Context: an optimization exercise on an open-source flow, tuned for small area, a short achievable clock period and few clock cycles per item. The choices shown serve that exercise and are no tape-out recipe.
Only simulation tests tie the RTL to the original design; equivalence was not proved.
Some runs may be left out. An edit can pass the tests and still lose a function that they never use.

### flow/config.mk
export PLATFORM = sky130hd
export DESIGN_NAME = Fib
export DESIGN_NICKNAME = Fib
export VERILOG_FILES = /design/flow/design.v
export SDC_FILE = /design/flow/constraint.sdc
export NUM_CORES = 4
export LEC_CHECK = 0
export ABC_AREA = 1
export CAP_MARGIN = 20
export CORE_MARGIN = 2
export CORE_UTILIZATION = 40
export SETUP_SLACK_MARGIN = 2.6
export SLEW_MARGIN = 20
### flow/design.v
module Fib
(
  input  clk,
  input  reset,
  input signed [32-1 : 0] fib_n,
  output signed [64-1 : 0] fib_return,
  output  fib_busy,
  input  fib_req
);
  wire [63:0] romv;
  wire r0866;
  wire r0867;
  wire r0868;
  wire r0869;
  wire r0870;
  wire r0871;
  wire r0872;
  wire r0873;
  wire r0874;
  wire r0875;
  wire r0876;
  wire r0877;
  wire r0878;
  wire r0879;
  wire r0880;
  wire r0881;
  wire r0882;
  wire r0883;
  wire r0884;
  wire r0885;
  wire r0886;
  wire r0887;
  wire r0888;
  wire r0889;
  wire r0890;
  wire r0891;
  wire r0892;
  wire r0893;
  wire r0894;
  wire r0895;
  wire r0896;
  wire r0897;
  wire r0898;
  wire r0899;
  wire r0900;
  wire r0901;
  wire r0902;
  wire r0903;
  wire r0904;
  wire r0905;
  wire r0906;
  wire r0907;
  wire r0908;
  wire r0909;
  wire r0910;
  wire r0911;
  wire r0912;
  wire r0913;
  wire r0914;
  wire r0915;
  wire r0916;
  wire r0917;
  wire r0918;
  wire r0919;
  wire r0920;
  wire r0921;
  wire r0922;
  wire r0923;
  wire r0924;
  wire r0925;
  wire r0926;
  wire r0927;
  wire r0928;
  wire r0929;
  wire r0930;
  wire r0931;
  wire r0932;
  wire r0933;
  wire r0934;
  wire r0935;
  wire r0936;
  wire r0937;
  wire r0938;
  wire r0939;
  wire r0940;
  wire r0941;
  wire r0942;
  wire r0943;
  wire r0944;
  wire r0945;
  wire r0946;
  wire r0947;
  wire r0948;
  wire r0949;
  wire r0950;
  wire r0951;
  wire r0952;
  wire r0953;
  wire r0954;
  wire r0955;
  wire r0956;
  wire r0957;
  wire r0958;
  wire r0959;
  wire r0960;
  wire r0961;
  wire r0962;
  wire r0963;
  wire r0964;
  wire r0965;
  wire r0966;
  wire r0967;
  wire r0968;
  wire r0969;
  wire r0970;
  wire r0971;
  wire r0972;
  wire r0973;
  wire r0974;
  wire r0975;
  wire r0976;
  wire r0977;
  wire r0978;
  wire r0979;
  wire r0980;
  wire r0981;
  wire r0982;
  wire r0983;
  wire r0984;
  wire r0985;
  wire r0986;
  wire r0987;
  wire r0988;
  wire r0989;
  wire r0990;
  wire r0991;
  wire r0992;
  wire r0993;
  wire r0994;
  wire r0995;
  wire r0996;
  wire r0997;
  wire r0998;
  wire r0999;
  wire r1000;
  wire r1001;
  wire r1002;
  wire r1003;
  wire r1004;
  wire r1005;
  wire r1006;
  wire r1007;
  wire r1008;
  wire r1009;
  wire r1010;
  wire r1011;
  wire r1012;
  wire r1013;
  wire r1014;
  wire r1015;
  wire r1016;
  wire r1017;
  wire r1018;
  wire r1019;
  wire r1020;
  wire r1021;
  wire r1022;
  wire r1023;
  wire r1024;
  wire r1025;
  wire r1026;
  wire r1027;
  wire r1028;
  wire r1029;
  wire r1030;
  wire r1031;
  wire r1032;
  wire r1033;
  wire r1034;
  wire r1035;
  wire r1036;
  wire r1037;
  wire r1038;
  wire r1039;
  wire r1040;
  wire r1041;
  wire r1042;
  wire r1043;
  wire r1044;
  wire r1045;
  wire r1046;
  wire r1047;
  wire r1048;
  wire r1049;
  wire r1050;
  wire r1051;
  wire r1052;
  wire r1053;
  wire r1054;
  wire r1055;
  wire r1056;
  wire r1057;
  wire r1058;
  wire r1059;
  wire r1060;
  wire r1061;
  wire r1062;
  wire r1063;
  wire r1064;
  wire r1065;
  wire r1066;
  wire r1067;
  wire r1068;
  wire r1069;
  wire r1070;
  wire r1071;
  wire r1072;
  wire r1073;
  wire r1074;
  wire r1075;
  wire r1076;
  wire r1077;
  wire r1078;
  wire r1079;
  wire r1080;
  wire r1081;
  wire r1082;
  wire r1083;
  wire r1084;
  wire r1085;
  wire r1086;
  wire r1087;
  wire r1088;
  wire r1089;
  wire r1090;
  wire r1091;
  wire r1092;
  wire r1093;
  wire r1094;
  wire r1095;
  wire r1096;
  wire r1097;
  wire r1098;
  wire r1099;
  wire r1100;
  wire r1101;
  wire r1102;
  wire r1103;
  wire r1104;
  wire r1105;
  wire r1106;
  wire r1107;
  wire r1108;
  wire r1109;
  wire r1110;
  wire r1111;
  wire r1112;
  wire r1113;
  wire r1114;
  wire r1115;
  wire r1116;
  wire r1117;
  wire r1118;
  wire r1119;
  wire r1120;
  wire r1121;
  wire r1122;
  wire r1123;
  wire r1124;
  wire r1125;
  wire r1126;
  wire r1127;
  wire r1128;
  wire r1129;
  wire r1130;
  wire r1131;
  wire r1132;
  wire r1133;
  wire r1134;
  wire r1135;
  wire r1136;
  wire r1137;
  wire r1138;
  wire r1139;
  wire r1140;
  wire r1141;
  wire r1142;
  wire r1143;
  wire r1144;
  wire r1145;
  wire r1146;
  wire r1147;
  wire r1148;
  wire r1149;
  wire r1150;
  wire r1151;
  wire r1152;
  wire r1153;
  wire r1154;
  wire r1155;
  wire r1156;
  wire r1157;
  wire r1158;
  wire r1159;
  wire r1160;
  wire r1161;
  wire r1162;
  wire r1163;
  wire r1164;
  wire r1165;
  wire r1166;
  wire r1167;
  wire r1168;
  wire r1169;
  wire r1170;
  wire r1171;
  wire r1172;
  wire r1173;
  wire r1174;
  wire r1175;
  wire r1176;
  wire r1177;
  wire r1178;
  wire r1179;
  wire r1180;
  wire r1181;
  wire r1182;
  wire r1183;
  wire r1184;
  wire r1185;
  wire r1186;
  wire r1187;
  wire r1188;
  wire r1189;
  wire r1190;
  wire r1191;
  wire r1192;
  wire r1193;
  wire r1194;
  wire r1195;
  wire r1196;
  wire r1197;
  wire r1198;
  wire r1199;
  wire r1200;
  wire r1201;
  wire r1202;
  wire r1203;
  wire r1204;
  wire r1205;
  wire r1206;
  wire r1207;
  wire r1208;
  wire r1209;
  wire r1210;
  wire r1211;
  wire r1212;
  wire r1213;
  wire r1214;
  wire r1215;
  wire r1216;
  wire r1217;
  wire r1218;
  wire r1219;
  wire r1220;
  wire r1221;
  wire r1222;
  wire r1223;
  wire r1224;
  wire r1225;
  wire r1226;
  wire r1227;
  wire r1228;
  wire r1229;
  wire r1230;
  wire r1231;
  wire r1232;
  wire r1233;
  wire r1234;
  wire r1235;
  wire r1236;
  wire r1237;
  wire r1238;
  wire r1239;
  wire r1240;
  wire r1241;
  wire r1242;
  wire r1243;
  wire r1244;
  wire r1245;
  wire r1246;
  wire r1247;
  wire r1248;
  wire r1249;
  wire r1250;
  wire r1251;
  wire r1252;
  wire r1253;
  wire r1254;
  wire r1255;
  wire r1256;
  wire r1257;
  wire r1258;
  wire r1259;
  wire r1260;
  wire r1261;
  wire r1262;
  wire r1263;
  wire r1264;
  wire r1265;
  wire r1266;
  wire r1267;
  wire r1268;
  wire r1269;
  wire r1270;
  wire r1271;
  wire r1272;
  wire r1273;
  wire r1274;
  wire r1275;
  wire r1276;
  wire r1277;
  wire r1278;
  wire r1279;
  wire r1280;
  wire r1281;
  wire r1282;
  wire r1283;
  wire r1284;
  wire r1285;
  wire r1286;
  wire r1287;
  wire r1288;
  wire r1289;
  wire r1290;
  wire r1291;
  wire r1292;
  wire r1293;
  wire r1294;
  wire r1295;
  wire r1296;
  wire r1297;
  wire r1298;
  wire r1299;
  wire r1300;
  wire r1301;
  wire r1302;
  wire r1303;
  wire r1304;
  wire r1305;
  wire r1306;
  wire r1307;
  wire r1308;
  wire r1309;
  wire r1310;
  wire r1311;
  wire r1312;
  wire r1313;
  wire r1314;
  wire r1315;
  wire r1316;
  wire r1317;
  wire r1318;
  wire r1319;
  wire r1320;
  wire r1321;
  wire r1322;
  wire r1323;
  wire r1324;
  wire r1325;
  wire r1326;
  wire r1327;
  wire r1328;
  wire r1329;
  wire r1330;
  wire r1331;
  wire r1332;
  wire r1333;
  wire r1334;
  wire r1335;
  wire r1336;
  wire r1337;
  wire r1338;
  wire r1339;
  wire r1340;
  wire r1341;
  wire r1342;
  wire r1343;
  wire r1344;
  wire r1345;
  wire r1346;
  wire r1347;
  wire r1348;
  wire r1349;
  wire r1350;
  wire r1351;
  wire r1352;
  wire r1353;
  wire r1354;
  wire r1355;
  wire r1356;
  wire r1357;
  wire r1358;
  wire r1359;
  wire r1360;
  wire r1361;
  wire r1362;
  wire r1363;
  wire r1364;
  wire r1365;
  wire r1366;
  wire r1367;
  wire r1368;
  wire r1369;
  wire r1370;
  wire r1371;
  wire r1372;
  wire r1373;
  wire r1374;
  wire r1375;
  wire r1376;
  wire r1377;
  wire r1378;
  wire r1379;
  wire r1380;
  wire r1381;
  wire r1382;
  wire r1383;
  wire r1384;
  wire r1385;
  wire r1386;
  wire r1387;
  wire r1388;
  wire r1389;
  wire r1390;
  assign r1299 = (~r0864);
  assign r1300 = (~r0865&~r0863&~r1299);
  assign r1301 = (~r1300);
  assign r1302 = (~r0859);
  assign r1303 = (~r0860&~r1302);
  assign r1304 = (~r0862);
  assign r1305 = (~r0861);
  assign r1306 = (~r1304&~r1305);
  assign r1307 = (~r1306);
  assign r1308 = (~r1303&~r1307);
  assign r1309 = (~r1308);
  assign r1310 = (~r1301&~r1309);
  assign r1311 = (~r0860&~r1307);
  assign r1312 = (~r0860);
  assign r1313 = (~r0859&~r1312);
  assign r1314 = (~r1313);
  assign r1315 = (~r0861&~r1304);
  assign r1316 = (~r1315);
  assign r1317 = (~r1314&~r1316);
  assign r1318 = (~r1311&~r1317);
  assign r1319 = (~r0862&~r0861);
  assign r1320 = (~r1319);
  assign r1321 = (~r1302&~r1312);
  assign r1322 = (~r1321);
  assign r1323 = (~r1320&~r1322);
  assign r1324 = (~r1323);
  assign r1325 = (~r0862&~r1305);
  assign r1326 = (~r0859&~r1320);
  assign r0866 = (~r1322&~r1326) | (~r1325&~r1326);
  assign r0867 = (~r0865);
  assign r0868 = (~r0863);
  assign r0869 = (~r0864&~r0867&~r0868);
  assign r0870 = (~r0869);
  assign r0871 = (~r1318&~r0870) | (~r1324&~r0870) | (~r0866&~r0870);
  assign r0872 = (~r0862&~r1312);
  assign r0873 = (~r0872);
  assign r0874 = (~r1302&~r1305);
  assign r0875 = (~r0874);
  assign r0876 = (~r0873&~r0875);
  assign r0877 = (~r0876);
  assign r0878 = (~r1312&~r1320);
  assign r0879 = (~r1325);
  assign r0880 = (~r0860&~r0879);
  assign r0881 = (~r0878&~r0880);
  assign r0882 = (~r0865&~r0868&~r1299);
  assign r0883 = (~r0882);
  assign r0884 = (~r1318&~r0883) | (~r0877&~r0883) | (~r0881&~r0883);
  assign r0885 = (~r0879&~r1314);
  assign r0886 = (~r1323&~r0885);
  assign r0887 = (~r1312&~r1316);
  assign r0888 = (~r0887);
  assign r0889 = (~r0860&~r1320);
  assign r0890 = (~r1302&~r0879);
  assign r0891 = (~r0889&~r0890);
  assign r0892 = (~r0863&~r0864&~r0867);
  assign r0893 = (~r0892);
  assign r0894 = (~r0886&~r0893) | (~r0888&~r0893) | (~r0891&~r0893);
  assign r1348 = (r1310) | (r0871) | (r0884) | (r0894);
  assign r0895 = (~r0859&~r0860);
  assign r0896 = (~r0895&~r1321);
  assign r0897 = (~r0896);
  assign r0898 = (~r1316&~r0897);
  assign r0899 = (~r0898);
  assign r0900 = (~r0895);
  assign r0901 = (~r0900&~r1307);
  assign r0902 = (~r0901);
  assign r0903 = (~r0899) | (~r0902);
  assign r0904 = (~r0879&~r0897);
  assign r0905 = (~r0900&~r0879);
  assign r0906 = (~r0905);
  assign r0907 = (~r1313) | (~r1319);
  assign r0908 = (~r0906) | (~r0907);
  assign r0909 = (~r0904&~r0908);
  assign r0910 = (~r0909);
  assign r0911 = (~r0903&~r0910) | (~r0869);
  assign r0912 = (~r0885);
  assign r0913 = (~r1303);
  assign r0914 = (~r1320&~r0913);
  assign r0915 = (~r0914);
  assign r0916 = (~r0912) | (~r0915);
  assign r0917 = (~r0916);
  assign r0918 = (~r0876&~r1317);
  assign r0919 = (~r0917) | (~r0918);
  assign r0920 = (~r0901&~r0919) | (~r0892);
  assign r0921 = (~r0879&~r0913);
  assign r0922 = (~r0859&~r1307);
  assign r0923 = (~r0887&~r0922);
  assign r0924 = (~r0923);
  assign r0925 = (~r0921&~r0924) | (~r0882);
  assign r1355 = (~r0911) | (~r0920) | (~r0925);
  assign r0926 = (~r1302&~r1316);
  assign r0927 = (~r0926&~r1311);
  assign r0928 = (~r0859&~r1316);
  assign r0929 = (~r1314&~r1307);
  assign r0930 = (~r0928&~r0929);
  assign r0931 = (~r0861&~r1302);
  assign r0932 = (~r0931);
  assign r0933 = (~r1312&~r1304);
  assign r0934 = (~r0933);
  assign r0935 = (~r0932&~r0934);
  assign r0936 = (~r0935);
  assign r0937 = (~r0930) | (~r0936);
  assign r0938 = (~r0878&~r0937) | (~r0892);
  assign r0939 = (~r1322&~r1307);
  assign r0940 = (~r0939) | (~r0882);
  assign r0941 = (~r1303) | (~r1305);
  assign r0942 = (~r0918) | (~r0941);
  assign r0943 = (~r0889&~r0908);
  assign r0944 = (~r0913&~r1307);
  assign r0945 = (~r0944);
  assign r0946 = (~r0943) | (~r0945);
  assign r0947 = (~r0942&~r0946) | (~r0869);
  assign r1358 = (~r0883&~r0927) | (~r0938) | (~r0940) | (~r0947);
  assign r0948 = (~r0900&~r1316);
  assign r0949 = (~r0948&~r0885);
  assign r0950 = (~r0949);
  assign r0951 = (~r1323&~r0921);
  assign r0952 = (~r0951);
  assign r0953 = (~r0950&~r0952);
  assign r0954 = (~r0953);
  assign r0955 = (~r1308&~r0954) | (~r0892);
  assign r0956 = (~r1304&~r1322);
  assign r0957 = (~r1316&~r0913);
  assign r0958 = (~r0957);
  assign r0959 = (~r0958) | (~r0877);
  assign r0960 = (~r0959);
  assign r0961 = (~r0960&~r0870) | (~r0881&~r0870);
  assign r0962 = (~r1300&~r0961) | (~r0956&~r0961);
  assign r0963 = (~r1320&~r0896);
  assign r0964 = (~r1312&~r0879);
  assign r0965 = (~r0964&~r0957);
  assign r0966 = (~r0965);
  assign r0967 = (~r0929&~r0963&~r0948&~r0966) | (~r0882);
  assign r1347 = (~r0955) | (~r0962) | (~r0967);
  assign r0968 = (~r0939);
  assign r0969 = (~r0926);
  assign r0970 = (~r0968) | (~r0949) | (~r0969);
  assign r0971 = (~r0963&~r0966) | (~r0869);
  assign r0972 = (~r0895&~r1316);
  assign r0973 = (~r0972&~r0922);
  assign r0974 = (~r0973);
  assign r0975 = (~r1322) | (~r1319);
  assign r0976 = (~r0895&~r0975);
  assign r0977 = (~r0948&~r0876);
  assign r0978 = (~r0977);
  assign r0979 = (~r0976&~r0978);
  assign r0980 = (~r0956);
  assign r0981 = (~r0979) | (~r0980);
  assign r0982 = (~r1300&~r0981) | (~r1300&~r0892) | (~r0974&~r0981) | (~r0974&~r0892);
  assign r1346 = (~r0883&~r0970) | (~r0971) | (~r0982);
  assign r0983 = (~r0905&~r0957);
  assign r0984 = (~r0983);
  assign r0985 = (~r1319&~r0984) | (~r0869);
  assign r0986 = (~r0874&~r0934);
  assign r0987 = (~r0921&~r0986);
  assign r0988 = (~r0987) | (~r0882);
  assign r0989 = (~r0974&~r0954) | (~r0892);
  assign r1345 = (~r1301&~r0930) | (~r0985) | (~r0988) | (~r0989);
  assign r0990 = (~r0887&~r0876);
  assign r0991 = (~r0990);
  assign r0992 = (~r1307&~r0901&~r0991) | (~r1303&~r0901&~r0991);
  assign r0993 = (~r0899) | (~r0945);
  assign r0994 = (~r0887&~r1311);
  assign r0995 = (~r0994);
  assign r0996 = (~r0995&~r0978&~r0910);
  assign r0997 = (~r0993&~r0996) | (~r0892);
  assign r1359 = (~r0934&~r0883) | (~r0870&~r0992) | (~r0997);
  assign r0998 = (~r0877) | (~r0975);
  assign r0999 = (~r0932&~r0998) | (~r0933&~r0998);
  assign r1000 = (~r0859&~r0879);
  assign r1001 = (~r1312&~r1307);
  assign r1002 = (~r1000&~r1001);
  assign r1003 = (~r0923) | (~r1002) | (~r0869);
  assign r1004 = (~r0928&~r0964);
  assign r1005 = (~r1004);
  assign r1006 = (~r0944&~r1005) | (~r1300);
  assign r1007 = (~r1316) | (~r0907);
  assign r1008 = (~r1307&~r0897);
  assign r1009 = (~r1008);
  assign r1010 = (~r1009) | (~r0936);
  assign r1011 = (~r1007&~r1010) | (~r0892);
  assign r1344 = (~r0883&~r0999) | (~r1003) | (~r1006) | (~r1011);
  assign r1012 = (~r1321&~r1307);
  assign r1013 = (~r1000&~r0935);
  assign r1014 = (~r1013) | (~r0877);
  assign r1015 = (~r0963&~r1012&~r1014);
  assign r1016 = (~r0914&~r0905);
  assign r1017 = (~r0879&~r0897) | (~r1016);
  assign r1018 = (~r0935&~r1017) | (~r0869);
  assign r1019 = (~r1308&~r0978) | (~r0882);
  assign r1020 = (~r0889&~r1323&~r0885);
  assign r1021 = (~r0870&~r1020);
  assign r1022 = (~r1021);
  assign r1357 = (~r0893&~r1015) | (~r1018) | (~r1019) | (~r1022);
  assign r1023 = (~r0928);
  assign r1024 = (~r0902) | (~r1023);
  assign r1025 = (~r0890&~r0889&~r1024);
  assign r1026 = (~r0957&~r0998) | (~r0892);
  assign r1027 = (~r0859&~r1005) | (~r0882);
  assign r1028 = (~r0890);
  assign r1029 = (~r1028) | (~r0934);
  assign r1030 = (~r0927);
  assign r1031 = (~r1029&~r1030) | (~r1300);
  assign r1343 = (~r0870&~r1025) | (~r1026) | (~r1027) | (~r1031);
  assign r1032 = (~r0859&~r0994);
  assign r1033 = (~r0905&~r0976&~r1032);
  assign r1034 = (~r0963);
  assign r1035 = (~r0968) | (~r1034);
  assign r1036 = (~r0904&~r0959&~r1035) | (~r0892);
  assign r1037 = (~r0860&~r1316);
  assign r1038 = (~r1037);
  assign r1039 = (~r1302&~r1320);
  assign r1040 = (~r1039);
  assign r1041 = (~r1314) | (~r1306);
  assign r1042 = (~r1038) | (~r1040) | (~r1041);
  assign r1043 = (~r0886) | (~r0891);
  assign r1044 = (~r1042&~r1043) | (~r0882);
  assign r1045 = (~r0905&~r1323);
  assign r1046 = (~r1045);
  assign r1047 = (~r0991&~r1046);
  assign r1048 = (~r1047);
  assign r1049 = (~r1030&~r1048) | (~r1300);
  assign r1342 = (~r0870&~r1033) | (~r1036) | (~r1044) | (~r1049);
  assign r1050 = (~r0948);
  assign r1051 = (~r1002) | (~r0869) | (~r1050);
  assign r1052 = (~r0879&~r0913) | (~r0975);
  assign r1053 = (~r1311&~r0957);
  assign r1054 = (~r1053) | (~r0949);
  assign r1055 = (~r1052&~r1054) | (~r0892);
  assign r1361 = (~r1309&~r0883) | (~r1051) | (~r1055);
  assign r1056 = (~r0909) | (~r0958) | (~r0990);
  assign r1057 = (~r0922&~r1056) | (~r1300);
  assign r1058 = (~r0860&~r1304&~r0874);
  assign r1059 = (~r1058&~r1046) | (~r0869);
  assign r1060 = (~r1313) | (~r0861);
  assign r1061 = (~r1038) | (~r1060);
  assign r1062 = (~r1052&~r1061) | (~r0892);
  assign r1063 = (~r1005&~r0952) | (~r0882);
  assign r1341 = (~r1057) | (~r1059) | (~r1062) | (~r1063);
  assign r1064 = (~r0908);
  assign r1065 = (~r1064) | (~r1028);
  assign r1066 = (~r0901&~r0972&~r1065) | (~r0869);
  assign r1067 = (~r1317&~r0944);
  assign r1068 = (~r1312) | (~r1304);
  assign r1069 = (~r1067) | (~r1068);
  assign r1070 = (~r0929&~r1069) | (~r1300);
  assign r1071 = (~r0862&~r0897);
  assign r1072 = (~r1071);
  assign r1073 = (~r1072) | (~r0899) | (~r0968);
  assign r1074 = (~r0929);
  assign r1075 = (~r1318&~r0893) | (~r1074&~r0893) | (~r1040&~r0893);
  assign r1076 = (~r1073&~r1075) | (~r0882&~r1075);
  assign r1340 = (~r1066) | (~r1070) | (~r1076);
  assign r1077 = (~r0862&~r0896);
  assign r1078 = (~r0936) | (~r0945);
  assign r1079 = (~r1078&~r0942) | (~r0869);
  assign r1080 = (~r0865&~r0864&~r0868);
  assign r1081 = (~r0895&~r1307);
  assign r1082 = (~r1081&~r0935);
  assign r1083 = (~r1082&~r0883) | (~r0873&~r0883);
  assign r1084 = (~r0892&~r0939&~r1083) | (~r0892&~r1080&~r1083) | (~r1042&~r0939&~r1083) | (~r1042&~r1080&~r1083);
  assign r1339 = (~r1311&~r1301&~r1077) | (~r1079) | (~r1084);
  assign r1085 = (~r1326&~r0926);
  assign r1086 = (~r1085);
  assign r1087 = (~r1038) | (~r0873) | (~r0892);
  assign r1362 = (~r1086&~r1087) | (~r0883&~r1009) | (~r1018);
  assign r1088 = (~r0957&~r1048) | (~r0869);
  assign r1089 = (~r0970) | (~r0882);
  assign r1090 = (~r0914&~r1024) | (~r0892);
  assign r1356 = (~r1088) | (~r1089) | (~r1090);
  assign r1091 = (~r1082);
  assign r1092 = (~r0984&~r1091&~r0954) | (~r0882);
  assign r1093 = (~r1016) | (~r0902) | (~r1028);
  assign r1094 = (~r1093) | (~r0869);
  assign r1095 = (~r0860&~r0874) | (~r1028) | (~r1023);
  assign r1096 = (~r1095) | (~r0892);
  assign r1354 = (~r1092) | (~r1094) | (~r1096);
  assign r1097 = (~r1307&~r0896);
  assign r1098 = (~r1038&~r1303) | (~r1040&~r1303);
  assign r1099 = (r0898) | (r1098);
  assign r1100 = (~r1097&~r1099) | (~r1300);
  assign r1101 = (~r1035&~r0942) | (~r0892);
  assign r1102 = (~r1080);
  assign r1103 = (~r1307&~r1102);
  assign r1104 = (~r1077);
  assign r1105 = (~r0930&~r0883) | (~r1104&~r0883);
  assign r1106 = (~r1313&~r1105) | (~r1103&~r1105);
  assign r1107 = (~r0917) | (~r1318);
  assign r1108 = (~r1107) | (~r0869);
  assign r1337 = (~r1100) | (~r1101) | (~r1106) | (~r1108);
  assign r1109 = (~r0914&~r1061);
  assign r1363 = (~r0870&~r0996) | (~r0893&~r1109) | (~r0940);
  assign r1110 = (~r0872&~r0931&~r1311);
  assign r1111 = (~r1068);
  assign r1112 = (~r1111&~r0993) | (~r0882);
  assign r1113 = (~r0893&~r1095);
  assign r1114 = (~r1103&~r1113);
  assign r1115 = (~r1311);
  assign r1116 = (~r0960) | (~r1115);
  assign r1117 = (~r1017&~r1116) | (~r0869);
  assign r1336 = (~r1301&~r1110) | (~r1112) | (~r1114) | (~r1117);
  assign r1118 = (~r0922&~r0926&~r0908);
  assign r1119 = (~r0994) | (~r1023);
  assign r1120 = (~r1071&~r1119) | (~r0882);
  assign r1121 = (~r0913&~r0870) | (~r0861&~r0870);
  assign r1122 = (~r1078&~r1121) | (~r1080&~r1121);
  assign r1123 = (~r1326&~r0978);
  assign r1124 = (~r0936) | (~r0902);
  assign r1125 = (~r1124);
  assign r1126 = (~r1123) | (~r0968) | (~r1125);
  assign r1127 = (~r0889);
  assign r1128 = (~r1126) | (~r1127) | (~r1045);
  assign r1129 = (~r1128) | (~r0892);
  assign r1335 = (~r1301&~r1118) | (~r1120) | (~r1122) | (~r1129);
  assign r1130 = (~r0976&~r1119&~r0952) | (~r0869);
  assign r1364 = (~r1130) | (~r1036) | (~r1026);
  assign r1131 = (~r1326&~r0924&~r1098);
  assign r1386 = (~r0870&~r0945);
  assign r1132 = (~r1080&~r1386) | (~r0993);
  assign r1133 = (~r0965&~r0870) | (~r1068&~r0870);
  assign r1134 = (~r1048&~r1133) | (~r0892&~r1133);
  assign r1135 = (~r0943);
  assign r1136 = (~r0978&~r1081&~r1135) | (~r1300);
  assign r1334 = (~r0883&~r1131) | (~r1132) | (~r1134) | (~r1136);
  assign r1137 = (~r1320&~r0900);
  assign r1138 = (~r1137&~r0885);
  assign r1139 = (~r0958) | (~r0877) | (~r0907);
  assign r1140 = (~r1139) | (~r0892);
  assign r1365 = (~r0870&~r1138) | (~r1140) | (~r1094);
  assign r1141 = (~r0931&~r0880&~r0922);
  assign r1142 = (~r1008&~r1014) | (~r0882);
  assign r1143 = (~r0941) | (~r0862) | (~r1080);
  assign r1144 = (~r0976);
  assign r1145 = (r1058) | (~r1144) | (~r0951);
  assign r1146 = (~r1325&~r0976);
  assign r1147 = (~r1001);
  assign r1148 = (~r1304&~r0900);
  assign r1149 = (~r1148);
  assign r1150 = (~r1146&~r0893) | (~r1147&~r0893) | (~r1149&~r0893);
  assign r1151 = (~r0869&~r1150) | (~r1145&~r1150);
  assign r1333 = (~r1301&~r1141) | (~r1142) | (~r1143) | (~r1151);
  assign r1152 = (~r0939&~r1317&~r1098);
  assign r1153 = (~r0964&~r0995) | (~r1080);
  assign r1154 = (~r1039&~r1000);
  assign r1155 = (~r1074) | (~r1154) | (~r1050);
  assign r1156 = (~r0969&~r0893) | (~r0879&~r0893);
  assign r1157 = (~r1155&~r1156) | (~r1300&~r1156);
  assign r1158 = (~r0901&~r1056) | (~r0869);
  assign r1332 = (~r0883&~r1152) | (~r1153) | (~r1157) | (~r1158);
  assign r1159 = (~r0886) | (~r1041);
  assign r1160 = (~r1317&~r0921&~r1159);
  assign r1161 = (~r0944&~r1077) | (~r0869);
  assign r1366 = (~r0893&~r1160) | (~r1161);
  assign r1162 = (~r0951&~r0893) | (~r1085&~r0893);
  assign r1163 = (~r1138&~r1301) | (~r1307&~r1301) | (~r1149&~r1301);
  assign r1164 = (~r0890&~r1037);
  assign r1165 = (~r1164&~r1102) | (~r0936&~r1102) | (~r1074&~r1102);
  assign r1166 = (~r1162&~r1163&~r1165);
  assign r1167 = (~r1325&~r0895&~r0926);
  assign r1168 = (~r1016) | (~r1004);
  assign r1169 = (~r1167&~r1168) | (~r0882);
  assign r1170 = (~r1069) | (~r0869);
  assign r1331 = (~r1166) | (~r1169) | (~r1170);
  assign r1171 = (~r0880&~r1037&~r1001);
  assign r1172 = (~r0872&~r1037&~r1124);
  assign r1367 = (~r0870&~r1172) | (~r0893&~r1171);
  assign r1173 = (~r1126) | (~r0892);
  assign r1174 = (~r0908&~r1091) | (~r0882);
  assign r1175 = (~r0998&~r0995) | (~r0869);
  assign r1353 = (~r1173) | (~r1174) | (~r1175);
  assign r1176 = (~r0880&~r0956);
  assign r1177 = (~r0949&~r0893) | (~r1176&~r0893);
  assign r1178 = (~r0973&~r0883) | (~r0877&~r0883) | (~r0907&~r0883);
  assign r1179 = (~r0935&~r1012);
  assign r1180 = (~r1179&~r1102) | (~r1045&~r1102) | (~r1023&~r1102);
  assign r1181 = (~r0897&~r0880) | (~r1315&~r0880);
  assign r1182 = (~r1181&~r1301) | (~r0945&~r1301) | (~r1138&~r1301);
  assign r1183 = (~r1177&~r1178&~r1180&~r1182);
  assign r1330 = (~r0870&~r1306&~r1077) | (~r1183);
  assign r1184 = (~r1071&~r1030) | (~r0869);
  assign r1185 = (~r0945) | (~r0888);
  assign r1186 = (~r1061&~r1185) | (~r0892);
  assign r1368 = (~r1184) | (~r1186);
  assign r1187 = (~r1164);
  assign r1188 = (~r0963&~r1185&~r1187);
  assign r1189 = (~r0897&~r0883) | (~r1320&~r0883);
  assign r1190 = (~r1109&~r1189) | (~r1034&~r1189) | (~r1080&~r1189);
  assign r1191 = (~r0901&~r1099) | (~r0869);
  assign r1192 = (~r0926&~r0978);
  assign r1193 = (~r1192);
  assign r1194 = (~r0924&~r0952&~r1193) | (~r0892);
  assign r1329 = (~r1301&~r1188) | (~r1190) | (~r1191) | (~r1194);
  assign r1195 = (~r0976&~r1008);
  assign r1196 = (~r1195);
  assign r1197 = (~r0928&~r1187&~r1196);
  assign r1198 = (~r0956&~r0919) | (~r0882);
  assign r1199 = (~r0916&~r0978);
  assign r1200 = (~r1199) | (~r0969);
  assign r1201 = (~r1200) | (~r1080);
  assign r1202 = (~r0870&~r1110);
  assign r1203 = (~r1300&~r1202) | (~r1013&~r1202);
  assign r1328 = (~r0893&~r1197) | (~r1198) | (~r1201) | (~r1203);
  assign r1204 = (~r1086&~r1116) | (~r0869);
  assign r1205 = (~r0978&~r1091) | (~r0892);
  assign r1369 = (~r1204) | (~r1205);
  assign r1206 = (~r0922);
  assign r1207 = (~r0897) | (~r1315);
  assign r1208 = (~r1206&~r0883) | (~r0891&~r0883) | (~r1207&~r0883);
  assign r1209 = (~r1064&~r0870) | (~r0927&~r0870);
  assign r1210 = (~r0865&~r0863&~r0864);
  assign r1211 = (~r1210);
  assign r1212 = (~r1316&~r0978) | (~r1303&~r0978);
  assign r1213 = (~r1301&~r1212) | (~r0968&~r1211);
  assign r1214 = (~r1208&~r1209&~r1213);
  assign r1215 = (~r1192) | (~r1147) | (~r0881);
  assign r1216 = (~r1215) | (~r0892);
  assign r1217 = (~r1029&~r1135) | (~r1080);
  assign r1390 = (~r1214) | (~r1216) | (~r1217);
  assign r1218 = (~r1023&~r0876&~r0935) | (~r1312&~r0876&~r0935);
  assign r1219 = (~r0926&~r1081) | (~r0892);
  assign r1370 = (~r0870&~r1218) | (~r1219);
  assign r1220 = (~r1302&~r1307);
  assign r1221 = (~r1125) | (~r1023);
  assign r1222 = (~r1039&~r1220&~r1221);
  assign r1223 = (~r1124&~r0978);
  assign r1224 = (~r1223);
  assign r1225 = (~r0946&~r1224) | (~r0869);
  assign r1226 = (~r0984&~r1196) | (~r0882);
  assign r1227 = (~r1179) | (~r0983) | (~r1127);
  assign r1228 = (~r0880&~r1102&~r1167);
  assign r1229 = (~r0929&~r1227&~r1228) | (~r0929&~r1300&~r1228) | (~r1210&~r1227&~r1228) | (~r1210&~r1300&~r1228);
  assign r1389 = (~r0893&~r1222) | (~r1225) | (~r1226) | (~r1229);
  assign r1230 = (~r0924&~r1386) | (~r0892&~r1386);
  assign r1372 = (~r0870&~r1199) | (~r1230);
  assign r1231 = (~r1144) | (~r1045);
  assign r1232 = (~r1220&~r1231&~r1224);
  assign r1233 = (~r0949) | (~r0902) | (~r0958);
  assign r1234 = (~r0880&~r0963&~r1233) | (~r0869);
  assign r1235 = (~r1020) | (~r0990);
  assign r1236 = (~r0874&~r1137) | (~r1080);
  assign r1237 = (~r1211&~r1115) | (~r1236);
  assign r1238 = (~r1235&~r1237) | (~r0892&~r1237);
  assign r1239 = (~r0899) | (~r0968) | (~r1045);
  assign r1240 = (~r0922&~r0978&~r1239) | (~r0882);
  assign r1388 = (~r1301&~r1232) | (~r1234) | (~r1238) | (~r1240);
  assign r1241 = (~r1185&~r1065) | (~r0869);
  assign r1373 = (~r1206&~r0893) | (~r1241);
  assign r1242 = (~r1147) | (~r0866) | (~r1149);
  assign r1243 = (~r0972);
  assign r1244 = (~r0943&~r0870) | (~r1243&~r0870);
  assign r1245 = (~r0882&~r1091&~r1244) | (~r0882&~r1210&~r1244) | (~r1242&~r1091&~r1244) | (~r1242&~r1210&~r1244);
  assign r1246 = (~r1001&~r1145) | (~r1300);
  assign r1247 = (~r1223) | (~r1147) | (~r0881);
  assign r1248 = (~r0876&~r0935&~r1097);
  assign r1249 = (~r0880);
  assign r1250 = (~r1248&~r1102) | (~r1249&~r1102) | (~r1034&~r1102);
  assign r1251 = (~r1247&~r1250) | (~r0892&~r1250);
  assign r1387 = (~r1245) | (~r1246) | (~r1251);
  assign r1252 = (~r1317&~r0889&~r1008&~r0984);
  assign r1253 = (~r0904&~r0963&~r1193);
  assign r1254 = (~r1233&~r1196) | (~r0892);
  assign r1352 = (~r0870&~r1253) | (~r0883&~r1252) | (~r1254);
  assign r1255 = (~r1081);
  assign r1256 = (~r0899) | (~r0866);
  assign r1257 = (~r1256) | (~r0869);
  assign r1374 = (~r0893&~r1255) | (~r1257);
  assign r1258 = (~r1192) | (~r1144) | (~r1176);
  assign r1259 = (~r1034&~r0893) | (~r1147&~r0893) | (~r1038&~r0893);
  assign r1260 = (~r0899&~r1211) | (~r1255&~r1211);
  assign r1261 = (~r1146&~r1301) | (~r1243&~r1301) | (~r0980&~r1301);
  assign r1262 = (~r1258&~r1259&~r1260&~r1261) | (~r0882&~r1259&~r1260&~r1261);
  assign r1263 = (~r1012&~r1168) | (~r1080);
  assign r1264 = (~r0889&~r0978&~r1046&~r1032) | (~r0869);
  assign r1382 = (~r1262) | (~r1263) | (~r1264);
  assign r1265 = (~r0870&~r0902);
  assign r1266 = (~r0892&~r1265) | (~r0939&~r1265);
  assign r1375 = (~r1088) | (~r1266);
  assign r1267 = (~r0883) | (~r1211);
  assign r1268 = (~r0929&~r1221) | (~r1267);
  assign r1269 = (~r1300&~r0869);
  assign r1270 = (~r1269);
  assign r1271 = (~r0880&~r1032) | (~r1270);
  assign r1272 = (~r0929) | (~r1300);
  assign r1273 = (~r0893) | (~r1102);
  assign r1274 = (~r1181) | (~r1060) | (~r1273);
  assign r1371 = (~r1268) | (~r1271) | (~r1272) | (~r1274);
  assign r1376 = (~r1123&~r0870) | (~r0886&~r0870) | (~r1067&~r0870);
  assign r1377 = (~r1072&~r0870) | (~r0902&~r0870) | (~r1243&~r0870);
  assign r1275 = (~r0903&~r0954) | (~r1270);
  assign r1276 = (~r0943) | (~r1002);
  assign r1277 = (~r1276) | (~r1273);
  assign r1278 = (~r0964&~r1010) | (~r1267);
  assign r1360 = (~r1275) | (~r1272) | (~r1277) | (~r1278);
  assign r1378 = (~r0951&~r0870) | (~r1004&~r0870) | (~r0945&~r0870);
  assign r1379 = (~r1249&~r0870) | (~r1023&~r0870);
  assign r1279 = (~r0901&~r1086) | (~r1270);
  assign r1280 = (~r1039&~r1000&~r1220) | (~r1273);
  assign r1281 = (~r0890&~r0928) | (~r1267);
  assign r1349 = (~r1279) | (~r1272) | (~r1280) | (~r1281);
  assign r1380 = (~r0912&~r0870) | (~r1023&~r0870);
  assign r1385 = (~r0870&~r1125);
  assign r1282 = (~r1300&~r1385) | (~r1008&~r1385);
  assign r1283 = (~r0890&~r0901&~r0956&~r0976) | (~r0882);
  assign r1284 = (~r0873) | (~r0941) | (~r1060) | (~r0892);
  assign r1350 = (~r1282) | (~r1022) | (~r1283) | (~r1284);
  assign r1381 = (~r1053&~r0870) | (~r0977&~r0870);
  assign r1285 = (~r0979) | (~r0945);
  assign r1286 = (~r1285) | (~r1270);
  assign r1287 = (~r0904&~r1137&~r1124) | (~r1273);
  assign r1288 = (~r1239) | (~r1267);
  assign r1338 = (~r1286) | (~r1287) | (~r1272) | (~r1288);
  assign r1289 = (~r0935&~r1052&~r1005);
  assign r1290 = (~r0889&~r0893);
  assign r1291 = (~r0977) | (~r1013) | (~r1206) | (~r1290);
  assign r1292 = (~r0939) | (~r0867) | (~r0864);
  assign r1293 = (~r0937&~r1231) | (~r0882);
  assign r1351 = (~r0870&~r1289) | (~r1291) | (~r1292) | (~r1293);
  assign r1383 = (~r0870&~r0958);
  assign r1384 = (~r0870&~r1318);
  assign r1294 = (~r0953&~r1269) | (~r1085&~r1269);
  assign r1295 = (~r1310&~r1265&~r1294);
  assign r1296 = (~r0880&~r0986&~r1285) | (~r1267);
  assign r1297 = (~r1007&~r0921&~r0986);
  assign r1298 = (~r0898&~r1297) | (~r1273);
  assign r1327 = (~r1295) | (~r1296) | (~r1298);
  assign r0865 = fib_n[6];
  assign r0863 = fib_n[4];
  assign r0864 = fib_n[5];
  assign r0859 = fib_n[0];
  assign r0860 = fib_n[1];
  assign r0862 = fib_n[3];
  assign r0861 = fib_n[2];
  assign romv[29] = r1348;
  assign romv[35] = r1355;
  assign romv[38] = r1358;
  assign romv[28] = r1347;
  assign romv[27] = r1346;
  assign romv[26] = r1345;
  assign romv[39] = r1359;
  assign romv[25] = r1344;
  assign romv[37] = r1357;
  assign romv[24] = r1343;
  assign romv[23] = r1342;
  assign romv[40] = r1361;
  assign romv[22] = r1341;
  assign romv[21] = r1340;
  assign romv[20] = r1339;
  assign romv[41] = r1362;
  assign romv[36] = r1356;
  assign romv[34] = r1354;
  assign romv[19] = r1337;
  assign romv[42] = r1363;
  assign romv[18] = r1336;
  assign romv[17] = r1335;
  assign romv[43] = r1364;
  assign romv[16] = r1334;
  assign romv[44] = r1365;
  assign romv[15] = r1333;
  assign romv[14] = r1332;
  assign romv[45] = r1366;
  assign romv[13] = r1331;
  assign romv[46] = r1367;
  assign romv[33] = r1353;
  assign romv[12] = r1330;
  assign romv[47] = r1368;
  assign romv[11] = r1329;
  assign romv[10] = r1328;
  assign romv[48] = r1369;
  assign romv[9] = r1390;
  assign romv[49] = r1370;
  assign romv[8] = r1389;
  assign romv[50] = r1372;
  assign romv[7] = r1388;
  assign romv[51] = r1373;
  assign romv[6] = r1387;
  assign romv[32] = r1352;
  assign romv[52] = r1374;
  assign romv[5] = r1382;
  assign romv[53] = r1375;
  assign romv[4] = r1371;
  assign romv[54] = r1376;
  assign romv[55] = r1377;
  assign romv[3] = r1360;
  assign romv[56] = r1378;
  assign romv[57] = r1379;
  assign romv[2] = r1349;
  assign romv[58] = r1380;
  assign romv[30] = r1350;
  assign romv[59] = r1381;
  assign romv[1] = r1338;
  assign romv[31] = r1351;
  assign romv[60] = r1383;
  assign romv[61] = r1384;
  assign romv[0] = r1327;
  assign romv[62] = r1385;
  assign romv[63] = r1386;
  reg  [63:0] cur, nxt;
  reg  [31:0] cnt;
  reg         busy;
  reg  [2:0]  ph;        
  reg  [1:0]  st;        
  reg         c;         
  reg         b;         
  wire neg  = fib_n[31];
  wire big  = ~neg & ((|fib_n[30:7]) | (fib_n[6:0] >= 7'd94));
  wire [63:0] tab = neg ? 64'h0 : romv;
  wire first = (ph == 3'd0);
  wire last  = (ph == 3'd7);
  wire [8:0] sum = nxt[7:0] + cur[7:0] + c;
  wire [7:0] nin = st[1] ? sum[7:0] : {7'd0, st[0] & first};
  wire [4:0] dec = {1'b0, cnt[3:0]} - b;
  wire       under = dec[4];
  always @(posedge clk) begin
    if (busy) begin
      cur <= {nxt[7:0], cur[63:8]};
    end else if (fib_req) begin
      cur <= tab;
    end
    nxt <= {nin, nxt[63:8]};
    if (busy)
      cnt <= {dec[3:0], cnt[31:4]};
    else
      cnt <= fib_n;
    c <= sum[8] & ~last;
    b <= busy & (last | under);
  end
  always @(posedge clk) begin
    if (reset) begin
      busy <= 1'b0;
      ph <= 3'd0;
      st <= 2'd0;
    end else if (busy) begin
      ph <= ph + 3'd1;
      if (last) begin
        if (st != 2'd2) st <= st + 2'd1;
        if (st == 2'd2 && under) busy <= 1'b0;
      end
    end else if (fib_req & big) begin
      busy <= 1'b1;
      ph <= 3'd0;
      st <= 2'd0;
    end
  end
  assign fib_return = cur;
  assign fib_busy = busy;
endmodule
### flow/flow/run.sh
#!/bin/bash
set -euo pipefail
export BUFFER_PORTS_ARGS="-buffer_cell sky130_fd_sc_hd__buf_1"
export CTS_ARGS="-sink_clustering_enable -repair_clock_nets -buf_list sky130_fd_sc_hd__clkbuf_8 -dont_use_dummy_load"
bash standard.sh > standard_flow.log 2>&1
### flow/standard.sh
#!/bin/bash
# synth_recipe.tcl (not shown) runs the flow's synth.tcl, then flattens the netlist and writes it again
# the make line also repeats each setting of config.mk as NAME=value (left out here)
make -C /OpenROAD-flow-scripts/flow DESIGN_CONFIG=/design/flow/config.mk WORK_HOME=/design/flow/orfs CLKGATE_MAP_FILE= SYNTH_SCRIPT=/design/flow/synth_recipe.tcl "${@:-finish}"
### flow/constraint.sdc
create_clock -name core_clock -period 5.0 [get_ports {clk}]
set_input_delay 1.0000 -clock core_clock [delete_from_list [all_inputs] [get_ports {clk}]]
set_output_delay 1.0000 -clock core_clock [all_outputs]
set_load 0.01 [all_outputs]
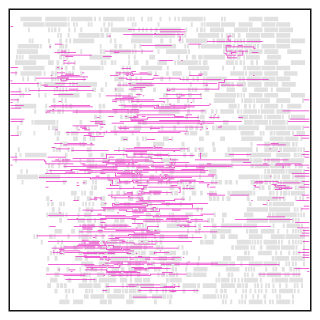
Figure 1: run 1, met3 routing.
Scale: 2 px per µm.
share of all routed wire: 11%
wire length on this layer: 4910 µm
nets with wire on the layer: 289
main direction: horizontal
longest straight run: 78.7 µm

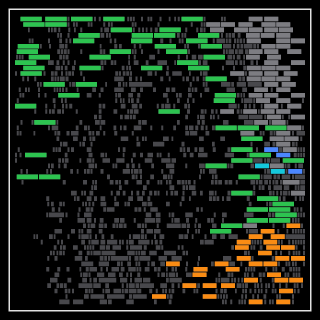
Figure 2: run 1, register map, names as in the netlist.
Scale: 2 px per µm.
| colour | signal | flops |
|---|---|---|
| cyan | `st` | 2 |
| orange | `cnt` | 32 |
| blue | `ph` | 3 |
| green | `cur` | 64 |
not coloured: 67

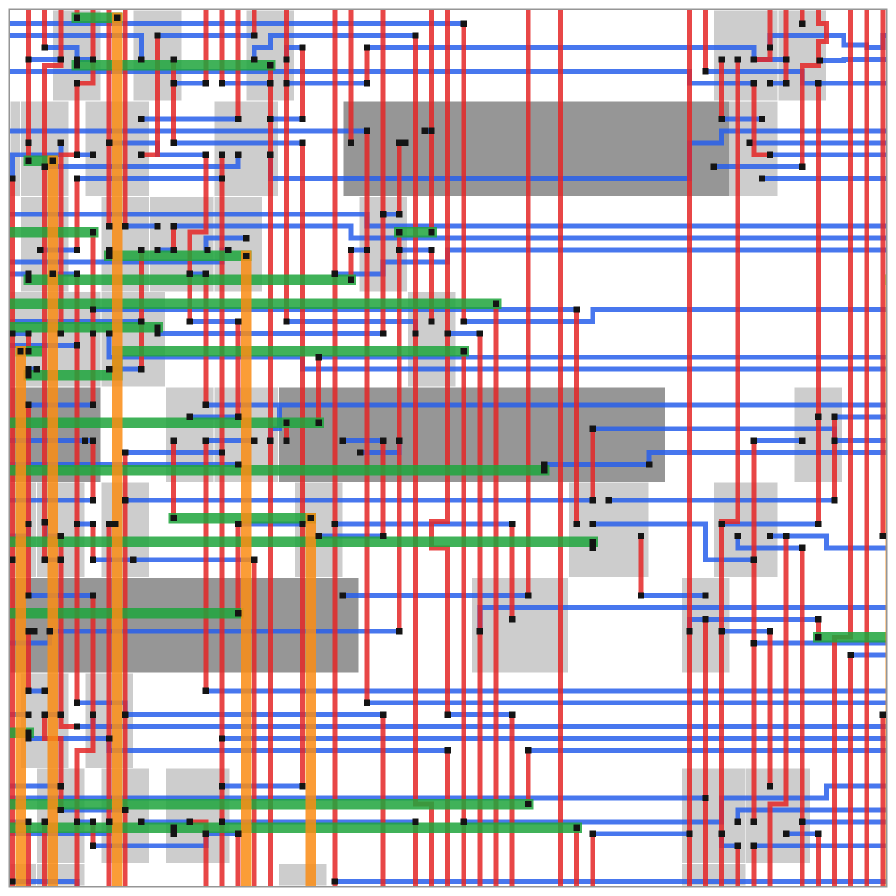
Figure 3: run 1, zoomed window.
Region (25, 100) to (50, 125) µm. Cells in grey, sequential cells in the stronger grey; small squares are vias.
| colour | layer |
|---|---|
| blue | metal 1 |
| green | metal 3 |
| red | metal 2 |
| orange | metal 4 |
most frequent: nand2_1 (17)
sequential cells in the window: 3
netlist names of flops here include: `cur` (3)
cells with their middle in the window: 38

==> impl_metrics.csv, run 1 <==
group,metric,value,unit
placement,post_dp_cell_area,9280,µm²
floorplan,initial_core_util,40.7,%
floorplan,die_h,150,µm
clock_network,cts_tree,"done",
worst_setup_path,cp-end-kind,"flip-flop",
routing,m1WireLength,17200,µm
global_routing,grt_util_met2,62.4,%
layout,inverters,93,
layout,non_clock_buffer_count,153,
min_path,hold_depth,0,
layout,nFlopsAndLatches,168,
clock_network,clk_latency,0.45,ns
layout,n_antenna_cell,1,
routing,wirelength,46100,µm
placement,io_buffers,99,
synthesis,ys_async_sr_fraction,0,%
clock_network,cts_buffers,17,
sta,final-hold-violation-count,0,
outcome,outcome,"no timing/DRC/antenna violations",
clock_network,clk_pin_slew,0.11,ns
global_routing,grt_first_pass_wirelength,63500,µm
layout,fin_cells,1557,
clock_network,cts_root_buffer,"clkbuf_8",
routing,vias,9741,
layout,area_delta_synth_final,22.6,%
synthesis,yosysTopAreaCellShare,24.4,%
routing,wire_per_inst,29.6,µm
global_routing,gr-usage-met3,10.2,%
layout,multi_input_area,4570,µm²
routing,via_per_inst,6.26,
layout,reg.largest.list,"cur: 64 flops, nxt: 64 flops, cnt: 32 flops",
layout,drive_gt1_share,16.6,%
worst_setup_path,critPathKind,"in -> reg",
synthesis,synth_warnings,8,
synthesis,synth_compound_area_share,13.8,%
min_path,holdPathEnd,"nxt[35]$_DFF_P_",
routing,top_layer_used,"met5",
synthesis,synth_top_family_by_area,"simple AND/OR/NAND/NOR gates",
global_routing,grt_max_degree,39,
clock_network,post_cts_buffers,16,
layout,utilization,49.9,%
global_routing,first_global_vias,9144,
synthesis,synth_nets,1202,
synthesis,synthMuxAreaShare,0,%
layout,layout.nonclk_buf_share,8.62,%
global_routing,gr-total-overflow,0,
worst_setup_path,reg2reg_from,"cur[0]$_DFFE_PP_",
synthesis,synth_common_cells,"nand2_1, o21ai_0, dfxtp_1",
run,max_cap_viol_count,0,
worst_setup_path,path_cells,"buf_8 > inv_8 > ha_4 > buf_4 > nand2_4 > inv_1 > o21ai_0 > nand3_1 > o21ai_1 > buf_4 > nand2_1",
routing,drc,0,
clock_network,ctsHoldBuffers,0,
global_routing,grt_use_total,40.5,%
worst_setup_path,cp-endpoint,"cur[15]$_DFFE_PP_",
layout,design_area,10500,µm²
synthesis,synth_area,8530,µm²
worst_setup_path,crit_path_start_kind,"input pin",
clock_network,cts.sinks,168,
worst_setup_path,cp.depth,11,
placement,dp.cells,1498,
floorplan,nWellTaps,275,
global_routing,antenna_found_initial,1,
global_routing,grt_busiest_layer,"met2",
synthesis,synth_xor_area_share,0.103,%
layout,final_common_cell,"nand2_1",
worst_setup_path,r2r_slack,2.85,ns
clock_network,post_cts_resized,112,
worst_setup_path,required,5.20,ns
sta,drv_slew,0,
worst_setup_path,reg2regPathDepth,11,
worst_setup_path,critPathLaunch,"fib_n[1]",
worst_setup_path,cp.arrival,2.76,ns
Testbench counts for the RTL of run 1, summed over its fixed seeds: cycles 1,024, requests 1,024.
==> run 2: changes to the inputs <==
--- a/flow/config.mk
+++ b/flow/config.mk
@@ -9,5 +9,6 @@
 export CAP_MARGIN = 20
 export CORE_MARGIN = 2
 export CORE_UTILIZATION = 40
-export SETUP_SLACK_MARGIN = 2.6
+export PLACE_DENSITY = 0.75
+export SETUP_SLACK_MARGIN = 2.5
 export SLEW_MARGIN = 20
==> run 2 against run 1 <==
  * Critical endpoint is now cur[54]$_DFFE_PP_
  * Clock skew is 0.019 ns higher
  * Area after synthesis stayed put
  * Die area stayed put
  * Sequential share of layout area is 0.52 points higher
  * Global-route usage hardly changed
  * Critical path type unchanged
==> impl_metrics.csv, run 2 <==
group,metric,value,unit
outcome,outcome,"no timing/DRC/antenna violations",
sta,final-hold-violation-count,0,
placement,io_buffers,99,
global_routing,grt_max_degree,44,
synthesis,seq_area_frac_synth,46.9,%
floorplan,die_h,150,µm
layout,area_delta_synth_final,21.0,%
synthesis,synth_warnings,8,
worst_setup_path,critPathKind,"in -> reg",
worst_setup_path,crit_path_start_kind,"input pin",
routing,wire_per_inst,29.3,µm
routing,top_layer_used,"met4",
global_routing,antenna_found_initial,0,
layout,nFlopsAndLatches,168,
clock_network,cts_root_buffer,"clkbuf_8",
min_path,hold_depth,0,
clock_network,cts_buffers,17,
placement,dp.cells,1502,
clock_network,cts_tree,"done",
layout,utilization,49.3,%
routing,via_per_inst,6.16,
global_routing,grt_util_met2,61.7,%
min_path,holdPathEnd,"nxt[17]$_DFF_P_",
worst_setup_path,path_cells,"clkbuf_4 > buf_8 > ha_4 > nand2_2 > nand2_1 > nor4_2 > o21ai_0",
global_routing,grt_first_pass_wirelength,63700,µm
worst_setup_path,critPathLaunch,"fib_n[0]",
worst_setup_path,cp.arrival,2.74,ns
global_routing,gr-total-overflow,0,
synthesis,ys_async_sr_fraction,0,%
worst_setup_path,r2r_slack,2.83,ns
synthesis,synth_top_family_by_area,"simple AND/OR/NAND/NOR gates",
floorplan,core,21000,µm²
sta,max_freq,391,MHz
layout,n_antenna_cell,0,
placement,place.gp.congestion,1.17,
worst_setup_path,required,5.18,ns
clock_network,ctsHoldBuffers,0,
layout,drive_gt1_share,15.2,%
layout,reg.largest.list,"cur: 64 flops, nxt: 64 flops, cnt: 32 flops",
layout,layout.nonclk_buf_share,8.40,%
global_routing,first_global_vias,9350,
global_routing,gr-usage-met3,12.7,%
clock_network,clk_pin_slew,0.09,ns
routing,m1WireLength,16600,µm
synthesis,synth_edf_count,64,
clock_network,post_cts_buffers,13,
synthesis,synth_xor_area_share,0.103,%
synthesis,synth_common_cells,"nand2_1, o21ai_0, dfxtp_1",
clock_network,clk_latency,0.48,ns
synthesis,synth_nets,1202,
worst_setup_path,reg2reg_from,"busy$_SDFF_PP0_",
layout,non_clock_buffer_count,146,
sta,drv_slew,0,
synthesis,yosysTopAreaCellShare,24.4,%
routing,wirelength,45300,µm
worst_setup_path,cp.depth,7,
clock_network,cts.sinks,168,
synthesis,synth_compound_area_share,13.8,%
layout,inverters,93,
routing,vias,9543,
global_routing,grt_use_total,40.6,%
clock_network,post_cts_resized,99,
layout,final_common_cell,"nand2_1",
routing,drc,0,
worst_setup_path,cp-endpoint,"cur[54]$_DFFE_PP_",
layout,multi_input_area,4470,µm²
floorplan,initial_core_util,40.7,%
worst_setup_path,worst-path-max-fanout,9,
worst_setup_path,reg2regPathDepth,7,
synthesis,synth_area,8530,µm²
synthesis,synthMuxAreaShare,0,%
placement,post_dp_cell_area,9270,µm²
synthesis,yosysMostFrequentCell,"nand2_1",
global_routing,grt_busiest_layer,"met2",
run,max_cap_viol_count,0,
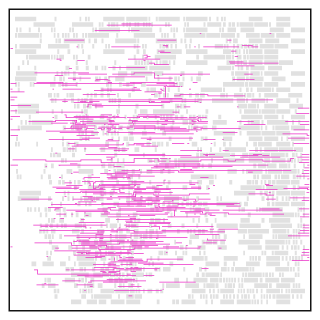
Figure 4: run 2, met3 routing.
Scale: 2 px per µm.
wire length on this layer: 5190 µm
share of all routed wire: 11%
main direction: horizontal

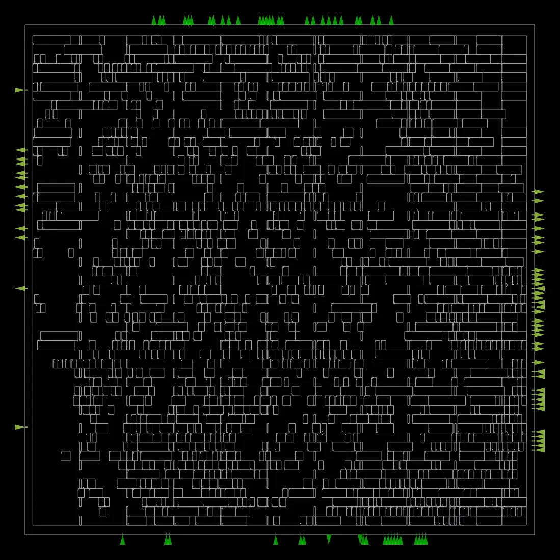
Figure 5: run 2, cell placement.
Finished Layout Cells: 1548
tap cells: 275
FP Rows: 53

==> run 3: changes to the inputs <==
--- a/flow/config.mk
+++ b/flow/config.mk
@@ -8,7 +8,6 @@
 export ABC_AREA = 1
 export CAP_MARGIN = 20
 export CORE_MARGIN = 2
-export CORE_UTILIZATION = 40
-export PLACE_DENSITY = 0.75
+export CORE_UTILIZATION = 50
 export SETUP_SLACK_MARGIN = 2.5
 export SLEW_MARGIN = 20
==> run 3 against run 2 <==
  * Still clean
  * Register-to-register slack worse by 0.08 ns
  * Global-route usage is 6.1 points higher
  * Critical path depth is 3 higher
  * Via count is 3.1% higher
  * Critical path type unchanged
==> impl_metrics.csv, run 3 <==
group,metric,value,unit
sta,final-hold-violation-count,0,
synthesis,synth_compound_area_share,13.8,%
global_routing,grt_max_degree,54,
min_path,hold_depth,0,
layout,utilization,60.3,%
global_routing,grt_first_pass_wirelength,60500,µm
worst_setup_path,critPathSlowestCell,"nand4_1",
layout,layout.nonclk_buf_share,7.88,%
floorplan,initial_core_util,51.3,%
sta,max_freq,378,MHz
worst_setup_path,reg2reg_from,"c$_DFF_P_",
synthesis,ys_async_sr_fraction,0,%
clock_network,cts_tree,"done",
synthesis,synth_warnings,8,
global_routing,antenna_found_initial,0,
placement,place.gp.congestion,1.23,
worst_setup_path,r2r_slack,2.75,ns
synthesis,synth_nets,1202,
outcome,outcome,"no timing/DRC/antenna violations",
synthesis,synth_top_family_by_area,"simple AND/OR/NAND/NOR gates",
worst_setup_path,reg2regPathDepth,11,
routing,drc,0,
synthesis,synthMuxAreaShare,0,%
worst_setup_path,critPathKind,"in -> reg",
layout,drive_gt1_share,13.0,%
clock_network,cts_root_buffer,"clkbuf_8",
placement,dp.cells,1443,
global_routing,grt_util_met2,69.8,%
floorplan,die_h,135,µm
worst_setup_path,cp-end-kind,"flip-flop",
synthesis,yosysMostFrequentCell,"nand2_1",
floorplan,num_rows,47,
clock_network,post_cts_buffers,13,
routing,via_per_inst,6.61,
worst_setup_path,cp.depth,10,
run,max_cap_viol_count,0,
sta,timing.slew.headroom,40.9,%
clock_network,cts_buffers,17,
routing,m1WireLength,14300,µm
synthesis,synth_common_cells,"nand2_1, o21ai_0, dfxtp_1",
floorplan,dieWidth,135,µm
global_routing,grt_use_total,46.6,%
clock_network,clk_pin_slew,0.09,ns
synthesis,synthTopCellsByArea,"dfxtp_1, edfxtp_1, nand2_1, o21ai_0, nand3_1",
worst_setup_path,worst-path-max-fanout,14,
global_routing,gr-total-overflow,0,
layout,clk_share,2.33,%
synthesis,synth_edf_count,64,
worst_setup_path,required,5.19,ns
sta,drv_slew,0,
synthesis,ys.flop_type,"dfxtp_1",
worst_setup_path,cp-endpoint,"cur[18]$_DFFE_PP_",
clock_network,post_cts_resized,62,
layout,inverters,93,
global_routing,grt_busiest_layer,"met2",
routing,wire_per_inst,28.4,µm
worst_setup_path,path_cells,"buf_6 > nand2_1 > inv_1 > nand2_1 > buf_4 > o211ai_1 > or2_2 > nand4_1 > nand2_1 > nand2_1",
layout,nFlopsAndLatches,168,
layout,fin_cells,1489,
layout,final_common_cell,"nand2_1",
layout,multi_input_area,4350,µm²
clock_network,clk_latency,0.46,ns
placement,post_dp_cell_area,9170,µm²
synthesis,synth_xor_area_share,0.103,%
synthesis,yosysTopAreaCellShare,24.4,%
global_routing,first_global_vias,9402,
placement,io_buffers,99,
sta,finalSetupTns,0,ns
worst_setup_path,cp.arrival,2.83,ns
floorplan,core,16600,µm²
synthesis,synth_area,8530,µm²
worst_setup_path,crit_path_start_kind,"input pin",
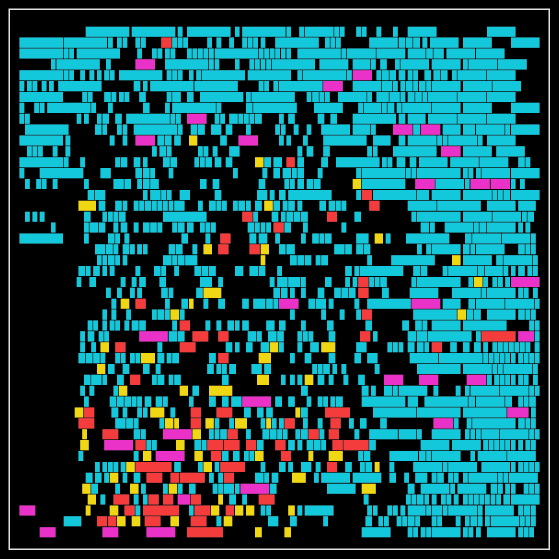
Figure 6: run 3, cell sizes after repair.
Scale: 4 px per µm.
| colour | size | cells | most used |
|---|---|---|---|
| yellow | _2 cells | 67 | nand2_2 |
| magenta | _6 and larger | 32 | clkbuf_8 |
| red | _3 and _4 cells | 66 | buf_4 |
| cyan | _0 and _1 cells | 1103 | nand2_1 |
Non-CTS buffers: 141
design area: 10000 µm²
final worst slack: 2.36 ns
Layout area overhead: 17.7%

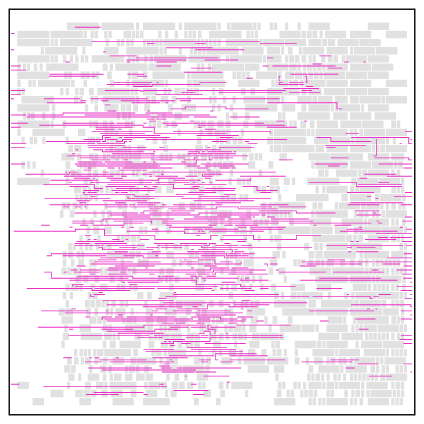
Figure 7: run 3, met3 routing.
Scale: 3 px per µm.
nets with wire on the layer: 329
wire length on this layer: 6040 µm
Vias: 9841
GR Util met3: 16.4%
Routed WL: 42300 µm

==> run 4: changes to the inputs <==
--- a/flow/config.mk
+++ b/flow/config.mk
@@ -8,6 +8,7 @@
 export ABC_AREA = 1
 export CAP_MARGIN = 20
 export CORE_MARGIN = 2
-export CORE_UTILIZATION = 50
+export CORE_UTILIZATION = 40
 export SETUP_SLACK_MARGIN = 2.5
 export SLEW_MARGIN = 20
+export TNS_END_PERCENT = 5
==> run 4 against run 3 <==
  * Die area increased by 24%
  * Hold slack got worse by 0.029 ns
  * Register-to-register slack got worse by 0.25 ns
  * Cell count increased by 3.5%
  * Critical path type unchanged
==> impl_metrics.csv, run 4 <==
group,metric,value,unit
sta,max_freq,380,MHz
synthesis,synth_common_cells,"nand2_1, o21ai_0, dfxtp_1",
routing,ant_nets,0,
worst_setup_path,critPathLaunch,"fib_n[1]",
layout,fin_cells,1541,
sta,tightest_slew,0.827,ns
clock_network,clk_latency,0.47,ns
global_routing,grt_first_pass_wirelength,63100,µm
layout,nFillCells,2122,
floorplan,initial_core_util,40.7,%
routing,wl_met3,4520,µm
sta,final-hold-violation-count,0,
layout,nets,1321,
placement,place.gp.congestion,1.13,
sta,period_minus_slack,2.63,ns
layout,multi_input_area,4370,µm²
synthesis,synth_edf_count,64,
outcome,outcome,"no timing/DRC/antenna violations",
worst_setup_path,critical_path.top_delay_family,"simple AND/OR/NAND/NOR gates",
layout,seq_area,4010,µm²
routing,vias,9515,
worst_setup_path,cp_common_cell,"buf_4",
sta,finalSetupViolations,0,
floorplan,die_h,150,µm
synthesis,synth_nets,1202,
worst_setup_path,crit_path_start_kind,"input pin",
floorplan,dieWidth,150,µm
clock_network,post_cts_buffers,14,
layout,biggestCellCategory,"multi-input gates",
placement,place_ws,1.12,ns
worst_setup_path,reg2reg_to,"cur[28]$_DFFE_PP_",
sta,timing.slew.headroom,44.7,%
synthesis,synth_top_area_cell,"dfxtp_1",
synthesis,ys.flop_type,"dfxtp_1",
synthesis,synth_xor_area_share,0.103,%
worst_setup_path,reg2reg_from,"busy$_SDFF_PP0_",
worst_setup_path,worst-path-max-fanout,10,
layout,design_area,10100,µm²
min_path,hold_path_class,"reg -> reg",
placement,dp.cells,1504,
global_routing,grt_util_met2,62.8,%
worst_setup_path,cp-endpoint,"cur[54]$_DFFE_PP_",
worst_setup_path,critPathKind,"in -> reg",
sta,finalSetupTns,0,ns
sta,grt_setup_unrepaired,"yes",
clock_network,cts.sinks,168,
synthesis,synthTopCellsByArea,"dfxtp_1, edfxtp_1, nand2_1, o21ai_0, nand3_1",
floorplan,nWellTaps,275,
sta,whs,0.276,ns
routing,drc,0,
worst_setup_path,cp.arrival,2.77,ns
layout,nClkBuffers,17,
global_routing,grt_use_total,40.3,%
synthesis,synth_cell_types,45,
synthesis,netlist_instances,1148,
worst_setup_path,required,5.14,ns
global_routing,grt_busiest_layer,"met2",
layout,inverters,92,
global_routing,first_global_vias,8969,
min_path,hold_depth,0,
synthesis,synth_area,8530,µm²
synthesis,avgSynthCellArea,7.43,µm²
min_path,hp-start,"nxt[52]$_DFF_P_",
layout,area_delta_synth_final,18.1,%
synthesis,synth_top_family_by_area,"simple AND/OR/NAND/NOR gates",
worst_setup_path,reg2regPathDepth,8,
routing,m1WireLength,17400,µm
layout,drive_gt1_share,13.3,%
layout,seq_share,39.8,%
synthesis,synthAdderAreaFrac,2.96,%
routing,via_per_inst,6.17,
layout,nFlopsAndLatches,168,
synthesis,synthMuxAreaShare,0,%
worst_setup_path,cp.depth,8,
floorplan,design.die.area,22500,µm²
routing,drt_iter0_markers,1153,
clock_network,clk_pin_slew,0.12,ns
layout,layout.nonclk_buf_share,7.20,%
routing,first_pass_iters,8,
synthesis,synth_seq_cells,168,
placement,post_dp_cell_area,9270,µm²
run,max_cap_viol_count,0,
global_routing,gr-total-overflow,0,
layout,utilization,48.1,%
clock_network,ctsHoldBuffers,0,
clock_network,htree_levels,4,
worst_setup_path,crit_buf_inv,3,
worst_setup_path,critPathSlowestCell,"nor4_1",
clock_network,post_cts_resized,69,
floorplan,num_io_pins,100,
worst_setup_path,r2r_slack,2.50,ns
clock_network,cts_root_buffer,"clkbuf_8",
synthesis,yosysMostFrequentCell,"nand2_1",
clock_network,cts_buffer_depth,2,
sta,fin_ws,2.37,ns
synthesis,synth_compound_area_share,13.8,%
placement,io_buffers,99,
routing,wl_met2,20000,µm
clock_network,cts_buffers,17,
sta,clock_skew,0.0551,ns
layout,mostFrequentLayoutCells,"nand2_1, o21ai_0, dfxtp_1",
floorplan,core,21000,µm²
routing,top_layer_used,"met4",
global_routing,grt_max_degree,58,
worst_setup_path,cpPeakStageDelay,0.65,ns
layout,final_common_cell,"nand2_1",
synthesis,seq_area_frac_synth,46.9,%
worst_setup_path,cp-end-kind,"flip-flop",
layout,non_clock_buffer_count,139,
layout,n_antenna_cell,1,
synthesis,yosysTopAreaCellShare,24.4,%
global_routing,antenna_found_initial,0,
layout,reg.largest.list,"cur: 64 flops, nxt: 64 flops, cnt: 32 flops",
global_routing,met1_usage,50.9,%
routing,wirelength,45500,µm
sta,period_share,52.7,%
layout,multi_input_area_share,43.4,%
layout,multi_input_comb_cells,849,
global_routing,gr-usage-met3,8.57,%
synthesis,synth_warnings,8,
placement,dp_hpwl,33700,µm
sta,drv_slew,0,
layout,clk_share,2.32,%
routing,wire_per_inst,29.5,µm
worst_setup_path,path_cells,"buf_2 > buf_4 > ha_4 > nand3_4 > buf_4 > nand2_1 > nor4_1 > o21ai_0",
min_path,holdPathEnd,"nxt[44]$_DFF_P_",
clock_network,cts_tree,"done",
synthesis,ys_async_sr_fraction,0,%
synthesis,yosys.area_share.simple,30.2,%
floorplan,num_rows,53,
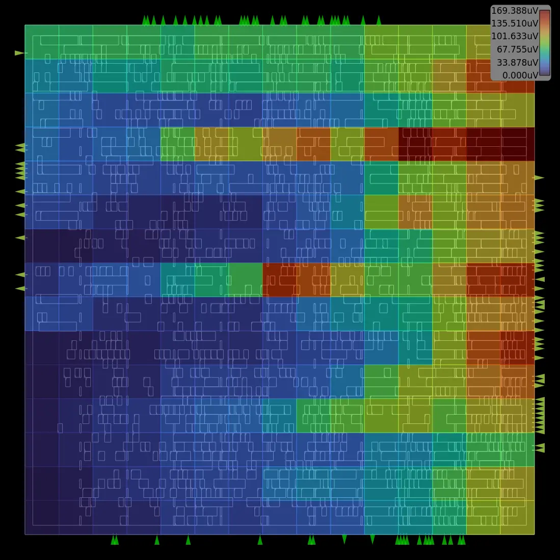
Figure 8: run 4, static IR drop.

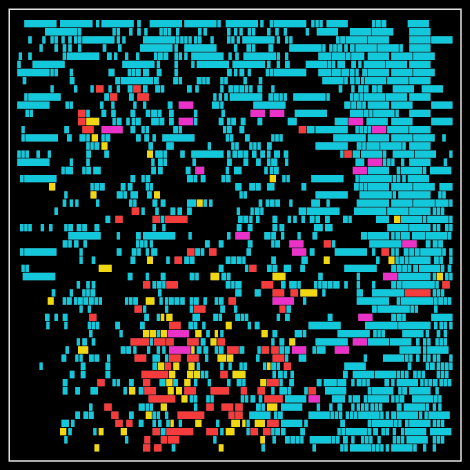
Figure 9: run 4, cell sizes after repair.
Scale: 3 px per µm.
| colour | size | cells | most used |
|---|---|---|---|
| yellow | _2 cells | 65 | nand2_2 |
| red | _3 and _4 cells | 80 | buf_4 |
| cyan | _0 and _1 cells | 1097 | nand2_1 |
| magenta | _6 and larger | 23 | clkbuf_8 |

==> run 5: changes to the inputs <==
--- a/flow/config.mk
+++ b/flow/config.mk
@@ -9,6 +9,7 @@
 export CAP_MARGIN = 20
 export CORE_MARGIN = 2
 export CORE_UTILIZATION = 40
+export PLACE_DENSITY = 0.75
 export SETUP_SLACK_MARGIN = 2.5
 export SLEW_MARGIN = 20
 export TNS_END_PERCENT = 5
==> run 5 against run 4 <==
  * Still clean on timing, DRC and antenna
  * Via count increased by 0.17%
  * Global-route usage decreased by 0.53 points
  * Non-clock buffer count decreased by 1
  * Worst setup slack improved by 0.027 ns
  * Clock skew decreased by 0.015 ns
  * First-iteration DRC count increased by 27%
==> impl_metrics.csv, run 5 <==
group,metric,value,unit
outcome,outcome,"no timing/DRC/antenna violations",
global_routing,gr-total-overflow,0,
placement,place_ws,1.05,ns
min_path,hold_path_class,"reg -> reg",
floorplan,nWellTaps,275,
sta,fin_ws,2.39,ns
clock_network,htree_levels,4,
layout,nets,1321,
global_routing,grt_max_degree,59,
clock_network,cts.sinks,168,
placement,post_dp_cell_area,9240,µm²
layout,area_delta_synth_final,18.4,%
min_path,hold_depth,0,
worst_setup_path,critPathSlowestCell,"o21ai_0",
sta,clock_skew,0.0396,ns
worst_setup_path,cp-end-kind,"flip-flop",
global_routing,grt_util_met2,60.3,%
synthesis,ys_async_sr_fraction,0,%
clock_network,post_cts_resized,75,
synthesis,synth_compound_area_share,13.8,%
routing,wl_met3,5380,µm
worst_setup_path,r2r_slack,2.83,ns
synthesis,synth_cell_types,45,
worst_setup_path,path_cells,"buf_6 > inv_4 > nor2_8 > nand2_2 > nand2_2 > o21ai_0 > nand3_1 > a21oi_1 > o21ai_0",
worst_setup_path,worst-path-max-fanout,15,
synthesis,synth_warnings,8,
layout,layout.nonclk_buf_share,7.44,%
global_routing,antenna_found_initial,2,
synthesis,synth_seq_cells,168,
layout,n_antenna_cell,1,
synthesis,yosysTopAreaCellShare,24.4,%
layout,final_common_cell,"nand2_1",
sta,drv_slew,0,
synthesis,ys.flop_type,"dfxtp_1",
min_path,holdPathEnd,"nxt[6]$_DFF_P_",
floorplan,num_io_pins,100,
layout,seq_share,39.7,%
worst_setup_path,critical_path.top_delay_family,"simple AND/OR/NAND/NOR gates",
synthesis,yosysMostFrequentCell,"nand2_1",
routing,m1WireLength,16400,µm
worst_setup_path,crit_buf_inv,2,
floorplan,die_h,150,µm
sta,whs,0.299,ns
sta,final-hold-violation-count,0,
routing,top_layer_used,"met4",
worst_setup_path,reg2reg_from,"busy$_SDFF_PP0_",
routing,wirelength,44600,µm
sta,finalSetupViolations,0,
placement,dp.cells,1500,
sta,tightest_slew,0.783,ns
min_path,hp-start,"nxt[14]$_DFF_P_",
layout,nClkBuffers,17,
clock_network,cts_tree,"done",
worst_setup_path,cp.arrival,2.76,ns
synthesis,synth_top_area_cell,"dfxtp_1",
floorplan,initial_core_util,40.7,%
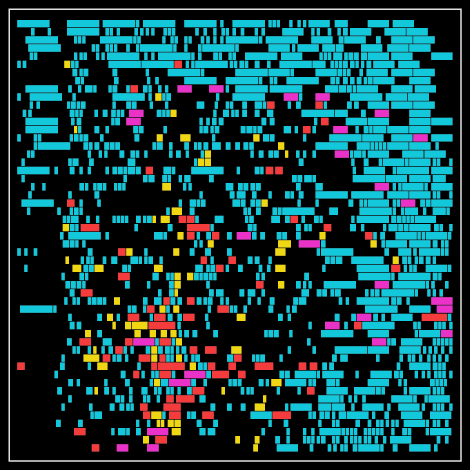
Figure 10: run 5, cell sizes after repair.
Scale: 3 px per µm.
| colour | size | cells | most used |
|---|---|---|---|
| yellow | _2 cells | 75 | nand2_2 |
| cyan | _0 and _1 cells | 1091 | nand2_1 |
| magenta | _6 and larger | 27 | clkbuf_8 |
| red | _3 and _4 cells | 72 | buf_4 |

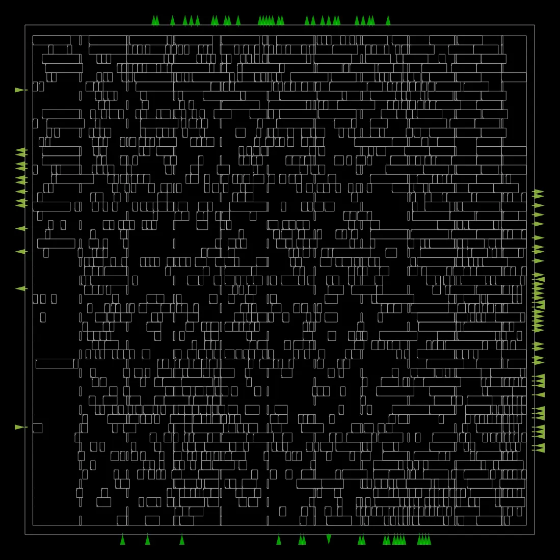
Figure 11: run 5, cell placement.
final core occ: 48.2%
Core ar.: 21000 µm²
Seq Cell Count: 168
fillcell total: 2161
Finished Layout Cells: 1541

==> run 6: changes to the inputs <==
--- a/flow/config.mk
+++ b/flow/config.mk
@@ -9,7 +9,6 @@
 export CAP_MARGIN = 20
 export CORE_MARGIN = 2
 export CORE_UTILIZATION = 40
-export PLACE_DENSITY = 0.75
+export PLACE_DENSITY = 0.85
 export SETUP_SLACK_MARGIN = 2.5
 export SLEW_MARGIN = 20
-export TNS_END_PERCENT = 5
==> run 6 against run 5 <==
  * Still clean
  * Flip-flop and latch count stayed put
  * Synthesized cell count stayed put
  * Worst setup slack better by 0.071 ns
  * Global-route usage is 0.90 points higher
  * Cell count is 0.26% higher
  * Utilization is 0.26 points higher
  * First-iteration DRC count is 9.7% lower
  * Area after synthesis stayed put
  * Critical path type unchanged
  * Highest routed layer unchanged
==> impl_metrics.csv, run 6 <==
group,metric,value,unit
global_routing,grt_busiest_layer,"met2",
synthesis,synth_common_cells,"nand2_1, o21ai_0, dfxtp_1",
clock_network,cts.sinks,168,
sta,tightest_slew,0.931,ns
floorplan,design.die.area,22500,µm²
synthesis,synth_seq_cells,168,
placement,place_ws,0.905,ns
floorplan,initial_core_util,40.7,%
layout,reg.largest.list,"cur: 64 flops, nxt: 64 flops, cnt: 32 flops",
worst_setup_path,critical_path.top_delay_family,"buffers and inverters",
global_routing,grt_util_met2,61.7,%
worst_setup_path,cp.depth,8,
clock_network,cts_tree,"done",
synthesis,ys.flop_type,"dfxtp_1",
floorplan,die_h,150,µm
sta,finalSetupViolations,0,
outcome,outcome,"no timing/DRC/antenna violations",
worst_setup_path,critPathKind,"in -> reg",
global_routing,grt_use_total,40.7,%
synthesis,synth_xor_area_share,0.103,%
layout,final_common_cell,"nand2_1",
routing,wl_met2,19900,µm
sta,max_freq,394,MHz
routing,top_layer_used,"met4",
global_routing,gr-total-overflow,0,
sta,fin_ws,2.46,ns
worst_setup_path,reg2regPathDepth,2,
sta,whs,0.304,ns
worst_setup_path,r2r_slack,2.69,ns
worst_setup_path,reg2reg_from,"busy$_SDFF_PP0_",
sta,drv_slew,0,
min_path,hold_depth,0,
synthesis,synth_warnings,8,
global_routing,grt_max_degree,62,
floorplan,core,21000,µm²
layout,nFillCells,2087,
layout,area_delta_synth_final,19.1,%
synthesis,synth_edf_count,64,
synthesis,seq_area_frac_synth,46.9,%
floorplan,num_rows,53,
floorplan,dieWidth,150,µm
placement,place.gp.congestion,1.11,
worst_setup_path,cp_common_cell,"o21ai_0",
clock_network,post_cts_resized,93,
synthesis,ys_async_sr_fraction,0,%
worst_setup_path,crit_buf_inv,3,
synthesis,synthMuxAreaShare,0,%
clock_network,post_cts_buffers,17,
clock_network,cts_buffers,17,
clock_network,cts_root_buffer,"clkbuf_8",
min_path,hp-start,"nxt[58]$_SDFF_PN0_",
routing,via_per_inst,6.15,
layout,nets,1326,
synthesis,synth_nets,1202,
global_routing,met1_usage,50.5,%
routing,drc,0,
sta,clock_skew,0.0413,ns
synthesis,netlist_instances,1148,
worst_setup_path,cp-end-kind,"flip-flop",
sta,grt_setup_unrepaired,"yes",
min_path,hold_path_class,"reg -> reg",
layout,drive_gt1_share,13.9,%
layout,multi_input_area_share,43.3,%
worst_setup_path,cp.arrival,2.69,ns
worst_setup_path,required,5.15,ns
clock_network,ctsHoldBuffers,0,
placement,dp_hpwl,34400,µm
layout,mostFrequentLayoutCells,"nand2_1, dfxtp_1, o21ai_0",
synthesis,synth_top_family_by_area,"simple AND/OR/NAND/NOR gates",
floorplan,nWellTaps,275,
placement,io_buffers,99,
layout,nClkBuffers,17,
layout,fin_cells,1545,
synthesis,yosys.area_share.simple,30.2,%
worst_setup_path,critPathLaunch,"fib_n[6]",
global_routing,gr-usage-met3,10.6,%
routing,ant_nets,0,
layout,multi_input_comb_cells,849,
routing,drt_iter0_markers,1327,
min_path,holdPathEnd,"nxt[50]$_DFF_P_",
sta,period_minus_slack,2.54,ns
worst_setup_path,crit_path_start_kind,"input pin",
worst_setup_path,worst-path-max-fanout,11,
routing,vias,9495,
clock_network,htree_levels,4,
layout,non_clock_buffer_count,143,
synthesis,synth_compound_area_share,13.8,%
routing,wirelength,45900,µm
run,max_cap_viol_count,0,
routing,m1WireLength,17300,µm
sta,period_share,50.7,%
worst_setup_path,critPathSlowestCell,"clkinvlp_4",
global_routing,first_global_vias,9160,
clock_network,clk_latency,0.46,ns
layout,inverters,93,
layout,multi_input_area,4400,µm²
sta,finalSetupTns,0,ns
worst_setup_path,reg2reg_to,"cur[18]$_DFFE_PP_",
clock_network,cts_buffer_depth,2,
layout,clk_share,2.30,%
layout,biggestCellCategory,"multi-input gates",
layout,n_antenna_cell,0,
synthesis,synthTopCellsByArea,"dfxtp_1, edfxtp_1, nand2_1, o21ai_0, nand3_1",
worst_setup_path,cpPeakStageDelay,0.42,ns
global_routing,grt_first_pass_wirelength,64100,µm
clock_network,clk_pin_slew,0.11,ns
synthesis,synth_cell_types,45,
routing,first_pass_iters,6,
routing,wire_per_inst,29.7,µm
synthesis,synth_top_area_cell,"dfxtp_1",
layout,seq_area,4010,µm²
synthesis,avgSynthCellArea,7.43,µm²
placement,dp.cells,1502,
layout,utilization,48.5,%
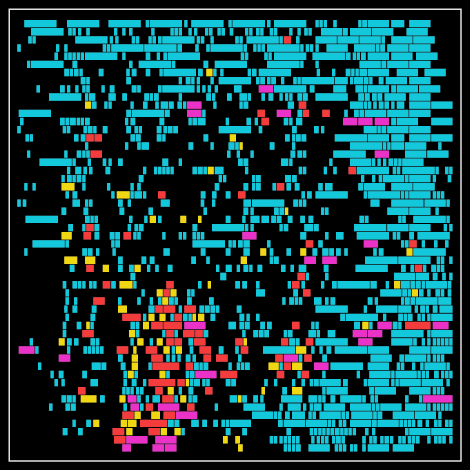
Figure 12: run 6, cell sizes after repair.
Scale: 3 px per µm.
| colour | size | cells | most used |
|---|---|---|---|
| red | _3 and _4 cells | 75 | buf_4 |
| cyan | _0 and _1 cells | 1093 | nand2_1 |
| yellow | _2 cells | 69 | nand2_2 |
| magenta | _6 and larger | 33 | clkbuf_8 |

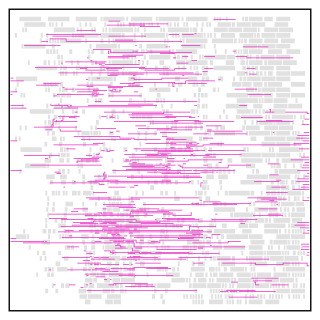
Figure 13: run 6, met3 routing.
Scale: 2 px per µm.
wire length on this layer: 4960 µm
main direction: horizontal
longest straight run: 76.6 µm

==> run 7: changes to the inputs <==
--- a/flow/config.mk
+++ b/flow/config.mk
@@ -9,6 +9,5 @@
 export CAP_MARGIN = 20
 export CORE_MARGIN = 2
 export CORE_UTILIZATION = 40
-export PLACE_DENSITY = 0.85
 export SETUP_SLACK_MARGIN = 2.5
 export SLEW_MARGIN = 20
==> run 7 against run 6 <==
  * Still clean on timing, DRC and antenna
  * Clock-buffer cell count did not move
  * Cell count is 0.32% lower
  * Flip-flop and latch count is the same
  * Final area down 0.70%
  * Fmax decreased by 2.5%
  * Critical path type unchanged
==> impl_metrics.csv, run 7 <==
group,metric,value,unit
synthesis,netlist_instances,1148,
layout,nFlopsAndLatches,168,
synthesis,synth_nets,1202,
sta,final-hold-violation-count,0,
floorplan,core,21000,µm²
clock_network,clk_pin_slew,0.11,ns
routing,vias,9345,
placement,dp.cells,1499,
min_path,hp-start,"nxt[36]$_DFF_P_",
sta,grt_setup_unrepaired,"yes",
synthesis,synth_top_area_cell,"dfxtp_1",
synthesis,synthTopCellsByArea,"dfxtp_1, edfxtp_1, nand2_1, o21ai_0, nand3_1",
global_routing,grt_busiest_layer,"met2",
sta,tightest_slew,0.873,ns
layout,fin_cells,1540,
routing,wire_per_inst,27.5,µm
routing,m1WireLength,16700,µm
layout,multi_input_area_share,43.3,%
routing,first_pass_iters,6,
min_path,hold_depth,0,
synthesis,synth_edf_count,64,
outcome,outcome,"no timing/DRC/antenna violations",
floorplan,num_rows,53,
synthesis,synth_area,8530,µm²
layout,final_common_cell,"nand2_1",
global_routing,gr-total-overflow,0,
routing,wl_met2,18500,µm
routing,drc,0,
global_routing,grt_first_pass_wirelength,60300,µm
clock_network,post_cts_buffers,14,
worst_setup_path,critPathLaunch,"fib_n[3]",
worst_setup_path,crit_path_start_kind,"input pin",
global_routing,antenna_found_initial,1,
layout,seq_share,39.7,%
floorplan,num_io_pins,100,
global_routing,grt_max_degree,59,
clock_network,cts_buffers,17,
worst_setup_path,critPathKind,"in -> reg",
placement,dp_hpwl,31800,µm
global_routing,grt_util_met2,58.5,%
sta,period_minus_slack,2.60,ns
clock_network,clk_latency,0.46,ns
placement,io_buffers,99,
run,max_cap_viol_count,0,
sta,whs,0.301,ns
layout,non_clock_buffer_count,139,
layout,multi_input_comb_cells,849,
worst_setup_path,reg2reg_to,"cur[30]$_DFFE_PP_",
synthesis,ys.flop_type,"dfxtp_1",
floorplan,die_h,150,µm
worst_setup_path,cpPeakStageDelay,0.26,ns
clock_network,cts_buffer_depth,2,
worst_setup_path,worst-path-max-fanout,15,
worst_setup_path,critPathSlowestCell,"o211ai_1",
layout,drive_gt1_share,13.3,%
routing,wirelength,42300,µm
placement,place.gp.congestion,1.18,
min_path,hold_path_class,"reg -> reg",
min_path,holdPathEnd,"nxt[28]$_DFF_P_",
floorplan,dieWidth,150,µm
routing,ant_nets,0,
layout,nFillCells,2135,
synthesis,synthAdderAreaFrac,2.96,%
layout,mostFrequentLayoutCells,"nand2_1, o21ai_0, dfxtp_1",
synthesis,yosys.area_share.simple,30.2,%
sta,clock_skew,0.0379,ns
sta,max_freq,384,MHz
clock_network,ctsHoldBuffers,0,
synthesis,yosysTopAreaCellShare,24.4,%
layout,multi_input_area,4370,µm²
layout,reg.largest.list,"cur: 64 flops, nxt: 64 flops, cnt: 32 flops",
global_routing,gr-usage-met3,8.48,%
synthesis,synth_common_cells,"nand2_1, o21ai_0, dfxtp_1",
worst_setup_path,critical_path.top_delay_family,"simple AND/OR/NAND/NOR gates",
clock_network,cts_root_buffer,"clkbuf_8",
clock_network,htree_levels,4,
clock_network,cts.sinks,168,
synthesis,synth_seq_cells,168,
layout,nets,1321,
worst_setup_path,cp.arrival,2.79,ns
clock_network,cts_tree,"done",
routing,top_layer_used,"met4",
worst_setup_path,r2r_slack,2.81,ns
sta,timing.slew.headroom,41.8,%
sta,fin_ws,2.40,ns
global_routing,grt_use_total,37.9,%
synthesis,synthMuxAreaShare,0,%
layout,biggestCellCategory,"multi-input gates",
worst_setup_path,cp-end-kind,"flip-flop",
layout,n_antenna_cell,0,
worst_setup_path,required,5.19,ns
synthesis,synth_cell_types,45,
worst_setup_path,cp.depth,9,
global_routing,met1_usage,49.2,%
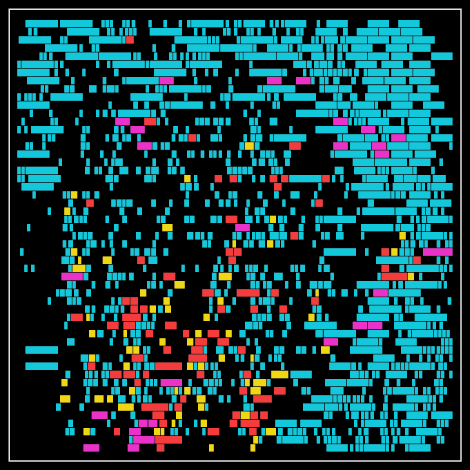
Figure 14: run 7, cell sizes after repair.
Scale: 3 px per µm.
| colour | size | cells | most used |
|---|---|---|---|
| magenta | _6 and larger | 27 | clkbuf_8 |
| cyan | _0 and _1 cells | 1097 | nand2_1 |
| red | _3 and _4 cells | 75 | buf_4 |
| yellow | _2 cells | 66 | nand2_2 |
Layout area overhead: 18.2%
design area: 10100 µm²

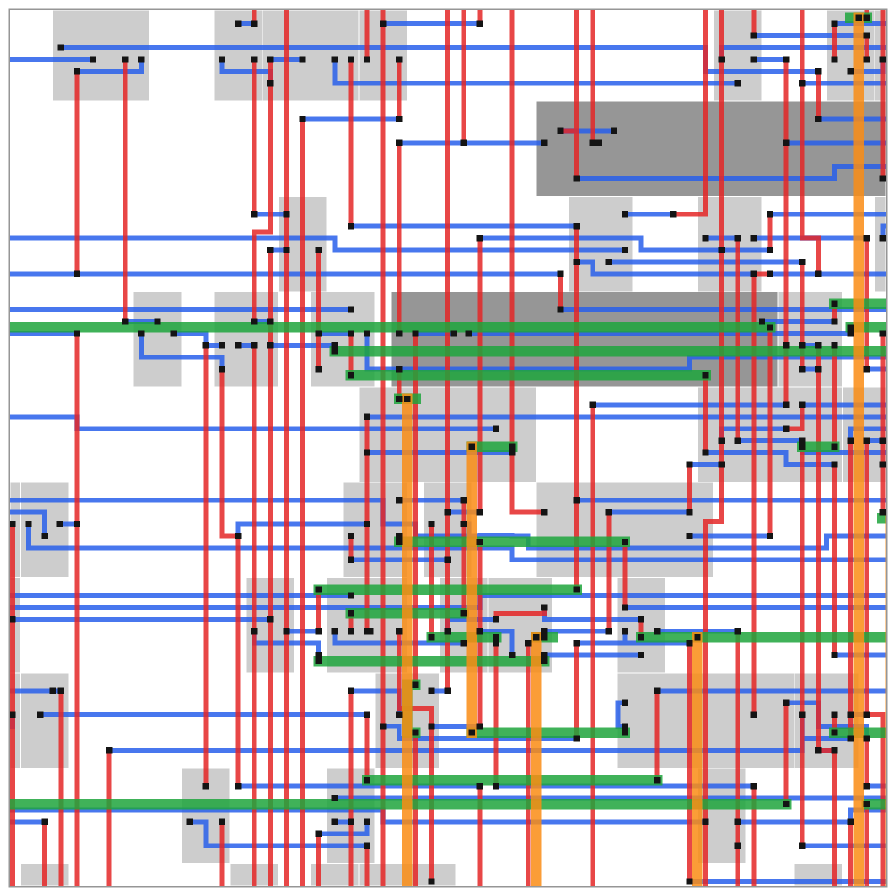
Figure 15: run 7, zoomed window.
Region (25, 100) to (50, 125) µm. Cells in grey, sequential cells in the stronger grey; small squares are vias.
| colour | layer |
|---|---|
| red | metal 2 |
| orange | metal 4 |
| green | metal 3 |
| blue | metal 1 |
sequential cells in the window: 2
netlist names of flops here include: `cur` (2)
cells with their middle in the window: 34
most frequent: nand2_1 (8), nor2_1 (7), o21ai_0 (5)

==> run 8: changes to the inputs <==
--- a/flow/design.v
+++ b/flow/design.v
@@ -1146,11 +1146,9 @@
   wire [4:0] dec = {1'b0, cnt[3:0]} - b;
   wire       under = dec[4];
   always @(posedge clk) begin
-    if (busy) begin
-      cur <= {nxt[7:0], cur[63:8]};
-    end else if (fib_req) begin
-      cur <= tab;
-    end
+    cur <= ({64{busy}} & {nxt[7:0], cur[63:8]})
+         | ({64{~busy & fib_req}} & tab)
+         | ({64{~busy & ~fib_req}} & cur);
     nxt <= {nin, nxt[63:8]};
     if (busy)
       cnt <= {dec[3:0], cnt[31:4]};
==> flow/flow/run.sh (replaced) <==
#!/bin/bash
set -euo pipefail
export BUFFER_PORTS_ARGS="-buffer_cell sky130_fd_sc_hd__buf_1"
export CTS_ARGS="-sink_clustering_enable -repair_clock_nets -dont_use_dummy_load"
bash standard.sh > standard_flow.log 2>&1
--- a/flow/config.mk
+++ b/flow/config.mk
@@ -9,5 +9,6 @@
 export CAP_MARGIN = 20
 export CORE_MARGIN = 2
 export CORE_UTILIZATION = 40
+export PLACE_DENSITY = 0.85
 export SETUP_SLACK_MARGIN = 2.5
 export SLEW_MARGIN = 20
==> run 8 against run 7 <==
  * Register-to-register slack worse by 0.14 ns
  * Largest cell class unchanged
  * Critical endpoint is now cur[19]$_DFF_P_
  * Final area down 1.6%
  * Hold slack improved by 0.0056 ns
  * Still clean on timing, DRC and antenna
  * Worst setup slack better by 0.045 ns
==> impl_metrics.csv, run 8 <==
group,metric,value,unit
routing,wl_met3,4890,µm
layout,nFillCells,2126,
synthesis,netlist_instances,1198,
global_routing,antenna_found_initial,1,
placement,dp_hpwl,34500,µm
layout,non_clock_buffer_count,133,
worst_setup_path,path_cells,"buf_6 > inv_4 > ha_2 > nand2_4 > inv_2 > nand2_2 > buf_6 > nand2_1 > inv_2 > nand2_1 > a21oi_2 > nand4_1 > nand2_1 > nand2_1",
synthesis,yosysMostFrequentCell,"nand2_1",
clock_network,cts_tree,"done",
layout,biggestCellCategory,"multi-input gates",
min_path,hold_path_class,"reg -> reg",
placement,io_buffers,99,
synthesis,synth_cell_types,42,
worst_setup_path,critical_path.top_delay_family,"simple AND/OR/NAND/NOR gates",
sta,clock_skew,0.0365,ns
floorplan,core,20400,µm²
layout,layout.nonclk_buf_share,6.93,%
global_routing,grt_use_total,40.8,%
routing,wire_per_inst,28.7,µm
layout,final_common_cell,"nand2_1",
run,max_cap_viol_count,0,
clock_network,clk_latency,0.44,ns
worst_setup_path,critPathLaunch,"fib_n[0]",
layout,nFlopsAndLatches,168,
sta,finalSetupViolations,0,
routing,m1WireLength,17200,µm
routing,via_per_inst,6.13,
clock_network,cts.sinks,168,
floorplan,initial_core_util,41.0,%
clock_network,post_cts_resized,58,
layout,area_delta_synth_final,18.3,%
layout,reg.largest.list,"cur: 64 flops, nxt: 64 flops, cnt: 32 flops",
worst_setup_path,cp-endpoint,"cur[19]$_DFF_P_",
placement,post_dp_cell_area,9020,µm²
synthesis,avgSynthCellArea,7.00,µm²
synthesis,synth_top_area_cell,"dfxtp_1",
worst_setup_path,cp.depth,14,
global_routing,grt_busiest_layer,"met2",
worst_setup_path,critPathKind,"in -> reg",
sta,whs,0.307,ns
floorplan,design.die.area,22100,µm²
layout,nClkBuffers,17,
sta,max_freq,391,MHz
synthesis,seq_area_frac_synth,40.1,%
floorplan,num_rows,52,
placement,dp.cells,1541,
worst_setup_path,cp.arrival,2.87,ns
routing,top_layer_used,"met5",
layout,clk_share,4.29,%
floorplan,num_io_pins,100,
global_routing,gr-total-overflow,0,
synthesis,synth_area,8390,µm²
synthesis,synth_nets,1252,
floorplan,nWellTaps,270,
global_routing,grt_util_met2,63.0,%
layout,n_antenna_cell,0,
worst_setup_path,cpPeakStageDelay,0.28,ns
synthesis,ys.flop_type,"dfxtp_1",
synthesis,yosys.area_share.simple,31.2,%
routing,ant_nets,0,
worst_setup_path,r2r_slack,2.67,ns
layout,design_area,9920,µm²
routing,first_pass_iters,6,
worst_setup_path,reg2regPathDepth,7,
placement,place.gp.congestion,1.08,
worst_setup_path,worst-path-max-fanout,9,
min_path,holdPathEnd,"nxt[20]$_DFF_P_",
synthesis,synth_seq_cells,168,
clock_network,cts_buffer_depth,2,
min_path,hp-start,"nxt[28]$_DFF_P_",
worst_setup_path,required,5.31,ns
synthesis,yosysTopAreaCellShare,40.1,%
synthesis,synth_xor_area_share,0.209,%
synthesis,synthTopCellsByArea,"dfxtp_1, nand2_1, o21ai_0, nand3_1, inv_1",
sta,timing.slew.headroom,35.4,%
worst_setup_path,cp-end-kind,"flip-flop",
clock_network,htree_levels,4,
synthesis,synthMuxAreaShare,0,%
worst_setup_path,crit_path_start_kind,"input pin",
synthesis,synth_common_cells,"nand2_1, dfxtp_1, o21ai_0",
global_routing,first_global_vias,9273,
routing,drc,0,
sta,final-hold-violation-count,0,
routing,drt_iter0_markers,1127,
worst_setup_path,crit_buf_inv,5,
clock_network,cts_buffers,17,
synthesis,ys_async_sr_fraction,0,%
layout,drive_gt1_share,13.3,%
floorplan,dieWidth,149,µm
worst_setup_path,cp_common_cell,"nand2_1",
synthesis,synth_warnings,8,
layout,seq_share,33.9,%
sta,finalSetupTns,0,ns
layout,multi_input_area,4660,µm²
global_routing,grt_max_degree,57,
global_routing,grt_first_pass_wirelength,64200,µm
worst_setup_path,reg2reg_to,"cur[37]$_DFF_P_",
sta,period_share,51.1,%
synthesis,synth_compound_area_share,17.7,%
layout,multi_input_area_share,46.9,%
sta,tightest_slew,0.967,ns
outcome,outcome,"no timing/DRC/antenna violations",
worst_setup_path,critPathSlowestCell,"nand4_1",
sta,grt_setup_unrepaired,"yes",
clock_network,clk_pin_slew,0.09,ns
clock_network,cts_root_buffer,"clkbuf_16",
layout,inverters,110,
sta,drv_slew,0,
synthesis,synth_edf_count,0,
layout,multi_input_comb_cells,875,
clock_network,post_cts_buffers,9,
floorplan,die_h,149,µm
global_routing,met1_usage,50.4,%
placement,place_ws,1.24,ns
worst_setup_path,reg2reg_from,"busy$_SDFF_PP0_",
layout,nets,1359,
sta,period_minus_slack,2.56,ns
clock_network,ctsHoldBuffers,0,
synthesis,synthAdderAreaFrac,3.01,%
layout,mostFrequentLayoutCells,"nand2_1, dfxtp_1, o21ai_0",
routing,wl_met2,19700,µm
Testbench counts for the RTL of run 8, summed over its fixed seeds: cycles 1,024, requests 1,024.
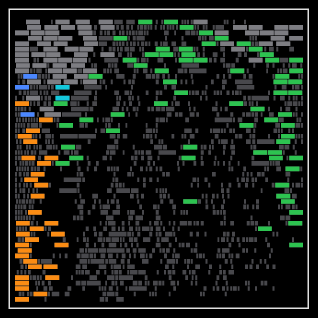
Figure 16: run 8, register map, names as in the netlist.
Scale: 2 px per µm.
| colour | signal | flops |
|---|---|---|
| orange | `cnt` | 32 |
| green | `cur` | 64 |
| blue | `ph` | 3 |
| cyan | `st` | 2 |
not coloured: 67
final core occ: 48.6%
FF+latch area: 3370 µm²

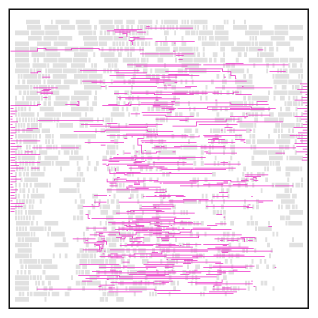
Figure 17: run 8, met3 routing.
Scale: 2 px per µm.
longest straight run: 66.5 µm
nets with wire on the layer: 276
share of all routed wire: 11%
GR Util met3: 11.8%
Routed WL: 45200 µm
Vias: 9635

==> run 9: changes to the inputs <==
--- a/flow/config.mk
+++ b/flow/config.mk
@@ -10,5 +10,5 @@
 export CORE_MARGIN = 2
 export CORE_UTILIZATION = 40
 export PLACE_DENSITY = 0.85
-export SETUP_SLACK_MARGIN = 2.5
+export SETUP_SLACK_MARGIN = 2.4
 export SLEW_MARGIN = 20
==> run 9 against run 8 <==
  * Critical path type unchanged
  * Clock-buffer cell count unchanged
  * Hold slack got worse by 0.0074 ns
  * Register-to-register slack about the same
  * Worst setup slack got worse by 0.10 ns
  * Final area decreased by 1.8%
  * Cell count decreased by 0.51%
  * Via count increased by 0.40%
  * Utilization decreased by 0.88 points
  * Die area unchanged
  * Global-route usage decreased by 0.35 points
==> impl_metrics.csv, run 9 <==
group,metric,value,unit
worst_setup_path,reg2reg_to,"cur[49]$_DFF_P_",
clock_network,htree_levels,4,
placement,io_buffers,99,
synthesis,yosysMostFrequentCell,"nand2_1",
synthesis,netlist_instances,1198,
worst_setup_path,cp-end-kind,"flip-flop",
worst_setup_path,cp-endpoint,"cur[17]$_DFF_P_",
global_routing,grt_busiest_layer,"met2",
floorplan,num_io_pins,100,
worst_setup_path,worst-path-max-fanout,9,
placement,dp.cells,1533,
routing,m1WireLength,16800,µm
layout,mostFrequentLayoutCells,"nand2_1, dfxtp_1, o21ai_0",
placement,place.gp.congestion,1.24,
synthesis,synthTopCellsByArea,"dfxtp_1, nand2_1, o21ai_0, nand3_1, inv_1",
layout,nets,1350,
floorplan,initial_core_util,41.0,%
layout,fin_cells,1565,
synthesis,synth_nets,1252,
run,max_cap_viol_count,0,
layout,inverters,110,
sta,fin_ws,2.34,ns
sta,final-hold-violation-count,0,
sta,clock_skew,0.0358,ns
floorplan,core,20400,µm²
routing,first_pass_iters,6,
layout,reg.largest.list,"cur: 64 flops, nxt: 64 flops, cnt: 32 flops",
synthesis,seq_area_frac_synth,40.1,%
floorplan,design.die.area,22100,µm²
synthesis,synthAdderAreaFrac,3.01,%
clock_network,cts.sinks,168,
worst_setup_path,reg2regPathDepth,8,
worst_setup_path,cpPeakStageDelay,0.39,ns
synthesis,avgSynthCellArea,7.00,µm²
placement,dp_hpwl,33900,µm
worst_setup_path,r2r_slack,2.66,ns
worst_setup_path,crit_buf_inv,2,
global_routing,grt_first_pass_wirelength,63300,µm
min_path,holdPathEnd,"nxt[26]$_DFF_P_",
layout,biggestCellCategory,"multi-input gates",
floorplan,die_h,149,µm
worst_setup_path,critPathSlowestCell,"o21ai_0",
sta,grt_setup_unrepaired,"yes",
layout,clk_share,4.37,%
routing,via_per_inst,6.18,
worst_setup_path,cp_common_cell,"nand2_1",
layout,multi_input_area_share,46.9,%
sta,max_freq,376,MHz
min_path,hold_depth,0,
synthesis,synth_xor_area_share,0.209,%
clock_network,cts_buffer_depth,2,
outcome,outcome,"no timing/DRC/antenna violations",
clock_network,clk_latency,0.44,ns
synthesis,synth_cell_types,42,
min_path,hold_path_class,"reg -> reg",
routing,drt_iter0_markers,1199,
global_routing,first_global_vias,9336,
layout,seq_area,3370,µm²
placement,post_dp_cell_area,8960,µm²
worst_setup_path,path_cells,"clkbuf_4 > inv_4 > ha_2 > nand2_1 > nand2_2 > o21ai_0 > nand2_1 > nor2_4 > nand2_1 > nand2_1 > nand2_1",
layout,nFillCells,2141,
worst_setup_path,required,5.29,ns
synthesis,ys_async_sr_fraction,0,%
synthesis,synth_area,8390,µm²
global_routing,met1_usage,49.1,%
layout,layout.nonclk_buf_share,6.16,%
layout,multi_input_area,4570,µm²
synthesis,yosys.area_share.simple,31.2,%
sta,finalSetupTns,0,ns
global_routing,antenna_found_initial,2,
global_routing,grt_util_met2,61.4,%
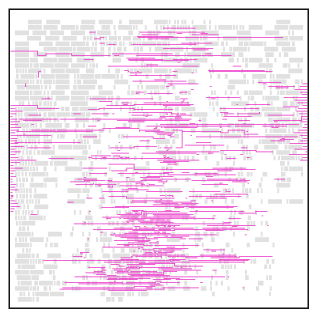
Figure 18: run 9, met3 routing.
Scale: 2 px per µm.
main direction: horizontal
nets with wire on the layer: 312
share of all routed wire: 11%
Routed WL: 44700 µm
Vias: 9674
GR Util met3: 12.0%

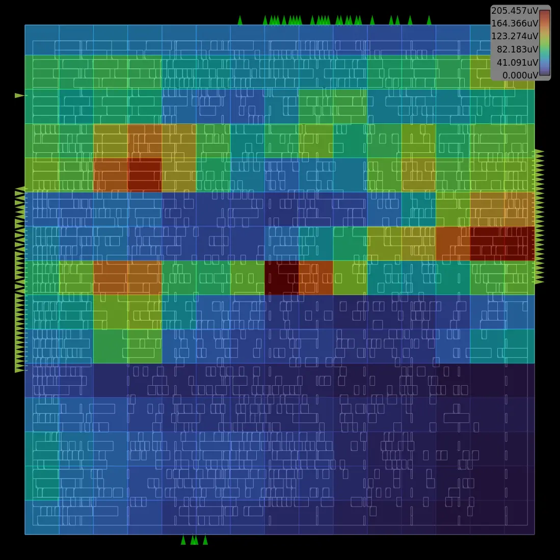
Figure 19: run 9, static IR drop.

==> run 10: changes to the inputs <==
--- a/flow/config.mk
+++ b/flow/config.mk
@@ -10,5 +10,5 @@
 export CORE_MARGIN = 2
 export CORE_UTILIZATION = 40
 export PLACE_DENSITY = 0.85
-export SETUP_SLACK_MARGIN = 2.4
+export SETUP_SLACK_MARGIN = 2.9
 export SLEW_MARGIN = 20
==> run 10 against run 9 <==
  * Wire length is 6.9% higher
  * First-iteration DRC count is 34% higher
  * Hold slack better by 0.011 ns
  * Clock-buffer cell count stayed put
  * Die area stayed put
  * Clock skew is 0.0046 ns lower
  * Synthesized cell count stayed put
  * Register-to-register slack better by 0.22 ns
  * Flip-flop and latch count stayed put
  * Highest routed layer unchanged
==> impl_metrics.csv, run 10 <==
group,metric,value,unit
worst_setup_path,reg2regPathDepth,6,
sta,clock_skew,0.0312,ns
worst_setup_path,cp_common_cell,"nand2_1",
placement,place_ws,1.25,ns
worst_setup_path,required,5.29,ns
floorplan,num_rows,52,
worst_setup_path,cp.depth,9,
layout,biggestCellCategory,"multi-input gates",
layout,seq_area,3370,µm²
global_routing,grt_busiest_layer,"met2",
clock_network,post_cts_buffers,50,
synthesis,seq_area_frac_synth,40.1,%
floorplan,core,20400,µm²
layout,nFlopsAndLatches,168,
worst_setup_path,crit_buf_inv,2,
worst_setup_path,worst-path-max-fanout,8,
min_path,hp-start,"nxt[29]$_DFF_P_",
min_path,hold_path_class,"reg -> reg",
synthesis,ys.flop_type,"dfxtp_1",
synthesis,synthTopCellsByArea,"dfxtp_1, nand2_1, o21ai_0, nand3_1, inv_1",
clock_network,clk_latency,0.43,ns
worst_setup_path,reg2reg_to,"cur[50]$_DFF_P_",
worst_setup_path,cp-endpoint,"cur[13]$_DFF_P_",
worst_setup_path,cp.arrival,2.59,ns
global_routing,grt_util_met2,61.9,%
routing,wl_met3,6080,µm
routing,m1WireLength,17700,µm
layout,multi_input_area,5260,µm²
floorplan,design.die.area,22100,µm²
synthesis,avgSynthCellArea,7.00,µm²
floorplan,die_h,149,µm
synthesis,yosysTopAreaCellShare,40.1,%
sta,whs,0.311,ns
routing,drc,0,
clock_network,cts_buffer_depth,2,
synthesis,synth_area,8390,µm²
routing,ant_nets,0,
worst_setup_path,critical_path.top_delay_family,"simple AND/OR/NAND/NOR gates",
clock_network,ctsHoldBuffers,0,
synthesis,synth_seq_cells,168,
floorplan,nWellTaps,270,
min_path,holdPathEnd,"nxt[21]$_DFF_P_",
routing,top_layer_used,"met4",
layout,layout.nonclk_buf_share,14.5,%
global_routing,antenna_found_initial,0,
clock_network,cts_root_buffer,"clkbuf_16",
layout,seq_share,29.0,%
worst_setup_path,reg2reg_from,"busy$_SDFF_PP0_",
clock_network,clk_pin_slew,0.08,ns
floorplan,num_io_pins,100,
global_routing,grt_first_pass_wirelength,66200,µm
worst_setup_path,path_cells,"buf_16 > nor2_4 > buf_4 > nand2_1 > nand2_2 > o21ai_0 > nand3_1 > o21ai_1 > nand2_1",
routing,first_pass_iters,10,
worst_setup_path,crit_path_start_kind,"input pin",
placement,dp.cells,1533,
worst_setup_path,critPathKind,"in -> reg",
run,max_cap_viol_count,0,
outcome,outcome,"no timing/DRC/antenna violations",
routing,wl_met2,19600,µm
worst_setup_path,critPathLaunch,"fib_n[2]",
min_path,hold_depth,0,
sta,grt_setup_unrepaired,"yes",
placement,dp_hpwl,32800,µm
sta,tightest_slew,0.713,ns
synthesis,synth_nets,1252,
layout,drive_gt1_share,25.7,%
global_routing,gr-total-overflow,0,
clock_network,post_cts_resized,211,
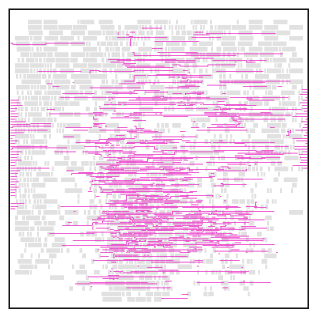
Figure 20: run 10, met3 routing.
Scale: 2 px per µm.
main direction: horizontal
wire length on this layer: 6080 µm
GR Util met3: 12.3%
Routed WL: 47700 µm

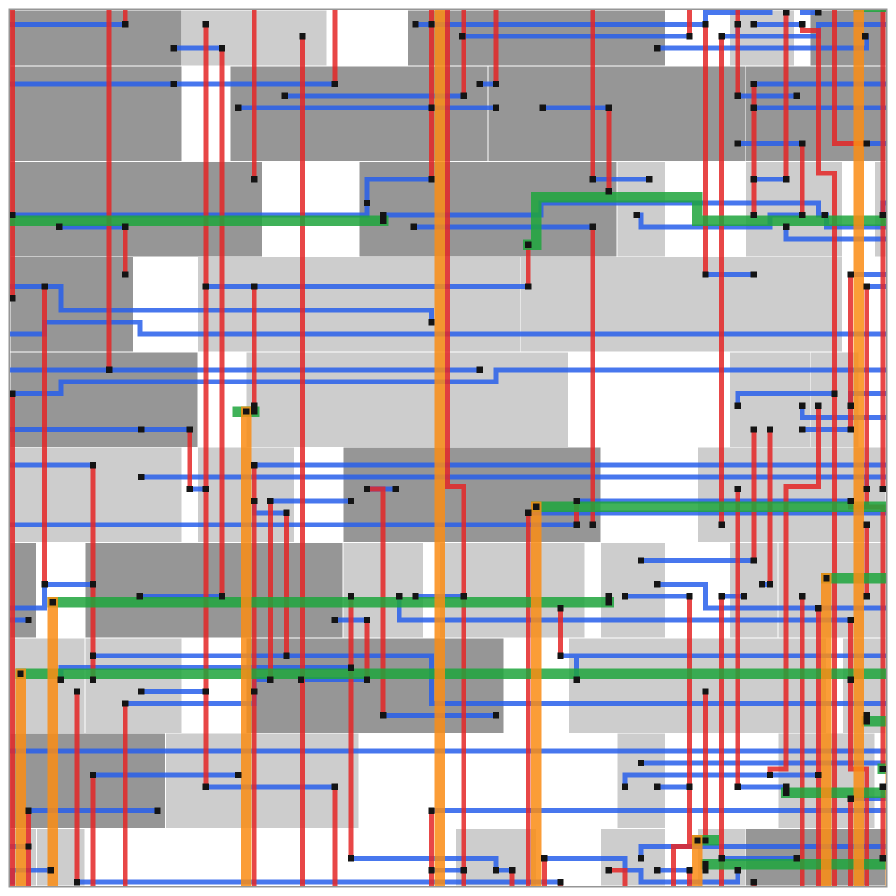
Figure 21: run 10, zoomed window.
Region (25, 99) to (50, 124) µm. Cells in grey, sequential cells in the stronger grey; small squares are vias.
| colour | layer |
|---|---|
| blue | metal 1 |
| red | metal 2 |
| green | metal 3 |
| orange | metal 4 |
cells with their middle in the window: 41
netlist names of flops here include: `nxt` (8), `cur` (2)
most frequent: dfxtp_1 (13)
sequential cells in the window: 14

==> run 11: changes to the inputs <==
--- a/flow/config.mk
+++ b/flow/config.mk
@@ -10,5 +10,5 @@
 export CORE_MARGIN = 2
 export CORE_UTILIZATION = 40
 export PLACE_DENSITY = 0.85
-export SETUP_SLACK_MARGIN = 2.9
+export SETUP_SLACK_MARGIN = 2.8
 export SLEW_MARGIN = 20
==> run 11 against run 10 <==
  * Hold slack barely moved
  * Largest cell class unchanged
  * Highest routed layer unchanged
  * Clock-buffer cell count did not move
  * Area after synthesis is the same
==> impl_metrics.csv, run 11 <==
group,metric,value,unit
clock_network,cts.sinks,168,
worst_setup_path,path_cells,"buf_6 > buf_12 > buf_12 > ha_4 > inv_1 > nor2_4 > inv_4 > nand2_1 > o21ai_0 > nand3_1 > o21ai_2 > nand3_1",
layout,multi_input_area_share,46.9,%
clock_network,cts_buffer_depth,2,
outcome,outcome,"no timing/DRC/antenna violations",
floorplan,dieWidth,149,µm
placement,place.gp.congestion,1.10,
layout,reg.largest.list,"cur: 64 flops, nxt: 64 flops, cnt: 32 flops",
synthesis,synth_area,8390,µm²
floorplan,core,20400,µm²
sta,finalSetupViolations,0,
floorplan,num_io_pins,100,
synthesis,synth_nets,1252,
synthesis,yosys.area_share.simple,31.2,%
global_routing,grt_util_met2,63.9,%
worst_setup_path,r2r_slack,2.96,ns
layout,drive_gt1_share,27.5,%
routing,top_layer_used,"met4",
routing,drt_iter0_markers,1231,
sta,fin_ws,2.66,ns
clock_network,clk_latency,0.44,ns
layout,nClkBuffers,17,
routing,wirelength,47700,µm
global_routing,grt_max_degree,40,
min_path,hp-start,"nxt[59]$_SDFF_PN0_",
synthesis,ys_async_sr_fraction,0,%
clock_network,cts_tree,"done",
placement,dp_hpwl,33800,µm
floorplan,nWellTaps,270,
routing,drc,0,
synthesis,synth_top_family_by_area,"simple AND/OR/NAND/NOR gates",
sta,whs,0.311,ns
worst_setup_path,crit_buf_inv,5,
synthesis,synthMuxAreaShare,0,%
global_routing,grt_busiest_layer,"met2",
layout,area_delta_synth_final,40.0,%
synthesis,synth_common_cells,"nand2_1, dfxtp_1, o21ai_0",
placement,post_dp_cell_area,9060,µm²
synthesis,yosysMostFrequentCell,"nand2_1",
layout,nFlopsAndLatches,168,
sta,grt_setup_unrepaired,"yes",
synthesis,seq_area_frac_synth,40.1,%
synthesis,yosysTopAreaCellShare,40.1,%
layout,multi_input_area,5510,µm²
floorplan,num_rows,52,
worst_setup_path,reg2reg_to,"cur[50]$_DFF_P_",
sta,clock_skew,0.0424,ns
worst_setup_path,critical_path.top_delay_family,"buffers and inverters",
layout,n_antenna_cell,0,
worst_setup_path,crit_path_start_kind,"input pin",
global_routing,grt_first_pass_wirelength,66500,µm
min_path,hold_path_class,"reg -> reg",
synthesis,synthTopCellsByArea,"dfxtp_1, nand2_1, o21ai_0, nand3_1, inv_1",
routing,first_pass_iters,10,
floorplan,design.die.area,22100,µm²
worst_setup_path,reg2reg_from,"busy$_SDFF_PP0_",
min_path,holdPathEnd,"nxt[51]$_DFF_P_",
sta,tightest_slew,0.913,ns
synthesis,synth_cell_types,42,
synthesis,synth_seq_cells,168,
routing,wire_per_inst,29.0,µm
synthesis,synth_edf_count,0,
layout,inverters,110,
synthesis,netlist_instances,1198,
sta,drv_slew,0,
worst_setup_path,cpPeakStageDelay,0.22,ns
synthesis,synth_compound_area_share,17.7,%
worst_setup_path,cp-end-kind,"flip-flop",
clock_network,ctsHoldBuffers,0,
layout,clk_share,3.62,%
layout,seq_share,28.7,%
worst_setup_path,reg2regPathDepth,7,
global_routing,gr-usage-met3,14.6,%
routing,wl_met3,5970,µm
placement,io_buffers,99,
sta,max_freq,428,MHz
placement,dp.cells,1534,
clock_network,post_cts_resized,227,
clock_network,cts_root_buffer,"clkbuf_16",
worst_setup_path,worst-path-max-fanout,7,
layout,final_common_cell,"nand2_1",
routing,ant_nets,0,
worst_setup_path,cp.arrival,2.65,ns
sta,period_share,46.8,%
global_routing,met1_usage,50.5,%
worst_setup_path,critPathSlowestCell,"o21ai_0",
routing,vias,10300,
sta,final-hold-violation-count,0,
synthesis,synth_top_area_cell,"dfxtp_1",
layout,layout.nonclk_buf_share,13.2,%
routing,wl_met2,20200,µm
sta,period_minus_slack,2.34,ns
layout,multi_input_comb_cells,878,
clock_network,post_cts_buffers,50,
synthesis,avgSynthCellArea,7.00,µm²
clock_network,cts_buffers,17,
layout,fin_cells,1647,
layout,mostFrequentLayoutCells,"nand2_1, dfxtp_1, buf_1",
worst_setup_path,cp.depth,12,
floorplan,die_h,149,µm
layout,utilization,57.5,%
clock_network,clk_pin_slew,0.07,ns
layout,nets,1433,
worst_setup_path,required,5.31,ns
worst_setup_path,critPathLaunch,"fib_n[1]",
placement,place_ws,1.31,ns
sta,finalSetupTns,0,ns
global_routing,first_global_vias,9921,
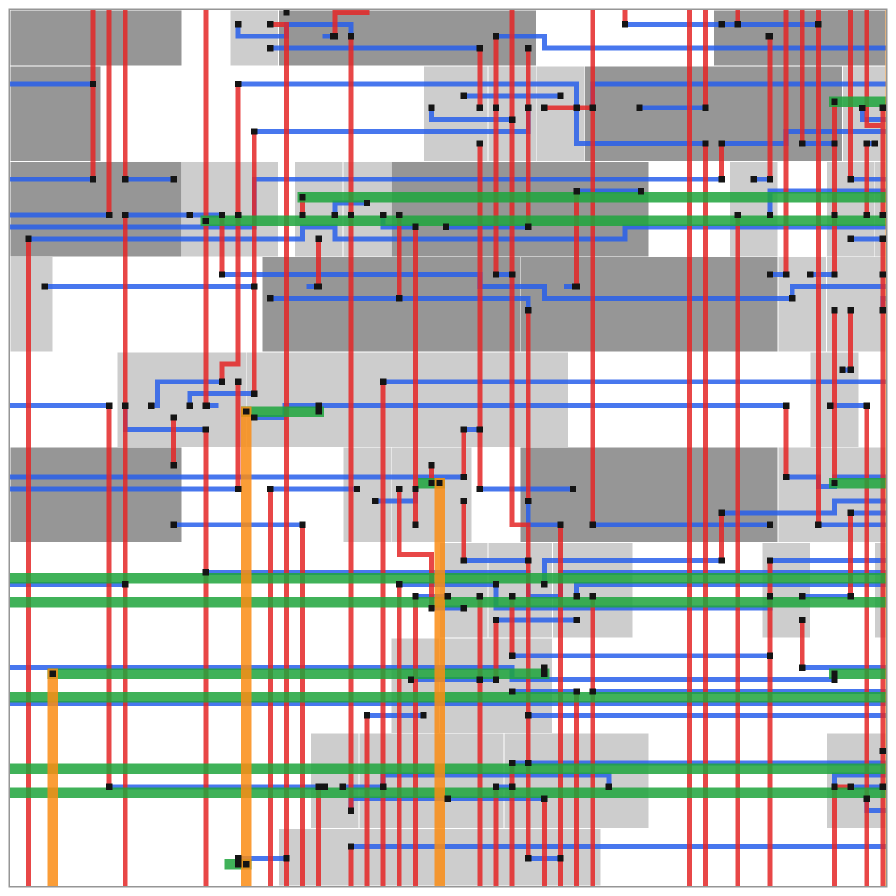
Figure 22: run 11, zoomed window.
Region (25, 99) to (50, 124) µm. Cells in grey, sequential cells in the stronger grey; small squares are vias.
| colour | layer |
|---|---|
| orange | metal 4 |
| blue | metal 1 |
| red | metal 2 |
| green | metal 3 |
most frequent: dfxtp_1 (10), nand2_1 (8), inv_1 (6)
cells with their middle in the window: 38
sequential cells in the window: 10
netlist names of flops here include: `nxt` (5), `cur` (4)

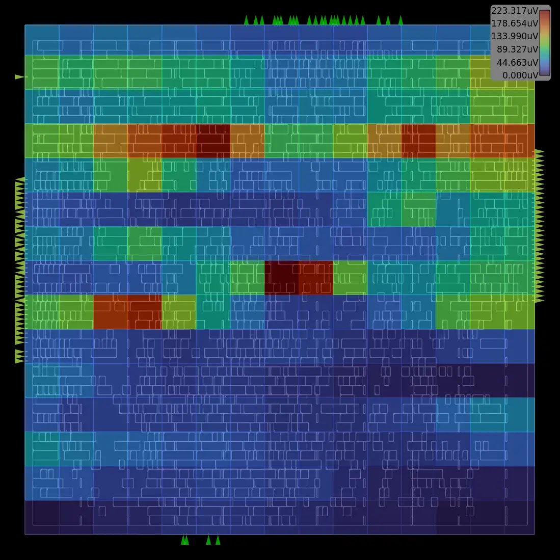
Figure 23: run 11, static IR drop.

==> run 12: changes to the inputs <==
--- a/flow/config.mk
+++ b/flow/config.mk
@@ -10,5 +10,5 @@
 export CORE_MARGIN = 2
 export CORE_UTILIZATION = 40
 export PLACE_DENSITY = 0.85
-export SETUP_SLACK_MARGIN = 2.8
+export SETUP_SLACK_MARGIN = 2.75
 export SLEW_MARGIN = 20
==> run 12 against run 11 <==
  * Critical endpoint is now cur[12]$_DFF_P_
  * Synthesized cell count stayed put
  * Wire length is 11% lower
  * Worst setup slack worse by 0.028 ns
  * Fmax is 1.2% lower
  * Clock-buffer cell count stayed put
  * Clock skew is 0.019 ns lower
  * Non-clock buffer count is 47 lower
  * Largest cell class unchanged
  * Sequential share of layout area is 2.9 points higher
  * Still clean on timing, DRC and antenna
  * Cell count is 3.0% lower
==> impl_metrics.csv, run 12 <==
group,metric,value,unit
synthesis,ys_async_sr_fraction,0,%
synthesis,yosysTopAreaCellShare,40.1,%
routing,first_pass_iters,8,
routing,ant_nets,0,
routing,drt_iter0_markers,1286,
floorplan,initial_core_util,41.0,%
routing,m1WireLength,16100,µm
synthesis,synth_xor_area_share,0.209,%
routing,wl_met3,5210,µm
sta,drv_slew,0,
placement,dp.cells,1535,
layout,n_antenna_cell,0,
layout,nFillCells,2028,
min_path,hold_path_class,"reg -> reg",
sta,timing.slew.headroom,51.7,%
sta,max_freq,423,MHz
layout,area_delta_synth_final,27.2,%
floorplan,design.die.area,22100,µm²
outcome,outcome,"no timing/DRC/antenna violations",
sta,period_minus_slack,2.37,ns
clock_network,clk_pin_slew,0.08,ns
global_routing,grt_use_total,38.0,%
routing,top_layer_used,"met4",
worst_setup_path,critPathSlowestCell,"o21ai_0",
sta,clock_skew,0.0234,ns
synthesis,synthAdderAreaFrac,3.01,%
synthesis,synth_edf_count,0,
worst_setup_path,cp-endpoint,"cur[12]$_DFF_P_",
synthesis,yosys.area_share.simple,31.2,%
global_routing,grt_util_met2,56.8,%
global_routing,grt_first_pass_wirelength,60700,µm
worst_setup_path,critPathKind,"in -> reg",
synthesis,synth_warnings,8,
synthesis,synth_area,8390,µm²
worst_setup_path,cp.depth,10,
layout,biggestCellCategory,"multi-input gates",
layout,fin_cells,1598,
sta,fin_ws,2.63,ns
worst_setup_path,reg2regPathDepth,8,
layout,non_clock_buffer_count,157,
global_routing,antenna_found_initial,0,
layout,nClkBuffers,17,
clock_network,cts.sinks,168,
layout,inverters,110,
clock_network,post_cts_buffers,24,
synthesis,synth_common_cells,"nand2_1, dfxtp_1, o21ai_0",
clock_network,clk_latency,0.43,ns
synthesis,seq_area_frac_synth,40.1,%
layout,design_area,10700,µm²
layout,mostFrequentLayoutCells,"nand2_1, dfxtp_1, o21ai_0",
layout,reg.largest.list,"cur: 64 flops, nxt: 64 flops, cnt: 32 flops",
clock_network,cts_buffer_depth,2,
layout,layout.nonclk_buf_share,9.37,%
worst_setup_path,crit_path_start_kind,"input pin",
clock_network,cts_buffers,17,
worst_setup_path,reg2reg_from,"busy$_SDFF_PP0_",
synthesis,synth_nets,1252,
layout,seq_area,3370,µm²
floorplan,num_rows,52,
global_routing,grt_max_degree,64,
global_routing,grt_busiest_layer,"met2",
layout,multi_input_area_share,47.1,%
floorplan,num_io_pins,100,
layout,clk_share,3.99,%
layout,nFlopsAndLatches,168,
clock_network,cts_root_buffer,"clkbuf_16",
global_routing,gr-total-overflow,0,
synthesis,synthTopCellsByArea,"dfxtp_1, nand2_1, o21ai_0, nand3_1, inv_1",
global_routing,met1_usage,47.3,%
layout,nets,1384,
synthesis,synth_top_area_cell,"dfxtp_1",
sta,grt_setup_unrepaired,"yes",
synthesis,netlist_instances,1198,
clock_network,htree_levels,4,
worst_setup_path,cp_common_cell,"nand2_1",
floorplan,nWellTaps,270,
placement,dp_hpwl,31400,µm
min_path,holdPathEnd,"nxt[45]$_DFF_P_",
worst_setup_path,worst-path-max-fanout,10,
synthesis,synthMuxAreaShare,0,%
min_path,hp-start,"nxt[53]$_DFF_P_",
layout,drive_gt1_share,19.1,%
placement,post_dp_cell_area,9050,µm²
min_path,hold_depth,0,
synthesis,yosysMostFrequentCell,"nand2_1",
worst_setup_path,r2r_slack,2.83,ns
placement,place.gp.congestion,1.09,
synthesis,ys.flop_type,"dfxtp_1",
worst_setup_path,crit_buf_inv,3,
synthesis,synth_compound_area_share,17.7,%
placement,io_buffers,99,
layout,final_common_cell,"nand2_1",
routing,wl_met2,17800,µm
worst_setup_path,required,5.29,ns
sta,whs,0.315,ns
clock_network,post_cts_resized,153,
sta,finalSetupViolations,0,
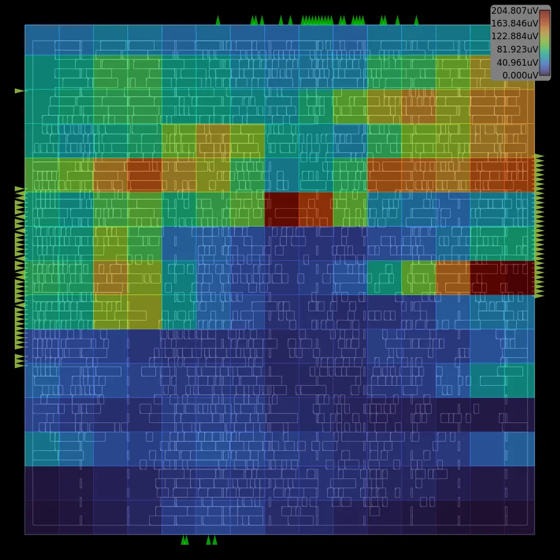
Figure 24: run 12, static IR drop.

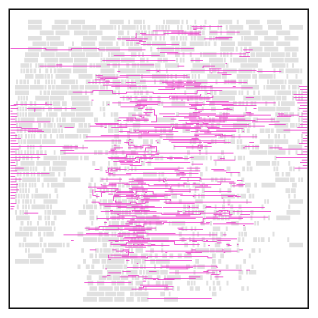
Figure 25: run 12, met3 routing.
Scale: 2 px per µm.
share of all routed wire: 12%
nets with wire on the layer: 312
GR Util met3: 11.3%
Routed WL: 42700 µm
Vias: 9797

==> run 13: changes to the inputs <==
--- a/flow/config.mk
+++ b/flow/config.mk
@@ -10,5 +10,5 @@
 export CORE_MARGIN = 2
 export CORE_UTILIZATION = 40
 export PLACE_DENSITY = 0.85
-export SETUP_SLACK_MARGIN = 2.75
+export SETUP_SLACK_MARGIN = 2.6
 export SLEW_MARGIN = 20
==> run 13 against run 12 <==
  * Sequential share of layout area increased by 1.6 points
  * Worst setup slack got worse by 0.10 ns
  * Via count increased by 0.76%
  * Critical path type unchanged
  * First-iteration DRC count increased by 13%
==> impl_metrics.csv, run 13 <==
group,metric,value,unit
outcome,outcome,"no timing/DRC/antenna violations",
routing,wl_met2,18700,µm
worst_setup_path,crit_path_start_kind,"input pin",
layout,multi_input_comb_cells,876,
floorplan,die_h,149,µm
layout,nFillCells,2053,
synthesis,avgSynthCellArea,7.00,µm²
layout,final_common_cell,"nand2_1",
layout,n_antenna_cell,1,
worst_setup_path,critical_path.top_delay_family,"simple AND/OR/NAND/NOR gates",
routing,wl_met3,5450,µm
routing,ant_nets,0,
sta,fin_ws,2.53,ns
worst_setup_path,critPathSlowestCell,"nand2_1",
floorplan,core,20400,µm²
routing,via_per_inst,6.22,
layout,layout.nonclk_buf_share,7.89,%
synthesis,synthAdderAreaFrac,3.01,%
layout,biggestCellCategory,"multi-input gates",
layout,multi_input_area_share,46.7,%
layout,area_delta_synth_final,21.0,%
sta,period_share,49.4,%
sta,final-hold-violation-count,0,
layout,nFlopsAndLatches,168,
synthesis,synthTopCellsByArea,"dfxtp_1, nand2_1, o21ai_0, nand3_1, inv_1",
placement,place.gp.congestion,1.17,
layout,clk_share,4.19,%
synthesis,synth_top_family_by_area,"simple AND/OR/NAND/NOR gates",
clock_network,cts_buffers,17,
global_routing,antenna_found_initial,0,
worst_setup_path,cp.depth,11,
synthesis,ys_async_sr_fraction,0,%
min_path,hold_depth,0,
synthesis,synth_nets,1252,
sta,finalSetupViolations,0,
floorplan,design.die.area,22100,µm²
floorplan,nWellTaps,270,
placement,dp.cells,1539,
clock_network,htree_levels,4,
global_routing,grt_busiest_layer,"met2",
clock_network,post_cts_resized,79,
placement,post_dp_cell_area,9020,µm²
sta,clock_skew,0.0384,ns
min_path,hp-start,"nxt[61]$_SDFF_PN0_",
layout,design_area,10100,µm²
sta,grt_setup_unrepaired,"yes",
worst_setup_path,crit_buf_inv,4,
routing,first_pass_iters,8,
global_routing,met1_usage,48.8,%
synthesis,yosysMostFrequentCell,"nand2_1",
synthesis,synth_common_cells,"nand2_1, dfxtp_1, o21ai_0",
routing,top_layer_used,"met4",
global_routing,grt_use_total,39.8,%
worst_setup_path,reg2reg_from,"cur[0]$_DFF_P_",
worst_setup_path,cpPeakStageDelay,0.31,ns
floorplan,initial_core_util,41.0,%
global_routing,first_global_vias,9358,
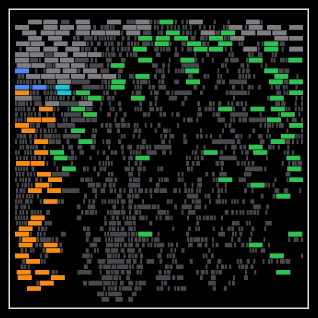
Figure 26: run 13, register map, names as in the netlist.
Scale: 2 px per µm.
| colour | signal | flops |
|---|---|---|
| cyan | `st` | 2 |
| green | `cur` | 64 |
| blue | `ph` | 3 |
| orange | `cnt` | 32 |
final core occ: 49.7%

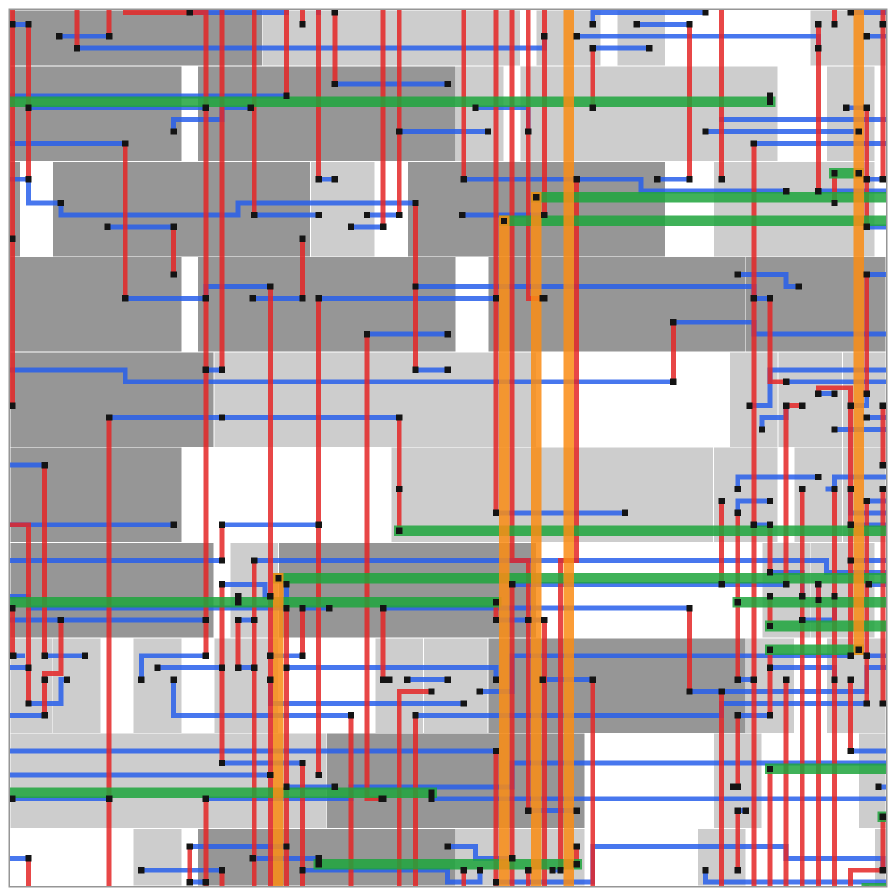
Figure 27: run 13, zoomed window.
Region (25, 99) to (50, 124) µm. Cells in grey, sequential cells in the stronger grey; small squares are vias.
| colour | layer |
|---|---|
| blue | metal 1 |
| red | metal 2 |
| orange | metal 4 |
| green | metal 3 |
cells with their middle in the window: 50
most frequent: dfxtp_1 (16), inv_1 (8), nand2_1 (7)
sequential cells in the window: 16
netlist names of flops here include: `nxt` (10), `cur` (3), `st` (2)

==> run 14: changes to the inputs <==
--- a/flow/config.mk
+++ b/flow/config.mk
@@ -10,5 +10,5 @@
 export CORE_MARGIN = 2
 export CORE_UTILIZATION = 40
 export PLACE_DENSITY = 0.85
-export SETUP_SLACK_MARGIN = 2.6
+export SETUP_SLACK_MARGIN = 2.7
 export SLEW_MARGIN = 20
==> run 14 against run 13 <==
  * Still clean
  * Non-clock buffer count shrank 3
  * Die area is the same
  * Cell count shrank 0.25%
  * Highest routed layer unchanged
==> impl_metrics.csv, run 14 <==
group,metric,value,unit
outcome,outcome,"no timing/DRC/antenna violations",
synthesis,synthTopCellsByArea,"dfxtp_1, nand2_1, o21ai_0, nand3_1, inv_1",
worst_setup_path,critical_path.top_delay_family,"simple AND/OR/NAND/NOR gates",
sta,whs,0.311,ns
layout,biggestCellCategory,"multi-input gates",
worst_setup_path,reg2reg_to,"cur[49]$_DFF_P_",
placement,io_buffers,99,
global_routing,antenna_found_initial,0,
worst_setup_path,crit_path_start_kind,"input pin",
global_routing,first_global_vias,9323,
routing,ant_nets,0,
floorplan,dieWidth,149,µm
layout,nFillCells,2085,
sta,clock_skew,0.0400,ns
sta,fin_ws,2.64,ns
synthesis,synthMuxAreaShare,0,%
layout,area_delta_synth_final,22.9,%
routing,wl_met2,19000,µm
global_routing,grt_first_pass_wirelength,63600,µm
clock_network,ctsHoldBuffers,0,
clock_network,cts_tree,"done",
layout,nClkBuffers,17,
global_routing,grt_use_total,40.1,%
layout,seq_area,3370,µm²
routing,top_layer_used,"met4",
synthesis,synth_edf_count,0,
sta,period_share,47.3,%
floorplan,core,20400,µm²
worst_setup_path,path_cells,"buf_12 > inv_8 > ha_2 > nand2_4 > nand2_1 > inv_1 > o21ai_1 > o21ai_1 > nand4_1 > nand2_1 > nand2_1",
layout,utilization,50.4,%
global_routing,met1_usage,50.4,%
floorplan,initial_core_util,41.0,%
sta,tightest_slew,0.716,ns
layout,multi_input_comb_cells,876,
worst_setup_path,cp-end-kind,"flip-flop",
floorplan,num_rows,52,
sta,drv_slew,0,
synthesis,ys_async_sr_fraction,0,%
placement,dp_hpwl,32500,µm
sta,timing.slew.headroom,52.3,%
worst_setup_path,critPathKind,"in -> reg",
worst_setup_path,cpPeakStageDelay,0.24,ns
sta,max_freq,423,MHz
synthesis,synth_common_cells,"nand2_1, dfxtp_1, o21ai_0",
synthesis,synth_seq_cells,168,
min_path,hp-start,"nxt[28]$_DFF_P_",
routing,via_per_inst,6.23,
synthesis,yosysTopAreaCellShare,40.1,%
worst_setup_path,critPathLaunch,"fib_n[0]",
global_routing,grt_busiest_layer,"met2",
worst_setup_path,r2r_slack,2.90,ns
layout,nets,1369,
synthesis,synth_warnings,8,
clock_network,post_cts_buffers,12,
sta,period_minus_slack,2.36,ns
synthesis,synth_compound_area_share,17.7,%
floorplan,die_h,149,µm
layout,seq_share,32.7,%
layout,multi_input_area,4840,µm²
clock_network,cts.sinks,168,
worst_setup_path,cp_common_cell,"nand2_1",
layout,n_antenna_cell,0,
sta,grt_setup_unrepaired,"yes",
synthesis,netlist_instances,1198,
placement,place_ws,1.31,ns
routing,m1WireLength,17200,µm
worst_setup_path,cp.depth,11,
worst_setup_path,cp-endpoint,"cur[21]$_DFF_P_",
placement,dp.cells,1533,
worst_setup_path,critPathSlowestCell,"nand4_1",
synthesis,ys.flop_type,"dfxtp_1",
routing,wl_met3,4670,µm
layout,drive_gt1_share,16.2,%
floorplan,num_io_pins,100,
placement,place.gp.congestion,1.07,
sta,final-hold-violation-count,0,
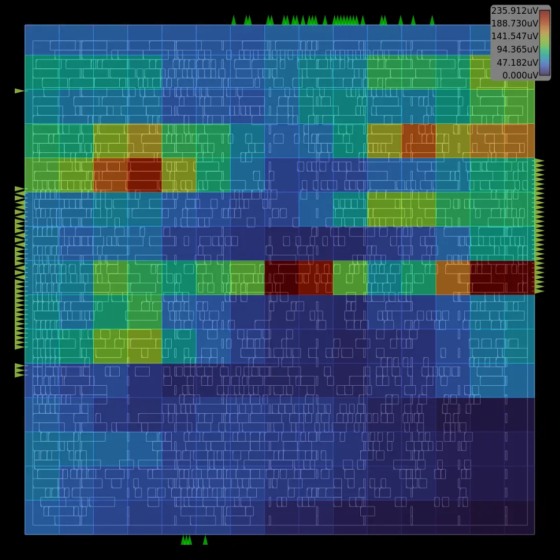
Figure 28: run 14, static IR drop.

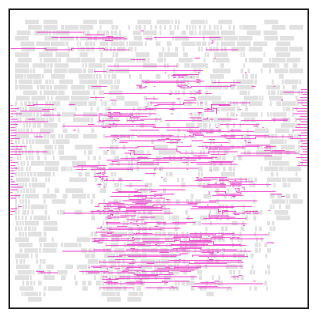
Figure 29: run 14, met3 routing.
Scale: 2 px per µm.
longest straight run: 79.4 µm
nets with wire on the layer: 294
wire length on this layer: 4670 µm
share of all routed wire: 10%
main direction: horizontal
Routed WL: 44600 µm
GR Util met3: 10.1%
Vias: 9864

==> run 15: changes to the inputs <==
--- a/flow/config.mk
+++ b/flow/config.mk
@@ -9,6 +9,6 @@
 export CAP_MARGIN = 20
 export CORE_MARGIN = 2
 export CORE_UTILIZATION = 40
-export PLACE_DENSITY = 0.85
+export PLACE_DENSITY = 0.95
 export SETUP_SLACK_MARGIN = 2.7
 export SLEW_MARGIN = 20
==> run 15 against run 14 <==
  * Flip-flop and latch count unchanged
  * Largest cell class unchanged
  * First-iteration DRC count increased by 2.7%
  * Wire length decreased by 5.5%
  * Hold slack improved by 0.0062 ns
  * Utilization decreased by 0.44 points
  * Die area unchanged
  * Fmax decreased by 1.7%
  * Cell count about the same
  * Still clean
  * Synthesized cell count unchanged
==> impl_metrics.csv, run 15 <==
group,metric,value,unit
synthesis,netlist_instances,1198,
synthesis,yosysTopAreaCellShare,40.1,%
min_path,holdPathEnd,"nxt[36]$_DFF_P_",
worst_setup_path,cp_common_cell,"nand2_1",
worst_setup_path,reg2reg_to,"cur[49]$_DFF_P_",
synthesis,ys.flop_type,"dfxtp_1",
routing,top_layer_used,"met4",
layout,nets,1368,
layout,fin_cells,1582,
worst_setup_path,cpPeakStageDelay,0.35,ns
synthesis,synth_edf_count,0,
global_routing,first_global_vias,9201,
synthesis,synth_warnings,8,
layout,multi_input_area,4780,µm²
worst_setup_path,cp.depth,8,
clock_network,post_cts_resized,91,
synthesis,yosysMostFrequentCell,"nand2_1",
min_path,hold_path_class,"reg -> reg",
floorplan,initial_core_util,41.0,%
clock_network,clk_latency,0.44,ns
global_routing,met1_usage,46.4,%
layout,seq_area,3370,µm²
layout,mostFrequentLayoutCells,"nand2_1, dfxtp_1, o21ai_0",
synthesis,synthMuxAreaShare,0,%
synthesis,synth_nets,1252,
placement,dp.cells,1535,
placement,place_ws,1.26,ns
floorplan,num_rows,52,
synthesis,avgSynthCellArea,7.00,µm²
sta,finalSetupViolations,0,
worst_setup_path,cp-end-kind,"flip-flop",
layout,drive_gt1_share,15.9,%
layout,seq_share,33.0,%
routing,drc,0,
synthesis,yosys.area_share.simple,31.2,%
worst_setup_path,reg2regPathDepth,8,
sta,timing.slew.headroom,34.2,%
clock_network,cts_buffer_depth,2,
layout,layout.nonclk_buf_share,7.88,%
outcome,outcome,"no timing/DRC/antenna violations",
global_routing,grt_busiest_layer,"met2",
clock_network,cts_root_buffer,"clkbuf_16",
synthesis,ys_async_sr_fraction,0,%
synthesis,synth_top_family_by_area,"simple AND/OR/NAND/NOR gates",
routing,wire_per_inst,26.7,µm
layout,utilization,50.0,%
sta,tightest_slew,0.985,ns
worst_setup_path,required,5.30,ns
synthesis,seq_area_frac_synth,40.1,%
worst_setup_path,crit_buf_inv,2,
floorplan,nWellTaps,270,
global_routing,gr-total-overflow,0,
global_routing,antenna_found_initial,0,
sta,period_share,48.1,%
clock_network,cts_tree,"done",
worst_setup_path,critPathKind,"in -> reg",
clock_network,htree_levels,4,
sta,grt_setup_unrepaired,"yes",
routing,ant_nets,0,
worst_setup_path,r2r_slack,2.82,ns
placement,dp_hpwl,31100,µm
synthesis,synth_area,8390,µm²
routing,first_pass_iters,6,
sta,period_minus_slack,2.40,ns
floorplan,dieWidth,149,µm
routing,wirelength,42200,µm
placement,place.gp.congestion,1.13,
clock_network,ctsHoldBuffers,0,
layout,nFlopsAndLatches,168,
min_path,hp-start,"nxt[44]$_DFF_P_",
synthesis,synth_top_area_cell,"dfxtp_1",
worst_setup_path,critPathSlowestCell,"nand2_2",
layout,inverters,110,
placement,post_dp_cell_area,9010,µm²
clock_network,post_cts_buffers,16,
synthesis,synthAdderAreaFrac,3.01,%
worst_setup_path,path_cells,"buf_1 > nor2_1 > nand2_2 > inv_4 > nand2_1 > nand4_1 > o21bai_2 > nand2_1",
global_routing,grt_use_total,37.7,%
layout,reg.largest.list,"cur: 64 flops, nxt: 64 flops, cnt: 32 flops",
global_routing,gr-usage-met3,12.1,%
synthesis,synth_compound_area_share,17.7,%
layout,clk_share,4.17,%
sta,fin_ws,2.60,ns
worst_setup_path,worst-path-max-fanout,21,
layout,final_common_cell,"nand2_1",
floorplan,core,20400,µm²
worst_setup_path,critPathLaunch,"fib_n[4]",
synthesis,synth_seq_cells,168,
global_routing,grt_first_pass_wirelength,59900,µm
worst_setup_path,critical_path.top_delay_family,"simple AND/OR/NAND/NOR gates",
layout,nClkBuffers,17,
synthesis,synth_xor_area_share,0.209,%
layout,n_antenna_cell,0,
sta,finalSetupTns,0,ns
layout,multi_input_area_share,46.9,%
layout,design_area,10200,µm²
layout,nFillCells,2071,
floorplan,design.die.area,22100,µm²
sta,whs,0.317,ns
worst_setup_path,cp.arrival,2.70,ns
placement,io_buffers,99,
layout,multi_input_comb_cells,875,
synthesis,synthTopCellsByArea,"dfxtp_1, nand2_1, o21ai_0, nand3_1, inv_1",
clock_network,cts_buffers,17,
floorplan,die_h,149,µm
sta,clock_skew,0.0271,ns
min_path,hold_depth,0,
sta,max_freq,416,MHz
synthesis,synth_cell_types,42,
global_routing,grt_max_degree,64,
routing,vias,9766,
worst_setup_path,reg2reg_from,"busy$_SDFF_PP0_",
floorplan,num_io_pins,100,
routing,m1WireLength,15600,µm
routing,wl_met3,5340,µm
routing,drt_iter0_markers,1429,
global_routing,grt_util_met2,55.1,%
layout,biggestCellCategory,"multi-input gates",
layout,area_delta_synth_final,21.8,%
layout,non_clock_buffer_count,142,
worst_setup_path,crit_path_start_kind,"input pin",
run,max_cap_viol_count,0,
sta,final-hold-violation-count,0,
clock_network,clk_pin_slew,0.08,ns
routing,wl_met2,17400,µm
sta,drv_slew,0,
synthesis,synth_common_cells,"nand2_1, dfxtp_1, o21ai_0",
clock_network,cts.sinks,168,
worst_setup_path,cp-endpoint,"cur[15]$_DFF_P_",
routing,via_per_inst,6.17,
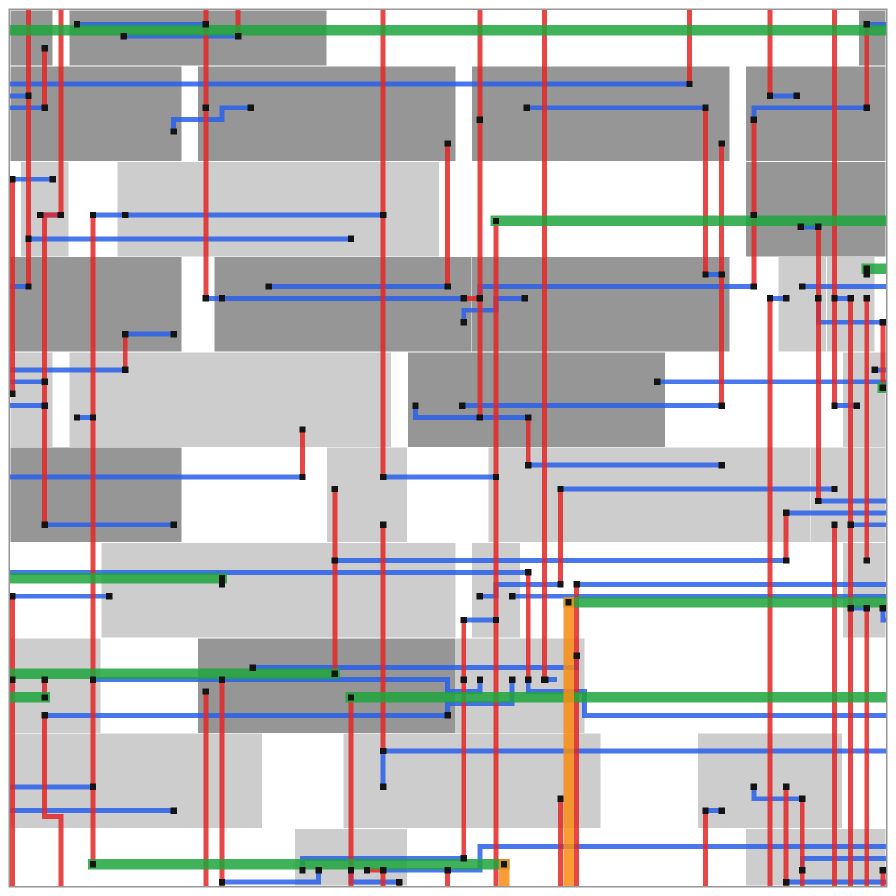
Figure 30: run 15, zoomed window.
Region (25, 99) to (50, 124) µm. Cells in grey, sequential cells in the stronger grey; small squares are vias.
| colour | layer |
|---|---|
| green | metal 3 |
| blue | metal 1 |
| red | metal 2 |
| orange | metal 4 |
sequential cells in the window: 12
most frequent: dfxtp_1 (12), clkbuf_16 (4)
netlist names of flops here include: `nxt` (7), `cur` (2), `st` (2)
cells with their middle in the window: 30

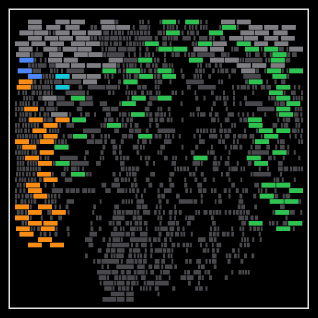
Figure 31: run 15, register map, names as in the netlist.
Scale: 2 px per µm.
| colour | signal | flops |
|---|---|---|
| blue | `ph` | 3 |
| green | `cur` | 64 |
| orange | `cnt` | 32 |
| cyan | `st` | 2 |
not coloured: 67

==> run 16: changes to the inputs <==
--- a/flow/config.mk
+++ b/flow/config.mk
@@ -9,6 +9,6 @@
 export CAP_MARGIN = 20
 export CORE_MARGIN = 2
 export CORE_UTILIZATION = 40
-export PLACE_DENSITY = 0.95
+export PLACE_DENSITY = 0.75
 export SETUP_SLACK_MARGIN = 2.7
 export SLEW_MARGIN = 20
==> run 16 against run 15 <==
  * Still clean
  * Sequential share of layout area shrank 0.39 points
  * Area after synthesis is the same
  * Worst setup slack gained 0.073 ns
  * Highest routed layer unchanged
==> impl_metrics.csv, run 16 <==
group,metric,value,unit
outcome,outcome,"no timing/DRC/antenna violations",
layout,utilization,50.6,%
sta,period_share,46.6,%
clock_network,cts.sinks,168,
global_routing,grt_busiest_layer,"met2",
global_routing,grt_first_pass_wirelength,60400,µm
synthesis,synth_compound_area_share,17.7,%
routing,drt_iter0_markers,1390,
sta,clock_skew,0.0228,ns
placement,place_ws,1.17,ns
routing,ant_nets,0,
synthesis,netlist_instances,1198,
worst_setup_path,r2r_slack,2.95,ns
worst_setup_path,critPathKind,"in -> reg",
worst_setup_path,crit_buf_inv,4,
layout,inverters,110,
layout,nets,1366,
synthesis,synthMuxAreaShare,0,%
worst_setup_path,path_cells,"buf_1 > inv_1 > nor2_4 > buf_12 > inv_1 > nor3_2 > a21oi_1 > nand3_1 > nand2_1 > nand2_1",
clock_network,cts_tree,"done",
routing,via_per_inst,6.14,
clock_network,post_cts_resized,108,
worst_setup_path,cpPeakStageDelay,0.25,ns
global_routing,gr-total-overflow,0,
synthesis,synth_common_cells,"nand2_1, dfxtp_1, o21ai_0",
floorplan,die_h,149,µm
synthesis,synth_area,8390,µm²
floorplan,num_rows,52,
synthesis,synthAdderAreaFrac,3.01,%
sta,max_freq,429,MHz
layout,seq_area,3370,µm²
synthesis,seq_area_frac_synth,40.1,%
routing,wl_met3,5310,µm
routing,wire_per_inst,26.9,µm
layout,final_common_cell,"nand2_1",
clock_network,ctsHoldBuffers,0,
synthesis,synthTopCellsByArea,"dfxtp_1, nand2_1, o21ai_0, nand3_1, inv_1",
layout,multi_input_comb_cells,876,
sta,final-hold-violation-count,0,
min_path,hp-start,"nxt[58]$_SDFF_PN0_",
worst_setup_path,cp.depth,10,
synthesis,synth_warnings,8,
global_routing,met1_usage,48.2,%
layout,nClkBuffers,17,
synthesis,ys_async_sr_fraction,0,%
global_routing,grt_util_met2,56.5,%
synthesis,avgSynthCellArea,7.00,µm²
layout,nFlopsAndLatches,168,
layout,area_delta_synth_final,23.2,%
layout,reg.largest.list,"cur: 64 flops, nxt: 64 flops, cnt: 32 flops",
sta,period_minus_slack,2.33,ns
synthesis,synth_top_family_by_area,"simple AND/OR/NAND/NOR gates",
floorplan,dieWidth,149,µm
global_routing,gr-usage-met3,10.2,%
min_path,hold_depth,0,
global_routing,grt_max_degree,64,
routing,wirelength,42600,µm
global_routing,antenna_found_initial,2,
synthesis,synth_cell_types,42,
clock_network,cts_buffers,17,
layout,layout.nonclk_buf_share,7.99,%
worst_setup_path,required,5.35,ns
layout,nFillCells,2091,
clock_network,htree_levels,4,
layout,multi_input_area_share,47.3,%
synthesis,yosysTopAreaCellShare,40.1,%
layout,seq_share,32.6,%
placement,dp.cells,1532,
layout,design_area,10300,µm²
clock_network,cts_root_buffer,"clkbuf_16",
worst_setup_path,worst-path-max-fanout,30,
worst_setup_path,cp.arrival,2.69,ns
synthesis,synth_top_area_cell,"dfxtp_1",
worst_setup_path,cp-endpoint,"cur[25]$_DFF_P_",
layout,clk_share,4.12,%
worst_setup_path,reg2reg_to,"cur[49]$_DFF_P_",
layout,multi_input_area,4890,µm²
global_routing,grt_use_total,37.7,%
synthesis,synth_seq_cells,168,
sta,fin_ws,2.67,ns
min_path,hold_path_class,"reg -> reg",
floorplan,num_io_pins,100,
routing,wl_met2,17700,µm
synthesis,synth_edf_count,0,
layout,biggestCellCategory,"multi-input gates",
synthesis,synth_xor_area_share,0.209,%
worst_setup_path,cp-end-kind,"flip-flop",
sta,finalSetupTns,0,ns
worst_setup_path,critPathLaunch,"fib_n[4]",
floorplan,nWellTaps,270,
layout,fin_cells,1580,
routing,drc,0,
placement,place.gp.congestion,1.15,
placement,io_buffers,99,
placement,post_dp_cell_area,8990,µm²
clock_network,cts_buffer_depth,2,
synthesis,yosysMostFrequentCell,"nand2_1",
clock_network,clk_latency,0.44,ns
synthesis,synth_nets,1252,
layout,non_clock_buffer_count,139,
routing,top_layer_used,"met4",
clock_network,clk_pin_slew,0.06,ns
sta,timing.slew.headroom,52.7,%
sta,whs,0.315,ns
synthesis,ys.flop_type,"dfxtp_1",
sta,tightest_slew,0.710,ns
run,max_cap_viol_count,0,
worst_setup_path,critPathSlowestCell,"nor3_2",
synthesis,yosys.area_share.simple,31.2,%
sta,finalSetupViolations,0,
routing,first_pass_iters,7,
worst_setup_path,critical_path.top_delay_family,"simple AND/OR/NAND/NOR gates",
worst_setup_path,crit_path_start_kind,"input pin",
routing,vias,9705,
worst_setup_path,reg2reg_from,"busy$_SDFF_PP0_",
floorplan,core,20400,µm²
floorplan,design.die.area,22100,µm²
sta,grt_setup_unrepaired,"yes",
global_routing,first_global_vias,9127,
floorplan,initial_core_util,41.0,%
placement,dp_hpwl,30700,µm
min_path,holdPathEnd,"nxt[50]$_DFF_P_",
layout,mostFrequentLayoutCells,"nand2_1, dfxtp_1, o21ai_0",
sta,drv_slew,0,
worst_setup_path,reg2regPathDepth,8,
layout,drive_gt1_share,16.7,%
clock_network,post_cts_buffers,13,
layout,n_antenna_cell,0,
routing,m1WireLength,16000,µm
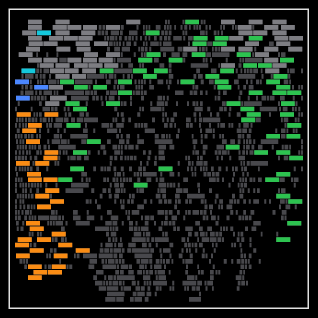
Figure 32: run 16, register map, names as in the netlist.
Scale: 2 px per µm.
| colour | signal | flops |
|---|---|---|
| cyan | `st` | 2 |
| blue | `ph` | 3 |
| green | `cur` | 64 |
| orange | `cnt` | 32 |
not coloured: 67

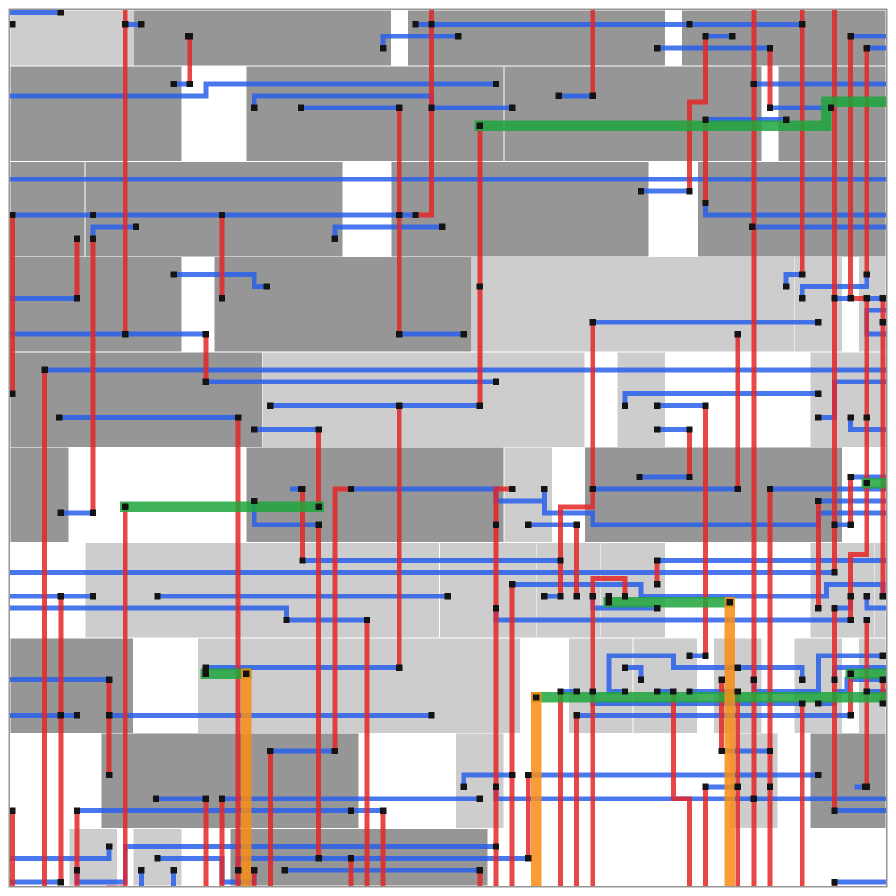
Figure 33: run 16, zoomed window.
Region (25, 99) to (50, 124) µm. Cells in grey, sequential cells in the stronger grey; small squares are vias.
| colour | layer |
|---|---|
| red | metal 2 |
| green | metal 3 |
| blue | metal 1 |
| orange | metal 4 |
sequential cells in the window: 16
most frequent: dfxtp_1 (16), nand2_1 (6)
cells with their middle in the window: 37
netlist names of flops here include: `nxt` (10), `cur` (6)

==> run 17: changes to the inputs <==
==> flow/flow/run.sh (replaced) <==
#!/bin/bash
set -euo pipefail
export BUFFER_PORTS_ARGS="-buffer_cell sky130_fd_sc_hd__buf_1"
export CTS_ARGS="-sink_clustering_enable -repair_clock_nets -buf_list sky130_fd_sc_hd__clkbuf_8 -dont_use_dummy_load -sink_clustering_size 10 -sink_clustering_max_diameter 40"
bash standard.sh > standard_flow.log 2>&1
--- a/flow/config.mk
+++ b/flow/config.mk
@@ -9,6 +9,6 @@
 export CAP_MARGIN = 20
 export CORE_MARGIN = 2
 export CORE_UTILIZATION = 40
-export PLACE_DENSITY = 0.75
-export SETUP_SLACK_MARGIN = 2.7
+export PLACE_DENSITY = 0.85
+export SETUP_SLACK_MARGIN = 2.5
 export SLEW_MARGIN = 20
==> run 17 against run 16 <==
  * Final area down 5.9%
  * Critical endpoint is now cur[20]$_DFF_P_
  * Still clean
  * Die area did not move
  * Register-to-register slack worse by 0.29 ns
  * Hold slack lost 0.012 ns
  * Clock skew is 0.028 ns higher
  * Critical path depth stayed put
  * Highest routed layer is now met5
  * Cell count down 0.44%
==> impl_metrics.csv, run 17 <==
group,metric,value,unit
min_path,hold_path_class,"reg -> reg",
global_routing,first_global_vias,9220,
layout,reg.largest.list,"cur: 64 flops, nxt: 64 flops, cnt: 32 flops",
synthesis,synthMuxAreaShare,0,%
layout,fin_cells,1573,
layout,n_antenna_cell,0,
placement,place_ws,1.24,ns
clock_network,cts.sinks,168,
layout,drive_gt1_share,13.1,%
layout,multi_input_comb_cells,875,
synthesis,ys.flop_type,"dfxtp_1",
clock_network,cts_tree,"done",
synthesis,synth_top_area_cell,"dfxtp_1",
sta,clock_skew,0.0511,ns
layout,mostFrequentLayoutCells,"nand2_1, dfxtp_1, o21ai_0",
layout,utilization,47.6,%
global_routing,gr-total-overflow,0,
synthesis,synth_cell_types,42,
worst_setup_path,cp.depth,10,
floorplan,die_h,149,µm
worst_setup_path,cp-endpoint,"cur[20]$_DFF_P_",
synthesis,synth_area,8390,µm²
synthesis,yosysTopAreaCellShare,40.1,%
synthesis,synth_edf_count,0,
worst_setup_path,cp.arrival,2.87,ns
layout,nClkBuffers,17,
worst_setup_path,r2r_slack,2.66,ns
clock_network,post_cts_buffers,9,
routing,wirelength,45300,µm
worst_setup_path,reg2reg_to,"cur[50]$_DFF_P_",
sta,period_minus_slack,2.56,ns
worst_setup_path,worst-path-max-fanout,9,
layout,multi_input_area_share,47.9,%
sta,period_share,51.1,%
clock_network,post_cts_resized,58,
sta,final-hold-violation-count,0,
global_routing,grt_busiest_layer,"met2",
global_routing,grt_max_degree,57,
worst_setup_path,required,5.31,ns
sta,max_freq,391,MHz
synthesis,synth_compound_area_share,17.7,%
worst_setup_path,critPathKind,"in -> reg",
layout,seq_area,3370,µm²
clock_network,clk_latency,0.47,ns
worst_setup_path,crit_path_start_kind,"input pin",
run,max_cap_viol_count,0,
min_path,holdPathEnd,"nxt[20]$_DFF_P_",
clock_network,cts_buffer_depth,2,
floorplan,design.die.area,22100,µm²
sta,finalSetupTns,0,ns
worst_setup_path,cpPeakStageDelay,0.30,ns
floorplan,num_io_pins,100,
routing,m1WireLength,17000,µm
layout,layout.nonclk_buf_share,6.99,%
synthesis,synth_xor_area_share,0.209,%
worst_setup_path,critical_path.top_delay_family,"simple AND/OR/NAND/NOR gates",
routing,first_pass_iters,6,
global_routing,grt_use_total,40.7,%
synthesis,seq_area_frac_synth,40.1,%
worst_setup_path,path_cells,"buf_4 > inv_4 > nand2_1 > inv_1 > nand2_2 > nand2_2 > o21ai_1 > nand3_1 > nand2_1 > nand3_1",
synthesis,synthAdderAreaFrac,3.01,%
routing,wire_per_inst,28.8,µm
clock_network,ctsHoldBuffers,0,
layout,nFlopsAndLatches,168,
sta,drv_slew,0,
clock_network,htree_levels,4,
synthesis,ys_async_sr_fraction,0,%
floorplan,dieWidth,149,µm
sta,whs,0.302,ns
worst_setup_path,reg2reg_from,"busy$_SDFF_PP0_",
sta,tightest_slew,0.973,ns
worst_setup_path,reg2regPathDepth,7,
placement,io_buffers,99,
layout,multi_input_area,4650,µm²
routing,drt_iter0_markers,1227,
routing,wl_met2,19600,µm
synthesis,yosys.area_share.simple,31.2,%
clock_network,cts_root_buffer,"clkbuf_8",
placement,dp.cells,1541,
placement,post_dp_cell_area,9020,µm²
floorplan,initial_core_util,41.0,%
floorplan,nWellTaps,270,
global_routing,met1_usage,49.7,%
worst_setup_path,crit_buf_inv,3,
sta,finalSetupViolations,0,
layout,biggestCellCategory,"multi-input gates",
sta,timing.slew.headroom,35.0,%
synthesis,synth_top_family_by_area,"simple AND/OR/NAND/NOR gates",
synthesis,yosysMostFrequentCell,"nand2_1",
sta,grt_setup_unrepaired,"yes",
floorplan,core,20400,µm²
synthesis,synth_warnings,8,
routing,drc,0,
min_path,hold_depth,0,
global_routing,grt_first_pass_wirelength,64000,µm
worst_setup_path,critPathLaunch,"fib_n[2]",
outcome,outcome,"no timing/DRC/antenna violations",
synthesis,synth_nets,1252,
synthesis,synth_seq_cells,168,
synthesis,synth_common_cells,"nand2_1, dfxtp_1, o21ai_0",
layout,seq_share,34.6,%
layout,clk_share,2.41,%
layout,nFillCells,2134,
worst_setup_path,critPathSlowestCell,"nand2_2",
clock_network,cts_buffers,17,
routing,ant_nets,0,
layout,nets,1359,
floorplan,num_rows,52,
layout,design_area,9720,µm²
layout,non_clock_buffer_count,133,
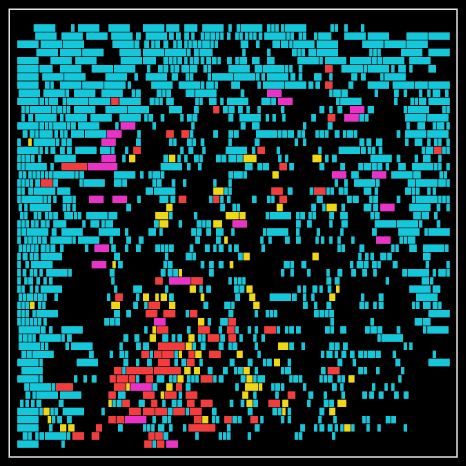
Figure 34: run 17, cell sizes after repair.
Scale: 3 px per µm.
| colour | size | cells | most used |
|---|---|---|---|
| magenta | _6 and larger | 23 | clkbuf_8 |
| yellow | _2 cells | 68 | nand2_2 |
| red | _3 and _4 cells | 80 | buf_4 |
| cyan | _0 and _1 cells | 1132 | nand2_1 |

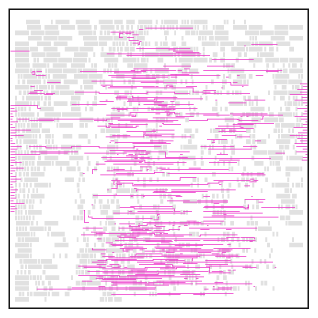
Figure 35: run 17, met3 routing.
Scale: 2 px per µm.
nets with wire on the layer: 304
share of all routed wire: 12%

==> run 18: changes to the inputs <==
==> flow/flow/run.sh (replaced) <==
#!/bin/bash
set -euo pipefail
export BUFFER_PORTS_ARGS="-buffer_cell sky130_fd_sc_hd__buf_1"
export CTS_ARGS="-sink_clustering_enable -repair_clock_nets -dont_use_dummy_load -buf_list {sky130_fd_sc_hd__clkbuf_8 sky130_fd_sc_hd__clkbuf_16}"
bash standard.sh > standard_flow.log 2>&1
==> run 18 against run 17 <==
  * Worst setup slack about the same
  * First-iteration DRC count down 8.1%
  * Area after synthesis unchanged
  * Global-route usage up 0.11 points
  * Highest routed layer unchanged
  * Clock-buffer cell count unchanged
  * Utilization up 1.0 points
  * Wire length down 0.31%
  * Via count down 1.1%
==> impl_metrics.csv, run 18 <==
group,metric,value,unit
sta,finalSetupTns,0,ns
worst_setup_path,reg2reg_from,"busy$_SDFF_PP0_",
worst_setup_path,critPathKind,"in -> reg",
layout,final_common_cell,"nand2_1",
sta,fin_ws,2.44,ns
clock_network,cts_root_buffer,"clkbuf_16",
global_routing,first_global_vias,9273,
synthesis,synth_common_cells,"nand2_1, dfxtp_1, o21ai_0",
layout,n_antenna_cell,0,
min_path,hp-start,"nxt[28]$_DFF_P_",
global_routing,gr-usage-met3,11.8,%
routing,via_per_inst,6.13,
synthesis,seq_area_frac_synth,40.1,%
clock_network,cts_tree,"done",
routing,drt_iter0_markers,1127,
global_routing,gr-total-overflow,0,
routing,vias,9635,
layout,design_area,9920,µm²
worst_setup_path,worst-path-max-fanout,9,
worst_setup_path,critPathLaunch,"fib_n[0]",
floorplan,design.die.area,22100,µm²
synthesis,ys_async_sr_fraction,0,%
worst_setup_path,critical_path.top_delay_family,"simple AND/OR/NAND/NOR gates",
global_routing,grt_max_degree,57,
placement,post_dp_cell_area,9020,µm²
global_routing,grt_first_pass_wirelength,64200,µm
placement,io_buffers,99,
layout,multi_input_comb_cells,875,
sta,whs,0.307,ns
outcome,outcome,"no timing/DRC/antenna violations",
layout,seq_share,33.9,%
placement,dp.cells,1541,
sta,max_freq,391,MHz
synthesis,synthMuxAreaShare,0,%
placement,place_ws,1.24,ns
sta,period_minus_slack,2.56,ns
worst_setup_path,cpPeakStageDelay,0.28,ns
sta,timing.slew.headroom,35.4,%
min_path,hold_path_class,"reg -> reg",
synthesis,synth_nets,1252,
synthesis,synth_area,8390,µm²
worst_setup_path,reg2reg_to,"cur[37]$_DFF_P_",
synthesis,synthAdderAreaFrac,3.01,%
layout,nets,1359,
global_routing,antenna_found_initial,1,
routing,top_layer_used,"met5",
floorplan,core,20400,µm²
floorplan,initial_core_util,41.0,%
worst_setup_path,cp_common_cell,"nand2_1",
worst_setup_path,required,5.31,ns
synthesis,synth_warnings,8,
clock_network,htree_levels,4,
clock_network,ctsHoldBuffers,0,
layout,nFlopsAndLatches,168,
synthesis,synth_top_area_cell,"dfxtp_1",
synthesis,synth_compound_area_share,17.7,%
min_path,hold_depth,0,
worst_setup_path,crit_buf_inv,5,
layout,multi_input_area,4660,µm²
floorplan,nWellTaps,270,
layout,drive_gt1_share,13.3,%
synthesis,synth_edf_count,0,
layout,inverters,110,
placement,place.gp.congestion,1.08,
global_routing,grt_busiest_layer,"met2",
routing,wirelength,45200,µm
sta,period_share,51.1,%
routing,wl_met3,4890,µm
layout,layout.nonclk_buf_share,6.93,%
synthesis,synth_seq_cells,168,
synthesis,netlist_instances,1198,
layout,biggestCellCategory,"multi-input gates",
sta,drv_slew,0,
layout,clk_share,4.29,%
floorplan,die_h,149,µm
layout,mostFrequentLayoutCells,"nand2_1, dfxtp_1, o21ai_0",
clock_network,cts_buffers,17,
synthesis,yosysTopAreaCellShare,40.1,%
sta,final-hold-violation-count,0,
floorplan,num_rows,52,
synthesis,avgSynthCellArea,7.00,µm²
layout,area_delta_synth_final,18.3,%
layout,nClkBuffers,17,
worst_setup_path,path_cells,"buf_6 > inv_4 > ha_2 > nand2_4 > inv_2 > nand2_2 > buf_6 > nand2_1 > inv_2 > nand2_1 > a21oi_2 > nand4_1 > nand2_1 > nand2_1",
layout,non_clock_buffer_count,133,
synthesis,synth_top_family_by_area,"simple AND/OR/NAND/NOR gates",
sta,grt_setup_unrepaired,"yes",
synthesis,synth_cell_types,42,
worst_setup_path,reg2regPathDepth,7,
worst_setup_path,r2r_slack,2.67,ns
global_routing,grt_use_total,40.8,%
worst_setup_path,cp.arrival,2.87,ns
routing,wl_met2,19700,µm
layout,seq_area,3370,µm²
synthesis,synth_xor_area_share,0.209,%
routing,m1WireLength,17200,µm
clock_network,clk_latency,0.44,ns
global_routing,met1_usage,50.4,%
clock_network,post_cts_buffers,9,
synthesis,yosysMostFrequentCell,"nand2_1",
floorplan,dieWidth,149,µm
sta,finalSetupViolations,0,
worst_setup_path,cp.depth,14,
worst_setup_path,crit_path_start_kind,"input pin",
layout,multi_input_area_share,46.9,%
clock_network,cts.sinks,168,
routing,ant_nets,0,
routing,first_pass_iters,6,
synthesis,yosys.area_share.simple,31.2,%
worst_setup_path,critPathSlowestCell,"nand4_1",
worst_setup_path,cp-endpoint,"cur[19]$_DFF_P_",
global_routing,grt_util_met2,63.0,%
synthesis,ys.flop_type,"dfxtp_1",
clock_network,post_cts_resized,58,
floorplan,num_io_pins,100,
synthesis,synthTopCellsByArea,"dfxtp_1, nand2_1, o21ai_0, nand3_1, inv_1",
run,max_cap_viol_count,0,
clock_network,cts_buffer_depth,2,
sta,clock_skew,0.0365,ns
routing,wire_per_inst,28.7,µm
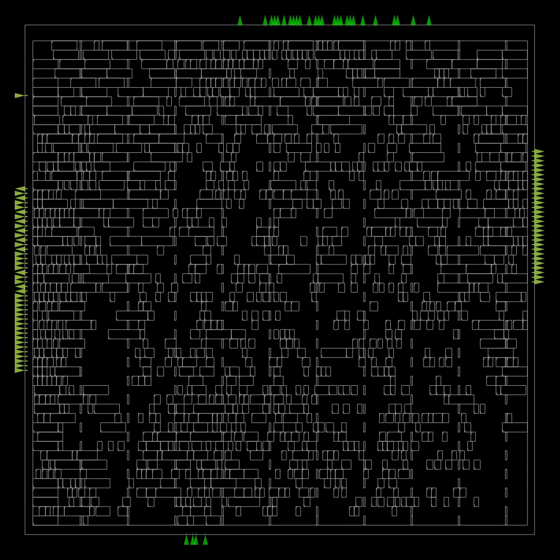
Figure 36: run 18, cell placement.
fillcell total: 2126
Finished Layout Cells: 1573
final core occ: 48.6%

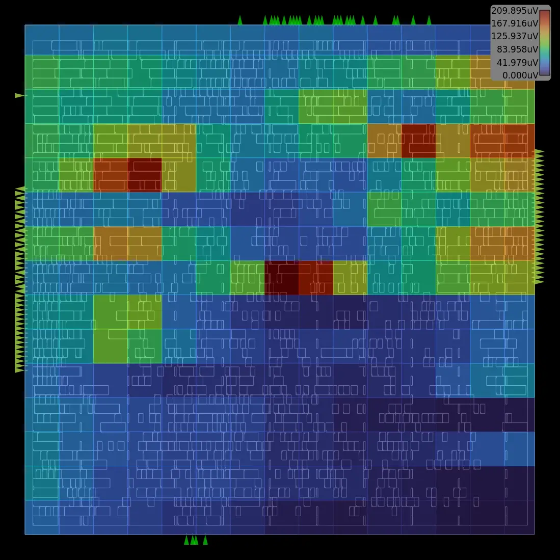
Figure 37: run 18, static IR drop.

==> run 19: changes to the inputs <==
==> flow/flow/run.sh (replaced) <==
#!/bin/bash
set -euo pipefail
export BUFFER_PORTS_ARGS="-buffer_cell sky130_fd_sc_hd__buf_1"
export CTS_ARGS="-sink_clustering_enable -repair_clock_nets -buf_list sky130_fd_sc_hd__clkbuf_8 -dont_use_dummy_load -sink_buffer_max_cap_derate 0.5"
bash standard.sh > standard_flow.log 2>&1
==> run 19 against run 18 <==
  * Critical path depth down 4
  * Final area down 2.1%
  * Clock skew up 0.015 ns
  * Critical endpoint is now cur[20]$_DFF_P_
  * Largest cell class unchanged
==> impl_metrics.csv, run 19 <==
group,metric,value,unit
worst_setup_path,worst-path-max-fanout,9,
synthesis,synthTopCellsByArea,"dfxtp_1, nand2_1, o21ai_0, nand3_1, inv_1",
floorplan,num_rows,52,
worst_setup_path,critPathKind,"in -> reg",
worst_setup_path,cp-endpoint,"cur[20]$_DFF_P_",
routing,drc,0,
synthesis,synth_compound_area_share,17.7,%
floorplan,nWellTaps,270,
worst_setup_path,cp.arrival,2.87,ns
routing,via_per_inst,6.20,
synthesis,synthMuxAreaShare,0,%
sta,finalSetupViolations,0,
sta,period_minus_slack,2.56,ns
synthesis,ys_async_sr_fraction,0,%
layout,multi_input_area,4650,µm²
sta,finalSetupTns,0,ns
global_routing,antenna_found_initial,2,
global_routing,first_global_vias,9220,
synthesis,synthAdderAreaFrac,3.01,%
layout,design_area,9720,µm²
worst_setup_path,critPathLaunch,"fib_n[2]",
global_routing,grt_first_pass_wirelength,64000,µm
layout,layout.nonclk_buf_share,6.99,%
layout,nClkBuffers,17,
synthesis,synth_xor_area_share,0.209,%
synthesis,synth_top_area_cell,"dfxtp_1",
run,max_cap_viol_count,0,
worst_setup_path,crit_buf_inv,3,
floorplan,num_io_pins,100,
sta,max_freq,391,MHz
routing,m1WireLength,17000,µm
synthesis,synth_edf_count,0,
worst_setup_path,required,5.31,ns
synthesis,synth_cell_types,42,
global_routing,grt_use_total,40.7,%
placement,place_ws,1.24,ns
worst_setup_path,reg2regPathDepth,7,
routing,first_pass_iters,6,
layout,nets,1359,
global_routing,grt_util_met2,62.7,%
placement,dp.cells,1541,
layout,mostFrequentLayoutCells,"nand2_1, dfxtp_1, o21ai_0",
global_routing,grt_max_degree,57,
clock_network,clk_pin_slew,0.12,ns
sta,drv_slew,0,
min_path,hold_depth,0,
layout,inverters,110,
floorplan,design.die.area,22100,µm²
global_routing,gr-total-overflow,0,
routing,drt_iter0_markers,1227,
sta,clock_skew,0.0511,ns
min_path,hold_path_class,"reg -> reg",
outcome,outcome,"no timing/DRC/antenna violations",
sta,whs,0.302,ns
layout,multi_input_comb_cells,875,
synthesis,yosys.area_share.simple,31.2,%
synthesis,ys.flop_type,"dfxtp_1",
layout,biggestCellCategory,"multi-input gates",
floorplan,initial_core_util,41.0,%
layout,non_clock_buffer_count,133,
synthesis,synth_warnings,8,
placement,dp_hpwl,34500,µm
global_routing,grt_busiest_layer,"met2",
worst_setup_path,cp.depth,10,
floorplan,core,20400,µm²
clock_network,cts_tree,"done",
layout,reg.largest.list,"cur: 64 flops, nxt: 64 flops, cnt: 32 flops",
worst_setup_path,critPathSlowestCell,"nand2_2",
clock_network,cts_buffers,17,
sta,period_share,51.1,%
layout,seq_area,3370,µm²
worst_setup_path,reg2reg_from,"busy$_SDFF_PP0_",
sta,fin_ws,2.44,ns
synthesis,yosysMostFrequentCell,"nand2_1",
clock_network,post_cts_resized,58,
routing,wirelength,45300,µm
placement,io_buffers,99,
clock_network,clk_latency,0.47,ns
floorplan,die_h,149,µm
routing,wl_met3,5220,µm
clock_network,cts_buffer_depth,2,
worst_setup_path,cpPeakStageDelay,0.30,ns
layout,n_antenna_cell,0,
synthesis,synth_area,8390,µm²
clock_network,ctsHoldBuffers,0,
clock_network,htree_levels,4,
layout,nFillCells,2134,
placement,post_dp_cell_area,9020,µm²
sta,final-hold-violation-count,0,
worst_setup_path,crit_path_start_kind,"input pin",
worst_setup_path,cp-end-kind,"flip-flop",
layout,fin_cells,1573,
sta,tightest_slew,0.973,ns
min_path,holdPathEnd,"nxt[20]$_DFF_P_",
layout,area_delta_synth_final,15.9,%
routing,wire_per_inst,28.8,µm
worst_setup_path,critical_path.top_delay_family,"simple AND/OR/NAND/NOR gates",
routing,top_layer_used,"met5",
placement,place.gp.congestion,1.08,
layout,drive_gt1_share,13.1,%
clock_network,cts_root_buffer,"clkbuf_8",
layout,seq_share,34.6,%
layout,multi_input_area_share,47.9,%
worst_setup_path,r2r_slack,2.66,ns
synthesis,netlist_instances,1198,
worst_setup_path,path_cells,"buf_4 > inv_4 > nand2_1 > inv_1 > nand2_2 > nand2_2 > o21ai_1 > nand3_1 > nand2_1 > nand3_1",
min_path,hp-start,"nxt[28]$_DFF_P_",
global_routing,met1_usage,49.7,%
layout,clk_share,2.41,%
global_routing,gr-usage-met3,12.3,%
floorplan,dieWidth,149,µm
layout,nFlopsAndLatches,168,
routing,ant_nets,0,
synthesis,synth_common_cells,"nand2_1, dfxtp_1, o21ai_0",
synthesis,synth_seq_cells,168,
synthesis,seq_area_frac_synth,40.1,%
sta,timing.slew.headroom,35.0,%
synthesis,synth_top_family_by_area,"simple AND/OR/NAND/NOR gates",
routing,wl_met2,19600,µm
synthesis,avgSynthCellArea,7.00,µm²
clock_network,cts.sinks,168,
layout,utilization,47.6,%
synthesis,synth_nets,1252,
clock_network,post_cts_buffers,9,
worst_setup_path,reg2reg_to,"cur[50]$_DFF_P_",
layout,final_common_cell,"nand2_1",
sta,grt_setup_unrepaired,"yes",
synthesis,yosysTopAreaCellShare,40.1,%
routing,vias,9746,
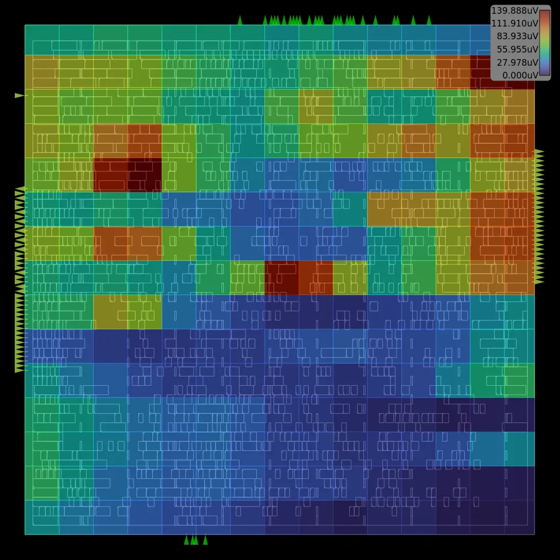
Figure 38: run 19, static IR drop.

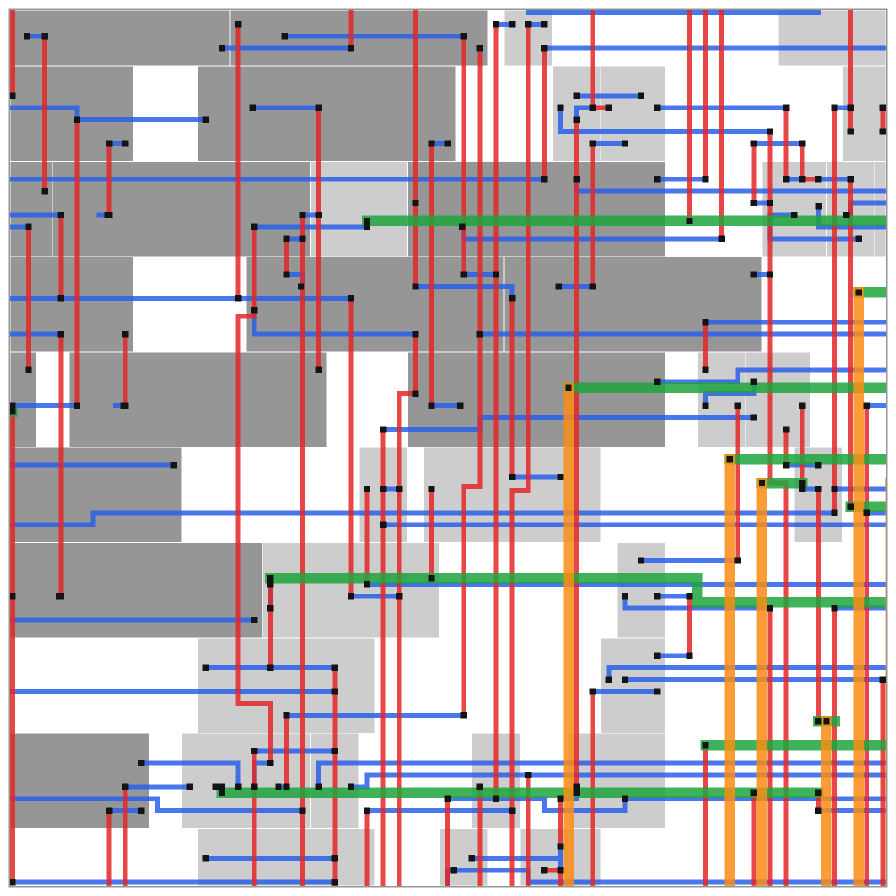
Figure 39: run 19, zoomed window.
Region (25, 99) to (50, 124) µm. Cells in grey, sequential cells in the stronger grey; small squares are vias.
| colour | layer |
|---|---|
| green | metal 3 |
| red | metal 2 |
| blue | metal 1 |
| orange | metal 4 |
sequential cells in the window: 12
most frequent: dfxtp_1 (12), nand2_1 (5), clkbuf_8 (4)
cells with their middle in the window: 35
netlist names of flops here include: `nxt` (8), `cur` (2), `st` (2)

==> run 20: changes to the inputs <==
--- a/flow/design.v
+++ b/flow/design.v
@@ -1146,9 +1146,11 @@
   wire [4:0] dec = {1'b0, cnt[3:0]} - b;
   wire       under = dec[4];
   always @(posedge clk) begin
-    cur <= ({64{busy}} & {nxt[7:0], cur[63:8]})
-         | ({64{~busy & fib_req}} & tab)
-         | ({64{~busy & ~fib_req}} & cur);
+    if (busy) begin
+      cur <= {nxt[7:0], cur[63:8]};
+    end else if (fib_req) begin
+      cur <= tab;
+    end
     nxt <= {nin, nxt[63:8]};
     if (busy)
       cnt <= {dec[3:0], cnt[31:4]};
==> flow/flow/run.sh (replaced) <==
#!/bin/bash
# The standard layout (standard.sh), with three choices made here:
#  - ports are buffered with buf_1,
#  - the clock tree uses clkbuf_8 and no dummy loads,
#  - the slow 4-input NOR/OR cells are added to the platform's don't-use list.
set -euo pipefail
export BUFFER_PORTS_ARGS="-buffer_cell sky130_fd_sc_hd__buf_1"
export CTS_ARGS="-sink_clustering_enable -repair_clock_nets -buf_list sky130_fd_sc_hd__clkbuf_8 -dont_use_dummy_load"
platform_dont_use=$(make -s -f - <<EOM
PLATFORM_DIR=$FLOW_HOME/platforms/sky130hd
include $FLOW_HOME/platforms/sky130hd/config.mk
all:
	@echo \$(DONT_USE_CELLS)
EOM
)
extra=""
for c in nor4 nor4b nor4bb or4 or4b or4bb; do for s in 1 2 4; do extra="$extra sky130_fd_sc_hd__${c}_$s"; done; done
echo "DONT_USE_CELLS=$platform_dont_use$extra" > dont_use.log
bash standard.sh "DONT_USE_CELLS=$platform_dont_use$extra" finish > standard_flow.log 2>&1
--- a/flow/config.mk
+++ b/flow/config.mk
@@ -9,6 +9,6 @@
 export CAP_MARGIN = 20
 export CORE_MARGIN = 2
 export CORE_UTILIZATION = 40
-export PLACE_DENSITY = 0.85
+export PLACE_DENSITY = 0.75
 export SETUP_SLACK_MARGIN = 2.5
 export SLEW_MARGIN = 20
==> run 20 against run 19 <==
  * Clock skew decreased by 0.011 ns
  * Register-to-register slack improved by 0.10 ns
  * First-iteration DRC count decreased by 5.9%
  * Final area increased by 7.3%
  * Via count decreased by 1.7%
  * Area after synthesis increased by 2.3%
  * Worst setup slack got worse by 0.059 ns
  * Largest cell class unchanged
  * Critical endpoint is now cur[34]$_DFFE_PP_
==> impl_metrics.csv, run 20 <==
group,metric,value,unit
clock_network,post_cts_resized,96,
clock_network,cts_root_buffer,"clkbuf_8",
global_routing,gr-total-overflow,0,
global_routing,grt_busiest_layer,"met2",
worst_setup_path,cp-end-kind,"flip-flop",
clock_network,cts_buffer_depth,2,
layout,reg.largest.list,"cur: 64 flops, nxt: 64 flops, cnt: 32 flops",
layout,nets,1339,
min_path,holdPathEnd,"nxt[49]$_DFF_P_",
synthesis,synth_nets,1202,
placement,dp.cells,1507,
floorplan,core,21000,µm²
layout,utilization,49.6,%
synthesis,synth_seq_cells,168,
synthesis,synthTopCellsByArea,"dfxtp_1, edfxtp_1, nand2_1, o21ai_0, nand3_1",
layout,area_delta_synth_final,21.6,%
worst_setup_path,reg2regPathDepth,6,
layout,inverters,92,
min_path,hold_path_class,"reg -> reg",
routing,wirelength,44100,µm
worst_setup_path,cp-endpoint,"cur[34]$_DFFE_PP_",
synthesis,netlist_instances,1148,
worst_setup_path,critPathSlowestCell,"nor2_2",
layout,seq_area,4010,µm²
run,max_cap_viol_count,0,
layout,fin_cells,1559,
clock_network,cts_tree,"done",
worst_setup_path,reg2reg_from,"busy$_SDFF_PP0_",
routing,wire_per_inst,28.3,µm
worst_setup_path,worst-path-max-fanout,9,
worst_setup_path,r2r_slack,2.76,ns
worst_setup_path,cpPeakStageDelay,0.28,ns
layout,n_antenna_cell,1,
sta,clock_skew,0.0406,ns
sta,finalSetupTns,0,ns
sta,period_minus_slack,2.61,ns
floorplan,num_rows,53,
worst_setup_path,reg2reg_to,"cur[51]$_DFFE_PP_",
routing,wl_met3,4730,µm
worst_setup_path,cp_common_cell,"buf_4",
sta,tightest_slew,0.740,ns
synthesis,synth_top_area_cell,"dfxtp_1",
sta,final-hold-violation-count,0,
layout,nFlopsAndLatches,168,
synthesis,seq_area_frac_synth,46.7,%
synthesis,synth_warnings,8,
clock_network,post_cts_buffers,19,
routing,top_layer_used,"met5",
synthesis,ys_async_sr_fraction,0,%
synthesis,ys.flop_type,"dfxtp_1",
clock_network,ctsHoldBuffers,0,
clock_network,clk_pin_slew,0.08,ns
synthesis,synth_xor_area_share,0.102,%
floorplan,initial_core_util,40.8,%
routing,drt_iter0_markers,1154,
layout,clk_share,2.24,%
layout,biggestCellCategory,"multi-input gates",
worst_setup_path,crit_buf_inv,7,
floorplan,nWellTaps,275,
layout,multi_input_area,4520,µm²
min_path,hp-start,"nxt[57]$_SDFF_PN0_",
outcome,outcome,"no timing/DRC/antenna violations",
synthesis,yosysTopAreaCellShare,24.3,%
synthesis,yosysMostFrequentCell,"nand2_1",
worst_setup_path,critPathLaunch,"fib_n[0]",
worst_setup_path,critical_path.top_delay_family,"buffers and inverters",
global_routing,antenna_found_initial,2,
routing,first_pass_iters,6,
synthesis,avgSynthCellArea,7.47,µm²
global_routing,met1_usage,49.8,%
routing,ant_nets,0,
routing,m1WireLength,17000,µm
sta,finalSetupViolations,0,
placement,io_buffers,99,
global_routing,grt_util_met2,58.2,%
layout,non_clock_buffer_count,159,
global_routing,grt_max_degree,63,
placement,dp_hpwl,32600,µm
synthesis,synth_area,8580,µm²
synthesis,synthMuxAreaShare,0,%
layout,layout.nonclk_buf_share,8.91,%
synthesis,synth_common_cells,"nand2_1, dfxtp_1, o21ai_0",
synthesis,synth_compound_area_share,13.8,%
routing,via_per_inst,6.15,
routing,drc,0,
synthesis,synth_edf_count,64,
floorplan,dieWidth,150,µm
sta,grt_setup_unrepaired,"yes",
routing,vias,9583,
clock_network,cts.sinks,168,
layout,mostFrequentLayoutCells,"nand2_1, dfxtp_1, buf_1",
layout,drive_gt1_share,16.7,%
routing,wl_met2,18700,µm
placement,place_ws,1.15,ns
sta,drv_slew,0,
worst_setup_path,cp.depth,12,
placement,post_dp_cell_area,9340,µm²
floorplan,die_h,150,µm
placement,place.gp.congestion,1.17,
clock_network,htree_levels,4,
global_routing,grt_use_total,39.1,%
global_routing,first_global_vias,8949,
layout,multi_input_area_share,43.3,%
Testbench counts for the RTL of run 20, summed over its fixed seeds: cycles 1,024, requests 1,024.
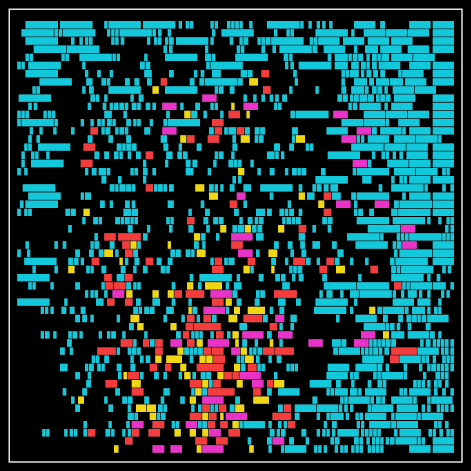
Figure 40: run 20, cell sizes after repair.
Scale: 3 px per µm.
| colour | size | cells | most used |
|---|---|---|---|
| red | _3 and _4 cells | 96 | buf_4 |
| yellow | _2 cells | 80 | nand2_2 |
| cyan | _0 and _1 cells | 1069 | nand2_1 |
| magenta | _6 and larger | 38 | clkbuf_8 |

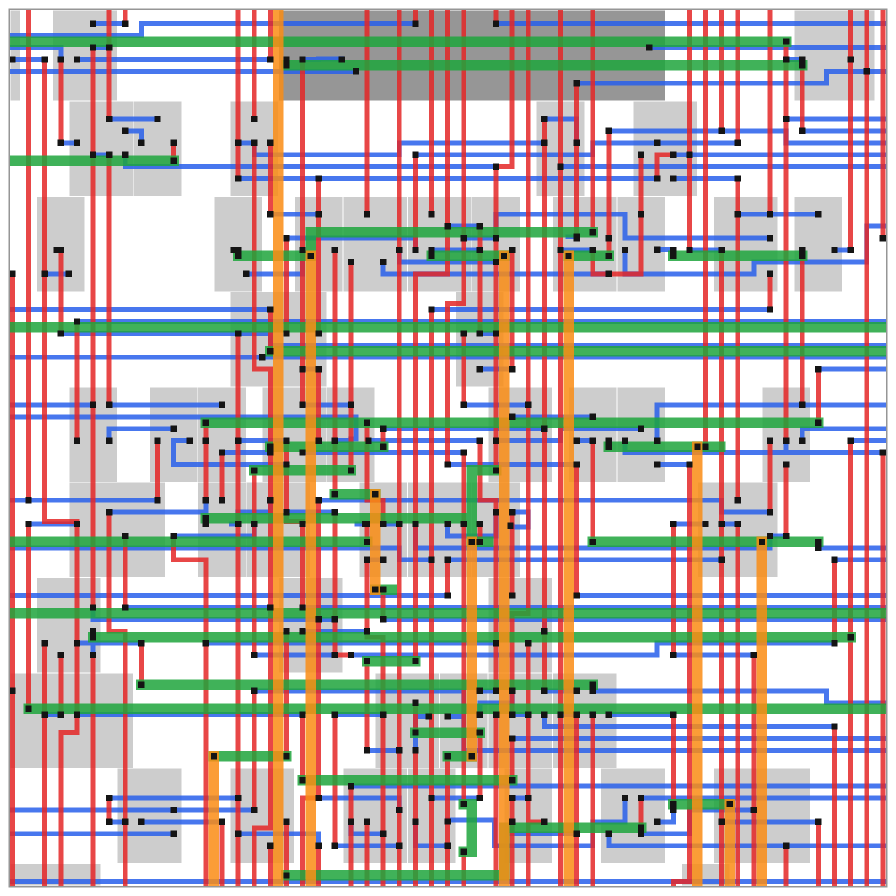
Figure 41: run 20, zoomed window.
Region (25, 100) to (50, 125) µm. Cells in grey, sequential cells in the stronger grey; small squares are vias.
| colour | layer |
|---|---|
| green | metal 3 |
| blue | metal 1 |
| orange | metal 4 |
| red | metal 2 |
netlist names of flops here include: `cur` (1)
most frequent: nand2_1 (20), nand3_1 (10), o21ai_1 (6)
sequential cells in the window: 1
cells with their middle in the window: 51

-- separate check: timing with driven ports --
In the flow no input, the clock included, has a driving cell. The finished layouts below were timed again as built, in two steps.
Step 1 (the two cells are an assumption about what drives the block):
set clk [get_ports {clk}]
set_driving_cell -lib_cell sky130_fd_sc_hd__clkbuf_16 $clk
set_driving_cell -lib_cell sky130_fd_sc_hd__buf_2 [delete_from_list [all_inputs] $clk]
Step 2 adds t to the input delays and takes it off the output delays; t is the mean of the earliest and latest rising clock arrival at the registers after step 1. Input paths then give back, and output paths get back, about the clock's delay inside the block.
Three values: ideal ports, drivers, drivers and shift; two values: the first two.
run | shift t [ns] | setup slack, ns | slew at the worst register clock pin (ns)
run 1 | 0.477 | 2.438 / 2.434 / 1.957 | 0.11 / 0.11
run 2 | 0.499 | 2.440 / 2.459 / 1.960 | 0.12 / 0.12
run 3 | 0.489 | 2.358 / 2.365 / 1.877 | 0.10 / 0.10
run 4 | 0.492 | 2.365 / 2.396 / 1.904 | 0.12 / 0.12
run 5 | 0.485 | 2.392 / 2.410 / 1.926 | 0.10 / 0.10
run 6 | 0.475 | 2.463 / 2.467 / 1.992 | 0.11 / 0.11
run 7 | 0.484 | 2.399 / 2.423 / 1.939 | 0.11 / 0.11
run 8 | 0.470 | 2.444 / 2.456 / 1.987 | 0.09 / 0.09
run 9 | 0.470 | 2.342 / 2.366 / 1.897 | 0.09 / 0.09
run 10 | 0.463 | 2.705 / 2.591 / 2.129 | 0.08 / 0.08
run 11 | 0.470 | 2.662 / 2.671 / 2.201 | 0.08 / 0.08
run 12 | 0.455 | 2.634 / 2.628 / 2.174 | 0.08 / 0.08
run 13 | 0.469 | 2.532 / 2.555 / 2.086 | 0.09 / 0.09
run 14 | 0.467 | 2.635 / 2.622 / 2.155 | 0.09 / 0.09
run 15 | 0.465 | 2.595 / 2.604 / 2.140 | 0.08 / 0.08
run 16 | 0.471 | 2.668 / 2.667 / 2.196 | 0.08 / 0.08
run 17 | 0.494 | 2.444 / 2.464 / 1.970 | 0.13 / 0.13
run 18 | 0.470 | 2.444 / 2.456 / 1.987 | 0.09 / 0.09
run 19 | 0.494 | 2.444 / 2.464 / 1.970 | 0.13 / 0.13
run 20 | 0.483 | 2.386 / 2.412 / 1.930 | 0.10 / 0.10
After both steps every run listed still meets setup and hold. For run 10, which loses most, drivers alone change the setup slack by -0.114 ns; drivers and shift together by -0.576 ns.
